What follows belongs to an exercise in optimizing a design on an open flow for small area and a short achievable clock period; a production flow would make more cautious choices. In this exercise RTL edits were held to simulation tests only and were not proved equivalent to the original. The series may have gaps, and a smaller design here may also do less where the tests do not look.

`design/flow/design.v`:
```
module simd_vector_mac (
    input clk, input rst_n, input valid_i, input start_i, input last_i,
    input [63:0] A, input [63:0] B,
    output vector_mac_valid_o, output [37:0] vector_mac_data_o);
    wire one1;
    wire two2;
    wire neg3;
    wire bp4;
    wire bp5;
    wire bp6;
    wire bp7;
    wire bp8;
    wire bp9;
    wire bp10;
    wire bp11;
    wire bp12;
    wire bp13;
    wire bp14;
    wire bp15;
    wire bp16;
    wire bp17;
    wire bp18;
    wire bp19;
    wire bp20;
    wire bn21;
    wire one22;
    wire two23;
    wire neg24;
    wire bp25;
    wire bp26;
    wire bp27;
    wire bp28;
    wire bp29;
    wire bp30;
    wire bp31;
    wire bp32;
    wire bp33;
    wire bp34;
    wire bp35;
    wire bp36;
    wire bp37;
    wire bp38;
    wire bp39;
    wire bp40;
    wire bp41;
    wire bn42;
    wire one43;
    wire two44;
    wire neg45;
    wire bp46;
    wire bp47;
    wire bp48;
    wire bp49;
    wire bp50;
    wire bp51;
    wire bp52;
    wire bp53;
    wire bp54;
    wire bp55;
    wire bp56;
    wire bp57;
    wire bp58;
    wire bp59;
    wire bp60;
    wire bp61;
    wire bp62;
    wire bn63;
    wire one64;
    wire two65;
    wire neg66;
    wire bp67;
    wire bp68;
    wire bp69;
    wire bp70;
    wire bp71;
    wire bp72;
    wire bp73;
    wire bp74;
    wire bp75;
    wire bp76;
    wire bp77;
    wire bp78;
    wire bp79;
    wire bp80;
    wire bp81;
    wire bp82;
    wire bp83;
    wire bn84;
    wire one85;
    wire two86;
    wire neg87;
    wire bp88;
    wire bp89;
    wire bp90;
    wire bp91;
    wire bp92;
    wire bp93;
    wire bp94;
    wire bp95;
    wire bp96;
    wire bp97;
    wire bp98;
    wire bp99;
    wire bp100;
    wire bp101;
    wire bp102;
    wire bp103;
    wire bp104;
    wire bn105;
    wire one106;
    wire two107;
    wire neg108;
    wire bp109;
    wire bp110;
    wire bp111;
    wire bp112;
    wire bp113;
    wire bp114;
    wire bp115;
    wire bp116;
    wire bp117;
    wire bp118;
    wire bp119;
    wire bp120;
    wire bp121;
    wire bp122;
    wire bp123;
    wire bp124;
    wire bp125;
    wire bn126;
    wire one127;
    wire two128;
    wire neg129;
    wire bp130;
    wire bp131;
    wire bp132;
    wire bp133;
    wire bp134;
    wire bp135;
    wire bp136;
    wire bp137;
    wire bp138;
    wire bp139;
    wire bp140;
    wire bp141;
    wire bp142;
    wire bp143;
    wire bp144;
    wire bp145;
    wire bp146;
    wire bn147;
    wire one148;
    wire two149;
    wire neg150;
    wire bp151;
    wire bp152;
    wire bp153;
    wire bp154;
    wire bp155;
    wire bp156;
    wire bp157;
    wire bp158;
    wire bp159;
    wire bp160;
    wire bp161;
    wire bp162;
    wire bp163;
    wire bp164;
    wire bp165;
    wire bp166;
    wire bp167;
    wire bn168;
    wire one169;
    wire two170;
    wire neg171;
    wire bp172;
    wire bp173;
    wire bp174;
    wire bp175;
    wire bp176;
    wire bp177;
    wire bp178;
    wire bp179;
    wire bp180;
    wire bp181;
    wire bp182;
    wire bp183;
    wire bp184;
    wire bp185;
    wire bp186;
    wire bp187;
    wire bp188;
    wire bn189;
    wire one190;
    wire two191;
    wire neg192;
    wire bp193;
    wire bp194;
    wire bp195;
    wire bp196;
    wire bp197;
    wire bp198;
    wire bp199;
    wire bp200;
    wire bp201;
    wire bp202;
    wire bp203;
    wire bp204;
    wire bp205;
    wire bp206;
    wire bp207;
    wire bp208;
    wire bp209;
    wire bn210;
    wire one211;
    wire two212;
    wire neg213;
    wire bp214;
    wire bp215;
    wire bp216;
    wire bp217;
    wire bp218;
    wire bp219;
    wire bp220;
    wire bp221;
    wire bp222;
    wire bp223;
    wire bp224;
    wire bp225;
    wire bp226;
    wire bp227;
    wire bp228;
    wire bp229;
    wire bp230;
    wire bn231;
    wire one232;
    wire two233;
    wire neg234;
    wire bp235;
    wire bp236;
    wire bp237;
    wire bp238;
    wire bp239;
    wire bp240;
    wire bp241;
    wire bp242;
    wire bp243;
    wire bp244;
    wire bp245;
    wire bp246;
    wire bp247;
    wire bp248;
    wire bp249;
    wire bp250;
    wire bp251;
    wire bn252;
    wire one253;
    wire two254;
    wire neg255;
    wire bp256;
    wire bp257;
    wire bp258;
    wire bp259;
    wire bp260;
    wire bp261;
    wire bp262;
    wire bp263;
    wire bp264;
    wire bp265;
    wire bp266;
    wire bp267;
    wire bp268;
    wire bp269;
    wire bp270;
    wire bp271;
    wire bp272;
    wire bn273;
    wire one274;
    wire two275;
    wire neg276;
    wire bp277;
    wire bp278;
    wire bp279;
    wire bp280;
    wire bp281;
    wire bp282;
    wire bp283;
    wire bp284;
    wire bp285;
    wire bp286;
    wire bp287;
    wire bp288;
    wire bp289;
    wire bp290;
    wire bp291;
    wire bp292;
    wire bp293;
    wire bn294;
    wire one295;
    wire two296;
    wire neg297;
    wire bp298;
    wire bp299;
    wire bp300;
    wire bp301;
    wire bp302;
    wire bp303;
    wire bp304;
    wire bp305;
    wire bp306;
    wire bp307;
    wire bp308;
    wire bp309;
    wire bp310;
    wire bp311;
    wire bp312;
    wire bp313;
    wire bp314;
    wire bn315;
    wire one316;
    wire two317;
    wire neg318;
    wire bp319;
    wire bp320;
    wire bp321;
    wire bp322;
    wire bp323;
    wire bp324;
    wire bp325;
    wire bp326;
    wire bp327;
    wire bp328;
    wire bp329;
    wire bp330;
    wire bp331;
    wire bp332;
    wire bp333;
    wire bp334;
    wire bp335;
    wire bn336;
    wire one337;
    wire two338;
    wire neg339;
    wire bp340;
    wire bp341;
    wire bp342;
    wire bp343;
    wire bp344;
    wire bp345;
    wire bp346;
    wire bp347;
    wire bp348;
    wire bp349;
    wire bp350;
    wire bp351;
    wire bp352;
    wire bp353;
    wire bp354;
    wire bp355;
    wire bp356;
    wire bn357;
    wire one358;
    wire two359;
    wire neg360;
    wire bp361;
    wire bp362;
    wire bp363;
    wire bp364;
    wire bp365;
    wire bp366;
    wire bp367;
    wire bp368;
    wire bp369;
    wire bp370;
    wire bp371;
    wire bp372;
    wire bp373;
    wire bp374;
    wire bp375;
    wire bp376;
    wire bp377;
    wire bn378;
    wire one379;
    wire two380;
    wire neg381;
    wire bp382;
    wire bp383;
    wire bp384;
    wire bp385;
    wire bp386;
    wire bp387;
    wire bp388;
    wire bp389;
    wire bp390;
    wire bp391;
    wire bp392;
    wire bp393;
    wire bp394;
    wire bp395;
    wire bp396;
    wire bp397;
    wire bp398;
    wire bn399;
    wire one400;
    wire two401;
    wire neg402;
    wire bp403;
    wire bp404;
    wire bp405;
    wire bp406;
    wire bp407;
    wire bp408;
    wire bp409;
    wire bp410;
    wire bp411;
    wire bp412;
    wire bp413;
    wire bp414;
    wire bp415;
    wire bp416;
    wire bp417;
    wire bp418;
    wire bp419;
    wire bn420;
    wire one421;
    wire two422;
    wire neg423;
    wire bp424;
    wire bp425;
    wire bp426;
    wire bp427;
    wire bp428;
    wire bp429;
    wire bp430;
    wire bp431;
    wire bp432;
    wire bp433;
    wire bp434;
    wire bp435;
    wire bp436;
    wire bp437;
    wire bp438;
    wire bp439;
    wire bp440;
    wire bn441;
    wire one442;
    wire two443;
    wire neg444;
    wire bp445;
    wire bp446;
    wire bp447;
    wire bp448;
    wire bp449;
    wire bp450;
    wire bp451;
    wire bp452;
    wire bp453;
    wire bp454;
    wire bp455;
    wire bp456;
    wire bp457;
    wire bp458;
    wire bp459;
    wire bp460;
    wire bp461;
    wire bn462;
    wire one463;
    wire two464;
    wire neg465;
    wire bp466;
    wire bp467;
    wire bp468;
    wire bp469;
    wire bp470;
    wire bp471;
    wire bp472;
    wire bp473;
    wire bp474;
    wire bp475;
    wire bp476;
    wire bp477;
    wire bp478;
    wire bp479;
    wire bp480;
    wire bp481;
    wire bp482;
    wire bn483;
    wire one484;
    wire two485;
    wire neg486;
    wire bp487;
    wire bp488;
    wire bp489;
    wire bp490;
    wire bp491;
    wire bp492;
    wire bp493;
    wire bp494;
    wire bp495;
    wire bp496;
    wire bp497;
    wire bp498;
    wire bp499;
    wire bp500;
    wire bp501;
    wire bp502;
    wire bp503;
    wire bn504;
    wire one505;
    wire two506;
    wire neg507;
    wire bp508;
    wire bp509;
    wire bp510;
    wire bp511;
    wire bp512;
    wire bp513;
    wire bp514;
    wire bp515;
    wire bp516;
    wire bp517;
    wire bp518;
    wire bp519;
    wire bp520;
    wire bp521;
    wire bp522;
    wire bp523;
    wire bp524;
    wire bn525;
    wire one526;
    wire two527;
    wire neg528;
    wire bp529;
    wire bp530;
    wire bp531;
    wire bp532;
    wire bp533;
    wire bp534;
    wire bp535;
    wire bp536;
    wire bp537;
    wire bp538;
    wire bp539;
    wire bp540;
    wire bp541;
    wire bp542;
    wire bp543;
    wire bp544;
    wire bp545;
    wire bn546;
    wire one547;
    wire two548;
    wire neg549;
    wire bp550;
    wire bp551;
    wire bp552;
    wire bp553;
    wire bp554;
    wire bp555;
    wire bp556;
    wire bp557;
    wire bp558;
    wire bp559;
    wire bp560;
    wire bp561;
    wire bp562;
    wire bp563;
    wire bp564;
    wire bp565;
    wire bp566;
    wire bn567;
    wire one568;
    wire two569;
    wire neg570;
    wire bp571;
    wire bp572;
    wire bp573;
    wire bp574;
    wire bp575;
    wire bp576;
    wire bp577;
    wire bp578;
    wire bp579;
    wire bp580;
    wire bp581;
    wire bp582;
    wire bp583;
    wire bp584;
    wire bp585;
    wire bp586;
    wire bp587;
    wire bn588;
    wire one589;
    wire two590;
    wire neg591;
    wire bp592;
    wire bp593;
    wire bp594;
    wire bp595;
    wire bp596;
    wire bp597;
    wire bp598;
    wire bp599;
    wire bp600;
    wire bp601;
    wire bp602;
    wire bp603;
    wire bp604;
    wire bp605;
    wire bp606;
    wire bp607;
    wire bp608;
    wire bn609;
    wire one610;
    wire two611;
    wire neg612;
    wire bp613;
    wire bp614;
    wire bp615;
    wire bp616;
    wire bp617;
    wire bp618;
    wire bp619;
    wire bp620;
    wire bp621;
    wire bp622;
    wire bp623;
    wire bp624;
    wire bp625;
    wire bp626;
    wire bp627;
    wire bp628;
    wire bp629;
    wire bn630;
    wire one631;
    wire two632;
    wire neg633;
    wire bp634;
    wire bp635;
    wire bp636;
    wire bp637;
    wire bp638;
    wire bp639;
    wire bp640;
    wire bp641;
    wire bp642;
    wire bp643;
    wire bp644;
    wire bp645;
    wire bp646;
    wire bp647;
    wire bp648;
    wire bp649;
    wire bp650;
    wire bn651;
    wire one652;
    wire two653;
    wire neg654;
    wire bp655;
    wire bp656;
    wire bp657;
    wire bp658;
    wire bp659;
    wire bp660;
    wire bp661;
    wire bp662;
    wire bp663;
    wire bp664;
    wire bp665;
    wire bp666;
    wire bp667;
    wire bp668;
    wire bp669;
    wire bp670;
    wire bp671;
    wire bn672;
    wire s673;
    wire c674;
    wire s675;
    wire c676;
    wire s677;
    wire c678;
    wire s679;
    wire c680;
    wire s681;
    wire c682;
    wire s683;
    wire c684;
    wire s685;
    wire c686;
    wire s687;
    wire c688;
    wire s689;
    wire c690;
    wire s691;
    wire c692;
    wire s693;
    wire c694;
    wire s695;
    wire c696;
    wire s697;
    wire c698;
    wire s699;
    wire c700;
    wire s701;
    wire c702;
    wire s703;
    wire c704;
    wire s705;
    wire c706;
    wire s707;
    wire c708;
    wire s709;
    wire c710;
    wire s711;
    wire c712;
    wire s713;
    wire c714;
    wire s715;
    wire c716;
    wire s717;
    wire c718;
    wire s719;
    wire c720;
    wire s721;
    wire c722;
    wire s723;
    wire c724;
    wire s725;
    wire c726;
    wire s727;
    wire c728;
    wire s729;
    wire c730;
    wire s731;
    wire c732;
    wire s733;
    wire c734;
    wire s735;
    wire c736;
    wire s737;
    wire c738;
    wire s739;
    wire c740;
    wire s741;
    wire c742;
    wire s743;
    wire c744;
    wire s745;
    wire c746;
    wire s747;
    wire c748;
    wire s749;
    wire c750;
    wire s751;
    wire c752;
    wire s753;
    wire c754;
    wire s755;
    wire c756;
    wire s757;
    wire c758;
    wire s759;
    wire c760;
    wire s761;
    wire c762;
    wire s763;
    wire c764;
    wire s765;
    wire c766;
    wire s767;
    wire c768;
    wire s769;
    wire c770;
    wire s771;
    wire c772;
    wire s773;
    wire c774;
    wire s775;
    wire c776;
    wire s777;
    wire c778;
    wire s779;
    wire c780;
    wire s781;
    wire c782;
    wire s783;
    wire c784;
    wire s785;
    wire c786;
    wire s787;
    wire c788;
    wire s789;
    wire c790;
    wire s791;
    wire c792;
    wire s793;
    wire c794;
    wire s795;
    wire c796;
    wire s797;
    wire c798;
    wire s799;
    wire c800;
    wire s801;
    wire c802;
    wire s803;
    wire c804;
    wire s805;
    wire c806;
    wire s807;
    wire c808;
    wire s809;
    wire c810;
    wire s811;
    wire c812;
    wire s813;
    wire c814;
    wire s815;
    wire c816;
    wire s817;
    wire c818;
    wire s819;
    wire c820;
    wire s821;
    wire c822;
    wire s823;
    wire c824;
    wire s825;
    wire c826;
    wire s827;
    wire c828;
    wire s829;
    wire c830;
    wire s831;
    wire c832;
    wire s833;
    wire c834;
    wire s835;
    wire c836;
    wire s837;
    wire c838;
    wire s839;
    wire c840;
    wire s841;
    wire c842;
    wire s843;
    wire c844;
    wire s845;
    wire c846;
    wire s847;
    wire c848;
    wire s849;
    wire c850;
    wire s851;
    wire c852;
    wire s853;
    wire c854;
    wire s855;
    wire c856;
    wire s857;
    wire c858;
    wire s859;
    wire c860;
    wire s861;
    wire c862;
    wire s863;
    wire c864;
    wire s865;
    wire c866;
    wire s867;
    wire c868;
    wire s869;
    wire c870;
    wire s871;
    wire c872;
    wire s873;
    wire c874;
    wire s875;
    wire c876;
    wire s877;
    wire c878;
    wire s879;
    wire c880;
    wire s881;
    wire c882;
    wire s883;
    wire c884;
    wire s885;
    wire c886;
    wire s887;
    wire c888;
    wire s889;
    wire c890;
    wire s891;
    wire c892;
    wire s893;
    wire c894;
    wire s895;
    wire c896;
    wire s897;
    wire c898;
    wire s899;
    wire c900;
    wire s901;
    wire c902;
    wire s903;
    wire c904;
    wire s905;
    wire c906;
    wire s907;
    wire c908;
    wire s909;
    wire c910;
    wire s911;
    wire c912;
    wire s913;
    wire c914;
    wire s915;
    wire c916;
    wire s917;
    wire c918;
    wire s919;
    wire c920;
    wire s921;
    wire c922;
    wire s923;
    wire c924;
    wire s925;
    wire c926;
    wire s927;
    wire c928;
    wire s929;
    wire c930;
    wire s931;
    wire c932;
    wire s933;
    wire c934;
    wire s935;
    wire c936;
    wire s937;
    wire c938;
    wire s939;
    wire c940;
    wire s941;
    wire c942;
    wire s943;
    wire c944;
    wire s945;
    wire c946;
    wire s947;
    wire c948;
    wire s949;
    wire c950;
    wire s951;
    wire c952;
    wire s953;
    wire c954;
    wire s955;
    wire c956;
    wire s957;
    wire c958;
    wire s959;
    wire c960;
    wire s961;
    wire c962;
    wire s963;
    wire c964;
    wire s965;
    wire c966;
    wire s967;
    wire c968;
    wire s969;
    wire c970;
    wire s971;
    wire c972;
    wire s973;
    wire c974;
    wire s975;
    wire c976;
    wire s977;
    wire c978;
    wire s979;
    wire c980;
    wire s981;
    wire c982;
    wire s983;
    wire c984;
    wire s985;
    wire c986;
    wire s987;
    wire c988;
    wire s989;
    wire c990;
    wire s991;
    wire c992;
    wire s993;
    wire c994;
    wire s995;
    wire c996;
    wire s997;
    wire c998;
    wire s999;
    wire c1000;
    wire s1001;
    wire c1002;
    wire s1003;
    wire c1004;
    wire s1005;
    wire c1006;
    wire s1007;
    wire c1008;
    wire s1009;
    wire c1010;
    wire s1011;
    wire c1012;
    wire s1013;
    wire c1014;
    wire s1015;
    wire c1016;
    wire s1017;
    wire c1018;
    wire s1019;
    wire c1020;
    wire s1021;
    wire c1022;
    wire s1023;
    wire c1024;
    wire s1025;
    wire c1026;
    wire s1027;
    wire c1028;
    wire s1029;
    wire c1030;
    wire s1031;
    wire c1032;
    wire s1033;
    wire c1034;
    wire s1035;
    wire c1036;
    wire s1037;
    wire c1038;
    wire s1039;
    wire c1040;
    wire s1041;
    wire c1042;
    wire s1043;
    wire c1044;
    wire s1045;
    wire c1046;
    wire s1047;
    wire c1048;
    wire s1049;
    wire c1050;
    wire s1051;
    wire c1052;
    wire s1053;
    wire c1054;
    wire s1055;
    wire c1056;
    wire s1057;
    wire c1058;
    wire s1059;
    wire c1060;
    wire s1061;
    wire c1062;
    wire s1063;
    wire c1064;
    wire s1065;
    wire c1066;
    wire s1067;
    wire c1068;
    wire s1069;
    wire c1070;
    wire s1071;
    wire c1072;
    wire s1073;
    wire c1074;
    wire s1075;
    wire c1076;
    wire s1077;
    wire c1078;
    wire s1079;
    wire c1080;
    wire s1081;
    wire c1082;
    wire s1083;
    wire c1084;
    wire s1085;
    wire c1086;
    wire s1087;
    wire c1088;
    wire s1089;
    wire c1090;
    wire s1091;
    wire c1092;
    wire s1093;
    wire c1094;
    wire s1095;
    wire c1096;
    wire s1097;
    wire c1098;
    wire s1099;
    wire c1100;
    wire s1101;
    wire c1102;
    wire s1103;
    wire c1104;
    wire s1105;
    wire c1106;
    wire s1107;
    wire c1108;
    wire s1109;
    wire c1110;
    wire s1111;
    wire c1112;
    wire s1113;
    wire c1114;
    wire s1115;
    wire c1116;
    wire s1117;
    wire c1118;
    wire s1119;
    wire c1120;
    wire s1121;
    wire c1122;
    wire s1123;
    wire c1124;
    wire s1125;
    wire c1126;
    wire s1127;
    wire c1128;
    wire s1129;
    wire c1130;
    wire s1131;
    wire c1132;
    wire s1133;
    wire c1134;
    wire s1135;
    wire c1136;
    wire s1137;
    wire c1138;
    wire s1139;
    wire c1140;
    wire s1141;
    wire c1142;
    wire s1143;
    wire c1144;
    wire s1145;
    wire c1146;
    wire s1147;
    wire c1148;
    wire s1149;
    wire c1150;
    wire s1151;
    wire c1152;
    wire s1153;
    wire c1154;
    wire s1155;
    wire c1156;
    wire s1157;
    wire c1158;
    wire s1159;
    wire c1160;
    wire s1161;
    wire c1162;
    wire s1163;
    wire c1164;
    wire s1165;
    wire c1166;
    wire s1167;
    wire c1168;
    wire s1169;
    wire c1170;
    wire s1171;
    wire c1172;
    wire s1173;
    wire c1174;
    wire s1175;
    wire c1176;
    wire s1177;
    wire c1178;
    wire s1179;
    wire c1180;
    wire s1181;
    wire c1182;
    wire s1183;
    wire c1184;
    wire s1185;
    wire c1186;
    wire s1187;
    wire c1188;
    wire s1189;
    wire c1190;
    wire s1191;
    wire c1192;
    wire s1193;
    wire c1194;
    wire s1195;
    wire c1196;
    wire s1197;
    wire c1198;
    wire s1199;
    wire c1200;
    wire s1201;
    wire c1202;
    wire s1203;
    wire c1204;
    wire s1205;
    wire c1206;
    wire s1207;
    wire c1208;
    wire s1209;
    wire c1210;
    wire s1211;
    wire c1212;
    wire s1213;
    wire c1214;
    wire s1215;
    wire c1216;
    wire s1217;
    wire c1218;
    wire s1219;
    wire c1220;
    wire s1221;
    wire c1222;
    wire s1223;
    wire c1224;
    wire s1225;
    wire c1226;
    wire s1227;
    wire c1228;
    wire s1229;
    wire c1230;
    wire s1231;
    wire c1232;
    wire s1233;
    wire c1234;
    wire s1235;
    wire c1236;
    wire s1237;
    wire c1238;
    wire s1239;
    wire c1240;
    wire s1241;
    wire c1242;
    wire s1243;
    wire c1244;
    wire s1245;
    wire c1246;
    wire s1247;
    wire c1248;
    wire s1249;
    wire c1250;
    wire s1251;
    wire c1252;
    wire s1253;
    wire c1254;
    wire s1255;
    wire c1256;
    wire s1257;
    wire c1258;
    wire s1259;
    wire c1260;
    wire s1261;
    wire c1262;
    wire s1263;
    wire c1264;
    wire s1265;
    wire c1266;
    wire s1267;
    wire c1268;
    wire s1269;
    wire c1270;
    wire s1271;
    wire c1272;
    wire s1273;
    wire c1274;
    wire s1275;
    wire c1276;
    wire s1277;
    wire c1278;
    wire s1279;
    wire c1280;
    wire s1281;
    wire c1282;
    wire s1283;
    wire c1284;
    wire s1285;
    wire c1286;
    wire s1287;
    wire c1288;
    wire s1289;
    wire c1290;
    wire s1291;
    wire c1292;
    wire s1293;
    wire c1294;
    wire s1295;
    wire c1296;
    wire s1297;
    wire c1298;
    wire s1299;
    wire c1300;
    wire s1301;
    wire c1302;
    wire s1303;
    wire c1304;
    wire s1305;
    wire c1306;
    wire s1307;
    wire c1308;
    wire s1309;
    wire c1310;
    wire s1311;
    wire c1312;
    wire s1313;
    wire c1314;
    wire s1315;
    wire c1316;
    wire s1317;
    wire c1318;
    wire s1319;
    wire c1320;
    wire s1321;
    wire c1322;
    wire s1323;
    wire c1324;
    wire s1325;
    wire c1326;
    wire s1327;
    wire c1328;
    wire s1329;
    wire c1330;
    wire s1331;
    wire c1332;
    wire s1333;
    wire c1334;
    wire s1335;
    wire c1336;
    wire s1337;
    wire c1338;
    wire s1339;
    wire c1340;
    wire s1341;
    wire c1342;
    wire s1343;
    wire c1344;
    wire s1345;
    wire c1346;
    wire s1347;
    wire c1348;
    wire s1349;
    wire c1350;
    wire s1351;
    wire c1352;
    wire s1353;
    wire c1354;
    logic q4_0;
    logic q4_1;
    logic q4_2;
    logic q4_3;
    logic q4_4;
    logic q4_5;
    logic q4_6;
    logic q4_7;
    logic q4_8;
    logic q4_9;
    logic q4_10;
    logic q4_11;
    logic q4_12;
    logic q4_13;
    logic q4_14;
    logic q4_15;
    logic q4_16;
    logic q4_17;
    logic q4_18;
    logic q4_19;
    logic q4_20;
    logic q4_21;
    logic q4_22;
    logic q4_23;
    logic q4_24;
    logic q4_25;
    logic q4_26;
    logic q4_27;
    logic q4_28;
    logic q4_29;
    logic q4_30;
    logic q4_31;
    logic q4_32;
    logic q4_33;
    logic q4_34;
    logic q4_35;
    logic q4_36;
    logic q4_37;
    logic q4_38;
    logic q4_39;
    logic q4_40;
    logic q4_41;
    logic q4_42;
    logic q4_43;
    logic q4_44;
    logic q4_45;
    logic q4_46;
    logic q4_47;
    logic q4_48;
    logic q4_49;
    logic q4_50;
    logic q4_51;
    logic q4_52;
    logic q4_53;
    logic q4_54;
    logic q4_55;
    logic q4_56;
    logic q4_57;
    logic q4_58;
    logic q4_59;
    logic q4_60;
    logic q4_61;
    logic q4_62;
    logic q4_63;
    logic q4_64;
    logic q4_65;
    logic q4_66;
    logic q4_67;
    logic q4_68;
    logic q4_69;
    logic q4_70;
    logic q4_71;
    logic q4_72;
    logic q4_73;
    logic q4_74;
    logic q4_75;
    logic q4_76;
    logic q4_77;
    logic q4_78;
    logic q4_79;
    logic q4_80;
    logic q4_81;
    logic q4_82;
    logic q4_83;
    logic q4_84;
    logic q4_85;
    logic q4_86;
    logic q4_87;
    logic q4_88;
    logic q4_89;
    logic q4_90;
    logic q4_91;
    logic q4_92;
    logic q4_93;
    logic q4_94;
    logic q4_95;
    logic q4_96;
    logic q4_97;
    logic q4_98;
    logic q4_99;
    logic q4_100;
    logic q4_101;
    logic q4_102;
    logic q4_103;
    logic q4_104;
    logic q4_105;
    logic q4_106;
    logic q4_107;
    logic q4_108;
    logic q4_109;
    logic q4_110;
    logic q4_111;
    logic q4_112;
    logic q4_113;
    logic q4_114;
    logic q4_115;
    logic q4_116;
    logic q4_117;
    logic q4_118;
    logic q4_119;
    logic q4_120;
    logic q4_121;
    logic q4_122;
    logic q4_123;
    logic q4_124;
    logic q4_125;
    logic q4_126;
    logic q4_127;
    logic q4_128;
    logic q4_129;
    logic q4_130;
    logic q4_131;
    logic q4_132;
    logic q4_133;
    logic q4_134;
    logic q4_135;
    logic q4_136;
    logic q4_137;
    logic q4_138;
    logic q4_139;
    logic q4_140;
    logic q4_141;
    logic q4_142;
    logic q4_143;
    logic q4_144;
    logic q4_145;
    logic q4_146;
    logic q4_147;
    logic q4_148;
    logic q4_149;
    logic q4_150;
    logic q4_151;
    logic q4_152;
    logic q4_153;
    logic q4_154;
    logic q4_155;
    logic q4_156;
    logic q4_157;
    logic q4_158;
    logic q4_159;
    logic q4_160;
    logic q4_161;
    logic q4_162;
    logic q4_163;
    logic q4_164;
    logic q4_165;
    logic q4_166;
    logic q4_167;
    logic q4_168;
    logic q4_169;
    logic q4_170;
    logic q4_171;
    logic q4_172;
    logic q4_173;
    logic q4_174;
    logic q4_175;
    logic q4_176;
    logic q4_177;
    logic q4_178;
    logic q4_179;
    logic q4_180;
    logic q4_181;
    logic q4_182;
    logic q4_183;
    logic q4_184;
    logic q4_185;
    logic q4_186;
    logic q4_187;
    logic q4_188;
    logic q4_189;
    logic q4_190;
    logic q4_191;
    logic q4_192;
    logic q4_193;
    logic q4_194;
    logic q4_195;
    logic q4_196;
    logic q4_197;
    logic q4_198;
    logic q4_199;
    logic q4_200;
    logic q4_201;
    logic q4_202;
    logic q4_203;
    logic q4_204;
    logic q4_205;
    logic q4_206;
    logic q4_207;
    logic q4_208;
    logic q4_209;
    logic q4_210;
    logic q4_211;
    logic q4_212;
    logic q4_213;
    logic q4_214;
    logic q4_215;
    logic q4_216;
    logic q4_217;
    logic q4_218;
    logic q4_219;
    logic q4_220;
    logic q4_221;
    logic q4_222;
    logic q4_223;
    logic q4_224;
    logic q4_225;
    logic q4_226;
    logic q4_227;
    logic q4_228;
    logic q4_229;
    logic q4_230;
    logic q4_231;
    logic q4_232;
    logic q4_233;
    logic q4_234;
    logic q4_235;
    logic q4_236;
    logic q4_237;
    logic q4_238;
    logic q4_239;
    logic q4_240;
    logic q4_241;
    logic q4_242;
    logic q4_243;
    logic q4_244;
    logic q4_245;
    logic q4_246;
    logic q4_247;
    logic q4_248;
    logic q4_249;
    logic q4_250;
    logic q4_251;
    logic q4_252;
    logic q4_253;
    logic q4_254;
    logic q4_255;
    logic q4_256;
    logic q4_257;
    logic q4_258;
    logic q4_259;
    logic q4_260;
    logic q4_261;
    logic q4_262;
    wire s1355;
    wire c1356;
    wire s1357;
    wire c1358;
    wire s1359;
    wire c1360;
    wire s1361;
    wire c1362;
    wire s1363;
    wire c1364;
    wire s1365;
    wire c1366;
    wire s1367;
    wire c1368;
    wire s1369;
    wire c1370;
    wire s1371;
    wire c1372;
    wire s1373;
    wire c1374;
    wire s1375;
    wire c1376;
    wire s1377;
    wire c1378;
    wire s1379;
    wire c1380;
    wire s1381;
    wire c1382;
    wire s1383;
    wire c1384;
    wire s1385;
    wire c1386;
    wire s1387;
    wire c1388;
    wire s1389;
    wire c1390;
    wire s1391;
    wire c1392;
    wire s1393;
    wire c1394;
    wire s1395;
    wire c1396;
    wire s1397;
    wire c1398;
    wire s1399;
    wire c1400;
    wire s1401;
    wire c1402;
    wire s1403;
    wire c1404;
    wire s1405;
    wire c1406;
    wire s1407;
    wire c1408;
    wire s1409;
    wire c1410;
    wire s1411;
    wire c1412;
    wire s1413;
    wire c1414;
    wire s1415;
    wire c1416;
    wire s1417;
    wire c1418;
    wire s1419;
    wire c1420;
    wire s1421;
    wire c1422;
    wire s1423;
    wire c1424;
    wire s1425;
    wire c1426;
    wire s1427;
    wire c1428;
    wire s1429;
    wire c1430;
    wire s1431;
    wire c1432;
    wire s1433;
    wire c1434;
    wire s1435;
    wire c1436;
    wire s1437;
    wire c1438;
    wire s1439;
    wire c1440;
    wire s1441;
    wire c1442;
    wire s1443;
    wire c1444;
    wire s1445;
    wire c1446;
    wire s1447;
    wire c1448;
    wire s1449;
    wire c1450;
    wire s1451;
    wire c1452;
    wire s1453;
    wire c1454;
    wire s1455;
    wire c1456;
    wire s1457;
    wire c1458;
    wire s1459;
    wire c1460;
    wire s1461;
    wire c1462;
    wire s1463;
    wire c1464;
    wire s1465;
    wire c1466;
    wire s1467;
    wire c1468;
    wire s1469;
    wire c1470;
    wire s1471;
    wire c1472;
    wire s1473;
    wire c1474;
    wire s1475;
    wire c1476;
    wire s1477;
    wire c1478;
    wire s1479;
    wire c1480;
    wire s1481;
    wire c1482;
    wire s1483;
    wire c1484;
    wire s1485;
    wire c1486;
    wire s1487;
    wire c1488;
    wire s1489;
    wire c1490;
    wire s1491;
    wire c1492;
    wire s1493;
    wire c1494;
    wire s1495;
    wire c1496;
    wire s1497;
    wire c1498;
    wire s1499;
    wire c1500;
    wire s1501;
    wire c1502;
    wire s1503;
    wire c1504;
    wire s1505;
    wire c1506;
    wire s1507;
    wire c1508;
    wire s1509;
    wire c1510;
    wire s1511;
    wire c1512;
    wire s1513;
    wire c1514;
    wire s1515;
    wire c1516;
    wire s1517;
    wire c1518;
    wire s1519;
    wire c1520;
    wire s1521;
    wire c1522;
    wire s1523;
    wire c1524;
    wire s1525;
    wire c1526;
    wire s1527;
    wire c1528;
    wire s1529;
    wire c1530;
    wire s1531;
    wire c1532;
    wire s1533;
    wire c1534;
    wire s1535;
    wire c1536;
    wire s1537;
    wire c1538;
    wire s1539;
    wire c1540;
    wire s1541;
    wire c1542;
    wire s1543;
    wire c1544;
    wire s1545;
    wire c1546;
    wire s1547;
    wire c1548;
    wire s1549;
    wire c1550;
    wire s1551;
    wire c1552;
    wire s1553;
    wire c1554;
    wire s1555;
    wire c1556;
    wire s1557;
    wire c1558;
    wire s1559;
    wire c1560;
    wire s1561;
    wire c1562;
    wire s1563;
    wire c1564;
    wire s1565;
    wire c1566;
    wire s1567;
    wire c1568;
    wire s1569;
    wire c1570;
    wire s1571;
    wire c1572;
    wire s1573;
    wire c1574;
    wire s1575;
    wire c1576;
    wire s1577;
    wire c1578;
    wire s1579;
    wire c1580;
    wire s1581;
    wire c1582;
    wire s1583;
    wire c1584;
    wire s1585;
    wire c1586;
    wire s1587;
    wire c1588;
    wire s1589;
    wire c1590;
    wire s1591;
    wire c1592;
    wire s1593;
    wire c1594;
    wire s1595;
    wire c1596;
    wire s1597;
    wire c1598;
    wire s1599;
    wire c1600;
    wire s1601;
    wire c1602;
    wire s1603;
    wire c1604;
    wire s1605;
    wire c1606;
    wire s1607;
    wire c1608;
    wire s1609;
    wire c1610;
    wire s1611;
    wire c1612;
    wire s1613;
    wire c1614;
    wire s1615;
    wire c1616;
    wire s1617;
    wire c1618;
    wire s1619;
    wire c1620;
    wire s1621;
    wire c1622;
    wire s1623;
    wire c1624;
    wire s1625;
    wire c1626;
    wire s1627;
    wire c1628;
    wire s1629;
    wire c1630;
    wire s1631;
    wire c1632;
    wire s1633;
    wire c1634;
    wire s1635;
    wire c1636;
    wire s1637;
    wire c1638;
    wire s1639;
    wire c1640;
    wire s1641;
    wire c1642;
    wire s1643;
    wire c1644;
    wire s1645;
    wire c1646;
    wire s1647;
    wire c1648;
    wire s1649;
    wire c1650;
    wire s1651;
    wire c1652;
    wire s1653;
    wire c1654;
    wire s1655;
    wire c1656;
    wire s1657;
    wire c1658;
    wire s1659;
    wire c1660;
    wire s1661;
    wire c1662;
    wire s1663;
    wire c1664;
    wire s1665;
    wire c1666;
    wire s1667;
    wire c1668;
    wire s1669;
    wire c1670;
    wire s1671;
    wire c1672;
    wire s1673;
    wire c1674;
    wire s1675;
    wire c1676;
    wire s1677;
    wire c1678;
    wire s1679;
    wire c1680;
    wire s1681;
    wire c1682;
    wire s1683;
    wire c1684;
    wire s1685;
    wire c1686;
    wire s1687;
    wire c1688;
    wire s1689;
    wire c1690;
    wire s1691;
    wire c1692;
    wire s1693;
    wire c1694;
    wire s1695;
    wire c1696;
    wire s1697;
    wire c1698;
    wire s1699;
    wire c1700;
    wire s1701;
    wire c1702;
    wire s1703;
    wire c1704;
    wire s1705;
    wire c1706;
    wire s1707;
    wire c1708;
    wire s1709;
    wire c1710;
    wire s1711;
    wire c1712;
    wire s1713;
    wire c1714;
    wire s1715;
    wire c1716;
    wire s1717;
    wire c1718;
    wire s1719;
    wire c1720;
    wire s1721;
    wire c1722;
    wire s1723;
    wire c1724;
    wire s1725;
    wire c1726;
    wire s1727;
    wire c1728;
    wire s1729;
    wire c1730;
    wire s1731;
    wire c1732;
    wire s1733;
    wire c1734;
    wire s1735;
    wire c1736;
    wire s1737;
    wire c1738;
    wire s1739;
    wire c1740;
    wire s1741;
    wire c1742;
    wire s1743;
    wire c1744;
    wire s1745;
    wire c1746;
    wire s1747;
    wire c1748;
    wire s1749;
    wire c1750;
    wire s1751;
    wire c1752;
    wire s1753;
    wire c1754;
    wire s1755;
    wire c1756;
    wire s1757;
    wire c1758;
    wire s1759;
    wire c1760;
    wire s1761;
    wire c1762;
    wire s1763;
    wire c1764;
    wire s1765;
    wire c1766;
    wire s1767;
    wire c1768;
    assign one1 = B[0] ^ 1'b0;
    assign two2 = (B[1] & ~B[0] & ~1'b0) | (~B[1] & B[0] & 1'b0);
    assign neg3 = B[1];
    assign bp4 = ((one1 & A[0]) | (two2 & 1'b0)) ^ neg3;
    assign bp5 = ((one1 & A[1]) | (two2 & A[0])) ^ neg3;
    assign bp6 = ((one1 & A[2]) | (two2 & A[1])) ^ neg3;
    assign bp7 = ((one1 & A[3]) | (two2 & A[2])) ^ neg3;
    assign bp8 = ((one1 & A[4]) | (two2 & A[3])) ^ neg3;
    assign bp9 = ((one1 & A[5]) | (two2 & A[4])) ^ neg3;
    assign bp10 = ((one1 & A[6]) | (two2 & A[5])) ^ neg3;
    assign bp11 = ((one1 & A[7]) | (two2 & A[6])) ^ neg3;
    assign bp12 = ((one1 & A[8]) | (two2 & A[7])) ^ neg3;
    assign bp13 = ((one1 & A[9]) | (two2 & A[8])) ^ neg3;
    assign bp14 = ((one1 & A[10]) | (two2 & A[9])) ^ neg3;
    assign bp15 = ((one1 & A[11]) | (two2 & A[10])) ^ neg3;
    assign bp16 = ((one1 & A[12]) | (two2 & A[11])) ^ neg3;
    assign bp17 = ((one1 & A[13]) | (two2 & A[12])) ^ neg3;
    assign bp18 = ((one1 & A[14]) | (two2 & A[13])) ^ neg3;
    assign bp19 = ((one1 & A[15]) | (two2 & A[14])) ^ neg3;
    assign bp20 = ((one1 & A[15]) | (two2 & A[15])) ^ neg3;
    assign bn21 = ~bp20;
    assign one22 = B[2] ^ B[1];
    assign two23 = (B[3] & ~B[2] & ~B[1]) | (~B[3] & B[2] & B[1]);
    assign neg24 = B[3];
    assign bp25 = ((one22 & A[0]) | (two23 & 1'b0)) ^ neg24;
    assign bp26 = ((one22 & A[1]) | (two23 & A[0])) ^ neg24;
    assign bp27 = ((one22 & A[2]) | (two23 & A[1])) ^ neg24;
    assign bp28 = ((one22 & A[3]) | (two23 & A[2])) ^ neg24;
    assign bp29 = ((one22 & A[4]) | (two23 & A[3])) ^ neg24;
    assign bp30 = ((one22 & A[5]) | (two23 & A[4])) ^ neg24;
    assign bp31 = ((one22 & A[6]) | (two23 & A[5])) ^ neg24;
    assign bp32 = ((one22 & A[7]) | (two23 & A[6])) ^ neg24;
    assign bp33 = ((one22 & A[8]) | (two23 & A[7])) ^ neg24;
    assign bp34 = ((one22 & A[9]) | (two23 & A[8])) ^ neg24;
    assign bp35 = ((one22 & A[10]) | (two23 & A[9])) ^ neg24;
    assign bp36 = ((one22 & A[11]) | (two23 & A[10])) ^ neg24;
    assign bp37 = ((one22 & A[12]) | (two23 & A[11])) ^ neg24;
    assign bp38 = ((one22 & A[13]) | (two23 & A[12])) ^ neg24;
    assign bp39 = ((one22 & A[14]) | (two23 & A[13])) ^ neg24;
    assign bp40 = ((one22 & A[15]) | (two23 & A[14])) ^ neg24;
    assign bp41 = ((one22 & A[15]) | (two23 & A[15])) ^ neg24;
    assign bn42 = ~bp41;
    assign one43 = B[4] ^ B[3];
    assign two44 = (B[5] & ~B[4] & ~B[3]) | (~B[5] & B[4] & B[3]);
    assign neg45 = B[5];
    assign bp46 = ((one43 & A[0]) | (two44 & 1'b0)) ^ neg45;
    assign bp47 = ((one43 & A[1]) | (two44 & A[0])) ^ neg45;
    assign bp48 = ((one43 & A[2]) | (two44 & A[1])) ^ neg45;
    assign bp49 = ((one43 & A[3]) | (two44 & A[2])) ^ neg45;
    assign bp50 = ((one43 & A[4]) | (two44 & A[3])) ^ neg45;
    assign bp51 = ((one43 & A[5]) | (two44 & A[4])) ^ neg45;
    assign bp52 = ((one43 & A[6]) | (two44 & A[5])) ^ neg45;
    assign bp53 = ((one43 & A[7]) | (two44 & A[6])) ^ neg45;
    assign bp54 = ((one43 & A[8]) | (two44 & A[7])) ^ neg45;
    assign bp55 = ((one43 & A[9]) | (two44 & A[8])) ^ neg45;
    assign bp56 = ((one43 & A[10]) | (two44 & A[9])) ^ neg45;
    assign bp57 = ((one43 & A[11]) | (two44 & A[10])) ^ neg45;
    assign bp58 = ((one43 & A[12]) | (two44 & A[11])) ^ neg45;
    assign bp59 = ((one43 & A[13]) | (two44 & A[12])) ^ neg45;
    assign bp60 = ((one43 & A[14]) | (two44 & A[13])) ^ neg45;
    assign bp61 = ((one43 & A[15]) | (two44 & A[14])) ^ neg45;
    assign bp62 = ((one43 & A[15]) | (two44 & A[15])) ^ neg45;
    assign bn63 = ~bp62;
    assign one64 = B[6] ^ B[5];
    assign two65 = (B[7] & ~B[6] & ~B[5]) | (~B[7] & B[6] & B[5]);
    assign neg66 = B[7];
    assign bp67 = ((one64 & A[0]) | (two65 & 1'b0)) ^ neg66;
    assign bp68 = ((one64 & A[1]) | (two65 & A[0])) ^ neg66;
    assign bp69 = ((one64 & A[2]) | (two65 & A[1])) ^ neg66;
    assign bp70 = ((one64 & A[3]) | (two65 & A[2])) ^ neg66;
    assign bp71 = ((one64 & A[4]) | (two65 & A[3])) ^ neg66;
    assign bp72 = ((one64 & A[5]) | (two65 & A[4])) ^ neg66;
    assign bp73 = ((one64 & A[6]) | (two65 & A[5])) ^ neg66;
    assign bp74 = ((one64 & A[7]) | (two65 & A[6])) ^ neg66;
    assign bp75 = ((one64 & A[8]) | (two65 & A[7])) ^ neg66;
    assign bp76 = ((one64 & A[9]) | (two65 & A[8])) ^ neg66;
    assign bp77 = ((one64 & A[10]) | (two65 & A[9])) ^ neg66;
    assign bp78 = ((one64 & A[11]) | (two65 & A[10])) ^ neg66;
    assign bp79 = ((one64 & A[12]) | (two65 & A[11])) ^ neg66;
    assign bp80 = ((one64 & A[13]) | (two65 & A[12])) ^ neg66;
    assign bp81 = ((one64 & A[14]) | (two65 & A[13])) ^ neg66;
    assign bp82 = ((one64 & A[15]) | (two65 & A[14])) ^ neg66;
    assign bp83 = ((one64 & A[15]) | (two65 & A[15])) ^ neg66;
    assign bn84 = ~bp83;
    assign one85 = B[8] ^ B[7];
    assign two86 = (B[9] & ~B[8] & ~B[7]) | (~B[9] & B[8] & B[7]);
    assign neg87 = B[9];
    assign bp88 = ((one85 & A[0]) | (two86 & 1'b0)) ^ neg87;
    assign bp89 = ((one85 & A[1]) | (two86 & A[0])) ^ neg87;
    assign bp90 = ((one85 & A[2]) | (two86 & A[1])) ^ neg87;
    assign bp91 = ((one85 & A[3]) | (two86 & A[2])) ^ neg87;
    assign bp92 = ((one85 & A[4]) | (two86 & A[3])) ^ neg87;
    assign bp93 = ((one85 & A[5]) | (two86 & A[4])) ^ neg87;
    assign bp94 = ((one85 & A[6]) | (two86 & A[5])) ^ neg87;
    assign bp95 = ((one85 & A[7]) | (two86 & A[6])) ^ neg87;
    assign bp96 = ((one85 & A[8]) | (two86 & A[7])) ^ neg87;
    assign bp97 = ((one85 & A[9]) | (two86 & A[8])) ^ neg87;
    assign bp98 = ((one85 & A[10]) | (two86 & A[9])) ^ neg87;
    assign bp99 = ((one85 & A[11]) | (two86 & A[10])) ^ neg87;
    assign bp100 = ((one85 & A[12]) | (two86 & A[11])) ^ neg87;
    assign bp101 = ((one85 & A[13]) | (two86 & A[12])) ^ neg87;
    assign bp102 = ((one85 & A[14]) | (two86 & A[13])) ^ neg87;
    assign bp103 = ((one85 & A[15]) | (two86 & A[14])) ^ neg87;
    assign bp104 = ((one85 & A[15]) | (two86 & A[15])) ^ neg87;
    assign bn105 = ~bp104;
    assign one106 = B[10] ^ B[9];
    assign two107 = (B[11] & ~B[10] & ~B[9]) | (~B[11] & B[10] & B[9]);
    assign neg108 = B[11];
    assign bp109 = ((one106 & A[0]) | (two107 & 1'b0)) ^ neg108;
    assign bp110 = ((one106 & A[1]) | (two107 & A[0])) ^ neg108;
    assign bp111 = ((one106 & A[2]) | (two107 & A[1])) ^ neg108;
    assign bp112 = ((one106 & A[3]) | (two107 & A[2])) ^ neg108;
    assign bp113 = ((one106 & A[4]) | (two107 & A[3])) ^ neg108;
    assign bp114 = ((one106 & A[5]) | (two107 & A[4])) ^ neg108;
    assign bp115 = ((one106 & A[6]) | (two107 & A[5])) ^ neg108;
    assign bp116 = ((one106 & A[7]) | (two107 & A[6])) ^ neg108;
    assign bp117 = ((one106 & A[8]) | (two107 & A[7])) ^ neg108;
    assign bp118 = ((one106 & A[9]) | (two107 & A[8])) ^ neg108;
    assign bp119 = ((one106 & A[10]) | (two107 & A[9])) ^ neg108;
    assign bp120 = ((one106 & A[11]) | (two107 & A[10])) ^ neg108;
    assign bp121 = ((one106 & A[12]) | (two107 & A[11])) ^ neg108;
    assign bp122 = ((one106 & A[13]) | (two107 & A[12])) ^ neg108;
    assign bp123 = ((one106 & A[14]) | (two107 & A[13])) ^ neg108;
    assign bp124 = ((one106 & A[15]) | (two107 & A[14])) ^ neg108;
    assign bp125 = ((one106 & A[15]) | (two107 & A[15])) ^ neg108;
    assign bn126 = ~bp125;
    assign one127 = B[12] ^ B[11];
    assign two128 = (B[13] & ~B[12] & ~B[11]) | (~B[13] & B[12] & B[11]);
    assign neg129 = B[13];
    assign bp130 = ((one127 & A[0]) | (two128 & 1'b0)) ^ neg129;
    assign bp131 = ((one127 & A[1]) | (two128 & A[0])) ^ neg129;
    assign bp132 = ((one127 & A[2]) | (two128 & A[1])) ^ neg129;
    assign bp133 = ((one127 & A[3]) | (two128 & A[2])) ^ neg129;
    assign bp134 = ((one127 & A[4]) | (two128 & A[3])) ^ neg129;
    assign bp135 = ((one127 & A[5]) | (two128 & A[4])) ^ neg129;
    assign bp136 = ((one127 & A[6]) | (two128 & A[5])) ^ neg129;
    assign bp137 = ((one127 & A[7]) | (two128 & A[6])) ^ neg129;
    assign bp138 = ((one127 & A[8]) | (two128 & A[7])) ^ neg129;
    assign bp139 = ((one127 & A[9]) | (two128 & A[8])) ^ neg129;
    assign bp140 = ((one127 & A[10]) | (two128 & A[9])) ^ neg129;
    assign bp141 = ((one127 & A[11]) | (two128 & A[10])) ^ neg129;
    assign bp142 = ((one127 & A[12]) | (two128 & A[11])) ^ neg129;
    assign bp143 = ((one127 & A[13]) | (two128 & A[12])) ^ neg129;
    assign bp144 = ((one127 & A[14]) | (two128 & A[13])) ^ neg129;
    assign bp145 = ((one127 & A[15]) | (two128 & A[14])) ^ neg129;
    assign bp146 = ((one127 & A[15]) | (two128 & A[15])) ^ neg129;
    assign bn147 = ~bp146;
    assign one148 = B[14] ^ B[13];
    assign two149 = (B[15] & ~B[14] & ~B[13]) | (~B[15] & B[14] & B[13]);
    assign neg150 = B[15];
    assign bp151 = ((one148 & A[0]) | (two149 & 1'b0)) ^ neg150;
    assign bp152 = ((one148 & A[1]) | (two149 & A[0])) ^ neg150;
    assign bp153 = ((one148 & A[2]) | (two149 & A[1])) ^ neg150;
    assign bp154 = ((one148 & A[3]) | (two149 & A[2])) ^ neg150;
    assign bp155 = ((one148 & A[4]) | (two149 & A[3])) ^ neg150;
    assign bp156 = ((one148 & A[5]) | (two149 & A[4])) ^ neg150;
    assign bp157 = ((one148 & A[6]) | (two149 & A[5])) ^ neg150;
    assign bp158 = ((one148 & A[7]) | (two149 & A[6])) ^ neg150;
    assign bp159 = ((one148 & A[8]) | (two149 & A[7])) ^ neg150;
    assign bp160 = ((one148 & A[9]) | (two149 & A[8])) ^ neg150;
    assign bp161 = ((one148 & A[10]) | (two149 & A[9])) ^ neg150;
    assign bp162 = ((one148 & A[11]) | (two149 & A[10])) ^ neg150;
    assign bp163 = ((one148 & A[12]) | (two149 & A[11])) ^ neg150;
    assign bp164 = ((one148 & A[13]) | (two149 & A[12])) ^ neg150;
    assign bp165 = ((one148 & A[14]) | (two149 & A[13])) ^ neg150;
    assign bp166 = ((one148 & A[15]) | (two149 & A[14])) ^ neg150;
    assign bp167 = ((one148 & A[15]) | (two149 & A[15])) ^ neg150;
    assign bn168 = ~bp167;
    assign one169 = B[16] ^ 1'b0;
    assign two170 = (B[17] & ~B[16] & ~1'b0) | (~B[17] & B[16] & 1'b0);
    assign neg171 = B[17];
    assign bp172 = ((one169 & A[16]) | (two170 & 1'b0)) ^ neg171;
    assign bp173 = ((one169 & A[17]) | (two170 & A[16])) ^ neg171;
    assign bp174 = ((one169 & A[18]) | (two170 & A[17])) ^ neg171;
    assign bp175 = ((one169 & A[19]) | (two170 & A[18])) ^ neg171;
    assign bp176 = ((one169 & A[20]) | (two170 & A[19])) ^ neg171;
    assign bp177 = ((one169 & A[21]) | (two170 & A[20])) ^ neg171;
    assign bp178 = ((one169 & A[22]) | (two170 & A[21])) ^ neg171;
    assign bp179 = ((one169 & A[23]) | (two170 & A[22])) ^ neg171;
    assign bp180 = ((one169 & A[24]) | (two170 & A[23])) ^ neg171;
    assign bp181 = ((one169 & A[25]) | (two170 & A[24])) ^ neg171;
    assign bp182 = ((one169 & A[26]) | (two170 & A[25])) ^ neg171;
    assign bp183 = ((one169 & A[27]) | (two170 & A[26])) ^ neg171;
    assign bp184 = ((one169 & A[28]) | (two170 & A[27])) ^ neg171;
    assign bp185 = ((one169 & A[29]) | (two170 & A[28])) ^ neg171;
    assign bp186 = ((one169 & A[30]) | (two170 & A[29])) ^ neg171;
    assign bp187 = ((one169 & A[31]) | (two170 & A[30])) ^ neg171;
    assign bp188 = ((one169 & A[31]) | (two170 & A[31])) ^ neg171;
    assign bn189 = ~bp188;
    assign one190 = B[18] ^ B[17];
    assign two191 = (B[19] & ~B[18] & ~B[17]) | (~B[19] & B[18] & B[17]);
    assign neg192 = B[19];
    assign bp193 = ((one190 & A[16]) | (two191 & 1'b0)) ^ neg192;
    assign bp194 = ((one190 & A[17]) | (two191 & A[16])) ^ neg192;
    assign bp195 = ((one190 & A[18]) | (two191 & A[17])) ^ neg192;
    assign bp196 = ((one190 & A[19]) | (two191 & A[18])) ^ neg192;
    assign bp197 = ((one190 & A[20]) | (two191 & A[19])) ^ neg192;
    assign bp198 = ((one190 & A[21]) | (two191 & A[20])) ^ neg192;
    assign bp199 = ((one190 & A[22]) | (two191 & A[21])) ^ neg192;
    assign bp200 = ((one190 & A[23]) | (two191 & A[22])) ^ neg192;
    assign bp201 = ((one190 & A[24]) | (two191 & A[23])) ^ neg192;
    assign bp202 = ((one190 & A[25]) | (two191 & A[24])) ^ neg192;
    assign bp203 = ((one190 & A[26]) | (two191 & A[25])) ^ neg192;
    assign bp204 = ((one190 & A[27]) | (two191 & A[26])) ^ neg192;
    assign bp205 = ((one190 & A[28]) | (two191 & A[27])) ^ neg192;
    assign bp206 = ((one190 & A[29]) | (two191 & A[28])) ^ neg192;
    assign bp207 = ((one190 & A[30]) | (two191 & A[29])) ^ neg192;
    assign bp208 = ((one190 & A[31]) | (two191 & A[30])) ^ neg192;
    assign bp209 = ((one190 & A[31]) | (two191 & A[31])) ^ neg192;
    assign bn210 = ~bp209;
    assign one211 = B[20] ^ B[19];
    assign two212 = (B[21] & ~B[20] & ~B[19]) | (~B[21] & B[20] & B[19]);
    assign neg213 = B[21];
    assign bp214 = ((one211 & A[16]) | (two212 & 1'b0)) ^ neg213;
    assign bp215 = ((one211 & A[17]) | (two212 & A[16])) ^ neg213;
    assign bp216 = ((one211 & A[18]) | (two212 & A[17])) ^ neg213;
    assign bp217 = ((one211 & A[19]) | (two212 & A[18])) ^ neg213;
    assign bp218 = ((one211 & A[20]) | (two212 & A[19])) ^ neg213;
    assign bp219 = ((one211 & A[21]) | (two212 & A[20])) ^ neg213;
    assign bp220 = ((one211 & A[22]) | (two212 & A[21])) ^ neg213;
    assign bp221 = ((one211 & A[23]) | (two212 & A[22])) ^ neg213;
    assign bp222 = ((one211 & A[24]) | (two212 & A[23])) ^ neg213;
    assign bp223 = ((one211 & A[25]) | (two212 & A[24])) ^ neg213;
    assign bp224 = ((one211 & A[26]) | (two212 & A[25])) ^ neg213;
    assign bp225 = ((one211 & A[27]) | (two212 & A[26])) ^ neg213;
    assign bp226 = ((one211 & A[28]) | (two212 & A[27])) ^ neg213;
    assign bp227 = ((one211 & A[29]) | (two212 & A[28])) ^ neg213;
    assign bp228 = ((one211 & A[30]) | (two212 & A[29])) ^ neg213;
    assign bp229 = ((one211 & A[31]) | (two212 & A[30])) ^ neg213;
    assign bp230 = ((one211 & A[31]) | (two212 & A[31])) ^ neg213;
    assign bn231 = ~bp230;
    assign one232 = B[22] ^ B[21];
    assign two233 = (B[23] & ~B[22] & ~B[21]) | (~B[23] & B[22] & B[21]);
    assign neg234 = B[23];
    assign bp235 = ((one232 & A[16]) | (two233 & 1'b0)) ^ neg234;
    assign bp236 = ((one232 & A[17]) | (two233 & A[16])) ^ neg234;
    assign bp237 = ((one232 & A[18]) | (two233 & A[17])) ^ neg234;
    assign bp238 = ((one232 & A[19]) | (two233 & A[18])) ^ neg234;
    assign bp239 = ((one232 & A[20]) | (two233 & A[19])) ^ neg234;
    assign bp240 = ((one232 & A[21]) | (two233 & A[20])) ^ neg234;
    assign bp241 = ((one232 & A[22]) | (two233 & A[21])) ^ neg234;
    assign bp242 = ((one232 & A[23]) | (two233 & A[22])) ^ neg234;
    assign bp243 = ((one232 & A[24]) | (two233 & A[23])) ^ neg234;
    assign bp244 = ((one232 & A[25]) | (two233 & A[24])) ^ neg234;
    assign bp245 = ((one232 & A[26]) | (two233 & A[25])) ^ neg234;
    assign bp246 = ((one232 & A[27]) | (two233 & A[26])) ^ neg234;
    assign bp247 = ((one232 & A[28]) | (two233 & A[27])) ^ neg234;
    assign bp248 = ((one232 & A[29]) | (two233 & A[28])) ^ neg234;
    assign bp249 = ((one232 & A[30]) | (two233 & A[29])) ^ neg234;
    assign bp250 = ((one232 & A[31]) | (two233 & A[30])) ^ neg234;
    assign bp251 = ((one232 & A[31]) | (two233 & A[31])) ^ neg234;
    assign bn252 = ~bp251;
    assign one253 = B[24] ^ B[23];
    assign two254 = (B[25] & ~B[24] & ~B[23]) | (~B[25] & B[24] & B[23]);
    assign neg255 = B[25];
    assign bp256 = ((one253 & A[16]) | (two254 & 1'b0)) ^ neg255;
    assign bp257 = ((one253 & A[17]) | (two254 & A[16])) ^ neg255;
    assign bp258 = ((one253 & A[18]) | (two254 & A[17])) ^ neg255;
    assign bp259 = ((one253 & A[19]) | (two254 & A[18])) ^ neg255;
    assign bp260 = ((one253 & A[20]) | (two254 & A[19])) ^ neg255;
    assign bp261 = ((one253 & A[21]) | (two254 & A[20])) ^ neg255;
    assign bp262 = ((one253 & A[22]) | (two254 & A[21])) ^ neg255;
    assign bp263 = ((one253 & A[23]) | (two254 & A[22])) ^ neg255;
    assign bp264 = ((one253 & A[24]) | (two254 & A[23])) ^ neg255;
    assign bp265 = ((one253 & A[25]) | (two254 & A[24])) ^ neg255;
    assign bp266 = ((one253 & A[26]) | (two254 & A[25])) ^ neg255;
    assign bp267 = ((one253 & A[27]) | (two254 & A[26])) ^ neg255;
    assign bp268 = ((one253 & A[28]) | (two254 & A[27])) ^ neg255;
    assign bp269 = ((one253 & A[29]) | (two254 & A[28])) ^ neg255;
    assign bp270 = ((one253 & A[30]) | (two254 & A[29])) ^ neg255;
    assign bp271 = ((one253 & A[31]) | (two254 & A[30])) ^ neg255;
    assign bp272 = ((one253 & A[31]) | (two254 & A[31])) ^ neg255;
    assign bn273 = ~bp272;
    assign one274 = B[26] ^ B[25];
    assign two275 = (B[27] & ~B[26] & ~B[25]) | (~B[27] & B[26] & B[25]);
    assign neg276 = B[27];
    assign bp277 = ((one274 & A[16]) | (two275 & 1'b0)) ^ neg276;
    assign bp278 = ((one274 & A[17]) | (two275 & A[16])) ^ neg276;
    assign bp279 = ((one274 & A[18]) | (two275 & A[17])) ^ neg276;
    assign bp280 = ((one274 & A[19]) | (two275 & A[18])) ^ neg276;
    assign bp281 = ((one274 & A[20]) | (two275 & A[19])) ^ neg276;
    assign bp282 = ((one274 & A[21]) | (two275 & A[20])) ^ neg276;
    assign bp283 = ((one274 & A[22]) | (two275 & A[21])) ^ neg276;
    assign bp284 = ((one274 & A[23]) | (two275 & A[22])) ^ neg276;
    assign bp285 = ((one274 & A[24]) | (two275 & A[23])) ^ neg276;
    assign bp286 = ((one274 & A[25]) | (two275 & A[24])) ^ neg276;
    assign bp287 = ((one274 & A[26]) | (two275 & A[25])) ^ neg276;
    assign bp288 = ((one274 & A[27]) | (two275 & A[26])) ^ neg276;
    assign bp289 = ((one274 & A[28]) | (two275 & A[27])) ^ neg276;
    assign bp290 = ((one274 & A[29]) | (two275 & A[28])) ^ neg276;
    assign bp291 = ((one274 & A[30]) | (two275 & A[29])) ^ neg276;
    assign bp292 = ((one274 & A[31]) | (two275 & A[30])) ^ neg276;
    assign bp293 = ((one274 & A[31]) | (two275 & A[31])) ^ neg276;
    assign bn294 = ~bp293;
    assign one295 = B[28] ^ B[27];
    assign two296 = (B[29] & ~B[28] & ~B[27]) | (~B[29] & B[28] & B[27]);
    assign neg297 = B[29];
    assign bp298 = ((one295 & A[16]) | (two296 & 1'b0)) ^ neg297;
    assign bp299 = ((one295 & A[17]) | (two296 & A[16])) ^ neg297;
    assign bp300 = ((one295 & A[18]) | (two296 & A[17])) ^ neg297;
    assign bp301 = ((one295 & A[19]) | (two296 & A[18])) ^ neg297;
    assign bp302 = ((one295 & A[20]) | (two296 & A[19])) ^ neg297;
    assign bp303 = ((one295 & A[21]) | (two296 & A[20])) ^ neg297;
    assign bp304 = ((one295 & A[22]) | (two296 & A[21])) ^ neg297;
    assign bp305 = ((one295 & A[23]) | (two296 & A[22])) ^ neg297;
    assign bp306 = ((one295 & A[24]) | (two296 & A[23])) ^ neg297;
    assign bp307 = ((one295 & A[25]) | (two296 & A[24])) ^ neg297;
    assign bp308 = ((one295 & A[26]) | (two296 & A[25])) ^ neg297;
    assign bp309 = ((one295 & A[27]) | (two296 & A[26])) ^ neg297;
    assign bp310 = ((one295 & A[28]) | (two296 & A[27])) ^ neg297;
    assign bp311 = ((one295 & A[29]) | (two296 & A[28])) ^ neg297;
    assign bp312 = ((one295 & A[30]) | (two296 & A[29])) ^ neg297;
    assign bp313 = ((one295 & A[31]) | (two296 & A[30])) ^ neg297;
    assign bp314 = ((one295 & A[31]) | (two296 & A[31])) ^ neg297;
    assign bn315 = ~bp314;
    assign one316 = B[30] ^ B[29];
    assign two317 = (B[31] & ~B[30] & ~B[29]) | (~B[31] & B[30] & B[29]);
    assign neg318 = B[31];
    assign bp319 = ((one316 & A[16]) | (two317 & 1'b0)) ^ neg318;
    assign bp320 = ((one316 & A[17]) | (two317 & A[16])) ^ neg318;
    assign bp321 = ((one316 & A[18]) | (two317 & A[17])) ^ neg318;
    assign bp322 = ((one316 & A[19]) | (two317 & A[18])) ^ neg318;
    assign bp323 = ((one316 & A[20]) | (two317 & A[19])) ^ neg318;
    assign bp324 = ((one316 & A[21]) | (two317 & A[20])) ^ neg318;
    assign bp325 = ((one316 & A[22]) | (two317 & A[21])) ^ neg318;
    assign bp326 = ((one316 & A[23]) | (two317 & A[22])) ^ neg318;
    assign bp327 = ((one316 & A[24]) | (two317 & A[23])) ^ neg318;
    assign bp328 = ((one316 & A[25]) | (two317 & A[24])) ^ neg318;
    assign bp329 = ((one316 & A[26]) | (two317 & A[25])) ^ neg318;
    assign bp330 = ((one316 & A[27]) | (two317 & A[26])) ^ neg318;
    assign bp331 = ((one316 & A[28]) | (two317 & A[27])) ^ neg318;
    assign bp332 = ((one316 & A[29]) | (two317 & A[28])) ^ neg318;
    assign bp333 = ((one316 & A[30]) | (two317 & A[29])) ^ neg318;
    assign bp334 = ((one316 & A[31]) | (two317 & A[30])) ^ neg318;
    assign bp335 = ((one316 & A[31]) | (two317 & A[31])) ^ neg318;
    assign bn336 = ~bp335;
    assign one337 = B[32] ^ 1'b0;
    assign two338 = (B[33] & ~B[32] & ~1'b0) | (~B[33] & B[32] & 1'b0);
    assign neg339 = B[33];
    assign bp340 = ((one337 & A[32]) | (two338 & 1'b0)) ^ neg339;
    assign bp341 = ((one337 & A[33]) | (two338 & A[32])) ^ neg339;
    assign bp342 = ((one337 & A[34]) | (two338 & A[33])) ^ neg339;
    assign bp343 = ((one337 & A[35]) | (two338 & A[34])) ^ neg339;
    assign bp344 = ((one337 & A[36]) | (two338 & A[35])) ^ neg339;
    assign bp345 = ((one337 & A[37]) | (two338 & A[36])) ^ neg339;
    assign bp346 = ((one337 & A[38]) | (two338 & A[37])) ^ neg339;
    assign bp347 = ((one337 & A[39]) | (two338 & A[38])) ^ neg339;
    assign bp348 = ((one337 & A[40]) | (two338 & A[39])) ^ neg339;
    assign bp349 = ((one337 & A[41]) | (two338 & A[40])) ^ neg339;
    assign bp350 = ((one337 & A[42]) | (two338 & A[41])) ^ neg339;
    assign bp351 = ((one337 & A[43]) | (two338 & A[42])) ^ neg339;
    assign bp352 = ((one337 & A[44]) | (two338 & A[43])) ^ neg339;
    assign bp353 = ((one337 & A[45]) | (two338 & A[44])) ^ neg339;
    assign bp354 = ((one337 & A[46]) | (two338 & A[45])) ^ neg339;
    assign bp355 = ((one337 & A[47]) | (two338 & A[46])) ^ neg339;
    assign bp356 = ((one337 & A[47]) | (two338 & A[47])) ^ neg339;
    assign bn357 = ~bp356;
    assign one358 = B[34] ^ B[33];
    assign two359 = (B[35] & ~B[34] & ~B[33]) | (~B[35] & B[34] & B[33]);
    assign neg360 = B[35];
    assign bp361 = ((one358 & A[32]) | (two359 & 1'b0)) ^ neg360;
    assign bp362 = ((one358 & A[33]) | (two359 & A[32])) ^ neg360;
    assign bp363 = ((one358 & A[34]) | (two359 & A[33])) ^ neg360;
    assign bp364 = ((one358 & A[35]) | (two359 & A[34])) ^ neg360;
    assign bp365 = ((one358 & A[36]) | (two359 & A[35])) ^ neg360;
    assign bp366 = ((one358 & A[37]) | (two359 & A[36])) ^ neg360;
    assign bp367 = ((one358 & A[38]) | (two359 & A[37])) ^ neg360;
    assign bp368 = ((one358 & A[39]) | (two359 & A[38])) ^ neg360;
    assign bp369 = ((one358 & A[40]) | (two359 & A[39])) ^ neg360;
    assign bp370 = ((one358 & A[41]) | (two359 & A[40])) ^ neg360;
    assign bp371 = ((one358 & A[42]) | (two359 & A[41])) ^ neg360;
    assign bp372 = ((one358 & A[43]) | (two359 & A[42])) ^ neg360;
    assign bp373 = ((one358 & A[44]) | (two359 & A[43])) ^ neg360;
    assign bp374 = ((one358 & A[45]) | (two359 & A[44])) ^ neg360;
    assign bp375 = ((one358 & A[46]) | (two359 & A[45])) ^ neg360;
    assign bp376 = ((one358 & A[47]) | (two359 & A[46])) ^ neg360;
    assign bp377 = ((one358 & A[47]) | (two359 & A[47])) ^ neg360;
    assign bn378 = ~bp377;
    assign one379 = B[36] ^ B[35];
    assign two380 = (B[37] & ~B[36] & ~B[35]) | (~B[37] & B[36] & B[35]);
    assign neg381 = B[37];
    assign bp382 = ((one379 & A[32]) | (two380 & 1'b0)) ^ neg381;
    assign bp383 = ((one379 & A[33]) | (two380 & A[32])) ^ neg381;
    assign bp384 = ((one379 & A[34]) | (two380 & A[33])) ^ neg381;
    assign bp385 = ((one379 & A[35]) | (two380 & A[34])) ^ neg381;
    assign bp386 = ((one379 & A[36]) | (two380 & A[35])) ^ neg381;
    assign bp387 = ((one379 & A[37]) | (two380 & A[36])) ^ neg381;
    assign bp388 = ((one379 & A[38]) | (two380 & A[37])) ^ neg381;
    assign bp389 = ((one379 & A[39]) | (two380 & A[38])) ^ neg381;
    assign bp390 = ((one379 & A[40]) | (two380 & A[39])) ^ neg381;
    assign bp391 = ((one379 & A[41]) | (two380 & A[40])) ^ neg381;
    assign bp392 = ((one379 & A[42]) | (two380 & A[41])) ^ neg381;
    assign bp393 = ((one379 & A[43]) | (two380 & A[42])) ^ neg381;
    assign bp394 = ((one379 & A[44]) | (two380 & A[43])) ^ neg381;
    assign bp395 = ((one379 & A[45]) | (two380 & A[44])) ^ neg381;
    assign bp396 = ((one379 & A[46]) | (two380 & A[45])) ^ neg381;
    assign bp397 = ((one379 & A[47]) | (two380 & A[46])) ^ neg381;
    assign bp398 = ((one379 & A[47]) | (two380 & A[47])) ^ neg381;
    assign bn399 = ~bp398;
    assign one400 = B[38] ^ B[37];
    assign two401 = (B[39] & ~B[38] & ~B[37]) | (~B[39] & B[38] & B[37]);
    assign neg402 = B[39];
    assign bp403 = ((one400 & A[32]) | (two401 & 1'b0)) ^ neg402;
    assign bp404 = ((one400 & A[33]) | (two401 & A[32])) ^ neg402;
    assign bp405 = ((one400 & A[34]) | (two401 & A[33])) ^ neg402;
    assign bp406 = ((one400 & A[35]) | (two401 & A[34])) ^ neg402;
    assign bp407 = ((one400 & A[36]) | (two401 & A[35])) ^ neg402;
    assign bp408 = ((one400 & A[37]) | (two401 & A[36])) ^ neg402;
    assign bp409 = ((one400 & A[38]) | (two401 & A[37])) ^ neg402;
    assign bp410 = ((one400 & A[39]) | (two401 & A[38])) ^ neg402;
    assign bp411 = ((one400 & A[40]) | (two401 & A[39])) ^ neg402;
    assign bp412 = ((one400 & A[41]) | (two401 & A[40])) ^ neg402;
    assign bp413 = ((one400 & A[42]) | (two401 & A[41])) ^ neg402;
    assign bp414 = ((one400 & A[43]) | (two401 & A[42])) ^ neg402;
    assign bp415 = ((one400 & A[44]) | (two401 & A[43])) ^ neg402;
    assign bp416 = ((one400 & A[45]) | (two401 & A[44])) ^ neg402;
    assign bp417 = ((one400 & A[46]) | (two401 & A[45])) ^ neg402;
    assign bp418 = ((one400 & A[47]) | (two401 & A[46])) ^ neg402;
    assign bp419 = ((one400 & A[47]) | (two401 & A[47])) ^ neg402;
    assign bn420 = ~bp419;
    assign one421 = B[40] ^ B[39];
    assign two422 = (B[41] & ~B[40] & ~B[39]) | (~B[41] & B[40] & B[39]);
    assign neg423 = B[41];
    assign bp424 = ((one421 & A[32]) | (two422 & 1'b0)) ^ neg423;
    assign bp425 = ((one421 & A[33]) | (two422 & A[32])) ^ neg423;
    assign bp426 = ((one421 & A[34]) | (two422 & A[33])) ^ neg423;
    assign bp427 = ((one421 & A[35]) | (two422 & A[34])) ^ neg423;
    assign bp428 = ((one421 & A[36]) | (two422 & A[35])) ^ neg423;
    assign bp429 = ((one421 & A[37]) | (two422 & A[36])) ^ neg423;
    assign bp430 = ((one421 & A[38]) | (two422 & A[37])) ^ neg423;
    assign bp431 = ((one421 & A[39]) | (two422 & A[38])) ^ neg423;
    assign bp432 = ((one421 & A[40]) | (two422 & A[39])) ^ neg423;
    assign bp433 = ((one421 & A[41]) | (two422 & A[40])) ^ neg423;
    assign bp434 = ((one421 & A[42]) | (two422 & A[41])) ^ neg423;
    assign bp435 = ((one421 & A[43]) | (two422 & A[42])) ^ neg423;
    assign bp436 = ((one421 & A[44]) | (two422 & A[43])) ^ neg423;
    assign bp437 = ((one421 & A[45]) | (two422 & A[44])) ^ neg423;
    assign bp438 = ((one421 & A[46]) | (two422 & A[45])) ^ neg423;
    assign bp439 = ((one421 & A[47]) | (two422 & A[46])) ^ neg423;
    assign bp440 = ((one421 & A[47]) | (two422 & A[47])) ^ neg423;
    assign bn441 = ~bp440;
    assign one442 = B[42] ^ B[41];
    assign two443 = (B[43] & ~B[42] & ~B[41]) | (~B[43] & B[42] & B[41]);
    assign neg444 = B[43];
    assign bp445 = ((one442 & A[32]) | (two443 & 1'b0)) ^ neg444;
    assign bp446 = ((one442 & A[33]) | (two443 & A[32])) ^ neg444;
    assign bp447 = ((one442 & A[34]) | (two443 & A[33])) ^ neg444;
    assign bp448 = ((one442 & A[35]) | (two443 & A[34])) ^ neg444;
    assign bp449 = ((one442 & A[36]) | (two443 & A[35])) ^ neg444;
    assign bp450 = ((one442 & A[37]) | (two443 & A[36])) ^ neg444;
    assign bp451 = ((one442 & A[38]) | (two443 & A[37])) ^ neg444;
    assign bp452 = ((one442 & A[39]) | (two443 & A[38])) ^ neg444;
    assign bp453 = ((one442 & A[40]) | (two443 & A[39])) ^ neg444;
    assign bp454 = ((one442 & A[41]) | (two443 & A[40])) ^ neg444;
    assign bp455 = ((one442 & A[42]) | (two443 & A[41])) ^ neg444;
    assign bp456 = ((one442 & A[43]) | (two443 & A[42])) ^ neg444;
    assign bp457 = ((one442 & A[44]) | (two443 & A[43])) ^ neg444;
    assign bp458 = ((one442 & A[45]) | (two443 & A[44])) ^ neg444;
    assign bp459 = ((one442 & A[46]) | (two443 & A[45])) ^ neg444;
    assign bp460 = ((one442 & A[47]) | (two443 & A[46])) ^ neg444;
    assign bp461 = ((one442 & A[47]) | (two443 & A[47])) ^ neg444;
    assign bn462 = ~bp461;
    assign one463 = B[44] ^ B[43];
    assign two464 = (B[45] & ~B[44] & ~B[43]) | (~B[45] & B[44] & B[43]);
    assign neg465 = B[45];
    assign bp466 = ((one463 & A[32]) | (two464 & 1'b0)) ^ neg465;
    assign bp467 = ((one463 & A[33]) | (two464 & A[32])) ^ neg465;
    assign bp468 = ((one463 & A[34]) | (two464 & A[33])) ^ neg465;
    assign bp469 = ((one463 & A[35]) | (two464 & A[34])) ^ neg465;
    assign bp470 = ((one463 & A[36]) | (two464 & A[35])) ^ neg465;
    assign bp471 = ((one463 & A[37]) | (two464 & A[36])) ^ neg465;
    assign bp472 = ((one463 & A[38]) | (two464 & A[37])) ^ neg465;
    assign bp473 = ((one463 & A[39]) | (two464 & A[38])) ^ neg465;
    assign bp474 = ((one463 & A[40]) | (two464 & A[39])) ^ neg465;
    assign bp475 = ((one463 & A[41]) | (two464 & A[40])) ^ neg465;
    assign bp476 = ((one463 & A[42]) | (two464 & A[41])) ^ neg465;
    assign bp477 = ((one463 & A[43]) | (two464 & A[42])) ^ neg465;
    assign bp478 = ((one463 & A[44]) | (two464 & A[43])) ^ neg465;
    assign bp479 = ((one463 & A[45]) | (two464 & A[44])) ^ neg465;
    assign bp480 = ((one463 & A[46]) | (two464 & A[45])) ^ neg465;
    assign bp481 = ((one463 & A[47]) | (two464 & A[46])) ^ neg465;
    assign bp482 = ((one463 & A[47]) | (two464 & A[47])) ^ neg465;
    assign bn483 = ~bp482;
    assign one484 = B[46] ^ B[45];
    assign two485 = (B[47] & ~B[46] & ~B[45]) | (~B[47] & B[46] & B[45]);
    assign neg486 = B[47];
    assign bp487 = ((one484 & A[32]) | (two485 & 1'b0)) ^ neg486;
    assign bp488 = ((one484 & A[33]) | (two485 & A[32])) ^ neg486;
    assign bp489 = ((one484 & A[34]) | (two485 & A[33])) ^ neg486;
    assign bp490 = ((one484 & A[35]) | (two485 & A[34])) ^ neg486;
    assign bp491 = ((one484 & A[36]) | (two485 & A[35])) ^ neg486;
    assign bp492 = ((one484 & A[37]) | (two485 & A[36])) ^ neg486;
    assign bp493 = ((one484 & A[38]) | (two485 & A[37])) ^ neg486;
    assign bp494 = ((one484 & A[39]) | (two485 & A[38])) ^ neg486;
    assign bp495 = ((one484 & A[40]) | (two485 & A[39])) ^ neg486;
    assign bp496 = ((one484 & A[41]) | (two485 & A[40])) ^ neg486;
    assign bp497 = ((one484 & A[42]) | (two485 & A[41])) ^ neg486;
    assign bp498 = ((one484 & A[43]) | (two485 & A[42])) ^ neg486;
    assign bp499 = ((one484 & A[44]) | (two485 & A[43])) ^ neg486;
    assign bp500 = ((one484 & A[45]) | (two485 & A[44])) ^ neg486;
    assign bp501 = ((one484 & A[46]) | (two485 & A[45])) ^ neg486;
    assign bp502 = ((one484 & A[47]) | (two485 & A[46])) ^ neg486;
    assign bp503 = ((one484 & A[47]) | (two485 & A[47])) ^ neg486;
    assign bn504 = ~bp503;
    assign one505 = B[48] ^ 1'b0;
    assign two506 = (B[49] & ~B[48] & ~1'b0) | (~B[49] & B[48] & 1'b0);
    assign neg507 = B[49];
    assign bp508 = ((one505 & A[48]) | (two506 & 1'b0)) ^ neg507;
    assign bp509 = ((one505 & A[49]) | (two506 & A[48])) ^ neg507;
    assign bp510 = ((one505 & A[50]) | (two506 & A[49])) ^ neg507;
    assign bp511 = ((one505 & A[51]) | (two506 & A[50])) ^ neg507;
    assign bp512 = ((one505 & A[52]) | (two506 & A[51])) ^ neg507;
    assign bp513 = ((one505 & A[53]) | (two506 & A[52])) ^ neg507;
    assign bp514 = ((one505 & A[54]) | (two506 & A[53])) ^ neg507;
    assign bp515 = ((one505 & A[55]) | (two506 & A[54])) ^ neg507;
    assign bp516 = ((one505 & A[56]) | (two506 & A[55])) ^ neg507;
    assign bp517 = ((one505 & A[57]) | (two506 & A[56])) ^ neg507;
    assign bp518 = ((one505 & A[58]) | (two506 & A[57])) ^ neg507;
    assign bp519 = ((one505 & A[59]) | (two506 & A[58])) ^ neg507;
    assign bp520 = ((one505 & A[60]) | (two506 & A[59])) ^ neg507;
    assign bp521 = ((one505 & A[61]) | (two506 & A[60])) ^ neg507;
    assign bp522 = ((one505 & A[62]) | (two506 & A[61])) ^ neg507;
    assign bp523 = ((one505 & A[63]) | (two506 & A[62])) ^ neg507;
    assign bp524 = ((one505 & A[63]) | (two506 & A[63])) ^ neg507;
    assign bn525 = ~bp524;
    assign one526 = B[50] ^ B[49];
    assign two527 = (B[51] & ~B[50] & ~B[49]) | (~B[51] & B[50] & B[49]);
    assign neg528 = B[51];
    assign bp529 = ((one526 & A[48]) | (two527 & 1'b0)) ^ neg528;
    assign bp530 = ((one526 & A[49]) | (two527 & A[48])) ^ neg528;
    assign bp531 = ((one526 & A[50]) | (two527 & A[49])) ^ neg528;
    assign bp532 = ((one526 & A[51]) | (two527 & A[50])) ^ neg528;
    assign bp533 = ((one526 & A[52]) | (two527 & A[51])) ^ neg528;
    assign bp534 = ((one526 & A[53]) | (two527 & A[52])) ^ neg528;
    assign bp535 = ((one526 & A[54]) | (two527 & A[53])) ^ neg528;
    assign bp536 = ((one526 & A[55]) | (two527 & A[54])) ^ neg528;
    assign bp537 = ((one526 & A[56]) | (two527 & A[55])) ^ neg528;
    assign bp538 = ((one526 & A[57]) | (two527 & A[56])) ^ neg528;
    assign bp539 = ((one526 & A[58]) | (two527 & A[57])) ^ neg528;
    assign bp540 = ((one526 & A[59]) | (two527 & A[58])) ^ neg528;
    assign bp541 = ((one526 & A[60]) | (two527 & A[59])) ^ neg528;
    assign bp542 = ((one526 & A[61]) | (two527 & A[60])) ^ neg528;
    assign bp543 = ((one526 & A[62]) | (two527 & A[61])) ^ neg528;
    assign bp544 = ((one526 & A[63]) | (two527 & A[62])) ^ neg528;
    assign bp545 = ((one526 & A[63]) | (two527 & A[63])) ^ neg528;
    assign bn546 = ~bp545;
    assign one547 = B[52] ^ B[51];
    assign two548 = (B[53] & ~B[52] & ~B[51]) | (~B[53] & B[52] & B[51]);
    assign neg549 = B[53];
    assign bp550 = ((one547 & A[48]) | (two548 & 1'b0)) ^ neg549;
    assign bp551 = ((one547 & A[49]) | (two548 & A[48])) ^ neg549;
    assign bp552 = ((one547 & A[50]) | (two548 & A[49])) ^ neg549;
    assign bp553 = ((one547 & A[51]) | (two548 & A[50])) ^ neg549;
    assign bp554 = ((one547 & A[52]) | (two548 & A[51])) ^ neg549;
    assign bp555 = ((one547 & A[53]) | (two548 & A[52])) ^ neg549;
    assign bp556 = ((one547 & A[54]) | (two548 & A[53])) ^ neg549;
    assign bp557 = ((one547 & A[55]) | (two548 & A[54])) ^ neg549;
    assign bp558 = ((one547 & A[56]) | (two548 & A[55])) ^ neg549;
    assign bp559 = ((one547 & A[57]) | (two548 & A[56])) ^ neg549;
    assign bp560 = ((one547 & A[58]) | (two548 & A[57])) ^ neg549;
    assign bp561 = ((one547 & A[59]) | (two548 & A[58])) ^ neg549;
    assign bp562 = ((one547 & A[60]) | (two548 & A[59])) ^ neg549;
    assign bp563 = ((one547 & A[61]) | (two548 & A[60])) ^ neg549;
    assign bp564 = ((one547 & A[62]) | (two548 & A[61])) ^ neg549;
    assign bp565 = ((one547 & A[63]) | (two548 & A[62])) ^ neg549;
    assign bp566 = ((one547 & A[63]) | (two548 & A[63])) ^ neg549;
    assign bn567 = ~bp566;
    assign one568 = B[54] ^ B[53];
    assign two569 = (B[55] & ~B[54] & ~B[53]) | (~B[55] & B[54] & B[53]);
    assign neg570 = B[55];
    assign bp571 = ((one568 & A[48]) | (two569 & 1'b0)) ^ neg570;
    assign bp572 = ((one568 & A[49]) | (two569 & A[48])) ^ neg570;
    assign bp573 = ((one568 & A[50]) | (two569 & A[49])) ^ neg570;
    assign bp574 = ((one568 & A[51]) | (two569 & A[50])) ^ neg570;
    assign bp575 = ((one568 & A[52]) | (two569 & A[51])) ^ neg570;
    assign bp576 = ((one568 & A[53]) | (two569 & A[52])) ^ neg570;
    assign bp577 = ((one568 & A[54]) | (two569 & A[53])) ^ neg570;
    assign bp578 = ((one568 & A[55]) | (two569 & A[54])) ^ neg570;
    assign bp579 = ((one568 & A[56]) | (two569 & A[55])) ^ neg570;
    assign bp580 = ((one568 & A[57]) | (two569 & A[56])) ^ neg570;
    assign bp581 = ((one568 & A[58]) | (two569 & A[57])) ^ neg570;
    assign bp582 = ((one568 & A[59]) | (two569 & A[58])) ^ neg570;
    assign bp583 = ((one568 & A[60]) | (two569 & A[59])) ^ neg570;
    assign bp584 = ((one568 & A[61]) | (two569 & A[60])) ^ neg570;
    assign bp585 = ((one568 & A[62]) | (two569 & A[61])) ^ neg570;
    assign bp586 = ((one568 & A[63]) | (two569 & A[62])) ^ neg570;
    assign bp587 = ((one568 & A[63]) | (two569 & A[63])) ^ neg570;
    assign bn588 = ~bp587;
    assign one589 = B[56] ^ B[55];
    assign two590 = (B[57] & ~B[56] & ~B[55]) | (~B[57] & B[56] & B[55]);
    assign neg591 = B[57];
    assign bp592 = ((one589 & A[48]) | (two590 & 1'b0)) ^ neg591;
    assign bp593 = ((one589 & A[49]) | (two590 & A[48])) ^ neg591;
    assign bp594 = ((one589 & A[50]) | (two590 & A[49])) ^ neg591;
    assign bp595 = ((one589 & A[51]) | (two590 & A[50])) ^ neg591;
    assign bp596 = ((one589 & A[52]) | (two590 & A[51])) ^ neg591;
    assign bp597 = ((one589 & A[53]) | (two590 & A[52])) ^ neg591;
    assign bp598 = ((one589 & A[54]) | (two590 & A[53])) ^ neg591;
    assign bp599 = ((one589 & A[55]) | (two590 & A[54])) ^ neg591;
    assign bp600 = ((one589 & A[56]) | (two590 & A[55])) ^ neg591;
    assign bp601 = ((one589 & A[57]) | (two590 & A[56])) ^ neg591;
    assign bp602 = ((one589 & A[58]) | (two590 & A[57])) ^ neg591;
    assign bp603 = ((one589 & A[59]) | (two590 & A[58])) ^ neg591;
    assign bp604 = ((one589 & A[60]) | (two590 & A[59])) ^ neg591;
    assign bp605 = ((one589 & A[61]) | (two590 & A[60])) ^ neg591;
    assign bp606 = ((one589 & A[62]) | (two590 & A[61])) ^ neg591;
    assign bp607 = ((one589 & A[63]) | (two590 & A[62])) ^ neg591;
    assign bp608 = ((one589 & A[63]) | (two590 & A[63])) ^ neg591;
    assign bn609 = ~bp608;
    assign one610 = B[58] ^ B[57];
    assign two611 = (B[59] & ~B[58] & ~B[57]) | (~B[59] & B[58] & B[57]);
    assign neg612 = B[59];
    assign bp613 = ((one610 & A[48]) | (two611 & 1'b0)) ^ neg612;
    assign bp614 = ((one610 & A[49]) | (two611 & A[48])) ^ neg612;
    assign bp615 = ((one610 & A[50]) | (two611 & A[49])) ^ neg612;
    assign bp616 = ((one610 & A[51]) | (two611 & A[50])) ^ neg612;
    assign bp617 = ((one610 & A[52]) | (two611 & A[51])) ^ neg612;
    assign bp618 = ((one610 & A[53]) | (two611 & A[52])) ^ neg612;
    assign bp619 = ((one610 & A[54]) | (two611 & A[53])) ^ neg612;
    assign bp620 = ((one610 & A[55]) | (two611 & A[54])) ^ neg612;
    assign bp621 = ((one610 & A[56]) | (two611 & A[55])) ^ neg612;
    assign bp622 = ((one610 & A[57]) | (two611 & A[56])) ^ neg612;
    assign bp623 = ((one610 & A[58]) | (two611 & A[57])) ^ neg612;
    assign bp624 = ((one610 & A[59]) | (two611 & A[58])) ^ neg612;
    assign bp625 = ((one610 & A[60]) | (two611 & A[59])) ^ neg612;
    assign bp626 = ((one610 & A[61]) | (two611 & A[60])) ^ neg612;
    assign bp627 = ((one610 & A[62]) | (two611 & A[61])) ^ neg612;
    assign bp628 = ((one610 & A[63]) | (two611 & A[62])) ^ neg612;
    assign bp629 = ((one610 & A[63]) | (two611 & A[63])) ^ neg612;
    assign bn630 = ~bp629;
    assign one631 = B[60] ^ B[59];
    assign two632 = (B[61] & ~B[60] & ~B[59]) | (~B[61] & B[60] & B[59]);
    assign neg633 = B[61];
    assign bp634 = ((one631 & A[48]) | (two632 & 1'b0)) ^ neg633;
    assign bp635 = ((one631 & A[49]) | (two632 & A[48])) ^ neg633;
    assign bp636 = ((one631 & A[50]) | (two632 & A[49])) ^ neg633;
    assign bp637 = ((one631 & A[51]) | (two632 & A[50])) ^ neg633;
    assign bp638 = ((one631 & A[52]) | (two632 & A[51])) ^ neg633;
    assign bp639 = ((one631 & A[53]) | (two632 & A[52])) ^ neg633;
    assign bp640 = ((one631 & A[54]) | (two632 & A[53])) ^ neg633;
    assign bp641 = ((one631 & A[55]) | (two632 & A[54])) ^ neg633;
    assign bp642 = ((one631 & A[56]) | (two632 & A[55])) ^ neg633;
    assign bp643 = ((one631 & A[57]) | (two632 & A[56])) ^ neg633;
    assign bp644 = ((one631 & A[58]) | (two632 & A[57])) ^ neg633;
    assign bp645 = ((one631 & A[59]) | (two632 & A[58])) ^ neg633;
    assign bp646 = ((one631 & A[60]) | (two632 & A[59])) ^ neg633;
    assign bp647 = ((one631 & A[61]) | (two632 & A[60])) ^ neg633;
    assign bp648 = ((one631 & A[62]) | (two632 & A[61])) ^ neg633;
    assign bp649 = ((one631 & A[63]) | (two632 & A[62])) ^ neg633;
    assign bp650 = ((one631 & A[63]) | (two632 & A[63])) ^ neg633;
    assign bn651 = ~bp650;
    assign one652 = B[62] ^ B[61];
    assign two653 = (B[63] & ~B[62] & ~B[61]) | (~B[63] & B[62] & B[61]);
    assign neg654 = B[63];
    assign bp655 = ((one652 & A[48]) | (two653 & 1'b0)) ^ neg654;
    assign bp656 = ((one652 & A[49]) | (two653 & A[48])) ^ neg654;
    assign bp657 = ((one652 & A[50]) | (two653 & A[49])) ^ neg654;
    assign bp658 = ((one652 & A[51]) | (two653 & A[50])) ^ neg654;
    assign bp659 = ((one652 & A[52]) | (two653 & A[51])) ^ neg654;
    assign bp660 = ((one652 & A[53]) | (two653 & A[52])) ^ neg654;
    assign bp661 = ((one652 & A[54]) | (two653 & A[53])) ^ neg654;
    assign bp662 = ((one652 & A[55]) | (two653 & A[54])) ^ neg654;
    assign bp663 = ((one652 & A[56]) | (two653 & A[55])) ^ neg654;
    assign bp664 = ((one652 & A[57]) | (two653 & A[56])) ^ neg654;
    assign bp665 = ((one652 & A[58]) | (two653 & A[57])) ^ neg654;
    assign bp666 = ((one652 & A[59]) | (two653 & A[58])) ^ neg654;
    assign bp667 = ((one652 & A[60]) | (two653 & A[59])) ^ neg654;
    assign bp668 = ((one652 & A[61]) | (two653 & A[60])) ^ neg654;
    assign bp669 = ((one652 & A[62]) | (two653 & A[61])) ^ neg654;
    assign bp670 = ((one652 & A[63]) | (two653 & A[62])) ^ neg654;
    assign bp671 = ((one652 & A[63]) | (two653 & A[63])) ^ neg654;
    assign bn672 = ~bp671;
    assign s673 = bp16 ^ bp35 ^ bp54;
    assign c674 = (bp16 & bp35) | (bp16 & bp54) | (bp35 & bp54);
    assign s675 = bp73 ^ bp92 ^ bp111;
    assign c676 = (bp73 & bp92) | (bp73 & bp111) | (bp92 & bp111);
    assign s677 = bp17 ^ bp36 ^ bp55;
    assign c678 = (bp17 & bp36) | (bp17 & bp55) | (bp36 & bp55);
    assign s679 = bp18 ^ bp37 ^ bp56;
    assign c680 = (bp18 & bp37) | (bp18 & bp56) | (bp37 & bp56);
    assign s681 = bp75 ^ bp94 ^ bp113;
    assign c682 = (bp75 & bp94) | (bp75 & bp113) | (bp94 & bp113);
    assign s683 = bp132 ^ bp151 ^ neg150;
    assign c684 = (bp132 & bp151) | (bp132 & neg150) | (bp151 & neg150);
    assign s685 = bp186 ^ bp205 ^ bp224;
    assign c686 = (bp186 & bp205) | (bp186 & bp224) | (bp205 & bp224);
    assign s687 = bp243 ^ bp262;
    assign c688 = bp243 & bp262;
    assign s689 = bp19 ^ bp38 ^ bp57;
    assign c690 = (bp19 & bp38) | (bp19 & bp57) | (bp38 & bp57);
    assign s691 = bp76 ^ bp95 ^ bp114;
    assign c692 = (bp76 & bp95) | (bp76 & bp114) | (bp95 & bp114);
    assign s693 = bp133 ^ bp152 ^ bp187;
    assign c694 = (bp133 & bp152) | (bp133 & bp187) | (bp152 & bp187);
    assign s695 = bp206 ^ bp225 ^ bp244;
    assign c696 = (bp206 & bp225) | (bp206 & bp244) | (bp225 & bp244);
    assign s697 = bp263 ^ bp282;
    assign c698 = bp263 & bp282;
    assign s699 = bn21 ^ bp39 ^ bp58;
    assign c700 = (bn21 & bp39) | (bn21 & bp58) | (bp39 & bp58);
    assign s701 = bp77 ^ bp96 ^ bp115;
    assign c702 = (bp77 & bp96) | (bp77 & bp115) | (bp96 & bp115);
    assign s703 = bp134 ^ bp153 ^ bn189;
    assign c704 = (bp134 & bp153) | (bp134 & bn189) | (bp153 & bn189);
    assign s705 = bp207 ^ bp226 ^ bp245;
    assign c706 = (bp207 & bp226) | (bp207 & bp245) | (bp226 & bp245);
    assign s707 = bp264 ^ bp283;
    assign c708 = bp264 & bp283;
    assign s709 = bp40 ^ bp59 ^ bp78;
    assign c710 = (bp40 & bp59) | (bp40 & bp78) | (bp59 & bp78);
    assign s711 = bp97 ^ bp116 ^ bp135;
    assign c712 = (bp97 & bp116) | (bp97 & bp135) | (bp116 & bp135);
    assign s713 = bp154 ^ bp208;
    assign c714 = bp154 & bp208;
    assign s715 = bn42 ^ bp60 ^ bp79;
    assign c716 = (bn42 & bp60) | (bn42 & bp79) | (bp60 & bp79);
    assign s717 = bp98 ^ bp117 ^ bp136;
    assign c718 = (bp98 & bp117) | (bp98 & bp136) | (bp117 & bp136);
    assign s719 = bp10 ^ bp29;
    assign c720 = bp10 & bp29;
    assign s721 = bp12 ^ bp31 ^ bp50;
    assign c722 = (bp12 & bp31) | (bp12 & bp50) | (bp31 & bp50);
    assign s723 = bp69 ^ bp88 ^ neg87;
    assign c724 = (bp69 & bp88) | (bp69 & neg87) | (bp88 & neg87);
    assign s725 = bp180 ^ bp199;
    assign c726 = bp180 & bp199;
    assign s727 = bp13 ^ bp32 ^ bp51;
    assign c728 = (bp13 & bp32) | (bp13 & bp51) | (bp32 & bp51);
    assign s729 = bp70 ^ bp89 ^ bp181;
    assign c730 = (bp70 & bp89) | (bp70 & bp181) | (bp89 & bp181);
    assign s731 = bp14 ^ bp33 ^ bp52;
    assign c732 = (bp14 & bp33) | (bp14 & bp52) | (bp33 & bp52);
    assign s733 = bp71 ^ bp90 ^ bp109;
    assign c734 = (bp71 & bp90) | (bp71 & bp109) | (bp90 & bp109);
    assign s735 = neg108 ^ bp182 ^ bp201;
    assign c736 = (neg108 & bp182) | (neg108 & bp201) | (bp182 & bp201);
    assign s737 = bp220 ^ bp239 ^ bp258;
    assign c738 = (bp220 & bp239) | (bp220 & bp258) | (bp239 & bp258);
    assign s739 = bp277 ^ neg276 ^ bp350;
    assign c740 = (bp277 & neg276) | (bp277 & bp350) | (neg276 & bp350);
    assign s741 = bp369 ^ bp388;
    assign c742 = bp369 & bp388;
    assign s743 = bp15 ^ bp34 ^ bp53;
    assign c744 = (bp15 & bp34) | (bp15 & bp53) | (bp34 & bp53);
    assign s745 = bp72 ^ bp91 ^ bp110;
    assign c746 = (bp72 & bp91) | (bp72 & bp110) | (bp91 & bp110);
    assign s747 = bp183 ^ bp202 ^ bp221;
    assign c748 = (bp183 & bp202) | (bp183 & bp221) | (bp202 & bp221);
    assign s749 = bp240 ^ bp259 ^ bp278;
    assign c750 = (bp240 & bp259) | (bp240 & bp278) | (bp259 & bp278);
    assign s751 = bp351 ^ bp370 ^ bp389;
    assign c752 = (bp351 & bp370) | (bp351 & bp389) | (bp370 & bp389);
    assign s753 = bp408 ^ bp427;
    assign c754 = bp408 & bp427;
    assign s755 = s673 ^ s675 ^ bp130;
    assign c756 = (s673 & s675) | (s673 & bp130) | (s675 & bp130);
    assign s757 = neg129 ^ bp184 ^ bp203;
    assign c758 = (neg129 & bp184) | (neg129 & bp203) | (bp184 & bp203);
    assign s759 = bp222 ^ bp241 ^ bp260;
    assign c760 = (bp222 & bp241) | (bp222 & bp260) | (bp241 & bp260);
    assign s761 = bp279 ^ bp298 ^ neg297;
    assign c762 = (bp279 & bp298) | (bp279 & neg297) | (bp298 & neg297);
    assign s763 = bp352 ^ bp371 ^ bp390;
    assign c764 = (bp352 & bp371) | (bp352 & bp390) | (bp371 & bp390);
    assign s765 = bp409 ^ bp428 ^ bp447;
    assign c766 = (bp409 & bp428) | (bp409 & bp447) | (bp428 & bp447);
    assign s767 = bp466 ^ neg465 ^ bp520;
    assign c768 = (bp466 & neg465) | (bp466 & bp520) | (neg465 & bp520);
    assign s769 = bp539 ^ bp558;
    assign c770 = bp539 & bp558;
    assign s771 = s677 ^ bp74 ^ bp93;
    assign c772 = (s677 & bp74) | (s677 & bp93) | (bp74 & bp93);
    assign s773 = bp112 ^ bp131 ^ bp185;
    assign c774 = (bp112 & bp131) | (bp112 & bp185) | (bp131 & bp185);
    assign s775 = bp204 ^ bp223 ^ bp242;
    assign c776 = (bp204 & bp223) | (bp204 & bp242) | (bp223 & bp242);
    assign s777 = bp261 ^ bp280 ^ bp299;
    assign c778 = (bp261 & bp280) | (bp261 & bp299) | (bp280 & bp299);
    assign s779 = bp353 ^ bp372 ^ bp391;
    assign c780 = (bp353 & bp372) | (bp353 & bp391) | (bp372 & bp391);
    assign s781 = bp410 ^ bp429 ^ bp448;
    assign c782 = (bp410 & bp429) | (bp410 & bp448) | (bp429 & bp448);
    assign s783 = bp467 ^ bp521 ^ bp540;
    assign c784 = (bp467 & bp521) | (bp467 & bp540) | (bp521 & bp540);
    assign s785 = bp559 ^ bp578 ^ bp597;
    assign c786 = (bp559 & bp578) | (bp559 & bp597) | (bp578 & bp597);
    assign s787 = bp616 ^ bp635;
    assign c788 = bp616 & bp635;
    assign s789 = s679 ^ s681 ^ s683;
    assign c790 = (s679 & s681) | (s679 & s683) | (s681 & s683);
    assign s791 = s685 ^ s687 ^ bp281;
    assign c792 = (s685 & s687) | (s685 & bp281) | (s687 & bp281);
    assign s793 = bp300 ^ bp319 ^ neg318;
    assign c794 = (bp300 & bp319) | (bp300 & neg318) | (bp319 & neg318);
    assign s795 = bp354 ^ bp373 ^ bp392;
    assign c796 = (bp354 & bp373) | (bp354 & bp392) | (bp373 & bp392);
    assign s797 = bp411 ^ bp430 ^ bp449;
    assign c798 = (bp411 & bp430) | (bp411 & bp449) | (bp430 & bp449);
    assign s799 = bp468 ^ bp487 ^ neg486;
    assign c800 = (bp468 & bp487) | (bp468 & neg486) | (bp487 & neg486);
    assign s801 = bp522 ^ bp541 ^ bp560;
    assign c802 = (bp522 & bp541) | (bp522 & bp560) | (bp541 & bp560);
    assign s803 = bp579 ^ bp598 ^ bp617;
    assign c804 = (bp579 & bp598) | (bp579 & bp617) | (bp598 & bp617);
    assign s805 = bp636 ^ bp655 ^ neg654;
    assign c806 = (bp636 & bp655) | (bp636 & neg654) | (bp655 & neg654);
    assign s807 = s689 ^ s691 ^ s693;
    assign c808 = (s689 & s691) | (s689 & s693) | (s691 & s693);
    assign s809 = s695 ^ s697 ^ bp301;
    assign c810 = (s695 & s697) | (s695 & bp301) | (s697 & bp301);
    assign s811 = bp320 ^ bp355 ^ bp374;
    assign c812 = (bp320 & bp355) | (bp320 & bp374) | (bp355 & bp374);
    assign s813 = bp393 ^ bp412 ^ bp431;
    assign c814 = (bp393 & bp412) | (bp393 & bp431) | (bp412 & bp431);
    assign s815 = bp450 ^ bp469 ^ bp488;
    assign c816 = (bp450 & bp469) | (bp450 & bp488) | (bp469 & bp488);
    assign s817 = bp523 ^ bp542 ^ bp561;
    assign c818 = (bp523 & bp542) | (bp523 & bp561) | (bp542 & bp561);
    assign s819 = bp580 ^ bp599 ^ bp618;
    assign c820 = (bp580 & bp599) | (bp580 & bp618) | (bp599 & bp618);
    assign s821 = bp637 ^ bp656 ^ c680;
    assign c822 = (bp637 & bp656) | (bp637 & c680) | (bp656 & c680);
    assign s823 = c682 ^ c684 ^ c686;
    assign c824 = (c682 & c684) | (c682 & c686) | (c684 & c686);
    assign s825 = s699 ^ s701 ^ s703;
    assign c826 = (s699 & s701) | (s699 & s703) | (s701 & s703);
    assign s827 = s705 ^ s707 ^ bp302;
    assign c828 = (s705 & s707) | (s705 & bp302) | (s707 & bp302);
    assign s829 = bp321 ^ bn357 ^ bp375;
    assign c830 = (bp321 & bn357) | (bp321 & bp375) | (bn357 & bp375);
    assign s831 = bp394 ^ bp413 ^ bp432;
    assign c832 = (bp394 & bp413) | (bp394 & bp432) | (bp413 & bp432);
    assign s833 = bp451 ^ bp470 ^ bp489;
    assign c834 = (bp451 & bp470) | (bp451 & bp489) | (bp470 & bp489);
    assign s835 = bn525 ^ bp543 ^ bp562;
    assign c836 = (bn525 & bp543) | (bn525 & bp562) | (bp543 & bp562);
    assign s837 = bp581 ^ bp600 ^ bp619;
    assign c838 = (bp581 & bp600) | (bp581 & bp619) | (bp600 & bp619);
    assign s839 = bp638 ^ bp657 ^ c690;
    assign c840 = (bp638 & bp657) | (bp638 & c690) | (bp657 & c690);
    assign s841 = c692 ^ c694 ^ c696;
    assign c842 = (c692 & c694) | (c692 & c696) | (c694 & c696);
    assign s843 = s709 ^ s711 ^ s713;
    assign c844 = (s709 & s711) | (s709 & s713) | (s711 & s713);
    assign s845 = bp227 ^ bp246 ^ bp265;
    assign c846 = (bp227 & bp246) | (bp227 & bp265) | (bp246 & bp265);
    assign s847 = bp284 ^ bp303 ^ bp322;
    assign c848 = (bp284 & bp303) | (bp284 & bp322) | (bp303 & bp322);
    assign s849 = bp376 ^ bp395 ^ bp414;
    assign c850 = (bp376 & bp395) | (bp376 & bp414) | (bp395 & bp414);
    assign s851 = bp433 ^ bp452 ^ bp471;
    assign c852 = (bp433 & bp452) | (bp433 & bp471) | (bp452 & bp471);
    assign s853 = bp490 ^ bp544 ^ bp563;
    assign c854 = (bp490 & bp544) | (bp490 & bp563) | (bp544 & bp563);
    assign s855 = bp582 ^ bp601 ^ bp620;
    assign c856 = (bp582 & bp601) | (bp582 & bp620) | (bp601 & bp620);
    assign s857 = bp639 ^ bp658 ^ c700;
    assign c858 = (bp639 & bp658) | (bp639 & c700) | (bp658 & c700);
    assign s859 = c702 ^ c704 ^ c706;
    assign c860 = (c702 & c704) | (c702 & c706) | (c704 & c706);
    assign s861 = s715 ^ s717 ^ bp155;
    assign c862 = (s715 & s717) | (s715 & bp155) | (s717 & bp155);
    assign s863 = bn210 ^ bp228 ^ bp247;
    assign c864 = (bn210 & bp228) | (bn210 & bp247) | (bp228 & bp247);
    assign s865 = bp266 ^ bp285 ^ bp304;
    assign c866 = (bp266 & bp285) | (bp266 & bp304) | (bp285 & bp304);
    assign s867 = bp323 ^ bn378 ^ bp396;
    assign c868 = (bp323 & bn378) | (bp323 & bp396) | (bn378 & bp396);
    assign s869 = bp415 ^ bp434 ^ bp453;
    assign c870 = (bp415 & bp434) | (bp415 & bp453) | (bp434 & bp453);
    assign s871 = bp472 ^ bp491 ^ bn546;
    assign c872 = (bp472 & bp491) | (bp472 & bn546) | (bp491 & bn546);
    assign s873 = bp564 ^ bp583 ^ bp602;
    assign c874 = (bp564 & bp583) | (bp564 & bp602) | (bp583 & bp602);
    assign s875 = bp621 ^ bp640 ^ bp659;
    assign c876 = (bp621 & bp640) | (bp621 & bp659) | (bp640 & bp659);
    assign s877 = 1'b1 ^ c710 ^ c712;
    assign c878 = (1'b1 & c710) | (1'b1 & c712) | (c710 & c712);
    assign s879 = bp61 ^ bp80 ^ bp99;
    assign c880 = (bp61 & bp80) | (bp61 & bp99) | (bp80 & bp99);
    assign s881 = bp118 ^ bp137 ^ bp156;
    assign c882 = (bp118 & bp137) | (bp118 & bp156) | (bp137 & bp156);
    assign s883 = bp229 ^ bp248 ^ bp267;
    assign c884 = (bp229 & bp248) | (bp229 & bp267) | (bp248 & bp267);
    assign s885 = bp286 ^ bp305 ^ bp324;
    assign c886 = (bp286 & bp305) | (bp286 & bp324) | (bp305 & bp324);
    assign s887 = bp397 ^ bp416 ^ bp435;
    assign c888 = (bp397 & bp416) | (bp397 & bp435) | (bp416 & bp435);
    assign s889 = bp454 ^ bp473 ^ bp492;
    assign c890 = (bp454 & bp473) | (bp454 & bp492) | (bp473 & bp492);
    assign s891 = bp565 ^ bp584 ^ bp603;
    assign c892 = (bp565 & bp584) | (bp565 & bp603) | (bp584 & bp603);
    assign s893 = bp622 ^ bp641 ^ bp660;
    assign c894 = (bp622 & bp641) | (bp622 & bp660) | (bp641 & bp660);
    assign s895 = 1'b1 ^ c716;
    assign c896 = 1'b1 & c716;
    assign s897 = bn63 ^ bp81 ^ bp100;
    assign c898 = (bn63 & bp81) | (bn63 & bp100) | (bp81 & bp100);
    assign s899 = bp119 ^ bp138 ^ bp157;
    assign c900 = (bp119 & bp138) | (bp119 & bp157) | (bp138 & bp157);
    assign s901 = bn231 ^ bp249 ^ bp268;
    assign c902 = (bn231 & bp249) | (bn231 & bp268) | (bp249 & bp268);
    assign s903 = bp287 ^ bp306 ^ bp325;
    assign c904 = (bp287 & bp306) | (bp287 & bp325) | (bp306 & bp325);
    assign s905 = bn399 ^ bp417 ^ bp436;
    assign c906 = (bn399 & bp417) | (bn399 & bp436) | (bp417 & bp436);
    assign s907 = bp455 ^ bp474 ^ bp493;
    assign c908 = (bp455 & bp474) | (bp455 & bp493) | (bp474 & bp493);
    assign s909 = bn567 ^ bp585 ^ bp604;
    assign c910 = (bn567 & bp585) | (bn567 & bp604) | (bp585 & bp604);
    assign s911 = bp82 ^ bp101 ^ bp120;
    assign c912 = (bp82 & bp101) | (bp82 & bp120) | (bp101 & bp120);
    assign s913 = bp139 ^ bp158 ^ bp250;
    assign c914 = (bp139 & bp158) | (bp139 & bp250) | (bp158 & bp250);
    assign s915 = bp269 ^ bp288 ^ bp307;
    assign c916 = (bp269 & bp288) | (bp269 & bp307) | (bp288 & bp307);
    assign s917 = bp326 ^ bp418 ^ bp437;
    assign c918 = (bp326 & bp418) | (bp326 & bp437) | (bp418 & bp437);
    assign s919 = bp456 ^ bp475;
    assign c920 = bp456 & bp475;
    assign s921 = bn84 ^ bp102 ^ bp121;
    assign c922 = (bn84 & bp102) | (bn84 & bp121) | (bp102 & bp121);
    assign s923 = bp140 ^ bp159 ^ bn252;
    assign c924 = (bp140 & bp159) | (bp140 & bn252) | (bp159 & bn252);
    assign s925 = bp270 ^ bp289 ^ bp308;
    assign c926 = (bp270 & bp289) | (bp270 & bp308) | (bp289 & bp308);
    assign s927 = bp103 ^ bp122;
    assign c928 = bp103 & bp122;
    assign s929 = bp8 ^ bp27 ^ bp46;
    assign c930 = (bp8 & bp27) | (bp8 & bp46) | (bp27 & bp46);
    assign s931 = neg45 ^ bp176;
    assign c932 = neg45 & bp176;
    assign s933 = bp9 ^ bp28;
    assign c934 = bp9 & bp28;
    assign s935 = s719 ^ bp48 ^ bp67;
    assign c936 = (s719 & bp48) | (s719 & bp67) | (bp48 & bp67);
    assign s937 = neg66 ^ bp178 ^ bp197;
    assign c938 = (neg66 & bp178) | (neg66 & bp197) | (bp178 & bp197);
    assign s939 = bp216 ^ bp235 ^ neg234;
    assign c940 = (bp216 & bp235) | (bp216 & neg234) | (bp235 & neg234);
    assign s941 = bp346 ^ bp365;
    assign c942 = bp346 & bp365;
    assign s943 = bp11 ^ bp30 ^ bp49;
    assign c944 = (bp11 & bp30) | (bp11 & bp49) | (bp30 & bp49);
    assign s945 = bp68 ^ bp179 ^ bp198;
    assign c946 = (bp68 & bp179) | (bp68 & bp198) | (bp179 & bp198);
    assign s947 = bp217 ^ bp236 ^ bp347;
    assign c948 = (bp217 & bp236) | (bp217 & bp347) | (bp236 & bp347);
    assign s949 = bp366 ^ bp385 ^ bp404;
    assign c950 = (bp366 & bp385) | (bp366 & bp404) | (bp385 & bp404);
    assign s951 = s721 ^ s723 ^ s725;
    assign c952 = (s721 & s723) | (s721 & s725) | (s723 & s725);
    assign s953 = bp218 ^ bp237 ^ bp256;
    assign c954 = (bp218 & bp237) | (bp218 & bp256) | (bp237 & bp256);
    assign s955 = neg255 ^ bp348 ^ bp367;
    assign c956 = (neg255 & bp348) | (neg255 & bp367) | (bp348 & bp367);
    assign s957 = bp386 ^ bp405 ^ bp424;
    assign c958 = (bp386 & bp405) | (bp386 & bp424) | (bp405 & bp424);
    assign s959 = neg423 ^ bp516 ^ bp535;
    assign c960 = (neg423 & bp516) | (neg423 & bp535) | (bp516 & bp535);
    assign s961 = s727 ^ s729 ^ bp200;
    assign c962 = (s727 & s729) | (s727 & bp200) | (s729 & bp200);
    assign s963 = bp219 ^ bp238 ^ bp257;
    assign c964 = (bp219 & bp238) | (bp219 & bp257) | (bp238 & bp257);
    assign s965 = bp349 ^ bp368 ^ bp387;
    assign c966 = (bp349 & bp368) | (bp349 & bp387) | (bp368 & bp387);
    assign s967 = bp406 ^ bp425 ^ bp517;
    assign c968 = (bp406 & bp425) | (bp406 & bp517) | (bp425 & bp517);
    assign s969 = bp536 ^ bp555 ^ bp574;
    assign c970 = (bp536 & bp555) | (bp536 & bp574) | (bp555 & bp574);
    assign s971 = bp593 ^ c722;
    assign c972 = bp593 & c722;
    assign s973 = s731 ^ s733 ^ s735;
    assign c974 = (s731 & s733) | (s731 & s735) | (s733 & s735);
    assign s975 = s737 ^ s739 ^ s741;
    assign c976 = (s737 & s739) | (s737 & s741) | (s739 & s741);
    assign s977 = bp407 ^ bp426 ^ bp445;
    assign c978 = (bp407 & bp426) | (bp407 & bp445) | (bp426 & bp445);
    assign s979 = neg444 ^ bp518 ^ bp537;
    assign c980 = (neg444 & bp518) | (neg444 & bp537) | (bp518 & bp537);
    assign s981 = bp556 ^ bp575 ^ bp594;
    assign c982 = (bp556 & bp575) | (bp556 & bp594) | (bp575 & bp594);
    assign s983 = bp613 ^ neg612 ^ c728;
    assign c984 = (bp613 & neg612) | (bp613 & c728) | (neg612 & c728);
    assign s985 = s743 ^ s745 ^ s747;
    assign c986 = (s743 & s745) | (s743 & s747) | (s745 & s747);
    assign s987 = s749 ^ s751 ^ s753;
    assign c988 = (s749 & s751) | (s749 & s753) | (s751 & s753);
    assign s989 = bp446 ^ bp519 ^ bp538;
    assign c990 = (bp446 & bp519) | (bp446 & bp538) | (bp519 & bp538);
    assign s991 = bp557 ^ bp576 ^ bp595;
    assign c992 = (bp557 & bp576) | (bp557 & bp595) | (bp576 & bp595);
    assign s993 = bp614 ^ c732 ^ c734;
    assign c994 = (bp614 & c732) | (bp614 & c734) | (c732 & c734);
    assign s995 = c736 ^ c738 ^ c740;
    assign c996 = (c736 & c738) | (c736 & c740) | (c738 & c740);
    assign s997 = s755 ^ s757 ^ s759;
    assign c998 = (s755 & s757) | (s755 & s759) | (s757 & s759);
    assign s999 = s761 ^ s763 ^ s765;
    assign c1000 = (s761 & s763) | (s761 & s765) | (s763 & s765);
    assign s1001 = s767 ^ s769 ^ bp577;
    assign c1002 = (s767 & s769) | (s767 & bp577) | (s769 & bp577);
    assign s1003 = bp596 ^ bp615 ^ bp634;
    assign c1004 = (bp596 & bp615) | (bp596 & bp634) | (bp615 & bp634);
    assign s1005 = neg633 ^ c744 ^ c746;
    assign c1006 = (neg633 & c744) | (neg633 & c746) | (c744 & c746);
    assign s1007 = c748 ^ c750 ^ c752;
    assign c1008 = (c748 & c750) | (c748 & c752) | (c750 & c752);
    assign s1009 = s771 ^ s773 ^ s775;
    assign c1010 = (s771 & s773) | (s771 & s775) | (s773 & s775);
    assign s1011 = s777 ^ s779 ^ s781;
    assign c1012 = (s777 & s779) | (s777 & s781) | (s779 & s781);
    assign s1013 = s783 ^ s785 ^ s787;
    assign c1014 = (s783 & s785) | (s783 & s787) | (s785 & s787);
    assign s1015 = c674 ^ c676 ^ c756;
    assign c1016 = (c674 & c676) | (c674 & c756) | (c676 & c756);
    assign s1017 = c758 ^ c760 ^ c762;
    assign c1018 = (c758 & c760) | (c758 & c762) | (c760 & c762);
    assign s1019 = c764 ^ c766 ^ c768;
    assign c1020 = (c764 & c766) | (c764 & c768) | (c766 & c768);
    assign s1021 = s789 ^ s791 ^ s793;
    assign c1022 = (s789 & s791) | (s789 & s793) | (s791 & s793);
    assign s1023 = s795 ^ s797 ^ s799;
    assign c1024 = (s795 & s797) | (s795 & s799) | (s797 & s799);
    assign s1025 = s801 ^ s803 ^ s805;
    assign c1026 = (s801 & s803) | (s801 & s805) | (s803 & s805);
    assign s1027 = c678 ^ c772 ^ c774;
    assign c1028 = (c678 & c772) | (c678 & c774) | (c772 & c774);
    assign s1029 = c776 ^ c778 ^ c780;
    assign c1030 = (c776 & c778) | (c776 & c780) | (c778 & c780);
    assign s1031 = c782 ^ c784 ^ c786;
    assign c1032 = (c782 & c784) | (c782 & c786) | (c784 & c786);
    assign s1033 = s807 ^ s809 ^ s811;
    assign c1034 = (s807 & s809) | (s807 & s811) | (s809 & s811);
    assign s1035 = s813 ^ s815 ^ s817;
    assign c1036 = (s813 & s815) | (s813 & s817) | (s815 & s817);
    assign s1037 = s819 ^ s821 ^ s823;
    assign c1038 = (s819 & s821) | (s819 & s823) | (s821 & s823);
    assign s1039 = c688 ^ c790 ^ c792;
    assign c1040 = (c688 & c790) | (c688 & c792) | (c790 & c792);
    assign s1041 = c794 ^ c796 ^ c798;
    assign c1042 = (c794 & c796) | (c794 & c798) | (c796 & c798);
    assign s1043 = c800 ^ c802 ^ c804;
    assign c1044 = (c800 & c802) | (c800 & c804) | (c802 & c804);
    assign s1045 = s825 ^ s827 ^ s829;
    assign c1046 = (s825 & s827) | (s825 & s829) | (s827 & s829);
    assign s1047 = s831 ^ s833 ^ s835;
    assign c1048 = (s831 & s833) | (s831 & s835) | (s833 & s835);
    assign s1049 = s837 ^ s839 ^ s841;
    assign c1050 = (s837 & s839) | (s837 & s841) | (s839 & s841);
    assign s1051 = c698 ^ c808 ^ c810;
    assign c1052 = (c698 & c808) | (c698 & c810) | (c808 & c810);
    assign s1053 = c812 ^ c814 ^ c816;
    assign c1054 = (c812 & c814) | (c812 & c816) | (c814 & c816);
    assign s1055 = c818 ^ c820 ^ c822;
    assign c1056 = (c818 & c820) | (c818 & c822) | (c820 & c822);
    assign s1057 = s843 ^ s845 ^ s847;
    assign c1058 = (s843 & s845) | (s843 & s847) | (s845 & s847);
    assign s1059 = s849 ^ s851 ^ s853;
    assign c1060 = (s849 & s851) | (s849 & s853) | (s851 & s853);
    assign s1061 = s855 ^ s857 ^ s859;
    assign c1062 = (s855 & s857) | (s855 & s859) | (s857 & s859);
    assign s1063 = c708 ^ c826 ^ c828;
    assign c1064 = (c708 & c826) | (c708 & c828) | (c826 & c828);
    assign s1065 = c830 ^ c832 ^ c834;
    assign c1066 = (c830 & c832) | (c830 & c834) | (c832 & c834);
    assign s1067 = c836 ^ c838 ^ c840;
    assign c1068 = (c836 & c838) | (c836 & c840) | (c838 & c840);
    assign s1069 = s861 ^ s863 ^ s865;
    assign c1070 = (s861 & s863) | (s861 & s865) | (s863 & s865);
    assign s1071 = s867 ^ s869 ^ s871;
    assign c1072 = (s867 & s869) | (s867 & s871) | (s869 & s871);
    assign s1073 = s873 ^ s875 ^ s877;
    assign c1074 = (s873 & s875) | (s873 & s877) | (s875 & s877);
    assign s1075 = c714 ^ c844 ^ c846;
    assign c1076 = (c714 & c844) | (c714 & c846) | (c844 & c846);
    assign s1077 = c848 ^ c850 ^ c852;
    assign c1078 = (c848 & c850) | (c848 & c852) | (c850 & c852);
    assign s1079 = c854 ^ c856 ^ c858;
    assign c1080 = (c854 & c856) | (c854 & c858) | (c856 & c858);
    assign s1081 = s879 ^ s881 ^ s883;
    assign c1082 = (s879 & s881) | (s879 & s883) | (s881 & s883);
    assign s1083 = s885 ^ s887 ^ s889;
    assign c1084 = (s885 & s887) | (s885 & s889) | (s887 & s889);
    assign s1085 = s891 ^ s893 ^ s895;
    assign c1086 = (s891 & s893) | (s891 & s895) | (s893 & s895);
    assign s1087 = c718 ^ c862 ^ c864;
    assign c1088 = (c718 & c862) | (c718 & c864) | (c862 & c864);
    assign s1089 = c866 ^ c868 ^ c870;
    assign c1090 = (c866 & c868) | (c866 & c870) | (c868 & c870);
    assign s1091 = c872 ^ c874 ^ c876;
    assign c1092 = (c872 & c874) | (c872 & c876) | (c874 & c876);
    assign s1093 = s897 ^ s899 ^ s901;
    assign c1094 = (s897 & s899) | (s897 & s901) | (s899 & s901);
    assign s1095 = s903 ^ s905 ^ s907;
    assign c1096 = (s903 & s905) | (s903 & s907) | (s905 & s907);
    assign s1097 = s909 ^ bp623 ^ bp642;
    assign c1098 = (s909 & bp623) | (s909 & bp642) | (bp623 & bp642);
    assign s1099 = bp661 ^ c880 ^ c882;
    assign c1100 = (bp661 & c880) | (bp661 & c882) | (c880 & c882);
    assign s1101 = c884 ^ c886 ^ c888;
    assign c1102 = (c884 & c886) | (c884 & c888) | (c886 & c888);
    assign s1103 = c890 ^ c892 ^ c894;
    assign c1104 = (c890 & c892) | (c890 & c894) | (c892 & c894);
    assign s1105 = s911 ^ s913 ^ s915;
    assign c1106 = (s911 & s913) | (s911 & s915) | (s913 & s915);
    assign s1107 = s917 ^ s919 ^ bp494;
    assign c1108 = (s917 & s919) | (s917 & bp494) | (s919 & bp494);
    assign s1109 = bp586 ^ bp605 ^ bp624;
    assign c1110 = (bp586 & bp605) | (bp586 & bp624) | (bp605 & bp624);
    assign s1111 = bp643 ^ bp662 ^ 1'b1;
    assign c1112 = (bp643 & bp662) | (bp643 & 1'b1) | (bp662 & 1'b1);
    assign s1113 = c898 ^ c900 ^ c902;
    assign c1114 = (c898 & c900) | (c898 & c902) | (c900 & c902);
    assign s1115 = c904 ^ c906 ^ c908;
    assign c1116 = (c904 & c906) | (c904 & c908) | (c906 & c908);
    assign s1117 = s921 ^ s923 ^ s925;
    assign c1118 = (s921 & s923) | (s921 & s925) | (s923 & s925);
    assign s1119 = bp327 ^ bn420 ^ bp438;
    assign c1120 = (bp327 & bn420) | (bp327 & bp438) | (bn420 & bp438);
    assign s1121 = bp457 ^ bp476 ^ bp495;
    assign c1122 = (bp457 & bp476) | (bp457 & bp495) | (bp476 & bp495);
    assign s1123 = bn588 ^ bp606 ^ bp625;
    assign c1124 = (bn588 & bp606) | (bn588 & bp625) | (bp606 & bp625);
    assign s1125 = bp644 ^ bp663 ^ c912;
    assign c1126 = (bp644 & bp663) | (bp644 & c912) | (bp663 & c912);
    assign s1127 = c914 ^ c916 ^ c918;
    assign c1128 = (c914 & c916) | (c914 & c918) | (c916 & c918);
    assign s1129 = s927 ^ bp141 ^ bp160;
    assign c1130 = (s927 & bp141) | (s927 & bp160) | (bp141 & bp160);
    assign s1131 = bp271 ^ bp290 ^ bp309;
    assign c1132 = (bp271 & bp290) | (bp271 & bp309) | (bp290 & bp309);
    assign s1133 = bp328 ^ bp439 ^ bp458;
    assign c1134 = (bp328 & bp439) | (bp328 & bp458) | (bp439 & bp458);
    assign s1135 = bp477 ^ bp496 ^ bp607;
    assign c1136 = (bp477 & bp496) | (bp477 & bp607) | (bp496 & bp607);
    assign s1137 = bp626 ^ bp645 ^ bp664;
    assign c1138 = (bp626 & bp645) | (bp626 & bp664) | (bp645 & bp664);
    assign s1139 = 1'b1 ^ c922 ^ c924;
    assign c1140 = (1'b1 & c922) | (1'b1 & c924) | (c922 & c924);
    assign s1141 = bn105 ^ bp123 ^ bp142;
    assign c1142 = (bn105 & bp123) | (bn105 & bp142) | (bp123 & bp142);
    assign s1143 = bp161 ^ bn273 ^ bp291;
    assign c1144 = (bp161 & bn273) | (bp161 & bp291) | (bn273 & bp291);
    assign s1145 = bp310 ^ bp329 ^ bn441;
    assign c1146 = (bp310 & bp329) | (bp310 & bn441) | (bp329 & bn441);
    assign s1147 = bp459 ^ bp478 ^ bp497;
    assign c1148 = (bp459 & bp478) | (bp459 & bp497) | (bp478 & bp497);
    assign s1149 = bn609 ^ bp627 ^ bp646;
    assign c1150 = (bn609 & bp627) | (bn609 & bp646) | (bp627 & bp646);
    assign s1151 = bp124 ^ bp143 ^ bp162;
    assign c1152 = (bp124 & bp143) | (bp124 & bp162) | (bp143 & bp162);
    assign s1153 = bp292 ^ bp311 ^ bp330;
    assign c1154 = (bp292 & bp311) | (bp292 & bp330) | (bp311 & bp330);
    assign s1155 = bp460 ^ bp479;
    assign c1156 = bp460 & bp479;
    assign s1157 = bn126 ^ bp144 ^ bp163;
    assign c1158 = (bn126 & bp144) | (bn126 & bp163) | (bp144 & bp163);
    assign s1159 = bp6 ^ bp25 ^ neg24;
    assign c1160 = (bp6 & bp25) | (bp6 & neg24) | (bp25 & neg24);
    assign s1161 = bp174 ^ bp193;
    assign c1162 = bp174 & bp193;
    assign s1163 = bp7 ^ bp26;
    assign c1164 = bp7 & bp26;
    assign s1165 = s929 ^ s931 ^ bp195;
    assign c1166 = (s929 & s931) | (s929 & bp195) | (s931 & bp195);
    assign s1167 = bp214 ^ neg213 ^ bp344;
    assign c1168 = (bp214 & neg213) | (bp214 & bp344) | (neg213 & bp344);
    assign s1169 = bp363 ^ bp382;
    assign c1170 = bp363 & bp382;
    assign s1171 = s933 ^ bp47 ^ bp177;
    assign c1172 = (s933 & bp47) | (s933 & bp177) | (bp47 & bp177);
    assign s1173 = bp196 ^ bp215 ^ bp345;
    assign c1174 = (bp196 & bp215) | (bp196 & bp345) | (bp215 & bp345);
    assign s1175 = bp364 ^ bp383 ^ bp513;
    assign c1176 = (bp364 & bp383) | (bp364 & bp513) | (bp383 & bp513);
    assign s1177 = bp532 ^ bp551;
    assign c1178 = bp532 & bp551;
    assign s1179 = s935 ^ s937 ^ s939;
    assign c1180 = (s935 & s937) | (s935 & s939) | (s937 & s939);
    assign s1181 = s941 ^ bp384 ^ bp403;
    assign c1182 = (s941 & bp384) | (s941 & bp403) | (bp384 & bp403);
    assign s1183 = neg402 ^ bp514 ^ bp533;
    assign c1184 = (neg402 & bp514) | (neg402 & bp533) | (bp514 & bp533);
    assign s1185 = bp552 ^ bp571 ^ neg570;
    assign c1186 = (bp552 & bp571) | (bp552 & neg570) | (bp571 & neg570);
    assign s1187 = s943 ^ s945 ^ s947;
    assign c1188 = (s943 & s945) | (s943 & s947) | (s945 & s947);
    assign s1189 = s949 ^ bp515 ^ bp534;
    assign c1190 = (s949 & bp515) | (s949 & bp534) | (bp515 & bp534);
    assign s1191 = bp553 ^ bp572 ^ c720;
    assign c1192 = (bp553 & bp572) | (bp553 & c720) | (bp572 & c720);
    assign s1193 = c936 ^ c938 ^ c940;
    assign c1194 = (c936 & c938) | (c936 & c940) | (c938 & c940);
    assign s1195 = s951 ^ s953 ^ s955;
    assign c1196 = (s951 & s953) | (s951 & s955) | (s953 & s955);
    assign s1197 = s957 ^ s959 ^ bp554;
    assign c1198 = (s957 & s959) | (s957 & bp554) | (s959 & bp554);
    assign s1199 = bp573 ^ bp592 ^ neg591;
    assign c1200 = (bp573 & bp592) | (bp573 & neg591) | (bp592 & neg591);
    assign s1201 = c944 ^ c946 ^ c948;
    assign c1202 = (c944 & c946) | (c944 & c948) | (c946 & c948);
    assign s1203 = s961 ^ s963 ^ s965;
    assign c1204 = (s961 & s963) | (s961 & s965) | (s963 & s965);
    assign s1205 = s967 ^ s969 ^ s971;
    assign c1206 = (s967 & s969) | (s967 & s971) | (s969 & s971);
    assign s1207 = c724 ^ c726 ^ c952;
    assign c1208 = (c724 & c726) | (c724 & c952) | (c726 & c952);
    assign s1209 = c954 ^ c956 ^ c958;
    assign c1210 = (c954 & c956) | (c954 & c958) | (c956 & c958);
    assign s1211 = s973 ^ s975 ^ s977;
    assign c1212 = (s973 & s975) | (s973 & s977) | (s975 & s977);
    assign s1213 = s979 ^ s981 ^ s983;
    assign c1214 = (s979 & s981) | (s979 & s983) | (s981 & s983);
    assign s1215 = c730 ^ c962 ^ c964;
    assign c1216 = (c730 & c962) | (c730 & c964) | (c962 & c964);
    assign s1217 = c966 ^ c968 ^ c970;
    assign c1218 = (c966 & c968) | (c966 & c970) | (c968 & c970);
    assign s1219 = s985 ^ s987 ^ s989;
    assign c1220 = (s985 & s987) | (s985 & s989) | (s987 & s989);
    assign s1221 = s991 ^ s993 ^ s995;
    assign c1222 = (s991 & s993) | (s991 & s995) | (s993 & s995);
    assign s1223 = c742 ^ c974 ^ c976;
    assign c1224 = (c742 & c974) | (c742 & c976) | (c974 & c976);
    assign s1225 = c978 ^ c980 ^ c982;
    assign c1226 = (c978 & c980) | (c978 & c982) | (c980 & c982);
    assign s1227 = s997 ^ s999 ^ s1001;
    assign c1228 = (s997 & s999) | (s997 & s1001) | (s999 & s1001);
    assign s1229 = s1003 ^ s1005 ^ s1007;
    assign c1230 = (s1003 & s1005) | (s1003 & s1007) | (s1005 & s1007);
    assign s1231 = c754 ^ c986 ^ c988;
    assign c1232 = (c754 & c986) | (c754 & c988) | (c986 & c988);
    assign s1233 = c990 ^ c992 ^ c994;
    assign c1234 = (c990 & c992) | (c990 & c994) | (c992 & c994);
    assign s1235 = s1009 ^ s1011 ^ s1013;
    assign c1236 = (s1009 & s1011) | (s1009 & s1013) | (s1011 & s1013);
    assign s1237 = s1015 ^ s1017 ^ s1019;
    assign c1238 = (s1015 & s1017) | (s1015 & s1019) | (s1017 & s1019);
    assign s1239 = c770 ^ c998 ^ c1000;
    assign c1240 = (c770 & c998) | (c770 & c1000) | (c998 & c1000);
    assign s1241 = c1002 ^ c1004 ^ c1006;
    assign c1242 = (c1002 & c1004) | (c1002 & c1006) | (c1004 & c1006);
    assign s1243 = s1021 ^ s1023 ^ s1025;
    assign c1244 = (s1021 & s1023) | (s1021 & s1025) | (s1023 & s1025);
    assign s1245 = s1027 ^ s1029 ^ s1031;
    assign c1246 = (s1027 & s1029) | (s1027 & s1031) | (s1029 & s1031);
    assign s1247 = c788 ^ c1010 ^ c1012;
    assign c1248 = (c788 & c1010) | (c788 & c1012) | (c1010 & c1012);
    assign s1249 = c1014 ^ c1016 ^ c1018;
    assign c1250 = (c1014 & c1016) | (c1014 & c1018) | (c1016 & c1018);
    assign s1251 = s1033 ^ s1035 ^ s1037;
    assign c1252 = (s1033 & s1035) | (s1033 & s1037) | (s1035 & s1037);
    assign s1253 = s1039 ^ s1041 ^ s1043;
    assign c1254 = (s1039 & s1041) | (s1039 & s1043) | (s1041 & s1043);
    assign s1255 = c806 ^ c1022 ^ c1024;
    assign c1256 = (c806 & c1022) | (c806 & c1024) | (c1022 & c1024);
    assign s1257 = c1026 ^ c1028 ^ c1030;
    assign c1258 = (c1026 & c1028) | (c1026 & c1030) | (c1028 & c1030);
    assign s1259 = s1045 ^ s1047 ^ s1049;
    assign c1260 = (s1045 & s1047) | (s1045 & s1049) | (s1047 & s1049);
    assign s1261 = s1051 ^ s1053 ^ s1055;
    assign c1262 = (s1051 & s1053) | (s1051 & s1055) | (s1053 & s1055);
    assign s1263 = c824 ^ c1034 ^ c1036;
    assign c1264 = (c824 & c1034) | (c824 & c1036) | (c1034 & c1036);
    assign s1265 = c1038 ^ c1040 ^ c1042;
    assign c1266 = (c1038 & c1040) | (c1038 & c1042) | (c1040 & c1042);
    assign s1267 = s1057 ^ s1059 ^ s1061;
    assign c1268 = (s1057 & s1059) | (s1057 & s1061) | (s1059 & s1061);
    assign s1269 = s1063 ^ s1065 ^ s1067;
    assign c1270 = (s1063 & s1065) | (s1063 & s1067) | (s1065 & s1067);
    assign s1271 = c842 ^ c1046 ^ c1048;
    assign c1272 = (c842 & c1046) | (c842 & c1048) | (c1046 & c1048);
    assign s1273 = c1050 ^ c1052 ^ c1054;
    assign c1274 = (c1050 & c1052) | (c1050 & c1054) | (c1052 & c1054);
    assign s1275 = s1069 ^ s1071 ^ s1073;
    assign c1276 = (s1069 & s1071) | (s1069 & s1073) | (s1071 & s1073);
    assign s1277 = s1075 ^ s1077 ^ s1079;
    assign c1278 = (s1075 & s1077) | (s1075 & s1079) | (s1077 & s1079);
    assign s1279 = c860 ^ c1058 ^ c1060;
    assign c1280 = (c860 & c1058) | (c860 & c1060) | (c1058 & c1060);
    assign s1281 = c1062 ^ c1064 ^ c1066;
    assign c1282 = (c1062 & c1064) | (c1062 & c1066) | (c1064 & c1066);
    assign s1283 = s1081 ^ s1083 ^ s1085;
    assign c1284 = (s1081 & s1083) | (s1081 & s1085) | (s1083 & s1085);
    assign s1285 = s1087 ^ s1089 ^ s1091;
    assign c1286 = (s1087 & s1089) | (s1087 & s1091) | (s1089 & s1091);
    assign s1287 = c878 ^ c1070 ^ c1072;
    assign c1288 = (c878 & c1070) | (c878 & c1072) | (c1070 & c1072);
    assign s1289 = c1074 ^ c1076 ^ c1078;
    assign c1290 = (c1074 & c1076) | (c1074 & c1078) | (c1076 & c1078);
    assign s1291 = s1093 ^ s1095 ^ s1097;
    assign c1292 = (s1093 & s1095) | (s1093 & s1097) | (s1095 & s1097);
    assign s1293 = s1099 ^ s1101 ^ s1103;
    assign c1294 = (s1099 & s1101) | (s1099 & s1103) | (s1101 & s1103);
    assign s1295 = c896 ^ c1082 ^ c1084;
    assign c1296 = (c896 & c1082) | (c896 & c1084) | (c1082 & c1084);
    assign s1297 = c1086 ^ c1088 ^ c1090;
    assign c1298 = (c1086 & c1088) | (c1086 & c1090) | (c1088 & c1090);
    assign s1299 = s1105 ^ s1107 ^ s1109;
    assign c1300 = (s1105 & s1107) | (s1105 & s1109) | (s1107 & s1109);
    assign s1301 = s1111 ^ s1113 ^ s1115;
    assign c1302 = (s1111 & s1113) | (s1111 & s1115) | (s1113 & s1115);
    assign s1303 = c910 ^ c1094 ^ c1096;
    assign c1304 = (c910 & c1094) | (c910 & c1096) | (c1094 & c1096);
    assign s1305 = c1098 ^ c1100 ^ c1102;
    assign c1306 = (c1098 & c1100) | (c1098 & c1102) | (c1100 & c1102);
    assign s1307 = s1117 ^ s1119 ^ s1121;
    assign c1308 = (s1117 & s1119) | (s1117 & s1121) | (s1119 & s1121);
    assign s1309 = s1123 ^ s1125 ^ s1127;
    assign c1310 = (s1123 & s1125) | (s1123 & s1127) | (s1125 & s1127);
    assign s1311 = c920 ^ c1106 ^ c1108;
    assign c1312 = (c920 & c1106) | (c920 & c1108) | (c1106 & c1108);
    assign s1313 = c1110 ^ c1112 ^ c1114;
    assign c1314 = (c1110 & c1112) | (c1110 & c1114) | (c1112 & c1114);
    assign s1315 = s1129 ^ s1131 ^ s1133;
    assign c1316 = (s1129 & s1131) | (s1129 & s1133) | (s1131 & s1133);
    assign s1317 = s1135 ^ s1137 ^ s1139;
    assign c1318 = (s1135 & s1137) | (s1135 & s1139) | (s1137 & s1139);
    assign s1319 = c926 ^ c1118 ^ c1120;
    assign c1320 = (c926 & c1118) | (c926 & c1120) | (c1118 & c1120);
    assign s1321 = c1122 ^ c1124 ^ c1126;
    assign c1322 = (c1122 & c1124) | (c1122 & c1126) | (c1124 & c1126);
    assign s1323 = s1141 ^ s1143 ^ s1145;
    assign c1324 = (s1141 & s1143) | (s1141 & s1145) | (s1143 & s1145);
    assign s1325 = s1147 ^ s1149 ^ bp665;
    assign c1326 = (s1147 & s1149) | (s1147 & bp665) | (s1149 & bp665);
    assign s1327 = c928 ^ c1130 ^ c1132;
    assign c1328 = (c928 & c1130) | (c928 & c1132) | (c1130 & c1132);
    assign s1329 = c1134 ^ c1136 ^ c1138;
    assign c1330 = (c1134 & c1136) | (c1134 & c1138) | (c1136 & c1138);
    assign s1331 = s1151 ^ s1153 ^ s1155;
    assign c1332 = (s1151 & s1153) | (s1151 & s1155) | (s1153 & s1155);
    assign s1333 = bp498 ^ bp628 ^ bp647;
    assign c1334 = (bp498 & bp628) | (bp498 & bp647) | (bp628 & bp647);
    assign s1335 = bp666 ^ 1'b1 ^ c1142;
    assign c1336 = (bp666 & 1'b1) | (bp666 & c1142) | (1'b1 & c1142);
    assign s1337 = c1144 ^ c1146 ^ c1148;
    assign c1338 = (c1144 & c1146) | (c1144 & c1148) | (c1146 & c1148);
    assign s1339 = s1157 ^ bn294 ^ bp312;
    assign c1340 = (s1157 & bn294) | (s1157 & bp312) | (bn294 & bp312);
    assign s1341 = bp331 ^ bn462 ^ bp480;
    assign c1342 = (bp331 & bn462) | (bp331 & bp480) | (bn462 & bp480);
    assign s1343 = bp499 ^ bn630 ^ bp648;
    assign c1344 = (bp499 & bn630) | (bp499 & bp648) | (bn630 & bp648);
    assign s1345 = bp667 ^ c1152 ^ c1154;
    assign c1346 = (bp667 & c1152) | (bp667 & c1154) | (c1152 & c1154);
    assign s1347 = bp145 ^ bp164 ^ bp313;
    assign c1348 = (bp145 & bp164) | (bp145 & bp313) | (bp164 & bp313);
    assign s1349 = bp332 ^ bp481 ^ bp500;
    assign c1350 = (bp332 & bp481) | (bp332 & bp500) | (bp481 & bp500);
    assign s1351 = bp649 ^ bp668;
    assign c1352 = bp649 & bp668;
    assign s1353 = bn147 ^ bp165 ^ bn315;
    assign c1354 = (bn147 & bp165) | (bn147 & bn315) | (bp165 & bn315);
    assign s1355 = q4_0 ^ q4_1 ^ q4_2;
    assign c1356 = (q4_0 & q4_1) | (q4_0 & q4_2) | (q4_1 & q4_2);
    assign s1357 = q4_12 ^ q4_13 ^ q4_14;
    assign c1358 = (q4_12 & q4_13) | (q4_12 & q4_14) | (q4_13 & q4_14);
    assign s1359 = q4_15 ^ q4_16;
    assign c1360 = q4_15 & q4_16;
    assign s1361 = q4_21 ^ q4_22 ^ q4_23;
    assign c1362 = (q4_21 & q4_22) | (q4_21 & q4_23) | (q4_22 & q4_23);
    assign s1363 = q4_24 ^ q4_25 ^ q4_26;
    assign c1364 = (q4_24 & q4_25) | (q4_24 & q4_26) | (q4_25 & q4_26);
    assign s1365 = q4_27 ^ q4_28;
    assign c1366 = q4_27 & q4_28;
    assign s1367 = q4_30 ^ q4_31 ^ q4_32;
    assign c1368 = (q4_30 & q4_31) | (q4_30 & q4_32) | (q4_31 & q4_32);
    assign s1369 = q4_33 ^ q4_34 ^ q4_35;
    assign c1370 = (q4_33 & q4_34) | (q4_33 & q4_35) | (q4_34 & q4_35);
    assign s1371 = q4_36 ^ q4_37 ^ q4_38;
    assign c1372 = (q4_36 & q4_37) | (q4_36 & q4_38) | (q4_37 & q4_38);
    assign s1373 = q4_39 ^ q4_40 ^ q4_41;
    assign c1374 = (q4_39 & q4_40) | (q4_39 & q4_41) | (q4_40 & q4_41);
    assign s1375 = q4_42 ^ q4_43 ^ q4_44;
    assign c1376 = (q4_42 & q4_43) | (q4_42 & q4_44) | (q4_43 & q4_44);
    assign s1377 = q4_45 ^ q4_46 ^ q4_47;
    assign c1378 = (q4_45 & q4_46) | (q4_45 & q4_47) | (q4_46 & q4_47);
    assign s1379 = q4_48 ^ q4_49 ^ q4_50;
    assign c1380 = (q4_48 & q4_49) | (q4_48 & q4_50) | (q4_49 & q4_50);
    assign s1381 = q4_51 ^ q4_52 ^ q4_53;
    assign c1382 = (q4_51 & q4_52) | (q4_51 & q4_53) | (q4_52 & q4_53);
    assign s1383 = q4_54 ^ q4_55 ^ q4_56;
    assign c1384 = (q4_54 & q4_55) | (q4_54 & q4_56) | (q4_55 & q4_56);
    assign s1385 = q4_57 ^ q4_58 ^ q4_59;
    assign c1386 = (q4_57 & q4_58) | (q4_57 & q4_59) | (q4_58 & q4_59);
    assign s1387 = q4_60 ^ q4_61 ^ q4_62;
    assign c1388 = (q4_60 & q4_61) | (q4_60 & q4_62) | (q4_61 & q4_62);
    assign s1389 = q4_63 ^ q4_64 ^ q4_65;
    assign c1390 = (q4_63 & q4_64) | (q4_63 & q4_65) | (q4_64 & q4_65);
    assign s1391 = q4_66 ^ q4_67 ^ q4_68;
    assign c1392 = (q4_66 & q4_67) | (q4_66 & q4_68) | (q4_67 & q4_68);
    assign s1393 = q4_69 ^ q4_70 ^ q4_71;
    assign c1394 = (q4_69 & q4_70) | (q4_69 & q4_71) | (q4_70 & q4_71);
    assign s1395 = q4_72 ^ q4_73 ^ q4_74;
    assign c1396 = (q4_72 & q4_73) | (q4_72 & q4_74) | (q4_73 & q4_74);
    assign s1397 = q4_75 ^ q4_76 ^ q4_77;
    assign c1398 = (q4_75 & q4_76) | (q4_75 & q4_77) | (q4_76 & q4_77);
    assign s1399 = q4_78 ^ q4_79 ^ q4_80;
    assign c1400 = (q4_78 & q4_79) | (q4_78 & q4_80) | (q4_79 & q4_80);
    assign s1401 = q4_81 ^ q4_82 ^ q4_83;
    assign c1402 = (q4_81 & q4_82) | (q4_81 & q4_83) | (q4_82 & q4_83);
    assign s1403 = q4_84 ^ q4_85 ^ q4_86;
    assign c1404 = (q4_84 & q4_85) | (q4_84 & q4_86) | (q4_85 & q4_86);
    assign s1405 = q4_87 ^ q4_88 ^ q4_89;
    assign c1406 = (q4_87 & q4_88) | (q4_87 & q4_89) | (q4_88 & q4_89);
    assign s1407 = q4_90 ^ q4_91 ^ q4_92;
    assign c1408 = (q4_90 & q4_91) | (q4_90 & q4_92) | (q4_91 & q4_92);
    assign s1409 = q4_93 ^ q4_94 ^ q4_95;
    assign c1410 = (q4_93 & q4_94) | (q4_93 & q4_95) | (q4_94 & q4_95);
    assign s1411 = q4_96 ^ q4_97 ^ q4_98;
    assign c1412 = (q4_96 & q4_97) | (q4_96 & q4_98) | (q4_97 & q4_98);
    assign s1413 = q4_99 ^ q4_100 ^ q4_101;
    assign c1414 = (q4_99 & q4_100) | (q4_99 & q4_101) | (q4_100 & q4_101);
    assign s1415 = q4_102 ^ q4_103 ^ q4_104;
    assign c1416 = (q4_102 & q4_103) | (q4_102 & q4_104) | (q4_103 & q4_104);
    assign s1417 = q4_105 ^ q4_106 ^ q4_107;
    assign c1418 = (q4_105 & q4_106) | (q4_105 & q4_107) | (q4_106 & q4_107);
    assign s1419 = q4_108 ^ q4_109 ^ q4_110;
    assign c1420 = (q4_108 & q4_109) | (q4_108 & q4_110) | (q4_109 & q4_110);
    assign s1421 = q4_111 ^ q4_112 ^ q4_113;
    assign c1422 = (q4_111 & q4_112) | (q4_111 & q4_113) | (q4_112 & q4_113);
    assign s1423 = q4_114 ^ q4_115 ^ q4_116;
    assign c1424 = (q4_114 & q4_115) | (q4_114 & q4_116) | (q4_115 & q4_116);
    assign s1425 = q4_117 ^ q4_118 ^ q4_119;
    assign c1426 = (q4_117 & q4_118) | (q4_117 & q4_119) | (q4_118 & q4_119);
    assign s1427 = q4_120 ^ q4_121 ^ q4_122;
    assign c1428 = (q4_120 & q4_121) | (q4_120 & q4_122) | (q4_121 & q4_122);
    assign s1429 = q4_123 ^ q4_124 ^ q4_125;
    assign c1430 = (q4_123 & q4_124) | (q4_123 & q4_125) | (q4_124 & q4_125);
    assign s1431 = q4_126 ^ q4_127 ^ q4_128;
    assign c1432 = (q4_126 & q4_127) | (q4_126 & q4_128) | (q4_127 & q4_128);
    assign s1433 = q4_129 ^ q4_130 ^ q4_131;
    assign c1434 = (q4_129 & q4_130) | (q4_129 & q4_131) | (q4_130 & q4_131);
    assign s1435 = q4_132 ^ q4_133 ^ q4_134;
    assign c1436 = (q4_132 & q4_133) | (q4_132 & q4_134) | (q4_133 & q4_134);
    assign s1437 = q4_135 ^ q4_136 ^ q4_137;
    assign c1438 = (q4_135 & q4_136) | (q4_135 & q4_137) | (q4_136 & q4_137);
    assign s1439 = q4_138 ^ q4_139 ^ q4_140;
    assign c1440 = (q4_138 & q4_139) | (q4_138 & q4_140) | (q4_139 & q4_140);
    assign s1441 = q4_141 ^ q4_142 ^ q4_143;
    assign c1442 = (q4_141 & q4_142) | (q4_141 & q4_143) | (q4_142 & q4_143);
    assign s1443 = q4_144 ^ q4_145 ^ q4_146;
    assign c1444 = (q4_144 & q4_145) | (q4_144 & q4_146) | (q4_145 & q4_146);
    assign s1445 = q4_147 ^ q4_148 ^ q4_149;
    assign c1446 = (q4_147 & q4_148) | (q4_147 & q4_149) | (q4_148 & q4_149);
    assign s1447 = q4_150 ^ q4_151 ^ q4_152;
    assign c1448 = (q4_150 & q4_151) | (q4_150 & q4_152) | (q4_151 & q4_152);
    assign s1449 = q4_153 ^ q4_154 ^ q4_155;
    assign c1450 = (q4_153 & q4_154) | (q4_153 & q4_155) | (q4_154 & q4_155);
    assign s1451 = q4_156 ^ q4_157 ^ q4_158;
    assign c1452 = (q4_156 & q4_157) | (q4_156 & q4_158) | (q4_157 & q4_158);
    assign s1453 = q4_159 ^ q4_160 ^ q4_161;
    assign c1454 = (q4_159 & q4_160) | (q4_159 & q4_161) | (q4_160 & q4_161);
    assign s1455 = q4_162 ^ q4_163 ^ q4_164;
    assign c1456 = (q4_162 & q4_163) | (q4_162 & q4_164) | (q4_163 & q4_164);
    assign s1457 = q4_165 ^ q4_166 ^ q4_167;
    assign c1458 = (q4_165 & q4_166) | (q4_165 & q4_167) | (q4_166 & q4_167);
    assign s1459 = q4_168 ^ q4_169 ^ q4_170;
    assign c1460 = (q4_168 & q4_169) | (q4_168 & q4_170) | (q4_169 & q4_170);
    assign s1461 = q4_171 ^ q4_172 ^ q4_173;
    assign c1462 = (q4_171 & q4_172) | (q4_171 & q4_173) | (q4_172 & q4_173);
    assign s1463 = q4_174 ^ q4_175 ^ q4_176;
    assign c1464 = (q4_174 & q4_175) | (q4_174 & q4_176) | (q4_175 & q4_176);
    assign s1465 = q4_177 ^ q4_178 ^ q4_179;
    assign c1466 = (q4_177 & q4_178) | (q4_177 & q4_179) | (q4_178 & q4_179);
    assign s1467 = q4_180 ^ q4_181 ^ q4_182;
    assign c1468 = (q4_180 & q4_181) | (q4_180 & q4_182) | (q4_181 & q4_182);
    assign s1469 = q4_183 ^ q4_184 ^ q4_185;
    assign c1470 = (q4_183 & q4_184) | (q4_183 & q4_185) | (q4_184 & q4_185);
    assign s1471 = q4_186 ^ q4_187 ^ q4_188;
    assign c1472 = (q4_186 & q4_187) | (q4_186 & q4_188) | (q4_187 & q4_188);
    assign s1473 = q4_189 ^ q4_190 ^ q4_191;
    assign c1474 = (q4_189 & q4_190) | (q4_189 & q4_191) | (q4_190 & q4_191);
    assign s1475 = q4_192 ^ q4_193 ^ q4_194;
    assign c1476 = (q4_192 & q4_193) | (q4_192 & q4_194) | (q4_193 & q4_194);
    assign s1477 = q4_195 ^ q4_196 ^ q4_197;
    assign c1478 = (q4_195 & q4_196) | (q4_195 & q4_197) | (q4_196 & q4_197);
    assign s1479 = q4_198 ^ q4_199 ^ q4_200;
    assign c1480 = (q4_198 & q4_199) | (q4_198 & q4_200) | (q4_199 & q4_200);
    assign s1481 = q4_201 ^ q4_202 ^ q4_203;
    assign c1482 = (q4_201 & q4_202) | (q4_201 & q4_203) | (q4_202 & q4_203);
    assign s1483 = q4_204 ^ q4_205 ^ q4_206;
    assign c1484 = (q4_204 & q4_205) | (q4_204 & q4_206) | (q4_205 & q4_206);
    assign s1485 = q4_207 ^ q4_208 ^ q4_209;
    assign c1486 = (q4_207 & q4_208) | (q4_207 & q4_209) | (q4_208 & q4_209);
    assign s1487 = q4_210 ^ q4_211 ^ q4_212;
    assign c1488 = (q4_210 & q4_211) | (q4_210 & q4_212) | (q4_211 & q4_212);
    assign s1489 = q4_213 ^ q4_214 ^ q4_215;
    assign c1490 = (q4_213 & q4_214) | (q4_213 & q4_215) | (q4_214 & q4_215);
    assign s1491 = q4_216 ^ q4_217 ^ q4_218;
    assign c1492 = (q4_216 & q4_217) | (q4_216 & q4_218) | (q4_217 & q4_218);
    assign s1493 = q4_219 ^ q4_220 ^ q4_221;
    assign c1494 = (q4_219 & q4_220) | (q4_219 & q4_221) | (q4_220 & q4_221);
    assign s1495 = q4_222 ^ q4_223 ^ q4_224;
    assign c1496 = (q4_222 & q4_223) | (q4_222 & q4_224) | (q4_223 & q4_224);
    assign s1497 = q4_225 ^ q4_226 ^ q4_227;
    assign c1498 = (q4_225 & q4_226) | (q4_225 & q4_227) | (q4_226 & q4_227);
    assign s1499 = q4_228 ^ q4_229 ^ q4_230;
    assign c1500 = (q4_228 & q4_229) | (q4_228 & q4_230) | (q4_229 & q4_230);
    assign s1501 = q4_231 ^ q4_232 ^ q4_233;
    assign c1502 = (q4_231 & q4_232) | (q4_231 & q4_233) | (q4_232 & q4_233);
    assign s1503 = q4_234 ^ q4_235 ^ q4_236;
    assign c1504 = (q4_234 & q4_235) | (q4_234 & q4_236) | (q4_235 & q4_236);
    assign s1505 = q4_237 ^ q4_238 ^ q4_239;
    assign c1506 = (q4_237 & q4_238) | (q4_237 & q4_239) | (q4_238 & q4_239);
    assign s1507 = 1'b1 ^ q4_240 ^ q4_241;
    assign c1508 = (1'b1 & q4_240) | (1'b1 & q4_241) | (q4_240 & q4_241);
    assign s1509 = q4_242 ^ q4_243 ^ q4_244;
    assign c1510 = (q4_242 & q4_243) | (q4_242 & q4_244) | (q4_243 & q4_244);
    assign s1511 = q4_245 ^ q4_246 ^ q4_247;
    assign c1512 = (q4_245 & q4_246) | (q4_245 & q4_247) | (q4_246 & q4_247);
    assign s1513 = q4_248 ^ q4_249 ^ q4_250;
    assign c1514 = (q4_248 & q4_249) | (q4_248 & q4_250) | (q4_249 & q4_250);
    assign s1515 = q4_251 ^ q4_252 ^ q4_253;
    assign c1516 = (q4_251 & q4_252) | (q4_251 & q4_253) | (q4_252 & q4_253);
    assign s1517 = q4_254 ^ q4_255 ^ q4_256;
    assign c1518 = (q4_254 & q4_255) | (q4_254 & q4_256) | (q4_255 & q4_256);
    assign s1519 = q4_257 ^ 1'b1;
    assign c1520 = q4_257 & 1'b1;
    assign s1521 = s1355 ^ q4_3 ^ q4_4;
    assign c1522 = (s1355 & q4_3) | (s1355 & q4_4) | (q4_3 & q4_4);
    assign s1523 = q4_8 ^ q4_9 ^ q4_10;
    assign c1524 = (q4_8 & q4_9) | (q4_8 & q4_10) | (q4_9 & q4_10);
    assign s1525 = s1357 ^ s1359 ^ q4_17;
    assign c1526 = (s1357 & s1359) | (s1357 & q4_17) | (s1359 & q4_17);
    assign s1527 = q4_18 ^ q4_19;
    assign c1528 = q4_18 & q4_19;
    assign s1529 = s1361 ^ s1363 ^ s1365;
    assign c1530 = (s1361 & s1363) | (s1361 & s1365) | (s1363 & s1365);
    assign s1531 = q4_29 ^ c1358 ^ c1360;
    assign c1532 = (q4_29 & c1358) | (q4_29 & c1360) | (c1358 & c1360);
    assign s1533 = s1367 ^ s1369 ^ s1371;
    assign c1534 = (s1367 & s1369) | (s1367 & s1371) | (s1369 & s1371);
    assign s1535 = c1362 ^ c1364 ^ c1366;
    assign c1536 = (c1362 & c1364) | (c1362 & c1366) | (c1364 & c1366);
    assign s1537 = s1373 ^ s1375 ^ s1377;
    assign c1538 = (s1373 & s1375) | (s1373 & s1377) | (s1375 & s1377);
    assign s1539 = c1368 ^ c1370 ^ c1372;
    assign c1540 = (c1368 & c1370) | (c1368 & c1372) | (c1370 & c1372);
    assign s1541 = s1379 ^ s1381 ^ s1383;
    assign c1542 = (s1379 & s1381) | (s1379 & s1383) | (s1381 & s1383);
    assign s1543 = c1374 ^ c1376 ^ c1378;
    assign c1544 = (c1374 & c1376) | (c1374 & c1378) | (c1376 & c1378);
    assign s1545 = s1385 ^ s1387 ^ s1389;
    assign c1546 = (s1385 & s1387) | (s1385 & s1389) | (s1387 & s1389);
    assign s1547 = c1380 ^ c1382 ^ c1384;
    assign c1548 = (c1380 & c1382) | (c1380 & c1384) | (c1382 & c1384);
    assign s1549 = s1391 ^ s1393 ^ s1395;
    assign c1550 = (s1391 & s1393) | (s1391 & s1395) | (s1393 & s1395);
    assign s1551 = c1386 ^ c1388 ^ c1390;
    assign c1552 = (c1386 & c1388) | (c1386 & c1390) | (c1388 & c1390);
    assign s1553 = s1397 ^ s1399 ^ s1401;
    assign c1554 = (s1397 & s1399) | (s1397 & s1401) | (s1399 & s1401);
    assign s1555 = c1392 ^ c1394 ^ c1396;
    assign c1556 = (c1392 & c1394) | (c1392 & c1396) | (c1394 & c1396);
    assign s1557 = s1403 ^ s1405 ^ s1407;
    assign c1558 = (s1403 & s1405) | (s1403 & s1407) | (s1405 & s1407);
    assign s1559 = c1398 ^ c1400 ^ c1402;
    assign c1560 = (c1398 & c1400) | (c1398 & c1402) | (c1400 & c1402);
    assign s1561 = s1409 ^ s1411 ^ s1413;
    assign c1562 = (s1409 & s1411) | (s1409 & s1413) | (s1411 & s1413);
    assign s1563 = c1404 ^ c1406 ^ c1408;
    assign c1564 = (c1404 & c1406) | (c1404 & c1408) | (c1406 & c1408);
    assign s1565 = s1415 ^ s1417 ^ s1419;
    assign c1566 = (s1415 & s1417) | (s1415 & s1419) | (s1417 & s1419);
    assign s1567 = c1410 ^ c1412 ^ c1414;
    assign c1568 = (c1410 & c1412) | (c1410 & c1414) | (c1412 & c1414);
    assign s1569 = s1421 ^ s1423 ^ s1425;
    assign c1570 = (s1421 & s1423) | (s1421 & s1425) | (s1423 & s1425);
    assign s1571 = c1416 ^ c1418 ^ c1420;
    assign c1572 = (c1416 & c1418) | (c1416 & c1420) | (c1418 & c1420);
    assign s1573 = s1427 ^ s1429 ^ s1431;
    assign c1574 = (s1427 & s1429) | (s1427 & s1431) | (s1429 & s1431);
    assign s1575 = c1422 ^ c1424 ^ c1426;
    assign c1576 = (c1422 & c1424) | (c1422 & c1426) | (c1424 & c1426);
    assign s1577 = s1433 ^ s1435 ^ s1437;
    assign c1578 = (s1433 & s1435) | (s1433 & s1437) | (s1435 & s1437);
    assign s1579 = c1428 ^ c1430 ^ c1432;
    assign c1580 = (c1428 & c1430) | (c1428 & c1432) | (c1430 & c1432);
    assign s1581 = s1439 ^ s1441 ^ s1443;
    assign c1582 = (s1439 & s1441) | (s1439 & s1443) | (s1441 & s1443);
    assign s1583 = c1434 ^ c1436 ^ c1438;
    assign c1584 = (c1434 & c1436) | (c1434 & c1438) | (c1436 & c1438);
    assign s1585 = s1445 ^ s1447 ^ s1449;
    assign c1586 = (s1445 & s1447) | (s1445 & s1449) | (s1447 & s1449);
    assign s1587 = c1440 ^ c1442 ^ c1444;
    assign c1588 = (c1440 & c1442) | (c1440 & c1444) | (c1442 & c1444);
    assign s1589 = s1451 ^ s1453 ^ s1455;
    assign c1590 = (s1451 & s1453) | (s1451 & s1455) | (s1453 & s1455);
    assign s1591 = c1446 ^ c1448 ^ c1450;
    assign c1592 = (c1446 & c1448) | (c1446 & c1450) | (c1448 & c1450);
    assign s1593 = s1457 ^ s1459 ^ s1461;
    assign c1594 = (s1457 & s1459) | (s1457 & s1461) | (s1459 & s1461);
    assign s1595 = c1452 ^ c1454 ^ c1456;
    assign c1596 = (c1452 & c1454) | (c1452 & c1456) | (c1454 & c1456);
    assign s1597 = s1463 ^ s1465 ^ s1467;
    assign c1598 = (s1463 & s1465) | (s1463 & s1467) | (s1465 & s1467);
    assign s1599 = c1458 ^ c1460 ^ c1462;
    assign c1600 = (c1458 & c1460) | (c1458 & c1462) | (c1460 & c1462);
    assign s1601 = s1469 ^ s1471 ^ s1473;
    assign c1602 = (s1469 & s1471) | (s1469 & s1473) | (s1471 & s1473);
    assign s1603 = c1464 ^ c1466 ^ c1468;
    assign c1604 = (c1464 & c1466) | (c1464 & c1468) | (c1466 & c1468);
    assign s1605 = s1475 ^ s1477 ^ s1479;
    assign c1606 = (s1475 & s1477) | (s1475 & s1479) | (s1477 & s1479);
    assign s1607 = c1470 ^ c1472 ^ c1474;
    assign c1608 = (c1470 & c1472) | (c1470 & c1474) | (c1472 & c1474);
    assign s1609 = s1481 ^ s1483 ^ s1485;
    assign c1610 = (s1481 & s1483) | (s1481 & s1485) | (s1483 & s1485);
    assign s1611 = c1476 ^ c1478 ^ c1480;
    assign c1612 = (c1476 & c1478) | (c1476 & c1480) | (c1478 & c1480);
    assign s1613 = s1487 ^ s1489 ^ s1491;
    assign c1614 = (s1487 & s1489) | (s1487 & s1491) | (s1489 & s1491);
    assign s1615 = c1482 ^ c1484 ^ c1486;
    assign c1616 = (c1482 & c1484) | (c1482 & c1486) | (c1484 & c1486);
    assign s1617 = s1493 ^ s1495 ^ s1497;
    assign c1618 = (s1493 & s1495) | (s1493 & s1497) | (s1495 & s1497);
    assign s1619 = c1488 ^ c1490 ^ c1492;
    assign c1620 = (c1488 & c1490) | (c1488 & c1492) | (c1490 & c1492);
    assign s1621 = s1499 ^ s1501 ^ s1503;
    assign c1622 = (s1499 & s1501) | (s1499 & s1503) | (s1501 & s1503);
    assign s1623 = c1494 ^ c1496 ^ c1498;
    assign c1624 = (c1494 & c1496) | (c1494 & c1498) | (c1496 & c1498);
    assign s1625 = s1505 ^ s1507 ^ s1509;
    assign c1626 = (s1505 & s1507) | (s1505 & s1509) | (s1507 & s1509);
    assign s1627 = c1500 ^ c1502 ^ c1504;
    assign c1628 = (c1500 & c1502) | (c1500 & c1504) | (c1502 & c1504);
    assign s1629 = s1511 ^ s1513 ^ s1515;
    assign c1630 = (s1511 & s1513) | (s1511 & s1515) | (s1513 & s1515);
    assign s1631 = c1506 ^ c1508 ^ c1510;
    assign c1632 = (c1506 & c1508) | (c1506 & c1510) | (c1508 & c1510);
    assign s1633 = s1517 ^ s1519 ^ q4_258;
    assign c1634 = (s1517 & s1519) | (s1517 & q4_258) | (s1519 & q4_258);
    assign s1635 = c1512 ^ c1514 ^ c1516;
    assign c1636 = (c1512 & c1514) | (c1512 & c1516) | (c1514 & c1516);
    assign s1637 = q4_259 ^ q4_260 ^ q4_261;
    assign c1638 = (q4_259 & q4_260) | (q4_259 & q4_261) | (q4_260 & q4_261);
    assign s1639 = q4_262 ^ c1518 ^ c1520;
    assign c1640 = (q4_262 & c1518) | (q4_262 & c1520) | (c1518 & c1520);
    assign s1641 = s1521 ^ q4_5;
    assign c1642 = s1521 & q4_5;
    assign s1643 = s1523 ^ q4_11 ^ c1356;
    assign c1644 = (s1523 & q4_11) | (s1523 & c1356) | (q4_11 & c1356);
    assign s1645 = s1525 ^ s1527 ^ q4_20;
    assign c1646 = (s1525 & s1527) | (s1525 & q4_20) | (s1527 & q4_20);
    assign s1647 = s1529 ^ s1531 ^ c1526;
    assign c1648 = (s1529 & s1531) | (s1529 & c1526) | (s1531 & c1526);
    assign s1649 = s1533 ^ s1535 ^ c1530;
    assign c1650 = (s1533 & s1535) | (s1533 & c1530) | (s1535 & c1530);
    assign s1651 = s1537 ^ s1539 ^ c1534;
    assign c1652 = (s1537 & s1539) | (s1537 & c1534) | (s1539 & c1534);
    assign s1653 = s1541 ^ s1543 ^ c1538;
    assign c1654 = (s1541 & s1543) | (s1541 & c1538) | (s1543 & c1538);
    assign s1655 = s1545 ^ s1547 ^ c1542;
    assign c1656 = (s1545 & s1547) | (s1545 & c1542) | (s1547 & c1542);
    assign s1657 = s1549 ^ s1551 ^ c1546;
    assign c1658 = (s1549 & s1551) | (s1549 & c1546) | (s1551 & c1546);
    assign s1659 = s1553 ^ s1555 ^ c1550;
    assign c1660 = (s1553 & s1555) | (s1553 & c1550) | (s1555 & c1550);
    assign s1661 = s1557 ^ s1559 ^ c1554;
    assign c1662 = (s1557 & s1559) | (s1557 & c1554) | (s1559 & c1554);
    assign s1663 = s1561 ^ s1563 ^ c1558;
    assign c1664 = (s1561 & s1563) | (s1561 & c1558) | (s1563 & c1558);
    assign s1665 = s1565 ^ s1567 ^ c1562;
    assign c1666 = (s1565 & s1567) | (s1565 & c1562) | (s1567 & c1562);
    assign s1667 = s1569 ^ s1571 ^ c1566;
    assign c1668 = (s1569 & s1571) | (s1569 & c1566) | (s1571 & c1566);
    assign s1669 = s1573 ^ s1575 ^ c1570;
    assign c1670 = (s1573 & s1575) | (s1573 & c1570) | (s1575 & c1570);
    assign s1671 = s1577 ^ s1579 ^ c1574;
    assign c1672 = (s1577 & s1579) | (s1577 & c1574) | (s1579 & c1574);
    assign s1673 = s1581 ^ s1583 ^ c1578;
    assign c1674 = (s1581 & s1583) | (s1581 & c1578) | (s1583 & c1578);
    assign s1675 = s1585 ^ s1587 ^ c1582;
    assign c1676 = (s1585 & s1587) | (s1585 & c1582) | (s1587 & c1582);
    assign s1677 = s1589 ^ s1591 ^ c1586;
    assign c1678 = (s1589 & s1591) | (s1589 & c1586) | (s1591 & c1586);
    assign s1679 = s1593 ^ s1595 ^ c1590;
    assign c1680 = (s1593 & s1595) | (s1593 & c1590) | (s1595 & c1590);
    assign s1681 = s1597 ^ s1599 ^ c1594;
    assign c1682 = (s1597 & s1599) | (s1597 & c1594) | (s1599 & c1594);
    assign s1683 = s1601 ^ s1603 ^ c1598;
    assign c1684 = (s1601 & s1603) | (s1601 & c1598) | (s1603 & c1598);
    assign s1685 = s1605 ^ s1607 ^ c1602;
    assign c1686 = (s1605 & s1607) | (s1605 & c1602) | (s1607 & c1602);
    assign s1687 = s1609 ^ s1611 ^ c1606;
    assign c1688 = (s1609 & s1611) | (s1609 & c1606) | (s1611 & c1606);
    assign s1689 = s1613 ^ s1615 ^ c1610;
    assign c1690 = (s1613 & s1615) | (s1613 & c1610) | (s1615 & c1610);
    assign s1691 = s1617 ^ s1619 ^ c1614;
    assign c1692 = (s1617 & s1619) | (s1617 & c1614) | (s1619 & c1614);
    assign s1693 = s1621 ^ s1623 ^ c1618;
    assign c1694 = (s1621 & s1623) | (s1621 & c1618) | (s1623 & c1618);
    assign s1695 = s1625 ^ s1627 ^ c1622;
    assign c1696 = (s1625 & s1627) | (s1625 & c1622) | (s1627 & c1622);
    assign s1697 = s1629 ^ s1631 ^ c1626;
    assign c1698 = (s1629 & s1631) | (s1629 & c1626) | (s1631 & c1626);
    assign s1699 = s1633 ^ s1635 ^ c1630;
    assign c1700 = (s1633 & s1635) | (s1633 & c1630) | (s1635 & c1630);
    assign s1701 = s1637 ^ s1639 ^ c1634;
    assign c1702 = (s1637 & s1639) | (s1637 & c1634) | (s1639 & c1634);
    assign s1703 = 1'b1 ^ c1638;
    assign c1704 = 1'b1 & c1638;
    assign s1705 = s1641 ^ q4_6;
    assign c1706 = s1641 & q4_6;
    assign s1707 = s1643 ^ c1522 ^ c1642;
    assign c1708 = (s1643 & c1522) | (s1643 & c1642) | (c1522 & c1642);
    assign s1709 = s1645 ^ c1524 ^ c1644;
    assign c1710 = (s1645 & c1524) | (s1645 & c1644) | (c1524 & c1644);
    assign s1711 = s1647 ^ c1528 ^ c1646;
    assign c1712 = (s1647 & c1528) | (s1647 & c1646) | (c1528 & c1646);
    assign s1713 = s1649 ^ c1532 ^ c1648;
    assign c1714 = (s1649 & c1532) | (s1649 & c1648) | (c1532 & c1648);
    assign s1715 = s1651 ^ c1536 ^ c1650;
    assign c1716 = (s1651 & c1536) | (s1651 & c1650) | (c1536 & c1650);
    assign s1717 = s1653 ^ c1540 ^ c1652;
    assign c1718 = (s1653 & c1540) | (s1653 & c1652) | (c1540 & c1652);
    assign s1719 = s1655 ^ c1544 ^ c1654;
    assign c1720 = (s1655 & c1544) | (s1655 & c1654) | (c1544 & c1654);
    assign s1721 = s1657 ^ c1548 ^ c1656;
    assign c1722 = (s1657 & c1548) | (s1657 & c1656) | (c1548 & c1656);
    assign s1723 = s1659 ^ c1552 ^ c1658;
    assign c1724 = (s1659 & c1552) | (s1659 & c1658) | (c1552 & c1658);
    assign s1725 = s1661 ^ c1556 ^ c1660;
    assign c1726 = (s1661 & c1556) | (s1661 & c1660) | (c1556 & c1660);
    assign s1727 = s1663 ^ c1560 ^ c1662;
    assign c1728 = (s1663 & c1560) | (s1663 & c1662) | (c1560 & c1662);
    assign s1729 = s1665 ^ c1564 ^ c1664;
    assign c1730 = (s1665 & c1564) | (s1665 & c1664) | (c1564 & c1664);
    assign s1731 = s1667 ^ c1568 ^ c1666;
    assign c1732 = (s1667 & c1568) | (s1667 & c1666) | (c1568 & c1666);
    assign s1733 = s1669 ^ c1572 ^ c1668;
    assign c1734 = (s1669 & c1572) | (s1669 & c1668) | (c1572 & c1668);
    assign s1735 = s1671 ^ c1576 ^ c1670;
    assign c1736 = (s1671 & c1576) | (s1671 & c1670) | (c1576 & c1670);
    assign s1737 = s1673 ^ c1580 ^ c1672;
    assign c1738 = (s1673 & c1580) | (s1673 & c1672) | (c1580 & c1672);
    assign s1739 = s1675 ^ c1584 ^ c1674;
    assign c1740 = (s1675 & c1584) | (s1675 & c1674) | (c1584 & c1674);
    assign s1741 = s1677 ^ c1588 ^ c1676;
    assign c1742 = (s1677 & c1588) | (s1677 & c1676) | (c1588 & c1676);
    assign s1743 = s1679 ^ c1592 ^ c1678;
    assign c1744 = (s1679 & c1592) | (s1679 & c1678) | (c1592 & c1678);
    assign s1745 = s1681 ^ c1596 ^ c1680;
    assign c1746 = (s1681 & c1596) | (s1681 & c1680) | (c1596 & c1680);
    assign s1747 = s1683 ^ c1600 ^ c1682;
    assign c1748 = (s1683 & c1600) | (s1683 & c1682) | (c1600 & c1682);
    assign s1749 = s1685 ^ c1604 ^ c1684;
    assign c1750 = (s1685 & c1604) | (s1685 & c1684) | (c1604 & c1684);
    assign s1751 = s1687 ^ c1608 ^ c1686;
    assign c1752 = (s1687 & c1608) | (s1687 & c1686) | (c1608 & c1686);
    assign s1753 = s1689 ^ c1612 ^ c1688;
    assign c1754 = (s1689 & c1612) | (s1689 & c1688) | (c1612 & c1688);
    assign s1755 = s1691 ^ c1616 ^ c1690;
    assign c1756 = (s1691 & c1616) | (s1691 & c1690) | (c1616 & c1690);
    assign s1757 = s1693 ^ c1620 ^ c1692;
    assign c1758 = (s1693 & c1620) | (s1693 & c1692) | (c1620 & c1692);
    assign s1759 = s1695 ^ c1624 ^ c1694;
    assign c1760 = (s1695 & c1624) | (s1695 & c1694) | (c1624 & c1694);
    assign s1761 = s1697 ^ c1628 ^ c1696;
    assign c1762 = (s1697 & c1628) | (s1697 & c1696) | (c1628 & c1696);
    assign s1763 = s1699 ^ c1632 ^ c1698;
    assign c1764 = (s1699 & c1632) | (s1699 & c1698) | (c1632 & c1698);
    assign s1765 = s1701 ^ c1636 ^ c1700;
    assign c1766 = (s1701 & c1636) | (s1701 & c1700) | (c1636 & c1700);
    assign s1767 = s1703 ^ c1640 ^ c1702;
    assign c1768 = (s1703 & c1640) | (s1703 & c1702) | (c1640 & c1702);
    wire [37:0] row0 = {1'b1, 1'b1, 1'b1, 1'b1, 1'b1, c1704, s1767, s1765, s1763, s1761, s1759, s1757, s1755, s1753, s1751, s1749, s1747, s1745, s1743, s1741, s1739, s1737, s1735, s1733, s1731, s1729, s1727, s1725, s1723, s1721, s1719, s1717, s1715, s1713, s1711, s1709, s1707, s1705};
    wire [37:0] row1 = {1'b0, 1'b0, 1'b0, 1'b0, 1'b0, c1768, c1766, c1764, c1762, c1760, c1758, c1756, c1754, c1752, c1750, c1748, c1746, c1744, c1742, c1740, c1738, c1736, c1734, c1732, c1730, c1728, c1726, c1724, c1722, c1720, c1718, c1716, c1714, c1712, c1710, c1708, c1706, q4_7};
    logic [1:0] v_p, s_p, l_p;
    assign v_p[0] = valid_i; assign s_p[0] = start_i; assign l_p[0] = last_i;
    always_ff @(posedge clk or negedge rst_n)
        if (!rst_n) begin
            v_p[1:1] <= '0; s_p[1:1] <= '0; l_p[1:1] <= '0;
        end else begin
            v_p[1:1] <= v_p[0:0]; s_p[1:1] <= s_p[0:0]; l_p[1:1] <= l_p[0:0];
        end
    always_ff @(posedge clk) begin
        q4_0 <= bp4;
        q4_1 <= neg3;
        q4_2 <= bp172;
        q4_3 <= neg171;
        q4_4 <= bp340;
        q4_5 <= neg339;
        q4_6 <= bp508;
        q4_7 <= neg507;
        q4_8 <= bp5;
        q4_9 <= bp173;
        q4_10 <= bp341;
        q4_11 <= bp509;
        q4_12 <= s1159;
        q4_13 <= s1161;
        q4_14 <= neg192;
        q4_15 <= bp342;
        q4_16 <= bp361;
        q4_17 <= neg360;
        q4_18 <= bp510;
        q4_19 <= bp529;
        q4_20 <= neg528;
        q4_21 <= s1163;
        q4_22 <= bp175;
        q4_23 <= bp194;
        q4_24 <= bp343;
        q4_25 <= bp362;
        q4_26 <= bp511;
        q4_27 <= bp530;
        q4_28 <= c1160;
        q4_29 <= c1162;
        q4_30 <= s1165;
        q4_31 <= s1167;
        q4_32 <= s1169;
        q4_33 <= neg381;
        q4_34 <= bp512;
        q4_35 <= bp531;
        q4_36 <= bp550;
        q4_37 <= neg549;
        q4_38 <= c1164;
        q4_39 <= s1171;
        q4_40 <= s1173;
        q4_41 <= s1175;
        q4_42 <= s1177;
        q4_43 <= c930;
        q4_44 <= c932;
        q4_45 <= c1166;
        q4_46 <= c1168;
        q4_47 <= c1170;
        q4_48 <= s1179;
        q4_49 <= s1181;
        q4_50 <= s1183;
        q4_51 <= s1185;
        q4_52 <= c934;
        q4_53 <= c1172;
        q4_54 <= c1174;
        q4_55 <= c1176;
        q4_56 <= c1178;
        q4_57 <= s1187;
        q4_58 <= s1189;
        q4_59 <= s1191;
        q4_60 <= s1193;
        q4_61 <= c942;
        q4_62 <= c1180;
        q4_63 <= c1182;
        q4_64 <= c1184;
        q4_65 <= c1186;
        q4_66 <= s1195;
        q4_67 <= s1197;
        q4_68 <= s1199;
        q4_69 <= s1201;
        q4_70 <= c950;
        q4_71 <= c1188;
        q4_72 <= c1190;
        q4_73 <= c1192;
        q4_74 <= c1194;
        q4_75 <= s1203;
        q4_76 <= s1205;
        q4_77 <= s1207;
        q4_78 <= s1209;
        q4_79 <= c960;
        q4_80 <= c1196;
        q4_81 <= c1198;
        q4_82 <= c1200;
        q4_83 <= c1202;
        q4_84 <= s1211;
        q4_85 <= s1213;
        q4_86 <= s1215;
        q4_87 <= s1217;
        q4_88 <= c972;
        q4_89 <= c1204;
        q4_90 <= c1206;
        q4_91 <= c1208;
        q4_92 <= c1210;
        q4_93 <= s1219;
        q4_94 <= s1221;
        q4_95 <= s1223;
        q4_96 <= s1225;
        q4_97 <= c984;
        q4_98 <= c1212;
        q4_99 <= c1214;
        q4_100 <= c1216;
        q4_101 <= c1218;
        q4_102 <= s1227;
        q4_103 <= s1229;
        q4_104 <= s1231;
        q4_105 <= s1233;
        q4_106 <= c996;
        q4_107 <= c1220;
        q4_108 <= c1222;
        q4_109 <= c1224;
        q4_110 <= c1226;
        q4_111 <= s1235;
        q4_112 <= s1237;
        q4_113 <= s1239;
        q4_114 <= s1241;
        q4_115 <= c1008;
        q4_116 <= c1228;
        q4_117 <= c1230;
        q4_118 <= c1232;
        q4_119 <= c1234;
        q4_120 <= s1243;
        q4_121 <= s1245;
        q4_122 <= s1247;
        q4_123 <= s1249;
        q4_124 <= c1020;
        q4_125 <= c1236;
        q4_126 <= c1238;
        q4_127 <= c1240;
        q4_128 <= c1242;
        q4_129 <= s1251;
        q4_130 <= s1253;
        q4_131 <= s1255;
        q4_132 <= s1257;
        q4_133 <= c1032;
        q4_134 <= c1244;
        q4_135 <= c1246;
        q4_136 <= c1248;
        q4_137 <= c1250;
        q4_138 <= s1259;
        q4_139 <= s1261;
        q4_140 <= s1263;
        q4_141 <= s1265;
        q4_142 <= c1044;
        q4_143 <= c1252;
        q4_144 <= c1254;
        q4_145 <= c1256;
        q4_146 <= c1258;
        q4_147 <= s1267;
        q4_148 <= s1269;
        q4_149 <= s1271;
        q4_150 <= s1273;
        q4_151 <= c1056;
        q4_152 <= c1260;
        q4_153 <= c1262;
        q4_154 <= c1264;
        q4_155 <= c1266;
        q4_156 <= s1275;
        q4_157 <= s1277;
        q4_158 <= s1279;
        q4_159 <= s1281;
        q4_160 <= c1068;
        q4_161 <= c1268;
        q4_162 <= c1270;
        q4_163 <= c1272;
        q4_164 <= c1274;
        q4_165 <= s1283;
        q4_166 <= s1285;
        q4_167 <= s1287;
        q4_168 <= s1289;
        q4_169 <= c1080;
        q4_170 <= c1276;
        q4_171 <= c1278;
        q4_172 <= c1280;
        q4_173 <= c1282;
        q4_174 <= s1291;
        q4_175 <= s1293;
        q4_176 <= s1295;
        q4_177 <= s1297;
        q4_178 <= c1092;
        q4_179 <= c1284;
        q4_180 <= c1286;
        q4_181 <= c1288;
        q4_182 <= c1290;
        q4_183 <= s1299;
        q4_184 <= s1301;
        q4_185 <= s1303;
        q4_186 <= s1305;
        q4_187 <= c1104;
        q4_188 <= c1292;
        q4_189 <= c1294;
        q4_190 <= c1296;
        q4_191 <= c1298;
        q4_192 <= s1307;
        q4_193 <= s1309;
        q4_194 <= s1311;
        q4_195 <= s1313;
        q4_196 <= c1116;
        q4_197 <= c1300;
        q4_198 <= c1302;
        q4_199 <= c1304;
        q4_200 <= c1306;
        q4_201 <= s1315;
        q4_202 <= s1317;
        q4_203 <= s1319;
        q4_204 <= s1321;
        q4_205 <= c1128;
        q4_206 <= c1308;
        q4_207 <= c1310;
        q4_208 <= c1312;
        q4_209 <= c1314;
        q4_210 <= s1323;
        q4_211 <= s1325;
        q4_212 <= s1327;
        q4_213 <= s1329;
        q4_214 <= c1140;
        q4_215 <= c1316;
        q4_216 <= c1318;
        q4_217 <= c1320;
        q4_218 <= c1322;
        q4_219 <= s1331;
        q4_220 <= s1333;
        q4_221 <= s1335;
        q4_222 <= s1337;
        q4_223 <= c1150;
        q4_224 <= c1324;
        q4_225 <= c1326;
        q4_226 <= c1328;
        q4_227 <= c1330;
        q4_228 <= s1339;
        q4_229 <= s1341;
        q4_230 <= s1343;
        q4_231 <= s1345;
        q4_232 <= c1156;
        q4_233 <= c1332;
        q4_234 <= c1334;
        q4_235 <= c1336;
        q4_236 <= c1338;
        q4_237 <= s1347;
        q4_238 <= s1349;
        q4_239 <= s1351;
        q4_240 <= c1158;
        q4_241 <= c1340;
        q4_242 <= c1342;
        q4_243 <= c1344;
        q4_244 <= c1346;
        q4_245 <= s1353;
        q4_246 <= bp333;
        q4_247 <= bn483;
        q4_248 <= bp501;
        q4_249 <= bn651;
        q4_250 <= bp669;
        q4_251 <= c1348;
        q4_252 <= c1350;
        q4_253 <= c1352;
        q4_254 <= bp166;
        q4_255 <= bp334;
        q4_256 <= bp502;
        q4_257 <= bp670;
        q4_258 <= c1354;
        q4_259 <= bn168;
        q4_260 <= bn336;
        q4_261 <= bn504;
        q4_262 <= bn672;
    end
    logic [37:0] acc;
    logic res_v;
    wire [37:0] acc_g = s_p[1] ? 38'd0 : acc;
    wire [37:0] x_s = acc_g ^ row0 ^ row1;
    wire [37:0] x_c = (acc_g & row0) | (acc_g & row1) | (row0 & row1);
    wire [37:0] acc_n = x_s + {x_c[36:0], 1'b0};
    always_ff @(posedge clk or negedge rst_n)
        if (!rst_n) begin
            acc <= '0; res_v <= 1'b0;
        end else begin
            if (v_p[1]) acc <= acc_n;
            res_v <= v_p[1] & l_p[1];
        end
    assign vector_mac_valid_o = res_v;
    assign vector_mac_data_o = acc;
endmodule
```
`design/flow/run.sh`:
```
#!/bin/bash
# synth_recipe.tcl (not shown) runs the flow's synth.tcl, then flattens the netlist and writes it again
# the make line also repeats each setting of config.mk as NAME=value (left out here)
make -C /OpenROAD-flow-scripts/flow DESIGN_CONFIG=/design/flow/config.mk WORK_HOME=/design/flow/orfs CLKGATE_MAP_FILE= SYNTH_SCRIPT=/design/flow/synth_recipe.tcl finish
```
`design/flow/config.mk`:
```
export PLATFORM = sky130hd
export DESIGN_NAME = simd_vector_mac
export DESIGN_NICKNAME = simd_vector_mac
export VERILOG_FILES = /design/flow/design.v
export SDC_FILE = /design/flow/constraint.sdc
export NUM_CORES = 4
export LEC_CHECK = 0
export CAP_MARGIN = 20
export CORE_MARGIN = 2
export CORE_UTILIZATION = 40
export SLEW_MARGIN = 20
```
`design/flow/constraint.sdc`:
```
create_clock -name core_clock -period 4.5 [get_ports {clk}]
set_input_delay 0.9000 -clock core_clock [delete_from_list [all_inputs] [get_ports {clk}]]
set_output_delay 0.9000 -clock core_clock [all_outputs]
set_load 0.01 [all_outputs]
```
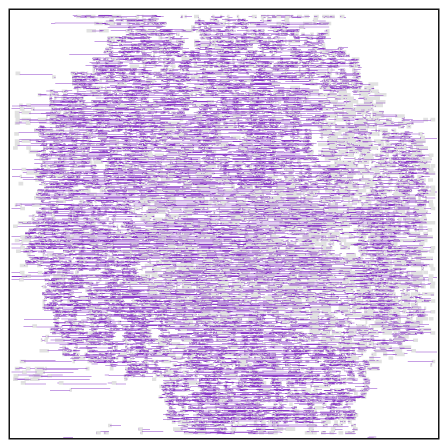
Figure 1: run 1, M1 wires.
Cells faint in the background.
longest straight run: 103 µm
nets with wire on the layer: 5936
wire length on this layer: 70.9 mm
main direction: horizontal
DR vias: 41.0k
grt met1 use: 0.437
Post-Route WL: 169000 µm

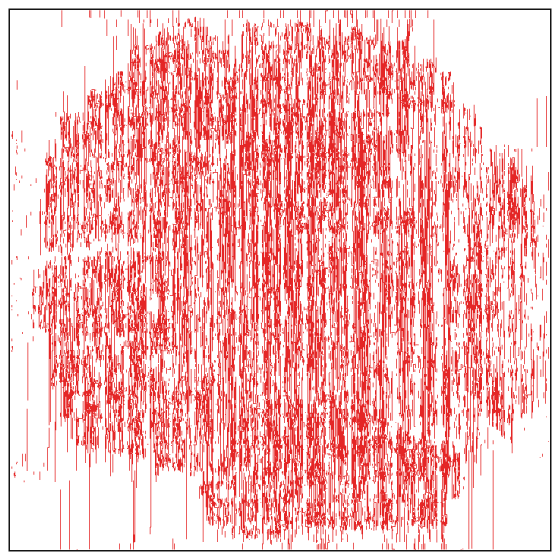
Figure 2: run 1, metal 2.
nets with wire on the layer: 5089
wire length on this layer: 75.1 mm
longest straight run: 175 µm
main direction: vertical
share of all routed wire: 44%

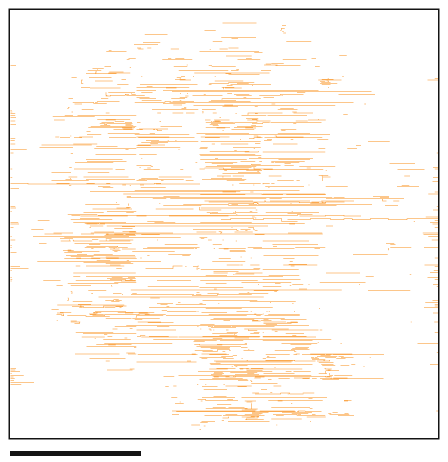
Figure 3: run 1, M3 wires.
Scale bar: 100 µm.
longest straight run: 161 µm
main direction: horizontal
wire length on this layer: 16800 µm
nets with wire on the layer: 775
grt met3 use: 0.0521

==> run notes, run 1 <==
share of layout cells above drive strength 1=0.145; setup violators final=31; fmax=193 MHz; crit path DAT=5.66 ns; register bit total from synthesis=305; max reg flops=38; Fail Reasons=setup timing; Hold WC Path Type=in -> async; initial antenna violation count=7; final instance area=49700 µm²; PnR worst setup slack=-0.688 ns; cts hold-fix bufs=0; H-tree lvl count=2; # nets final=6375; # fillers=10.2k; Routed Antenna Nets=0; FP Rows=118; synth warn=1; Routed WL per cell=24.0 µm; post-DP HPWL=137000 µm; Avg Inst Size Synth=7.68 µm²; Remaining DRCs=0; via-per-instance ratio=5.81; Inserted Clock Buffers=36; CTS clk-pin slew, worst paths=0.06 ns; CP most frequent cell=fa_1; RSZ-0062 raised after global routing=yes; die area=107000 µm²; Final Slew Violations=0; status=failed layout checks; IO buf count=171; count leader, synth=inv_1; Die X=327 µm; Critical Path Source Type=register; TritonRoute pass-1 iters=9; Synth Cell Area=41800 µm²; Yosys top cell area share=0.255; Post-Synthesis Cells=5443; Iteration-0 DRC Markers=5654; post-synthesis cell type count=70; Worst Path Required=4.97 ns; grt ovf=0; core area=104000 µm²; Starting Density=0.403
[run 1: cell usage in the layout (no fill, tap or decap), drive strengths merged, types with 57 or more instances in the layout]
cell           synthesis  final
a211oi               130    130
fa                   533    533
o22ai                137    137
xnor2                 68     68
dfxtp                263    263
inv                  575    578
a21oi                570    570
xor2                  82     82
clkdlybuf4s50          0    145
o221ai                57     57
nand2                554    554
o21ai                393    393
maj3                 146    146
a221oi                92     92
nor2b                111    111
a22oi                158    158
ha                    68     68
nor2                 408    408
buf                  103    603
[run 1: layer usage]
layer	track usage	wire, µm
met5	0	0
met4	0.106	6500
met2	0.476	75100
met1	0.437	70900
met3	0.0521	16800
[run 1: path summary, 6_finish.rpt]
path                            startpoint      end  slack, ns  depth (start not counted)
worst max-delay path                 q4_42  acc[34]      -0.69                         21
worst min-delay path                 rst_n   acc[7]       0.42                          2
worst max register to register       q4_42  acc[34]      -0.69                         21
worst min register to register      l_p[1]    res_v       0.45                          1
max in group asynchronous            rst_n   v_p[1]       3.65                          2
min in group core_clock             l_p[1]    res_v       0.45                          1
[run 1: cell families after synthesis]
logic type | synth area share
compound gates | 0.256
simple gates | 0.134
mux | 0.0111
fa+ha+maj | 0.311
xor+xnor | 0.0314
buf+inv | 0.106
flops | 0.151
[run 1: area by class of cell]
cell class,instances,area [µm²],area share
multi-input combinational,3957,31600,0.637
inverter,593,2230,0.0448
antenna,8,20.0,0.000403
clock inverter,18,238,0.00479
clock buffer,48,1050,0.0211
tap,1380,1730,0.0348
timing repair buffer,748,6450,0.130
sequential,305,6330,0.127
[run 1: through the flow]
| step | util | hold slack [ns] | TNS [ns] | cells | setup WS (ns) |
|---|---|---|---|---|---|
| final | 0.479 | 0.417 | -12.44 | 7057 | -0.688 |
| after CTS | 0.476 | 0.422 | -11.51 | 7042 | -0.656 |
| after global placement | 0.462 | 0.441 | -17.71 | 6972 | -0.679 |
| after detailed placement | 0.462 | 0.448 | -19.65 | 6972 | -0.736 |
| after global routing | 0.479 | 0.475 | -17.76 | 7049 | -0.829 |
| after floorplan | - | 0.428 | -4.22 | 5443 | -0.465 |
[run 1: what timing repair did]
item / CTS / global route
pin swaps: 23 / 20
setup endpoints to repair: 31 / 32
setup buffers: 5 / 7
gates resized for setup: 52 / 48
--- run 2: outline of the changes from run 1 ---
design/flow/design.v: 4094 -> 4421 lines; modules unchanged: 0
  simd_vector_mac: edited, 4094 -> 4421 lines
==> design/flow/flow/run.sh (new file) <==
#!/bin/bash
# Standard layout, with one netlist step between synthesis and floorplan: bubble2.py chooses the
# polarity of the full-adder cells, fa(~a,~b,~c) = ~fa(a,b,c), and of gates that have a
# complemented twin, so that the netlist needs fewer inverters. Registers are not touched.
set -euo pipefail
R=$PWD/orfs/results/$FLOW_PLATFORM/simd_vector_mac/base
LIB=$FLOW_HOME/platforms/$FLOW_PLATFORM/lib/sky130_fd_sc_hd__tt_025C_1v80.lib
bash standard.sh "$R/1_2_yosys.v" > synth.log 2>&1
cp "$R/1_2_yosys.v" "$PWD/1_2_yosys_standard.v"
python3 flow/bubble2.py "$LIB" "$PWD/1_2_yosys_standard.v" "$R/1_2_yosys.v" > bubble.log 2>&1
bash standard.sh finish > layout.log 2>&1
==> design/flow/flow/bubble2.py (new file) <==
#!/usr/bin/env python3
"""Choose the polarity of every full-adder cell in a flat sky130hd Yosys netlist so that the
netlist needs as few inverters as possible, then rebuild its inverters.

A full adder with all three inputs complemented gives both outputs complemented:
fa(~a, ~b, ~c) = (~sum, ~cout). Synthesis maps many adders in the inverted form and puts an
inverter on adder inputs and outputs. Here every inverter is taken out, each signal is traced to
its source with the parity of the inverters on the way, each adder gets a polarity (0: as it is,
1: all its pins complemented) from a local search, and one inverter is put back for each signal
that some pin needs complemented. Registers, ports and all other cells keep their function and
names; the netlist's function is unchanged.

Gates that have a complemented twin with the same inputs (nand2 and and2, o21ai and o21a, ...)
may also be swapped for their twin where that saves area, so that a signal can be had in either
polarity without an inverter.

usage: bubble2.py LIB IN.v OUT.v
"""
import random, re, sys

libtxt = open(sys.argv[1]).read()
LIB = {}
for m in re.finditer(r'cell\s*\(\s*"?(sky130_fd_sc_hd__\w+)"?\s*\)\s*\{', libtxt):
    nxt = libtxt.find("cell (", m.end())
    seg = libtxt[m.end(): nxt if nxt > 0 else len(libtxt)]
    area = float(re.search(r"area\s*:\s*([0-9.]+)", seg).group(1))
    pins = re.findall(r'pin\s*\(\s*"?(\w+)"?\s*\)\s*\{\s*[^}]*?direction\s*:\s*"?(\w+)"?', seg, re.S)
    LIB[m.group(1)] = (area, {p for p, d in pins if d == "input"}, [p for p, d in pins if d == "output"])
PAIRS = """and2 nand2 and3 nand3 and4 nand4 or2 nor2 or3 nor3 or4 nor4 xor2 xnor2 xor3 xnor3
and2b nand2b and3b nand3b and4b nand4b and4bb nand4bb or2b nor2b or3b nor3b or4b nor4b or4bb nor4bb
a21o a21oi a211o a211oi a2111o a2111oi a21bo a21boi a22o a22oi a221o a221oi a2bb2o a2bb2oi
a311o a311oi a31o a31oi a32o a32oi a41o a41oi o21a o21ai o211a o211ai o2111a o2111ai o21ba o21bai
o221a o221ai o22a o22ai o2bb2a o2bb2ai o311a o311ai o31a o31ai o32a o32ai o41a o41ai mux2 mux2i""".split()
TWIN = {}
for i in range(0, len(PAIRS), 2):
    TWIN[PAIRS[i]] = PAIRS[i + 1]
    TWIN[PAIRS[i + 1]] = PAIRS[i]
P = "sky130_fd_sc_hd__"


def twin_of(typ):
    """The complemented twin cell of typ (same drive if the library has it), or None."""
    mm = re.match(P + r"(\w+?)_(\d+)$", typ)
    if not mm or mm.group(1) not in TWIN or typ not in LIB:
        return None
    base = P + TWIN[mm.group(1)]
    for size in (mm.group(2), "1", "2", "0", "4"):
        t = f"{base}_{size}"
        if t in LIB and LIB[t][1] == LIB[typ][1] and len(LIB[t][2]) == 1 and len(LIB[typ][2]) == 1:
            return t
    return None


src = open(sys.argv[2]).read()
OUT_PINS = {"Y", "X", "SUM", "COUT", "Q", "Q_N", "HI", "LO"}
FA_IN = ("A", "B", "CIN")
INV = "sky130_fd_sc_hd__inv_1"

m = re.search(r"module\s+(\w+)\s*\((.*?)\);(.*)endmodule", src, re.S)
top, portlist, body = m.group(1), m.group(2), m.group(3)
decls, assigns, cells, order, ports = [], [], {}, [], set()
for st in re.split(r";\s*\n", body):
    s = st.strip()
    if not s:
        continue
    if re.match(r"(input|output|inout|wire)\b", s):
        decls.append(s + " ;")
        mm = re.match(r"(input|output|inout)\s+(\[[^\]]*\]\s*)?(\S+)", s)
        if mm:
            ports.add(mm.group(3))
        continue
    if s.startswith("assign"):
        assigns.append(s + " ;")
        continue
    mm = re.match(r"(\S+)\s+(\S+)\s*\((.*)\)\s*$", s, re.S)
    if not mm:
        raise SystemExit("cannot parse: " + s[:200])
    typ, name, conns = mm.groups()
    pins = {pm.group(1): pm.group(2).strip() for pm in re.finditer(r"\.(\w+)\(([^()]*)\)", conns)}
    cells[name] = [typ, pins]
    order.append(name)
if assigns:
    raise SystemExit("netlist has assign statements; not handled")


def is_port(net):
    return re.sub(r"\[\d+\]$", "", net) in ports


driver = {}
for c in order:
    for p, net in cells[c][1].items():
        if p in OUT_PINS:
            driver[net] = c

# removable inverters: every inverter whose output is not a port
inv = {c for c in order if cells[c][0].startswith(("sky130_fd_sc_hd__inv_", "sky130_fd_sc_hd__clkinv_"))
       and not is_port(cells[c][1]["Y"])}
fas = [c for c in order if cells[c][0].startswith("sky130_fd_sc_hd__fa_")]
fixed = {c for c in fas if any(is_port(cells[c][1][p]) for p in ("SUM", "COUT"))}
flip_ok = [c for c in fas if c not in fixed]


def root(net):
    par = 0
    while net in driver and driver[net] in inv:
        net = cells[driver[net]][1]["A"]
        par ^= 1
    return net, par


# loads: every input pin of a kept cell, as (root, parity)
loads = {}          # root -> list of (cell, pin, parity)
pinroot = {}        # (cell, pin) -> (root, parity)
for c in order:
    if c in inv:
        continue
    for p, net in cells[c][1].items():
        if p in OUT_PINS or net.startswith("1'"):
            continue
        r, q = root(net)
        loads.setdefault(r, []).append((c, p, q))
        pinroot[(c, p)] = (r, q)
# inverter outputs that reach nothing are dropped with the inverter

isfa = set(fas)
twin = {}
for c in order:
    if c in inv or c in isfa:
        continue
    t = twin_of(cells[c][0])
    if t and not any(is_port(n) for p, n in cells[c][1].items() if p in OUT_PINS):
        twin[c] = t
var = flip_ok + list(twin)
pol = {c: 0 for c in var}
INV_AREA = LIB[INV][0]
swap_cost = {c: LIB[t][0] - LIB[cells[c][0]][0] for c, t in twin.items()}


def avail(r):
    return pol.get(driver.get(r), 0)


def need(c, p, q):
    return q ^ (pol[c] if (c in isfa and p in FA_IN and c in pol) else 0)


def cost(r):
    a = avail(r)
    return INV_AREA if any(need(c, p, q) != a for (c, p, q) in loads.get(r, ())) else 0.0


def outs(c):
    return [n for p, n in cells[c][1].items() if p in OUT_PINS]


def touched(f):
    rs = set(outs(f))
    if f in isfa:
        for p in FA_IN:
            if (f, p) in pinroot:
                rs.add(pinroot[(f, p)][0])
    return rs


def own(f):
    return swap_cost.get(f, 0.0) * pol[f]


def total():
    return sum(cost(r) for r in loads) + sum(own(c) for c in twin)


start = total()
best, best_pol = start, dict(pol)
cur = start
rng = random.Random(1)
for it in range(80):
    rng.shuffle(var)
    improved = False
    for f in var:
        rs = touched(f)
        before = sum(cost(r) for r in rs) + own(f)
        pol[f] ^= 1
        after = sum(cost(r) for r in rs) + own(f)
        d = after - before
        if d < -1e-9 or (abs(d) < 1e-9 and rng.random() < 0.3):
            cur += d
            if d < -1e-9:
                improved = True
        else:
            pol[f] ^= 1
    if cur < best - 1e-9:
        best, best_pol = cur, dict(pol)
    if not improved and it > 30:
        break
pol = best_pol
for c, t in twin.items():
    if pol[c]:
        pins = cells[c][1]
        (op,) = [p for p in pins if p in OUT_PINS]
        net = pins.pop(op)
        pins[LIB[t][2][0]] = net
        cells[c][0] = t

# rebuild
newdecl, k = [], [0]
comp = {}


def complement(r):
    if r not in comp:
        k[0] += 1
        nn = f"_bubn{k[0]}_"
        newdecl.append(f"wire {nn};")
        ci = f"_bubinv{k[0]}_"
        cells[ci] = [INV, {"A": r, "Y": nn}]
        order.append(ci)
        comp[r] = nn
    return comp[r]


for c in list(order):
    if c in inv or c not in cells:
        continue
    typ, pins = cells[c]
    for p in list(pins):
        if (c, p) not in pinroot:
            continue
        r, q = pinroot[(c, p)]
        pins[p] = r if need(c, p, q) == avail(r) else complement(r)
for c in inv:
    del cells[c]

n_inv0 = len(inv)
sys.stderr.write(f"bubble2: {len(fas)} adders, {sum(pol[c] for c in flip_ok)} flipped, "
                 f"{sum(pol[c] for c in twin)} of {len(twin)} gates swapped for their twin, "
                 f"inverters {n_inv0} -> {len(comp)} (area cost {start:.1f} -> {best:.1f})\n")

out = [f"module {top}({portlist});"]
out += ["  " + d for d in decls]
out += ["  " + d for d in newdecl]
for name in order:
    if name not in cells:
        continue
    typ, pins = cells[name]
    conn = ",\n".join(f"    .{p}({n}{' ' if n.startswith(chr(92)) else ''})" for p, n in pins.items())
    out.append(f"  {typ} {name} (\n{conn}\n  );")
out.append("endmodule")
open(sys.argv[3], "w").write("\n".join(out) + "\n")
==> design/flow/standard.sh (new file) <==
#!/bin/bash
# synth_recipe.tcl (not shown) runs the flow's synth.tcl, then flattens the netlist and writes it again
# the make line also repeats each setting of config.mk as NAME=value (left out here)
make -C /OpenROAD-flow-scripts/flow DESIGN_CONFIG=/design/flow/config.mk WORK_HOME=/design/flow/orfs CLKGATE_MAP_FILE= SYNTH_SCRIPT=/design/flow/synth_recipe.tcl "${@:-finish}"
--- a/design/flow/config.mk
+++ b/design/flow/config.mk
@@ -9,3 +9,4 @@
 export CORE_MARGIN = 2
 export CORE_UTILIZATION = 40
+export SETUP_SLACK_MARGIN = 2.2
 export SLEW_MARGIN = 20
removed: design/flow/run.sh
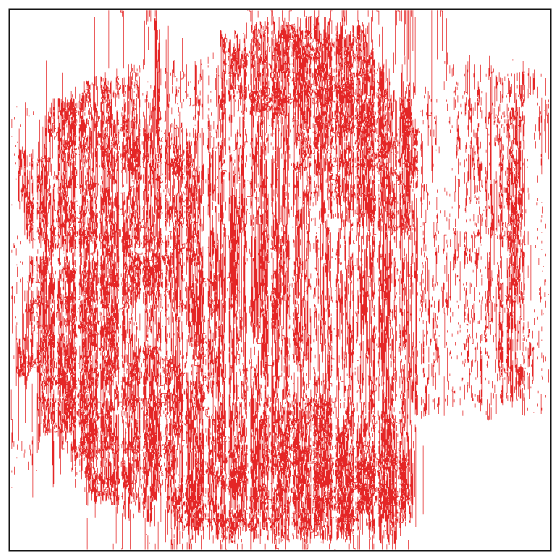
Figure 4: run 2, metal 2.
longest straight run: 136 µm
share of all routed wire: 44%
Post-Route WL: 197000 µm
met2 GRT Util: 0.504
DR vias: 45.1k

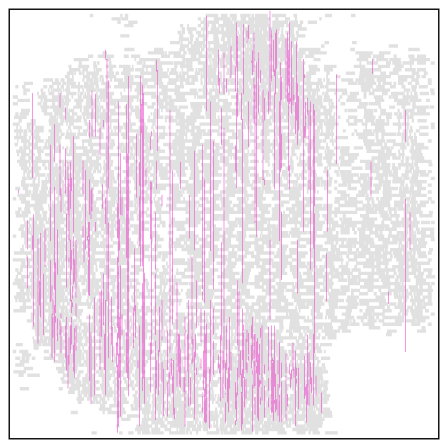
Figure 5: run 2, M4 wires.
Cells faint in the background.
share of all routed wire: 7.3%
main direction: vertical

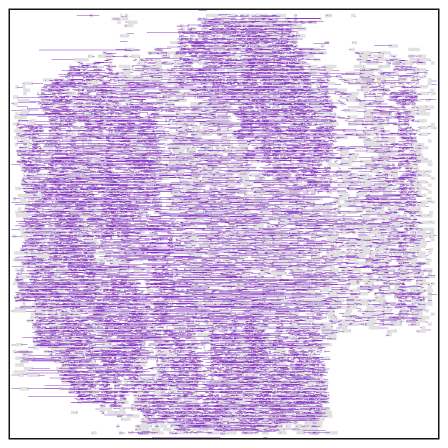
Figure 6: run 2, M1 wires.
Cells faint in the background.
share of all routed wire: 38%
wire length on this layer: 75.7 mm
nets with wire on the layer: 6081
main direction: horizontal
longest straight run: 136 µm

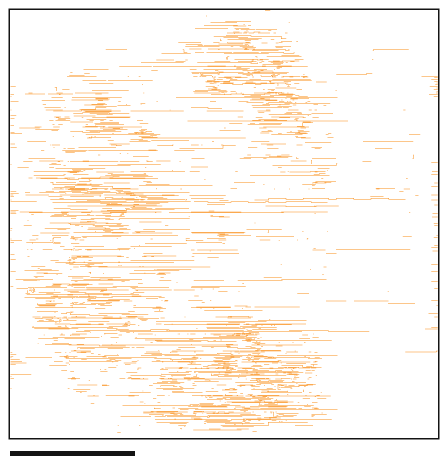
Figure 7: run 2, M3 wires.
Scale bar: 100 µm.
share of all routed wire: 10%
nets with wire on the layer: 964

==> run 2 against run 1 <==
Net effect:
- the run now finishes clean
- cell count up 4.4%
- count of clock-buffer cells in the layout increased by 33
- flip-flop and latch count is 273 higher
- synthesized cell count decreased by 1.6%
- non-clock buffer count increased by 193
- register-to-register slack improved by 2.8 ns
- clock skew is 0.033 ns higher
==> run notes, run 2 <==
initial antenna violation count=10 (was 7); share of layout cells above drive strength 1=0.407 (was 0.145); grt ovf=0 (unchanged); post-DP HPWL=129000 µm (was 137000 µm); Worst R2R End=res_d[35] (was acc[34]); Critical Path Source Type=primary input (was register); Die X=343 µm (was 327 µm); Routed WL per cell=26.8 µm (was 24.0 µm); synth warn=1 (unchanged); hold_ws=0.327 ns (was 0.417 ns); Starting Density=0.403 (about the same); cell count of the worst reg-to-reg path=12 (was 21); Iteration-0 DRC Markers=5563 (was 5654); Post-Synthesis Cells=5356 (was 5443); Remaining DRCs=0 (unchanged); # nets final=6565 (was 6375); Critical Path End=t2_137 (was acc[34]); die area=118000 µm² (was 107000 µm²); setup violators final=0 (was 31); final cell count without fillers=7369 (was 7057); Synth Cell Area=46000 µm² (was 41800 µm²); fin util=0.586 (was 0.479); core area=114000 µm² (was 104000 µm²); Inserted Clock Buffers=60 (was 36); cts hold-fix bufs=0 (unchanged); r2r startpoint=acc_s[1] (was q4_42); TritonRoute pass-1 iters=8 (was 9); Placed Instances=6682 (was 6972); via-per-instance ratio=6.12 (was 5.81); FP Rows=124 (was 118); Final Slew Violations=0 (unchanged); pre-CTS WS=0.400 ns (was -0.736 ns); status=no timing/DRC/antenna violations (was failed layout checks); Routed Antenna Nets=0 (unchanged); Hold WC Path Type=reg -> reg (was in -> async); Worst Path Required=4.99 ns (was 4.97 ns); Worst R2R Setup Slack=2.07 ns (was -0.69 ns); CTS clk-pin slew, worst paths=0.06 ns (about the same)
-- run 2: cell count changes in the layout (fill, tap and decap cells not counted), sizes merged, moves of 49 or more --
cell,delta
clkbuf,+55
o21ai,-49
and2,+143
buf,+213
clkdlybuf4s50,-141
inv,-317
bufbuf,+52
dfxtp,+302
-- run 2: final cells by class --
class | count | area (µm²)
clock inverter | 32 | 378
antenna | 3 | 7.51
inverter | 278 | 1210
timing repair inverter | 3 | 18.8
clock buffer | 81 | 1700
multi-input combinational | 3941 | 37500
fill | 9353 | 47300
sequential | 578 | 11700
timing repair buffer | 941 | 12500
tap | 1512 | 1890
-- run 2: what timing repair did --
item,4_1_cts,5_1_grt
pin swaps,416,368
buffers inserted,332,109
gates cloned,114,16
setup endpoints to repair,389,187
resized for setup,1930,592
-- run 2: routing by layer --
layer | GRT usage | share of wire
met2 | 0.504 | 0.44
met1 | 0.421 | 0.38
met4 | 0.155 | 0.073
met3 | 0.0596 | 0.10
met5 | 0 | 0.00051
-- run 2: worst min path at each step --
stage | startpoint | end | slack [ns] | cells after the start
after floorplan | t2_0 | t5_0 | 0.31 | 0
after global placement | t2_1 | t5_1 | 0.31 | 0
after detailed placement | t2_1 | t5_1 | 0.31 | 0
after CTS | t2_1 | t5_1 | 0.33 | 0
after global routing | t2_1 | t5_1 | 0.33 | 0
final | t2_1 | t5_1 | 0.33 | 0
-- run 2: critical path: stages --
cell	delay, ns
buf_6	0.09
buf_6	0.12
buf_6	0.11
buf_12	0.14
a21oi_1	0.62
a21oi_2	0.07
o22ai_2	0.22
fa_2	0.48
inv_2	0.08
fa_2	0.41
-- run 2: metrics by stage --
step           instance area [µm²]
6_report                     66900
5_1_grt                      66900
4_1_cts                      63300
3_5_place_dp                 50700
3_3_place_gp                 50700
2_1_floorplan                50000

[separate check: timing with driven ports]
How much do the figures lean on ideal ports? The routed layouts below were timed once more, with nothing changed but the port constraints. Step 1 assumes that a clkbuf_16 drives the clock port and a buf_2 every other input. Step 2 adds t to the input delays and takes it off the output delays; t is the mean of the earliest and latest rising clock arrival at the registers after step 1. Input paths then give back, and output paths get back, about the clock's delay inside the block. a / b / c = ideal ports / drivers / drivers and shift; a / b = the first two.
| run | shift t [ns] | setup WS [ns] | worst setup path at the end | worst register clock-pin slew, ns | pins driven straight from the clock port |
|---|---|---|---|---|---|
| run 1 | 0.619 | -0.688 / -0.688 / -0.688 | register to register | 0.07 / 0.07 | 1 |
| run 2 | 0.716 | 1.739 / 1.728 / 1.012 | input to register | 0.07 / 0.07 | 1 |
The setup slack of run 2, which loses most, moves by -0.011 ns with the drivers and by -0.727 ns with both steps.
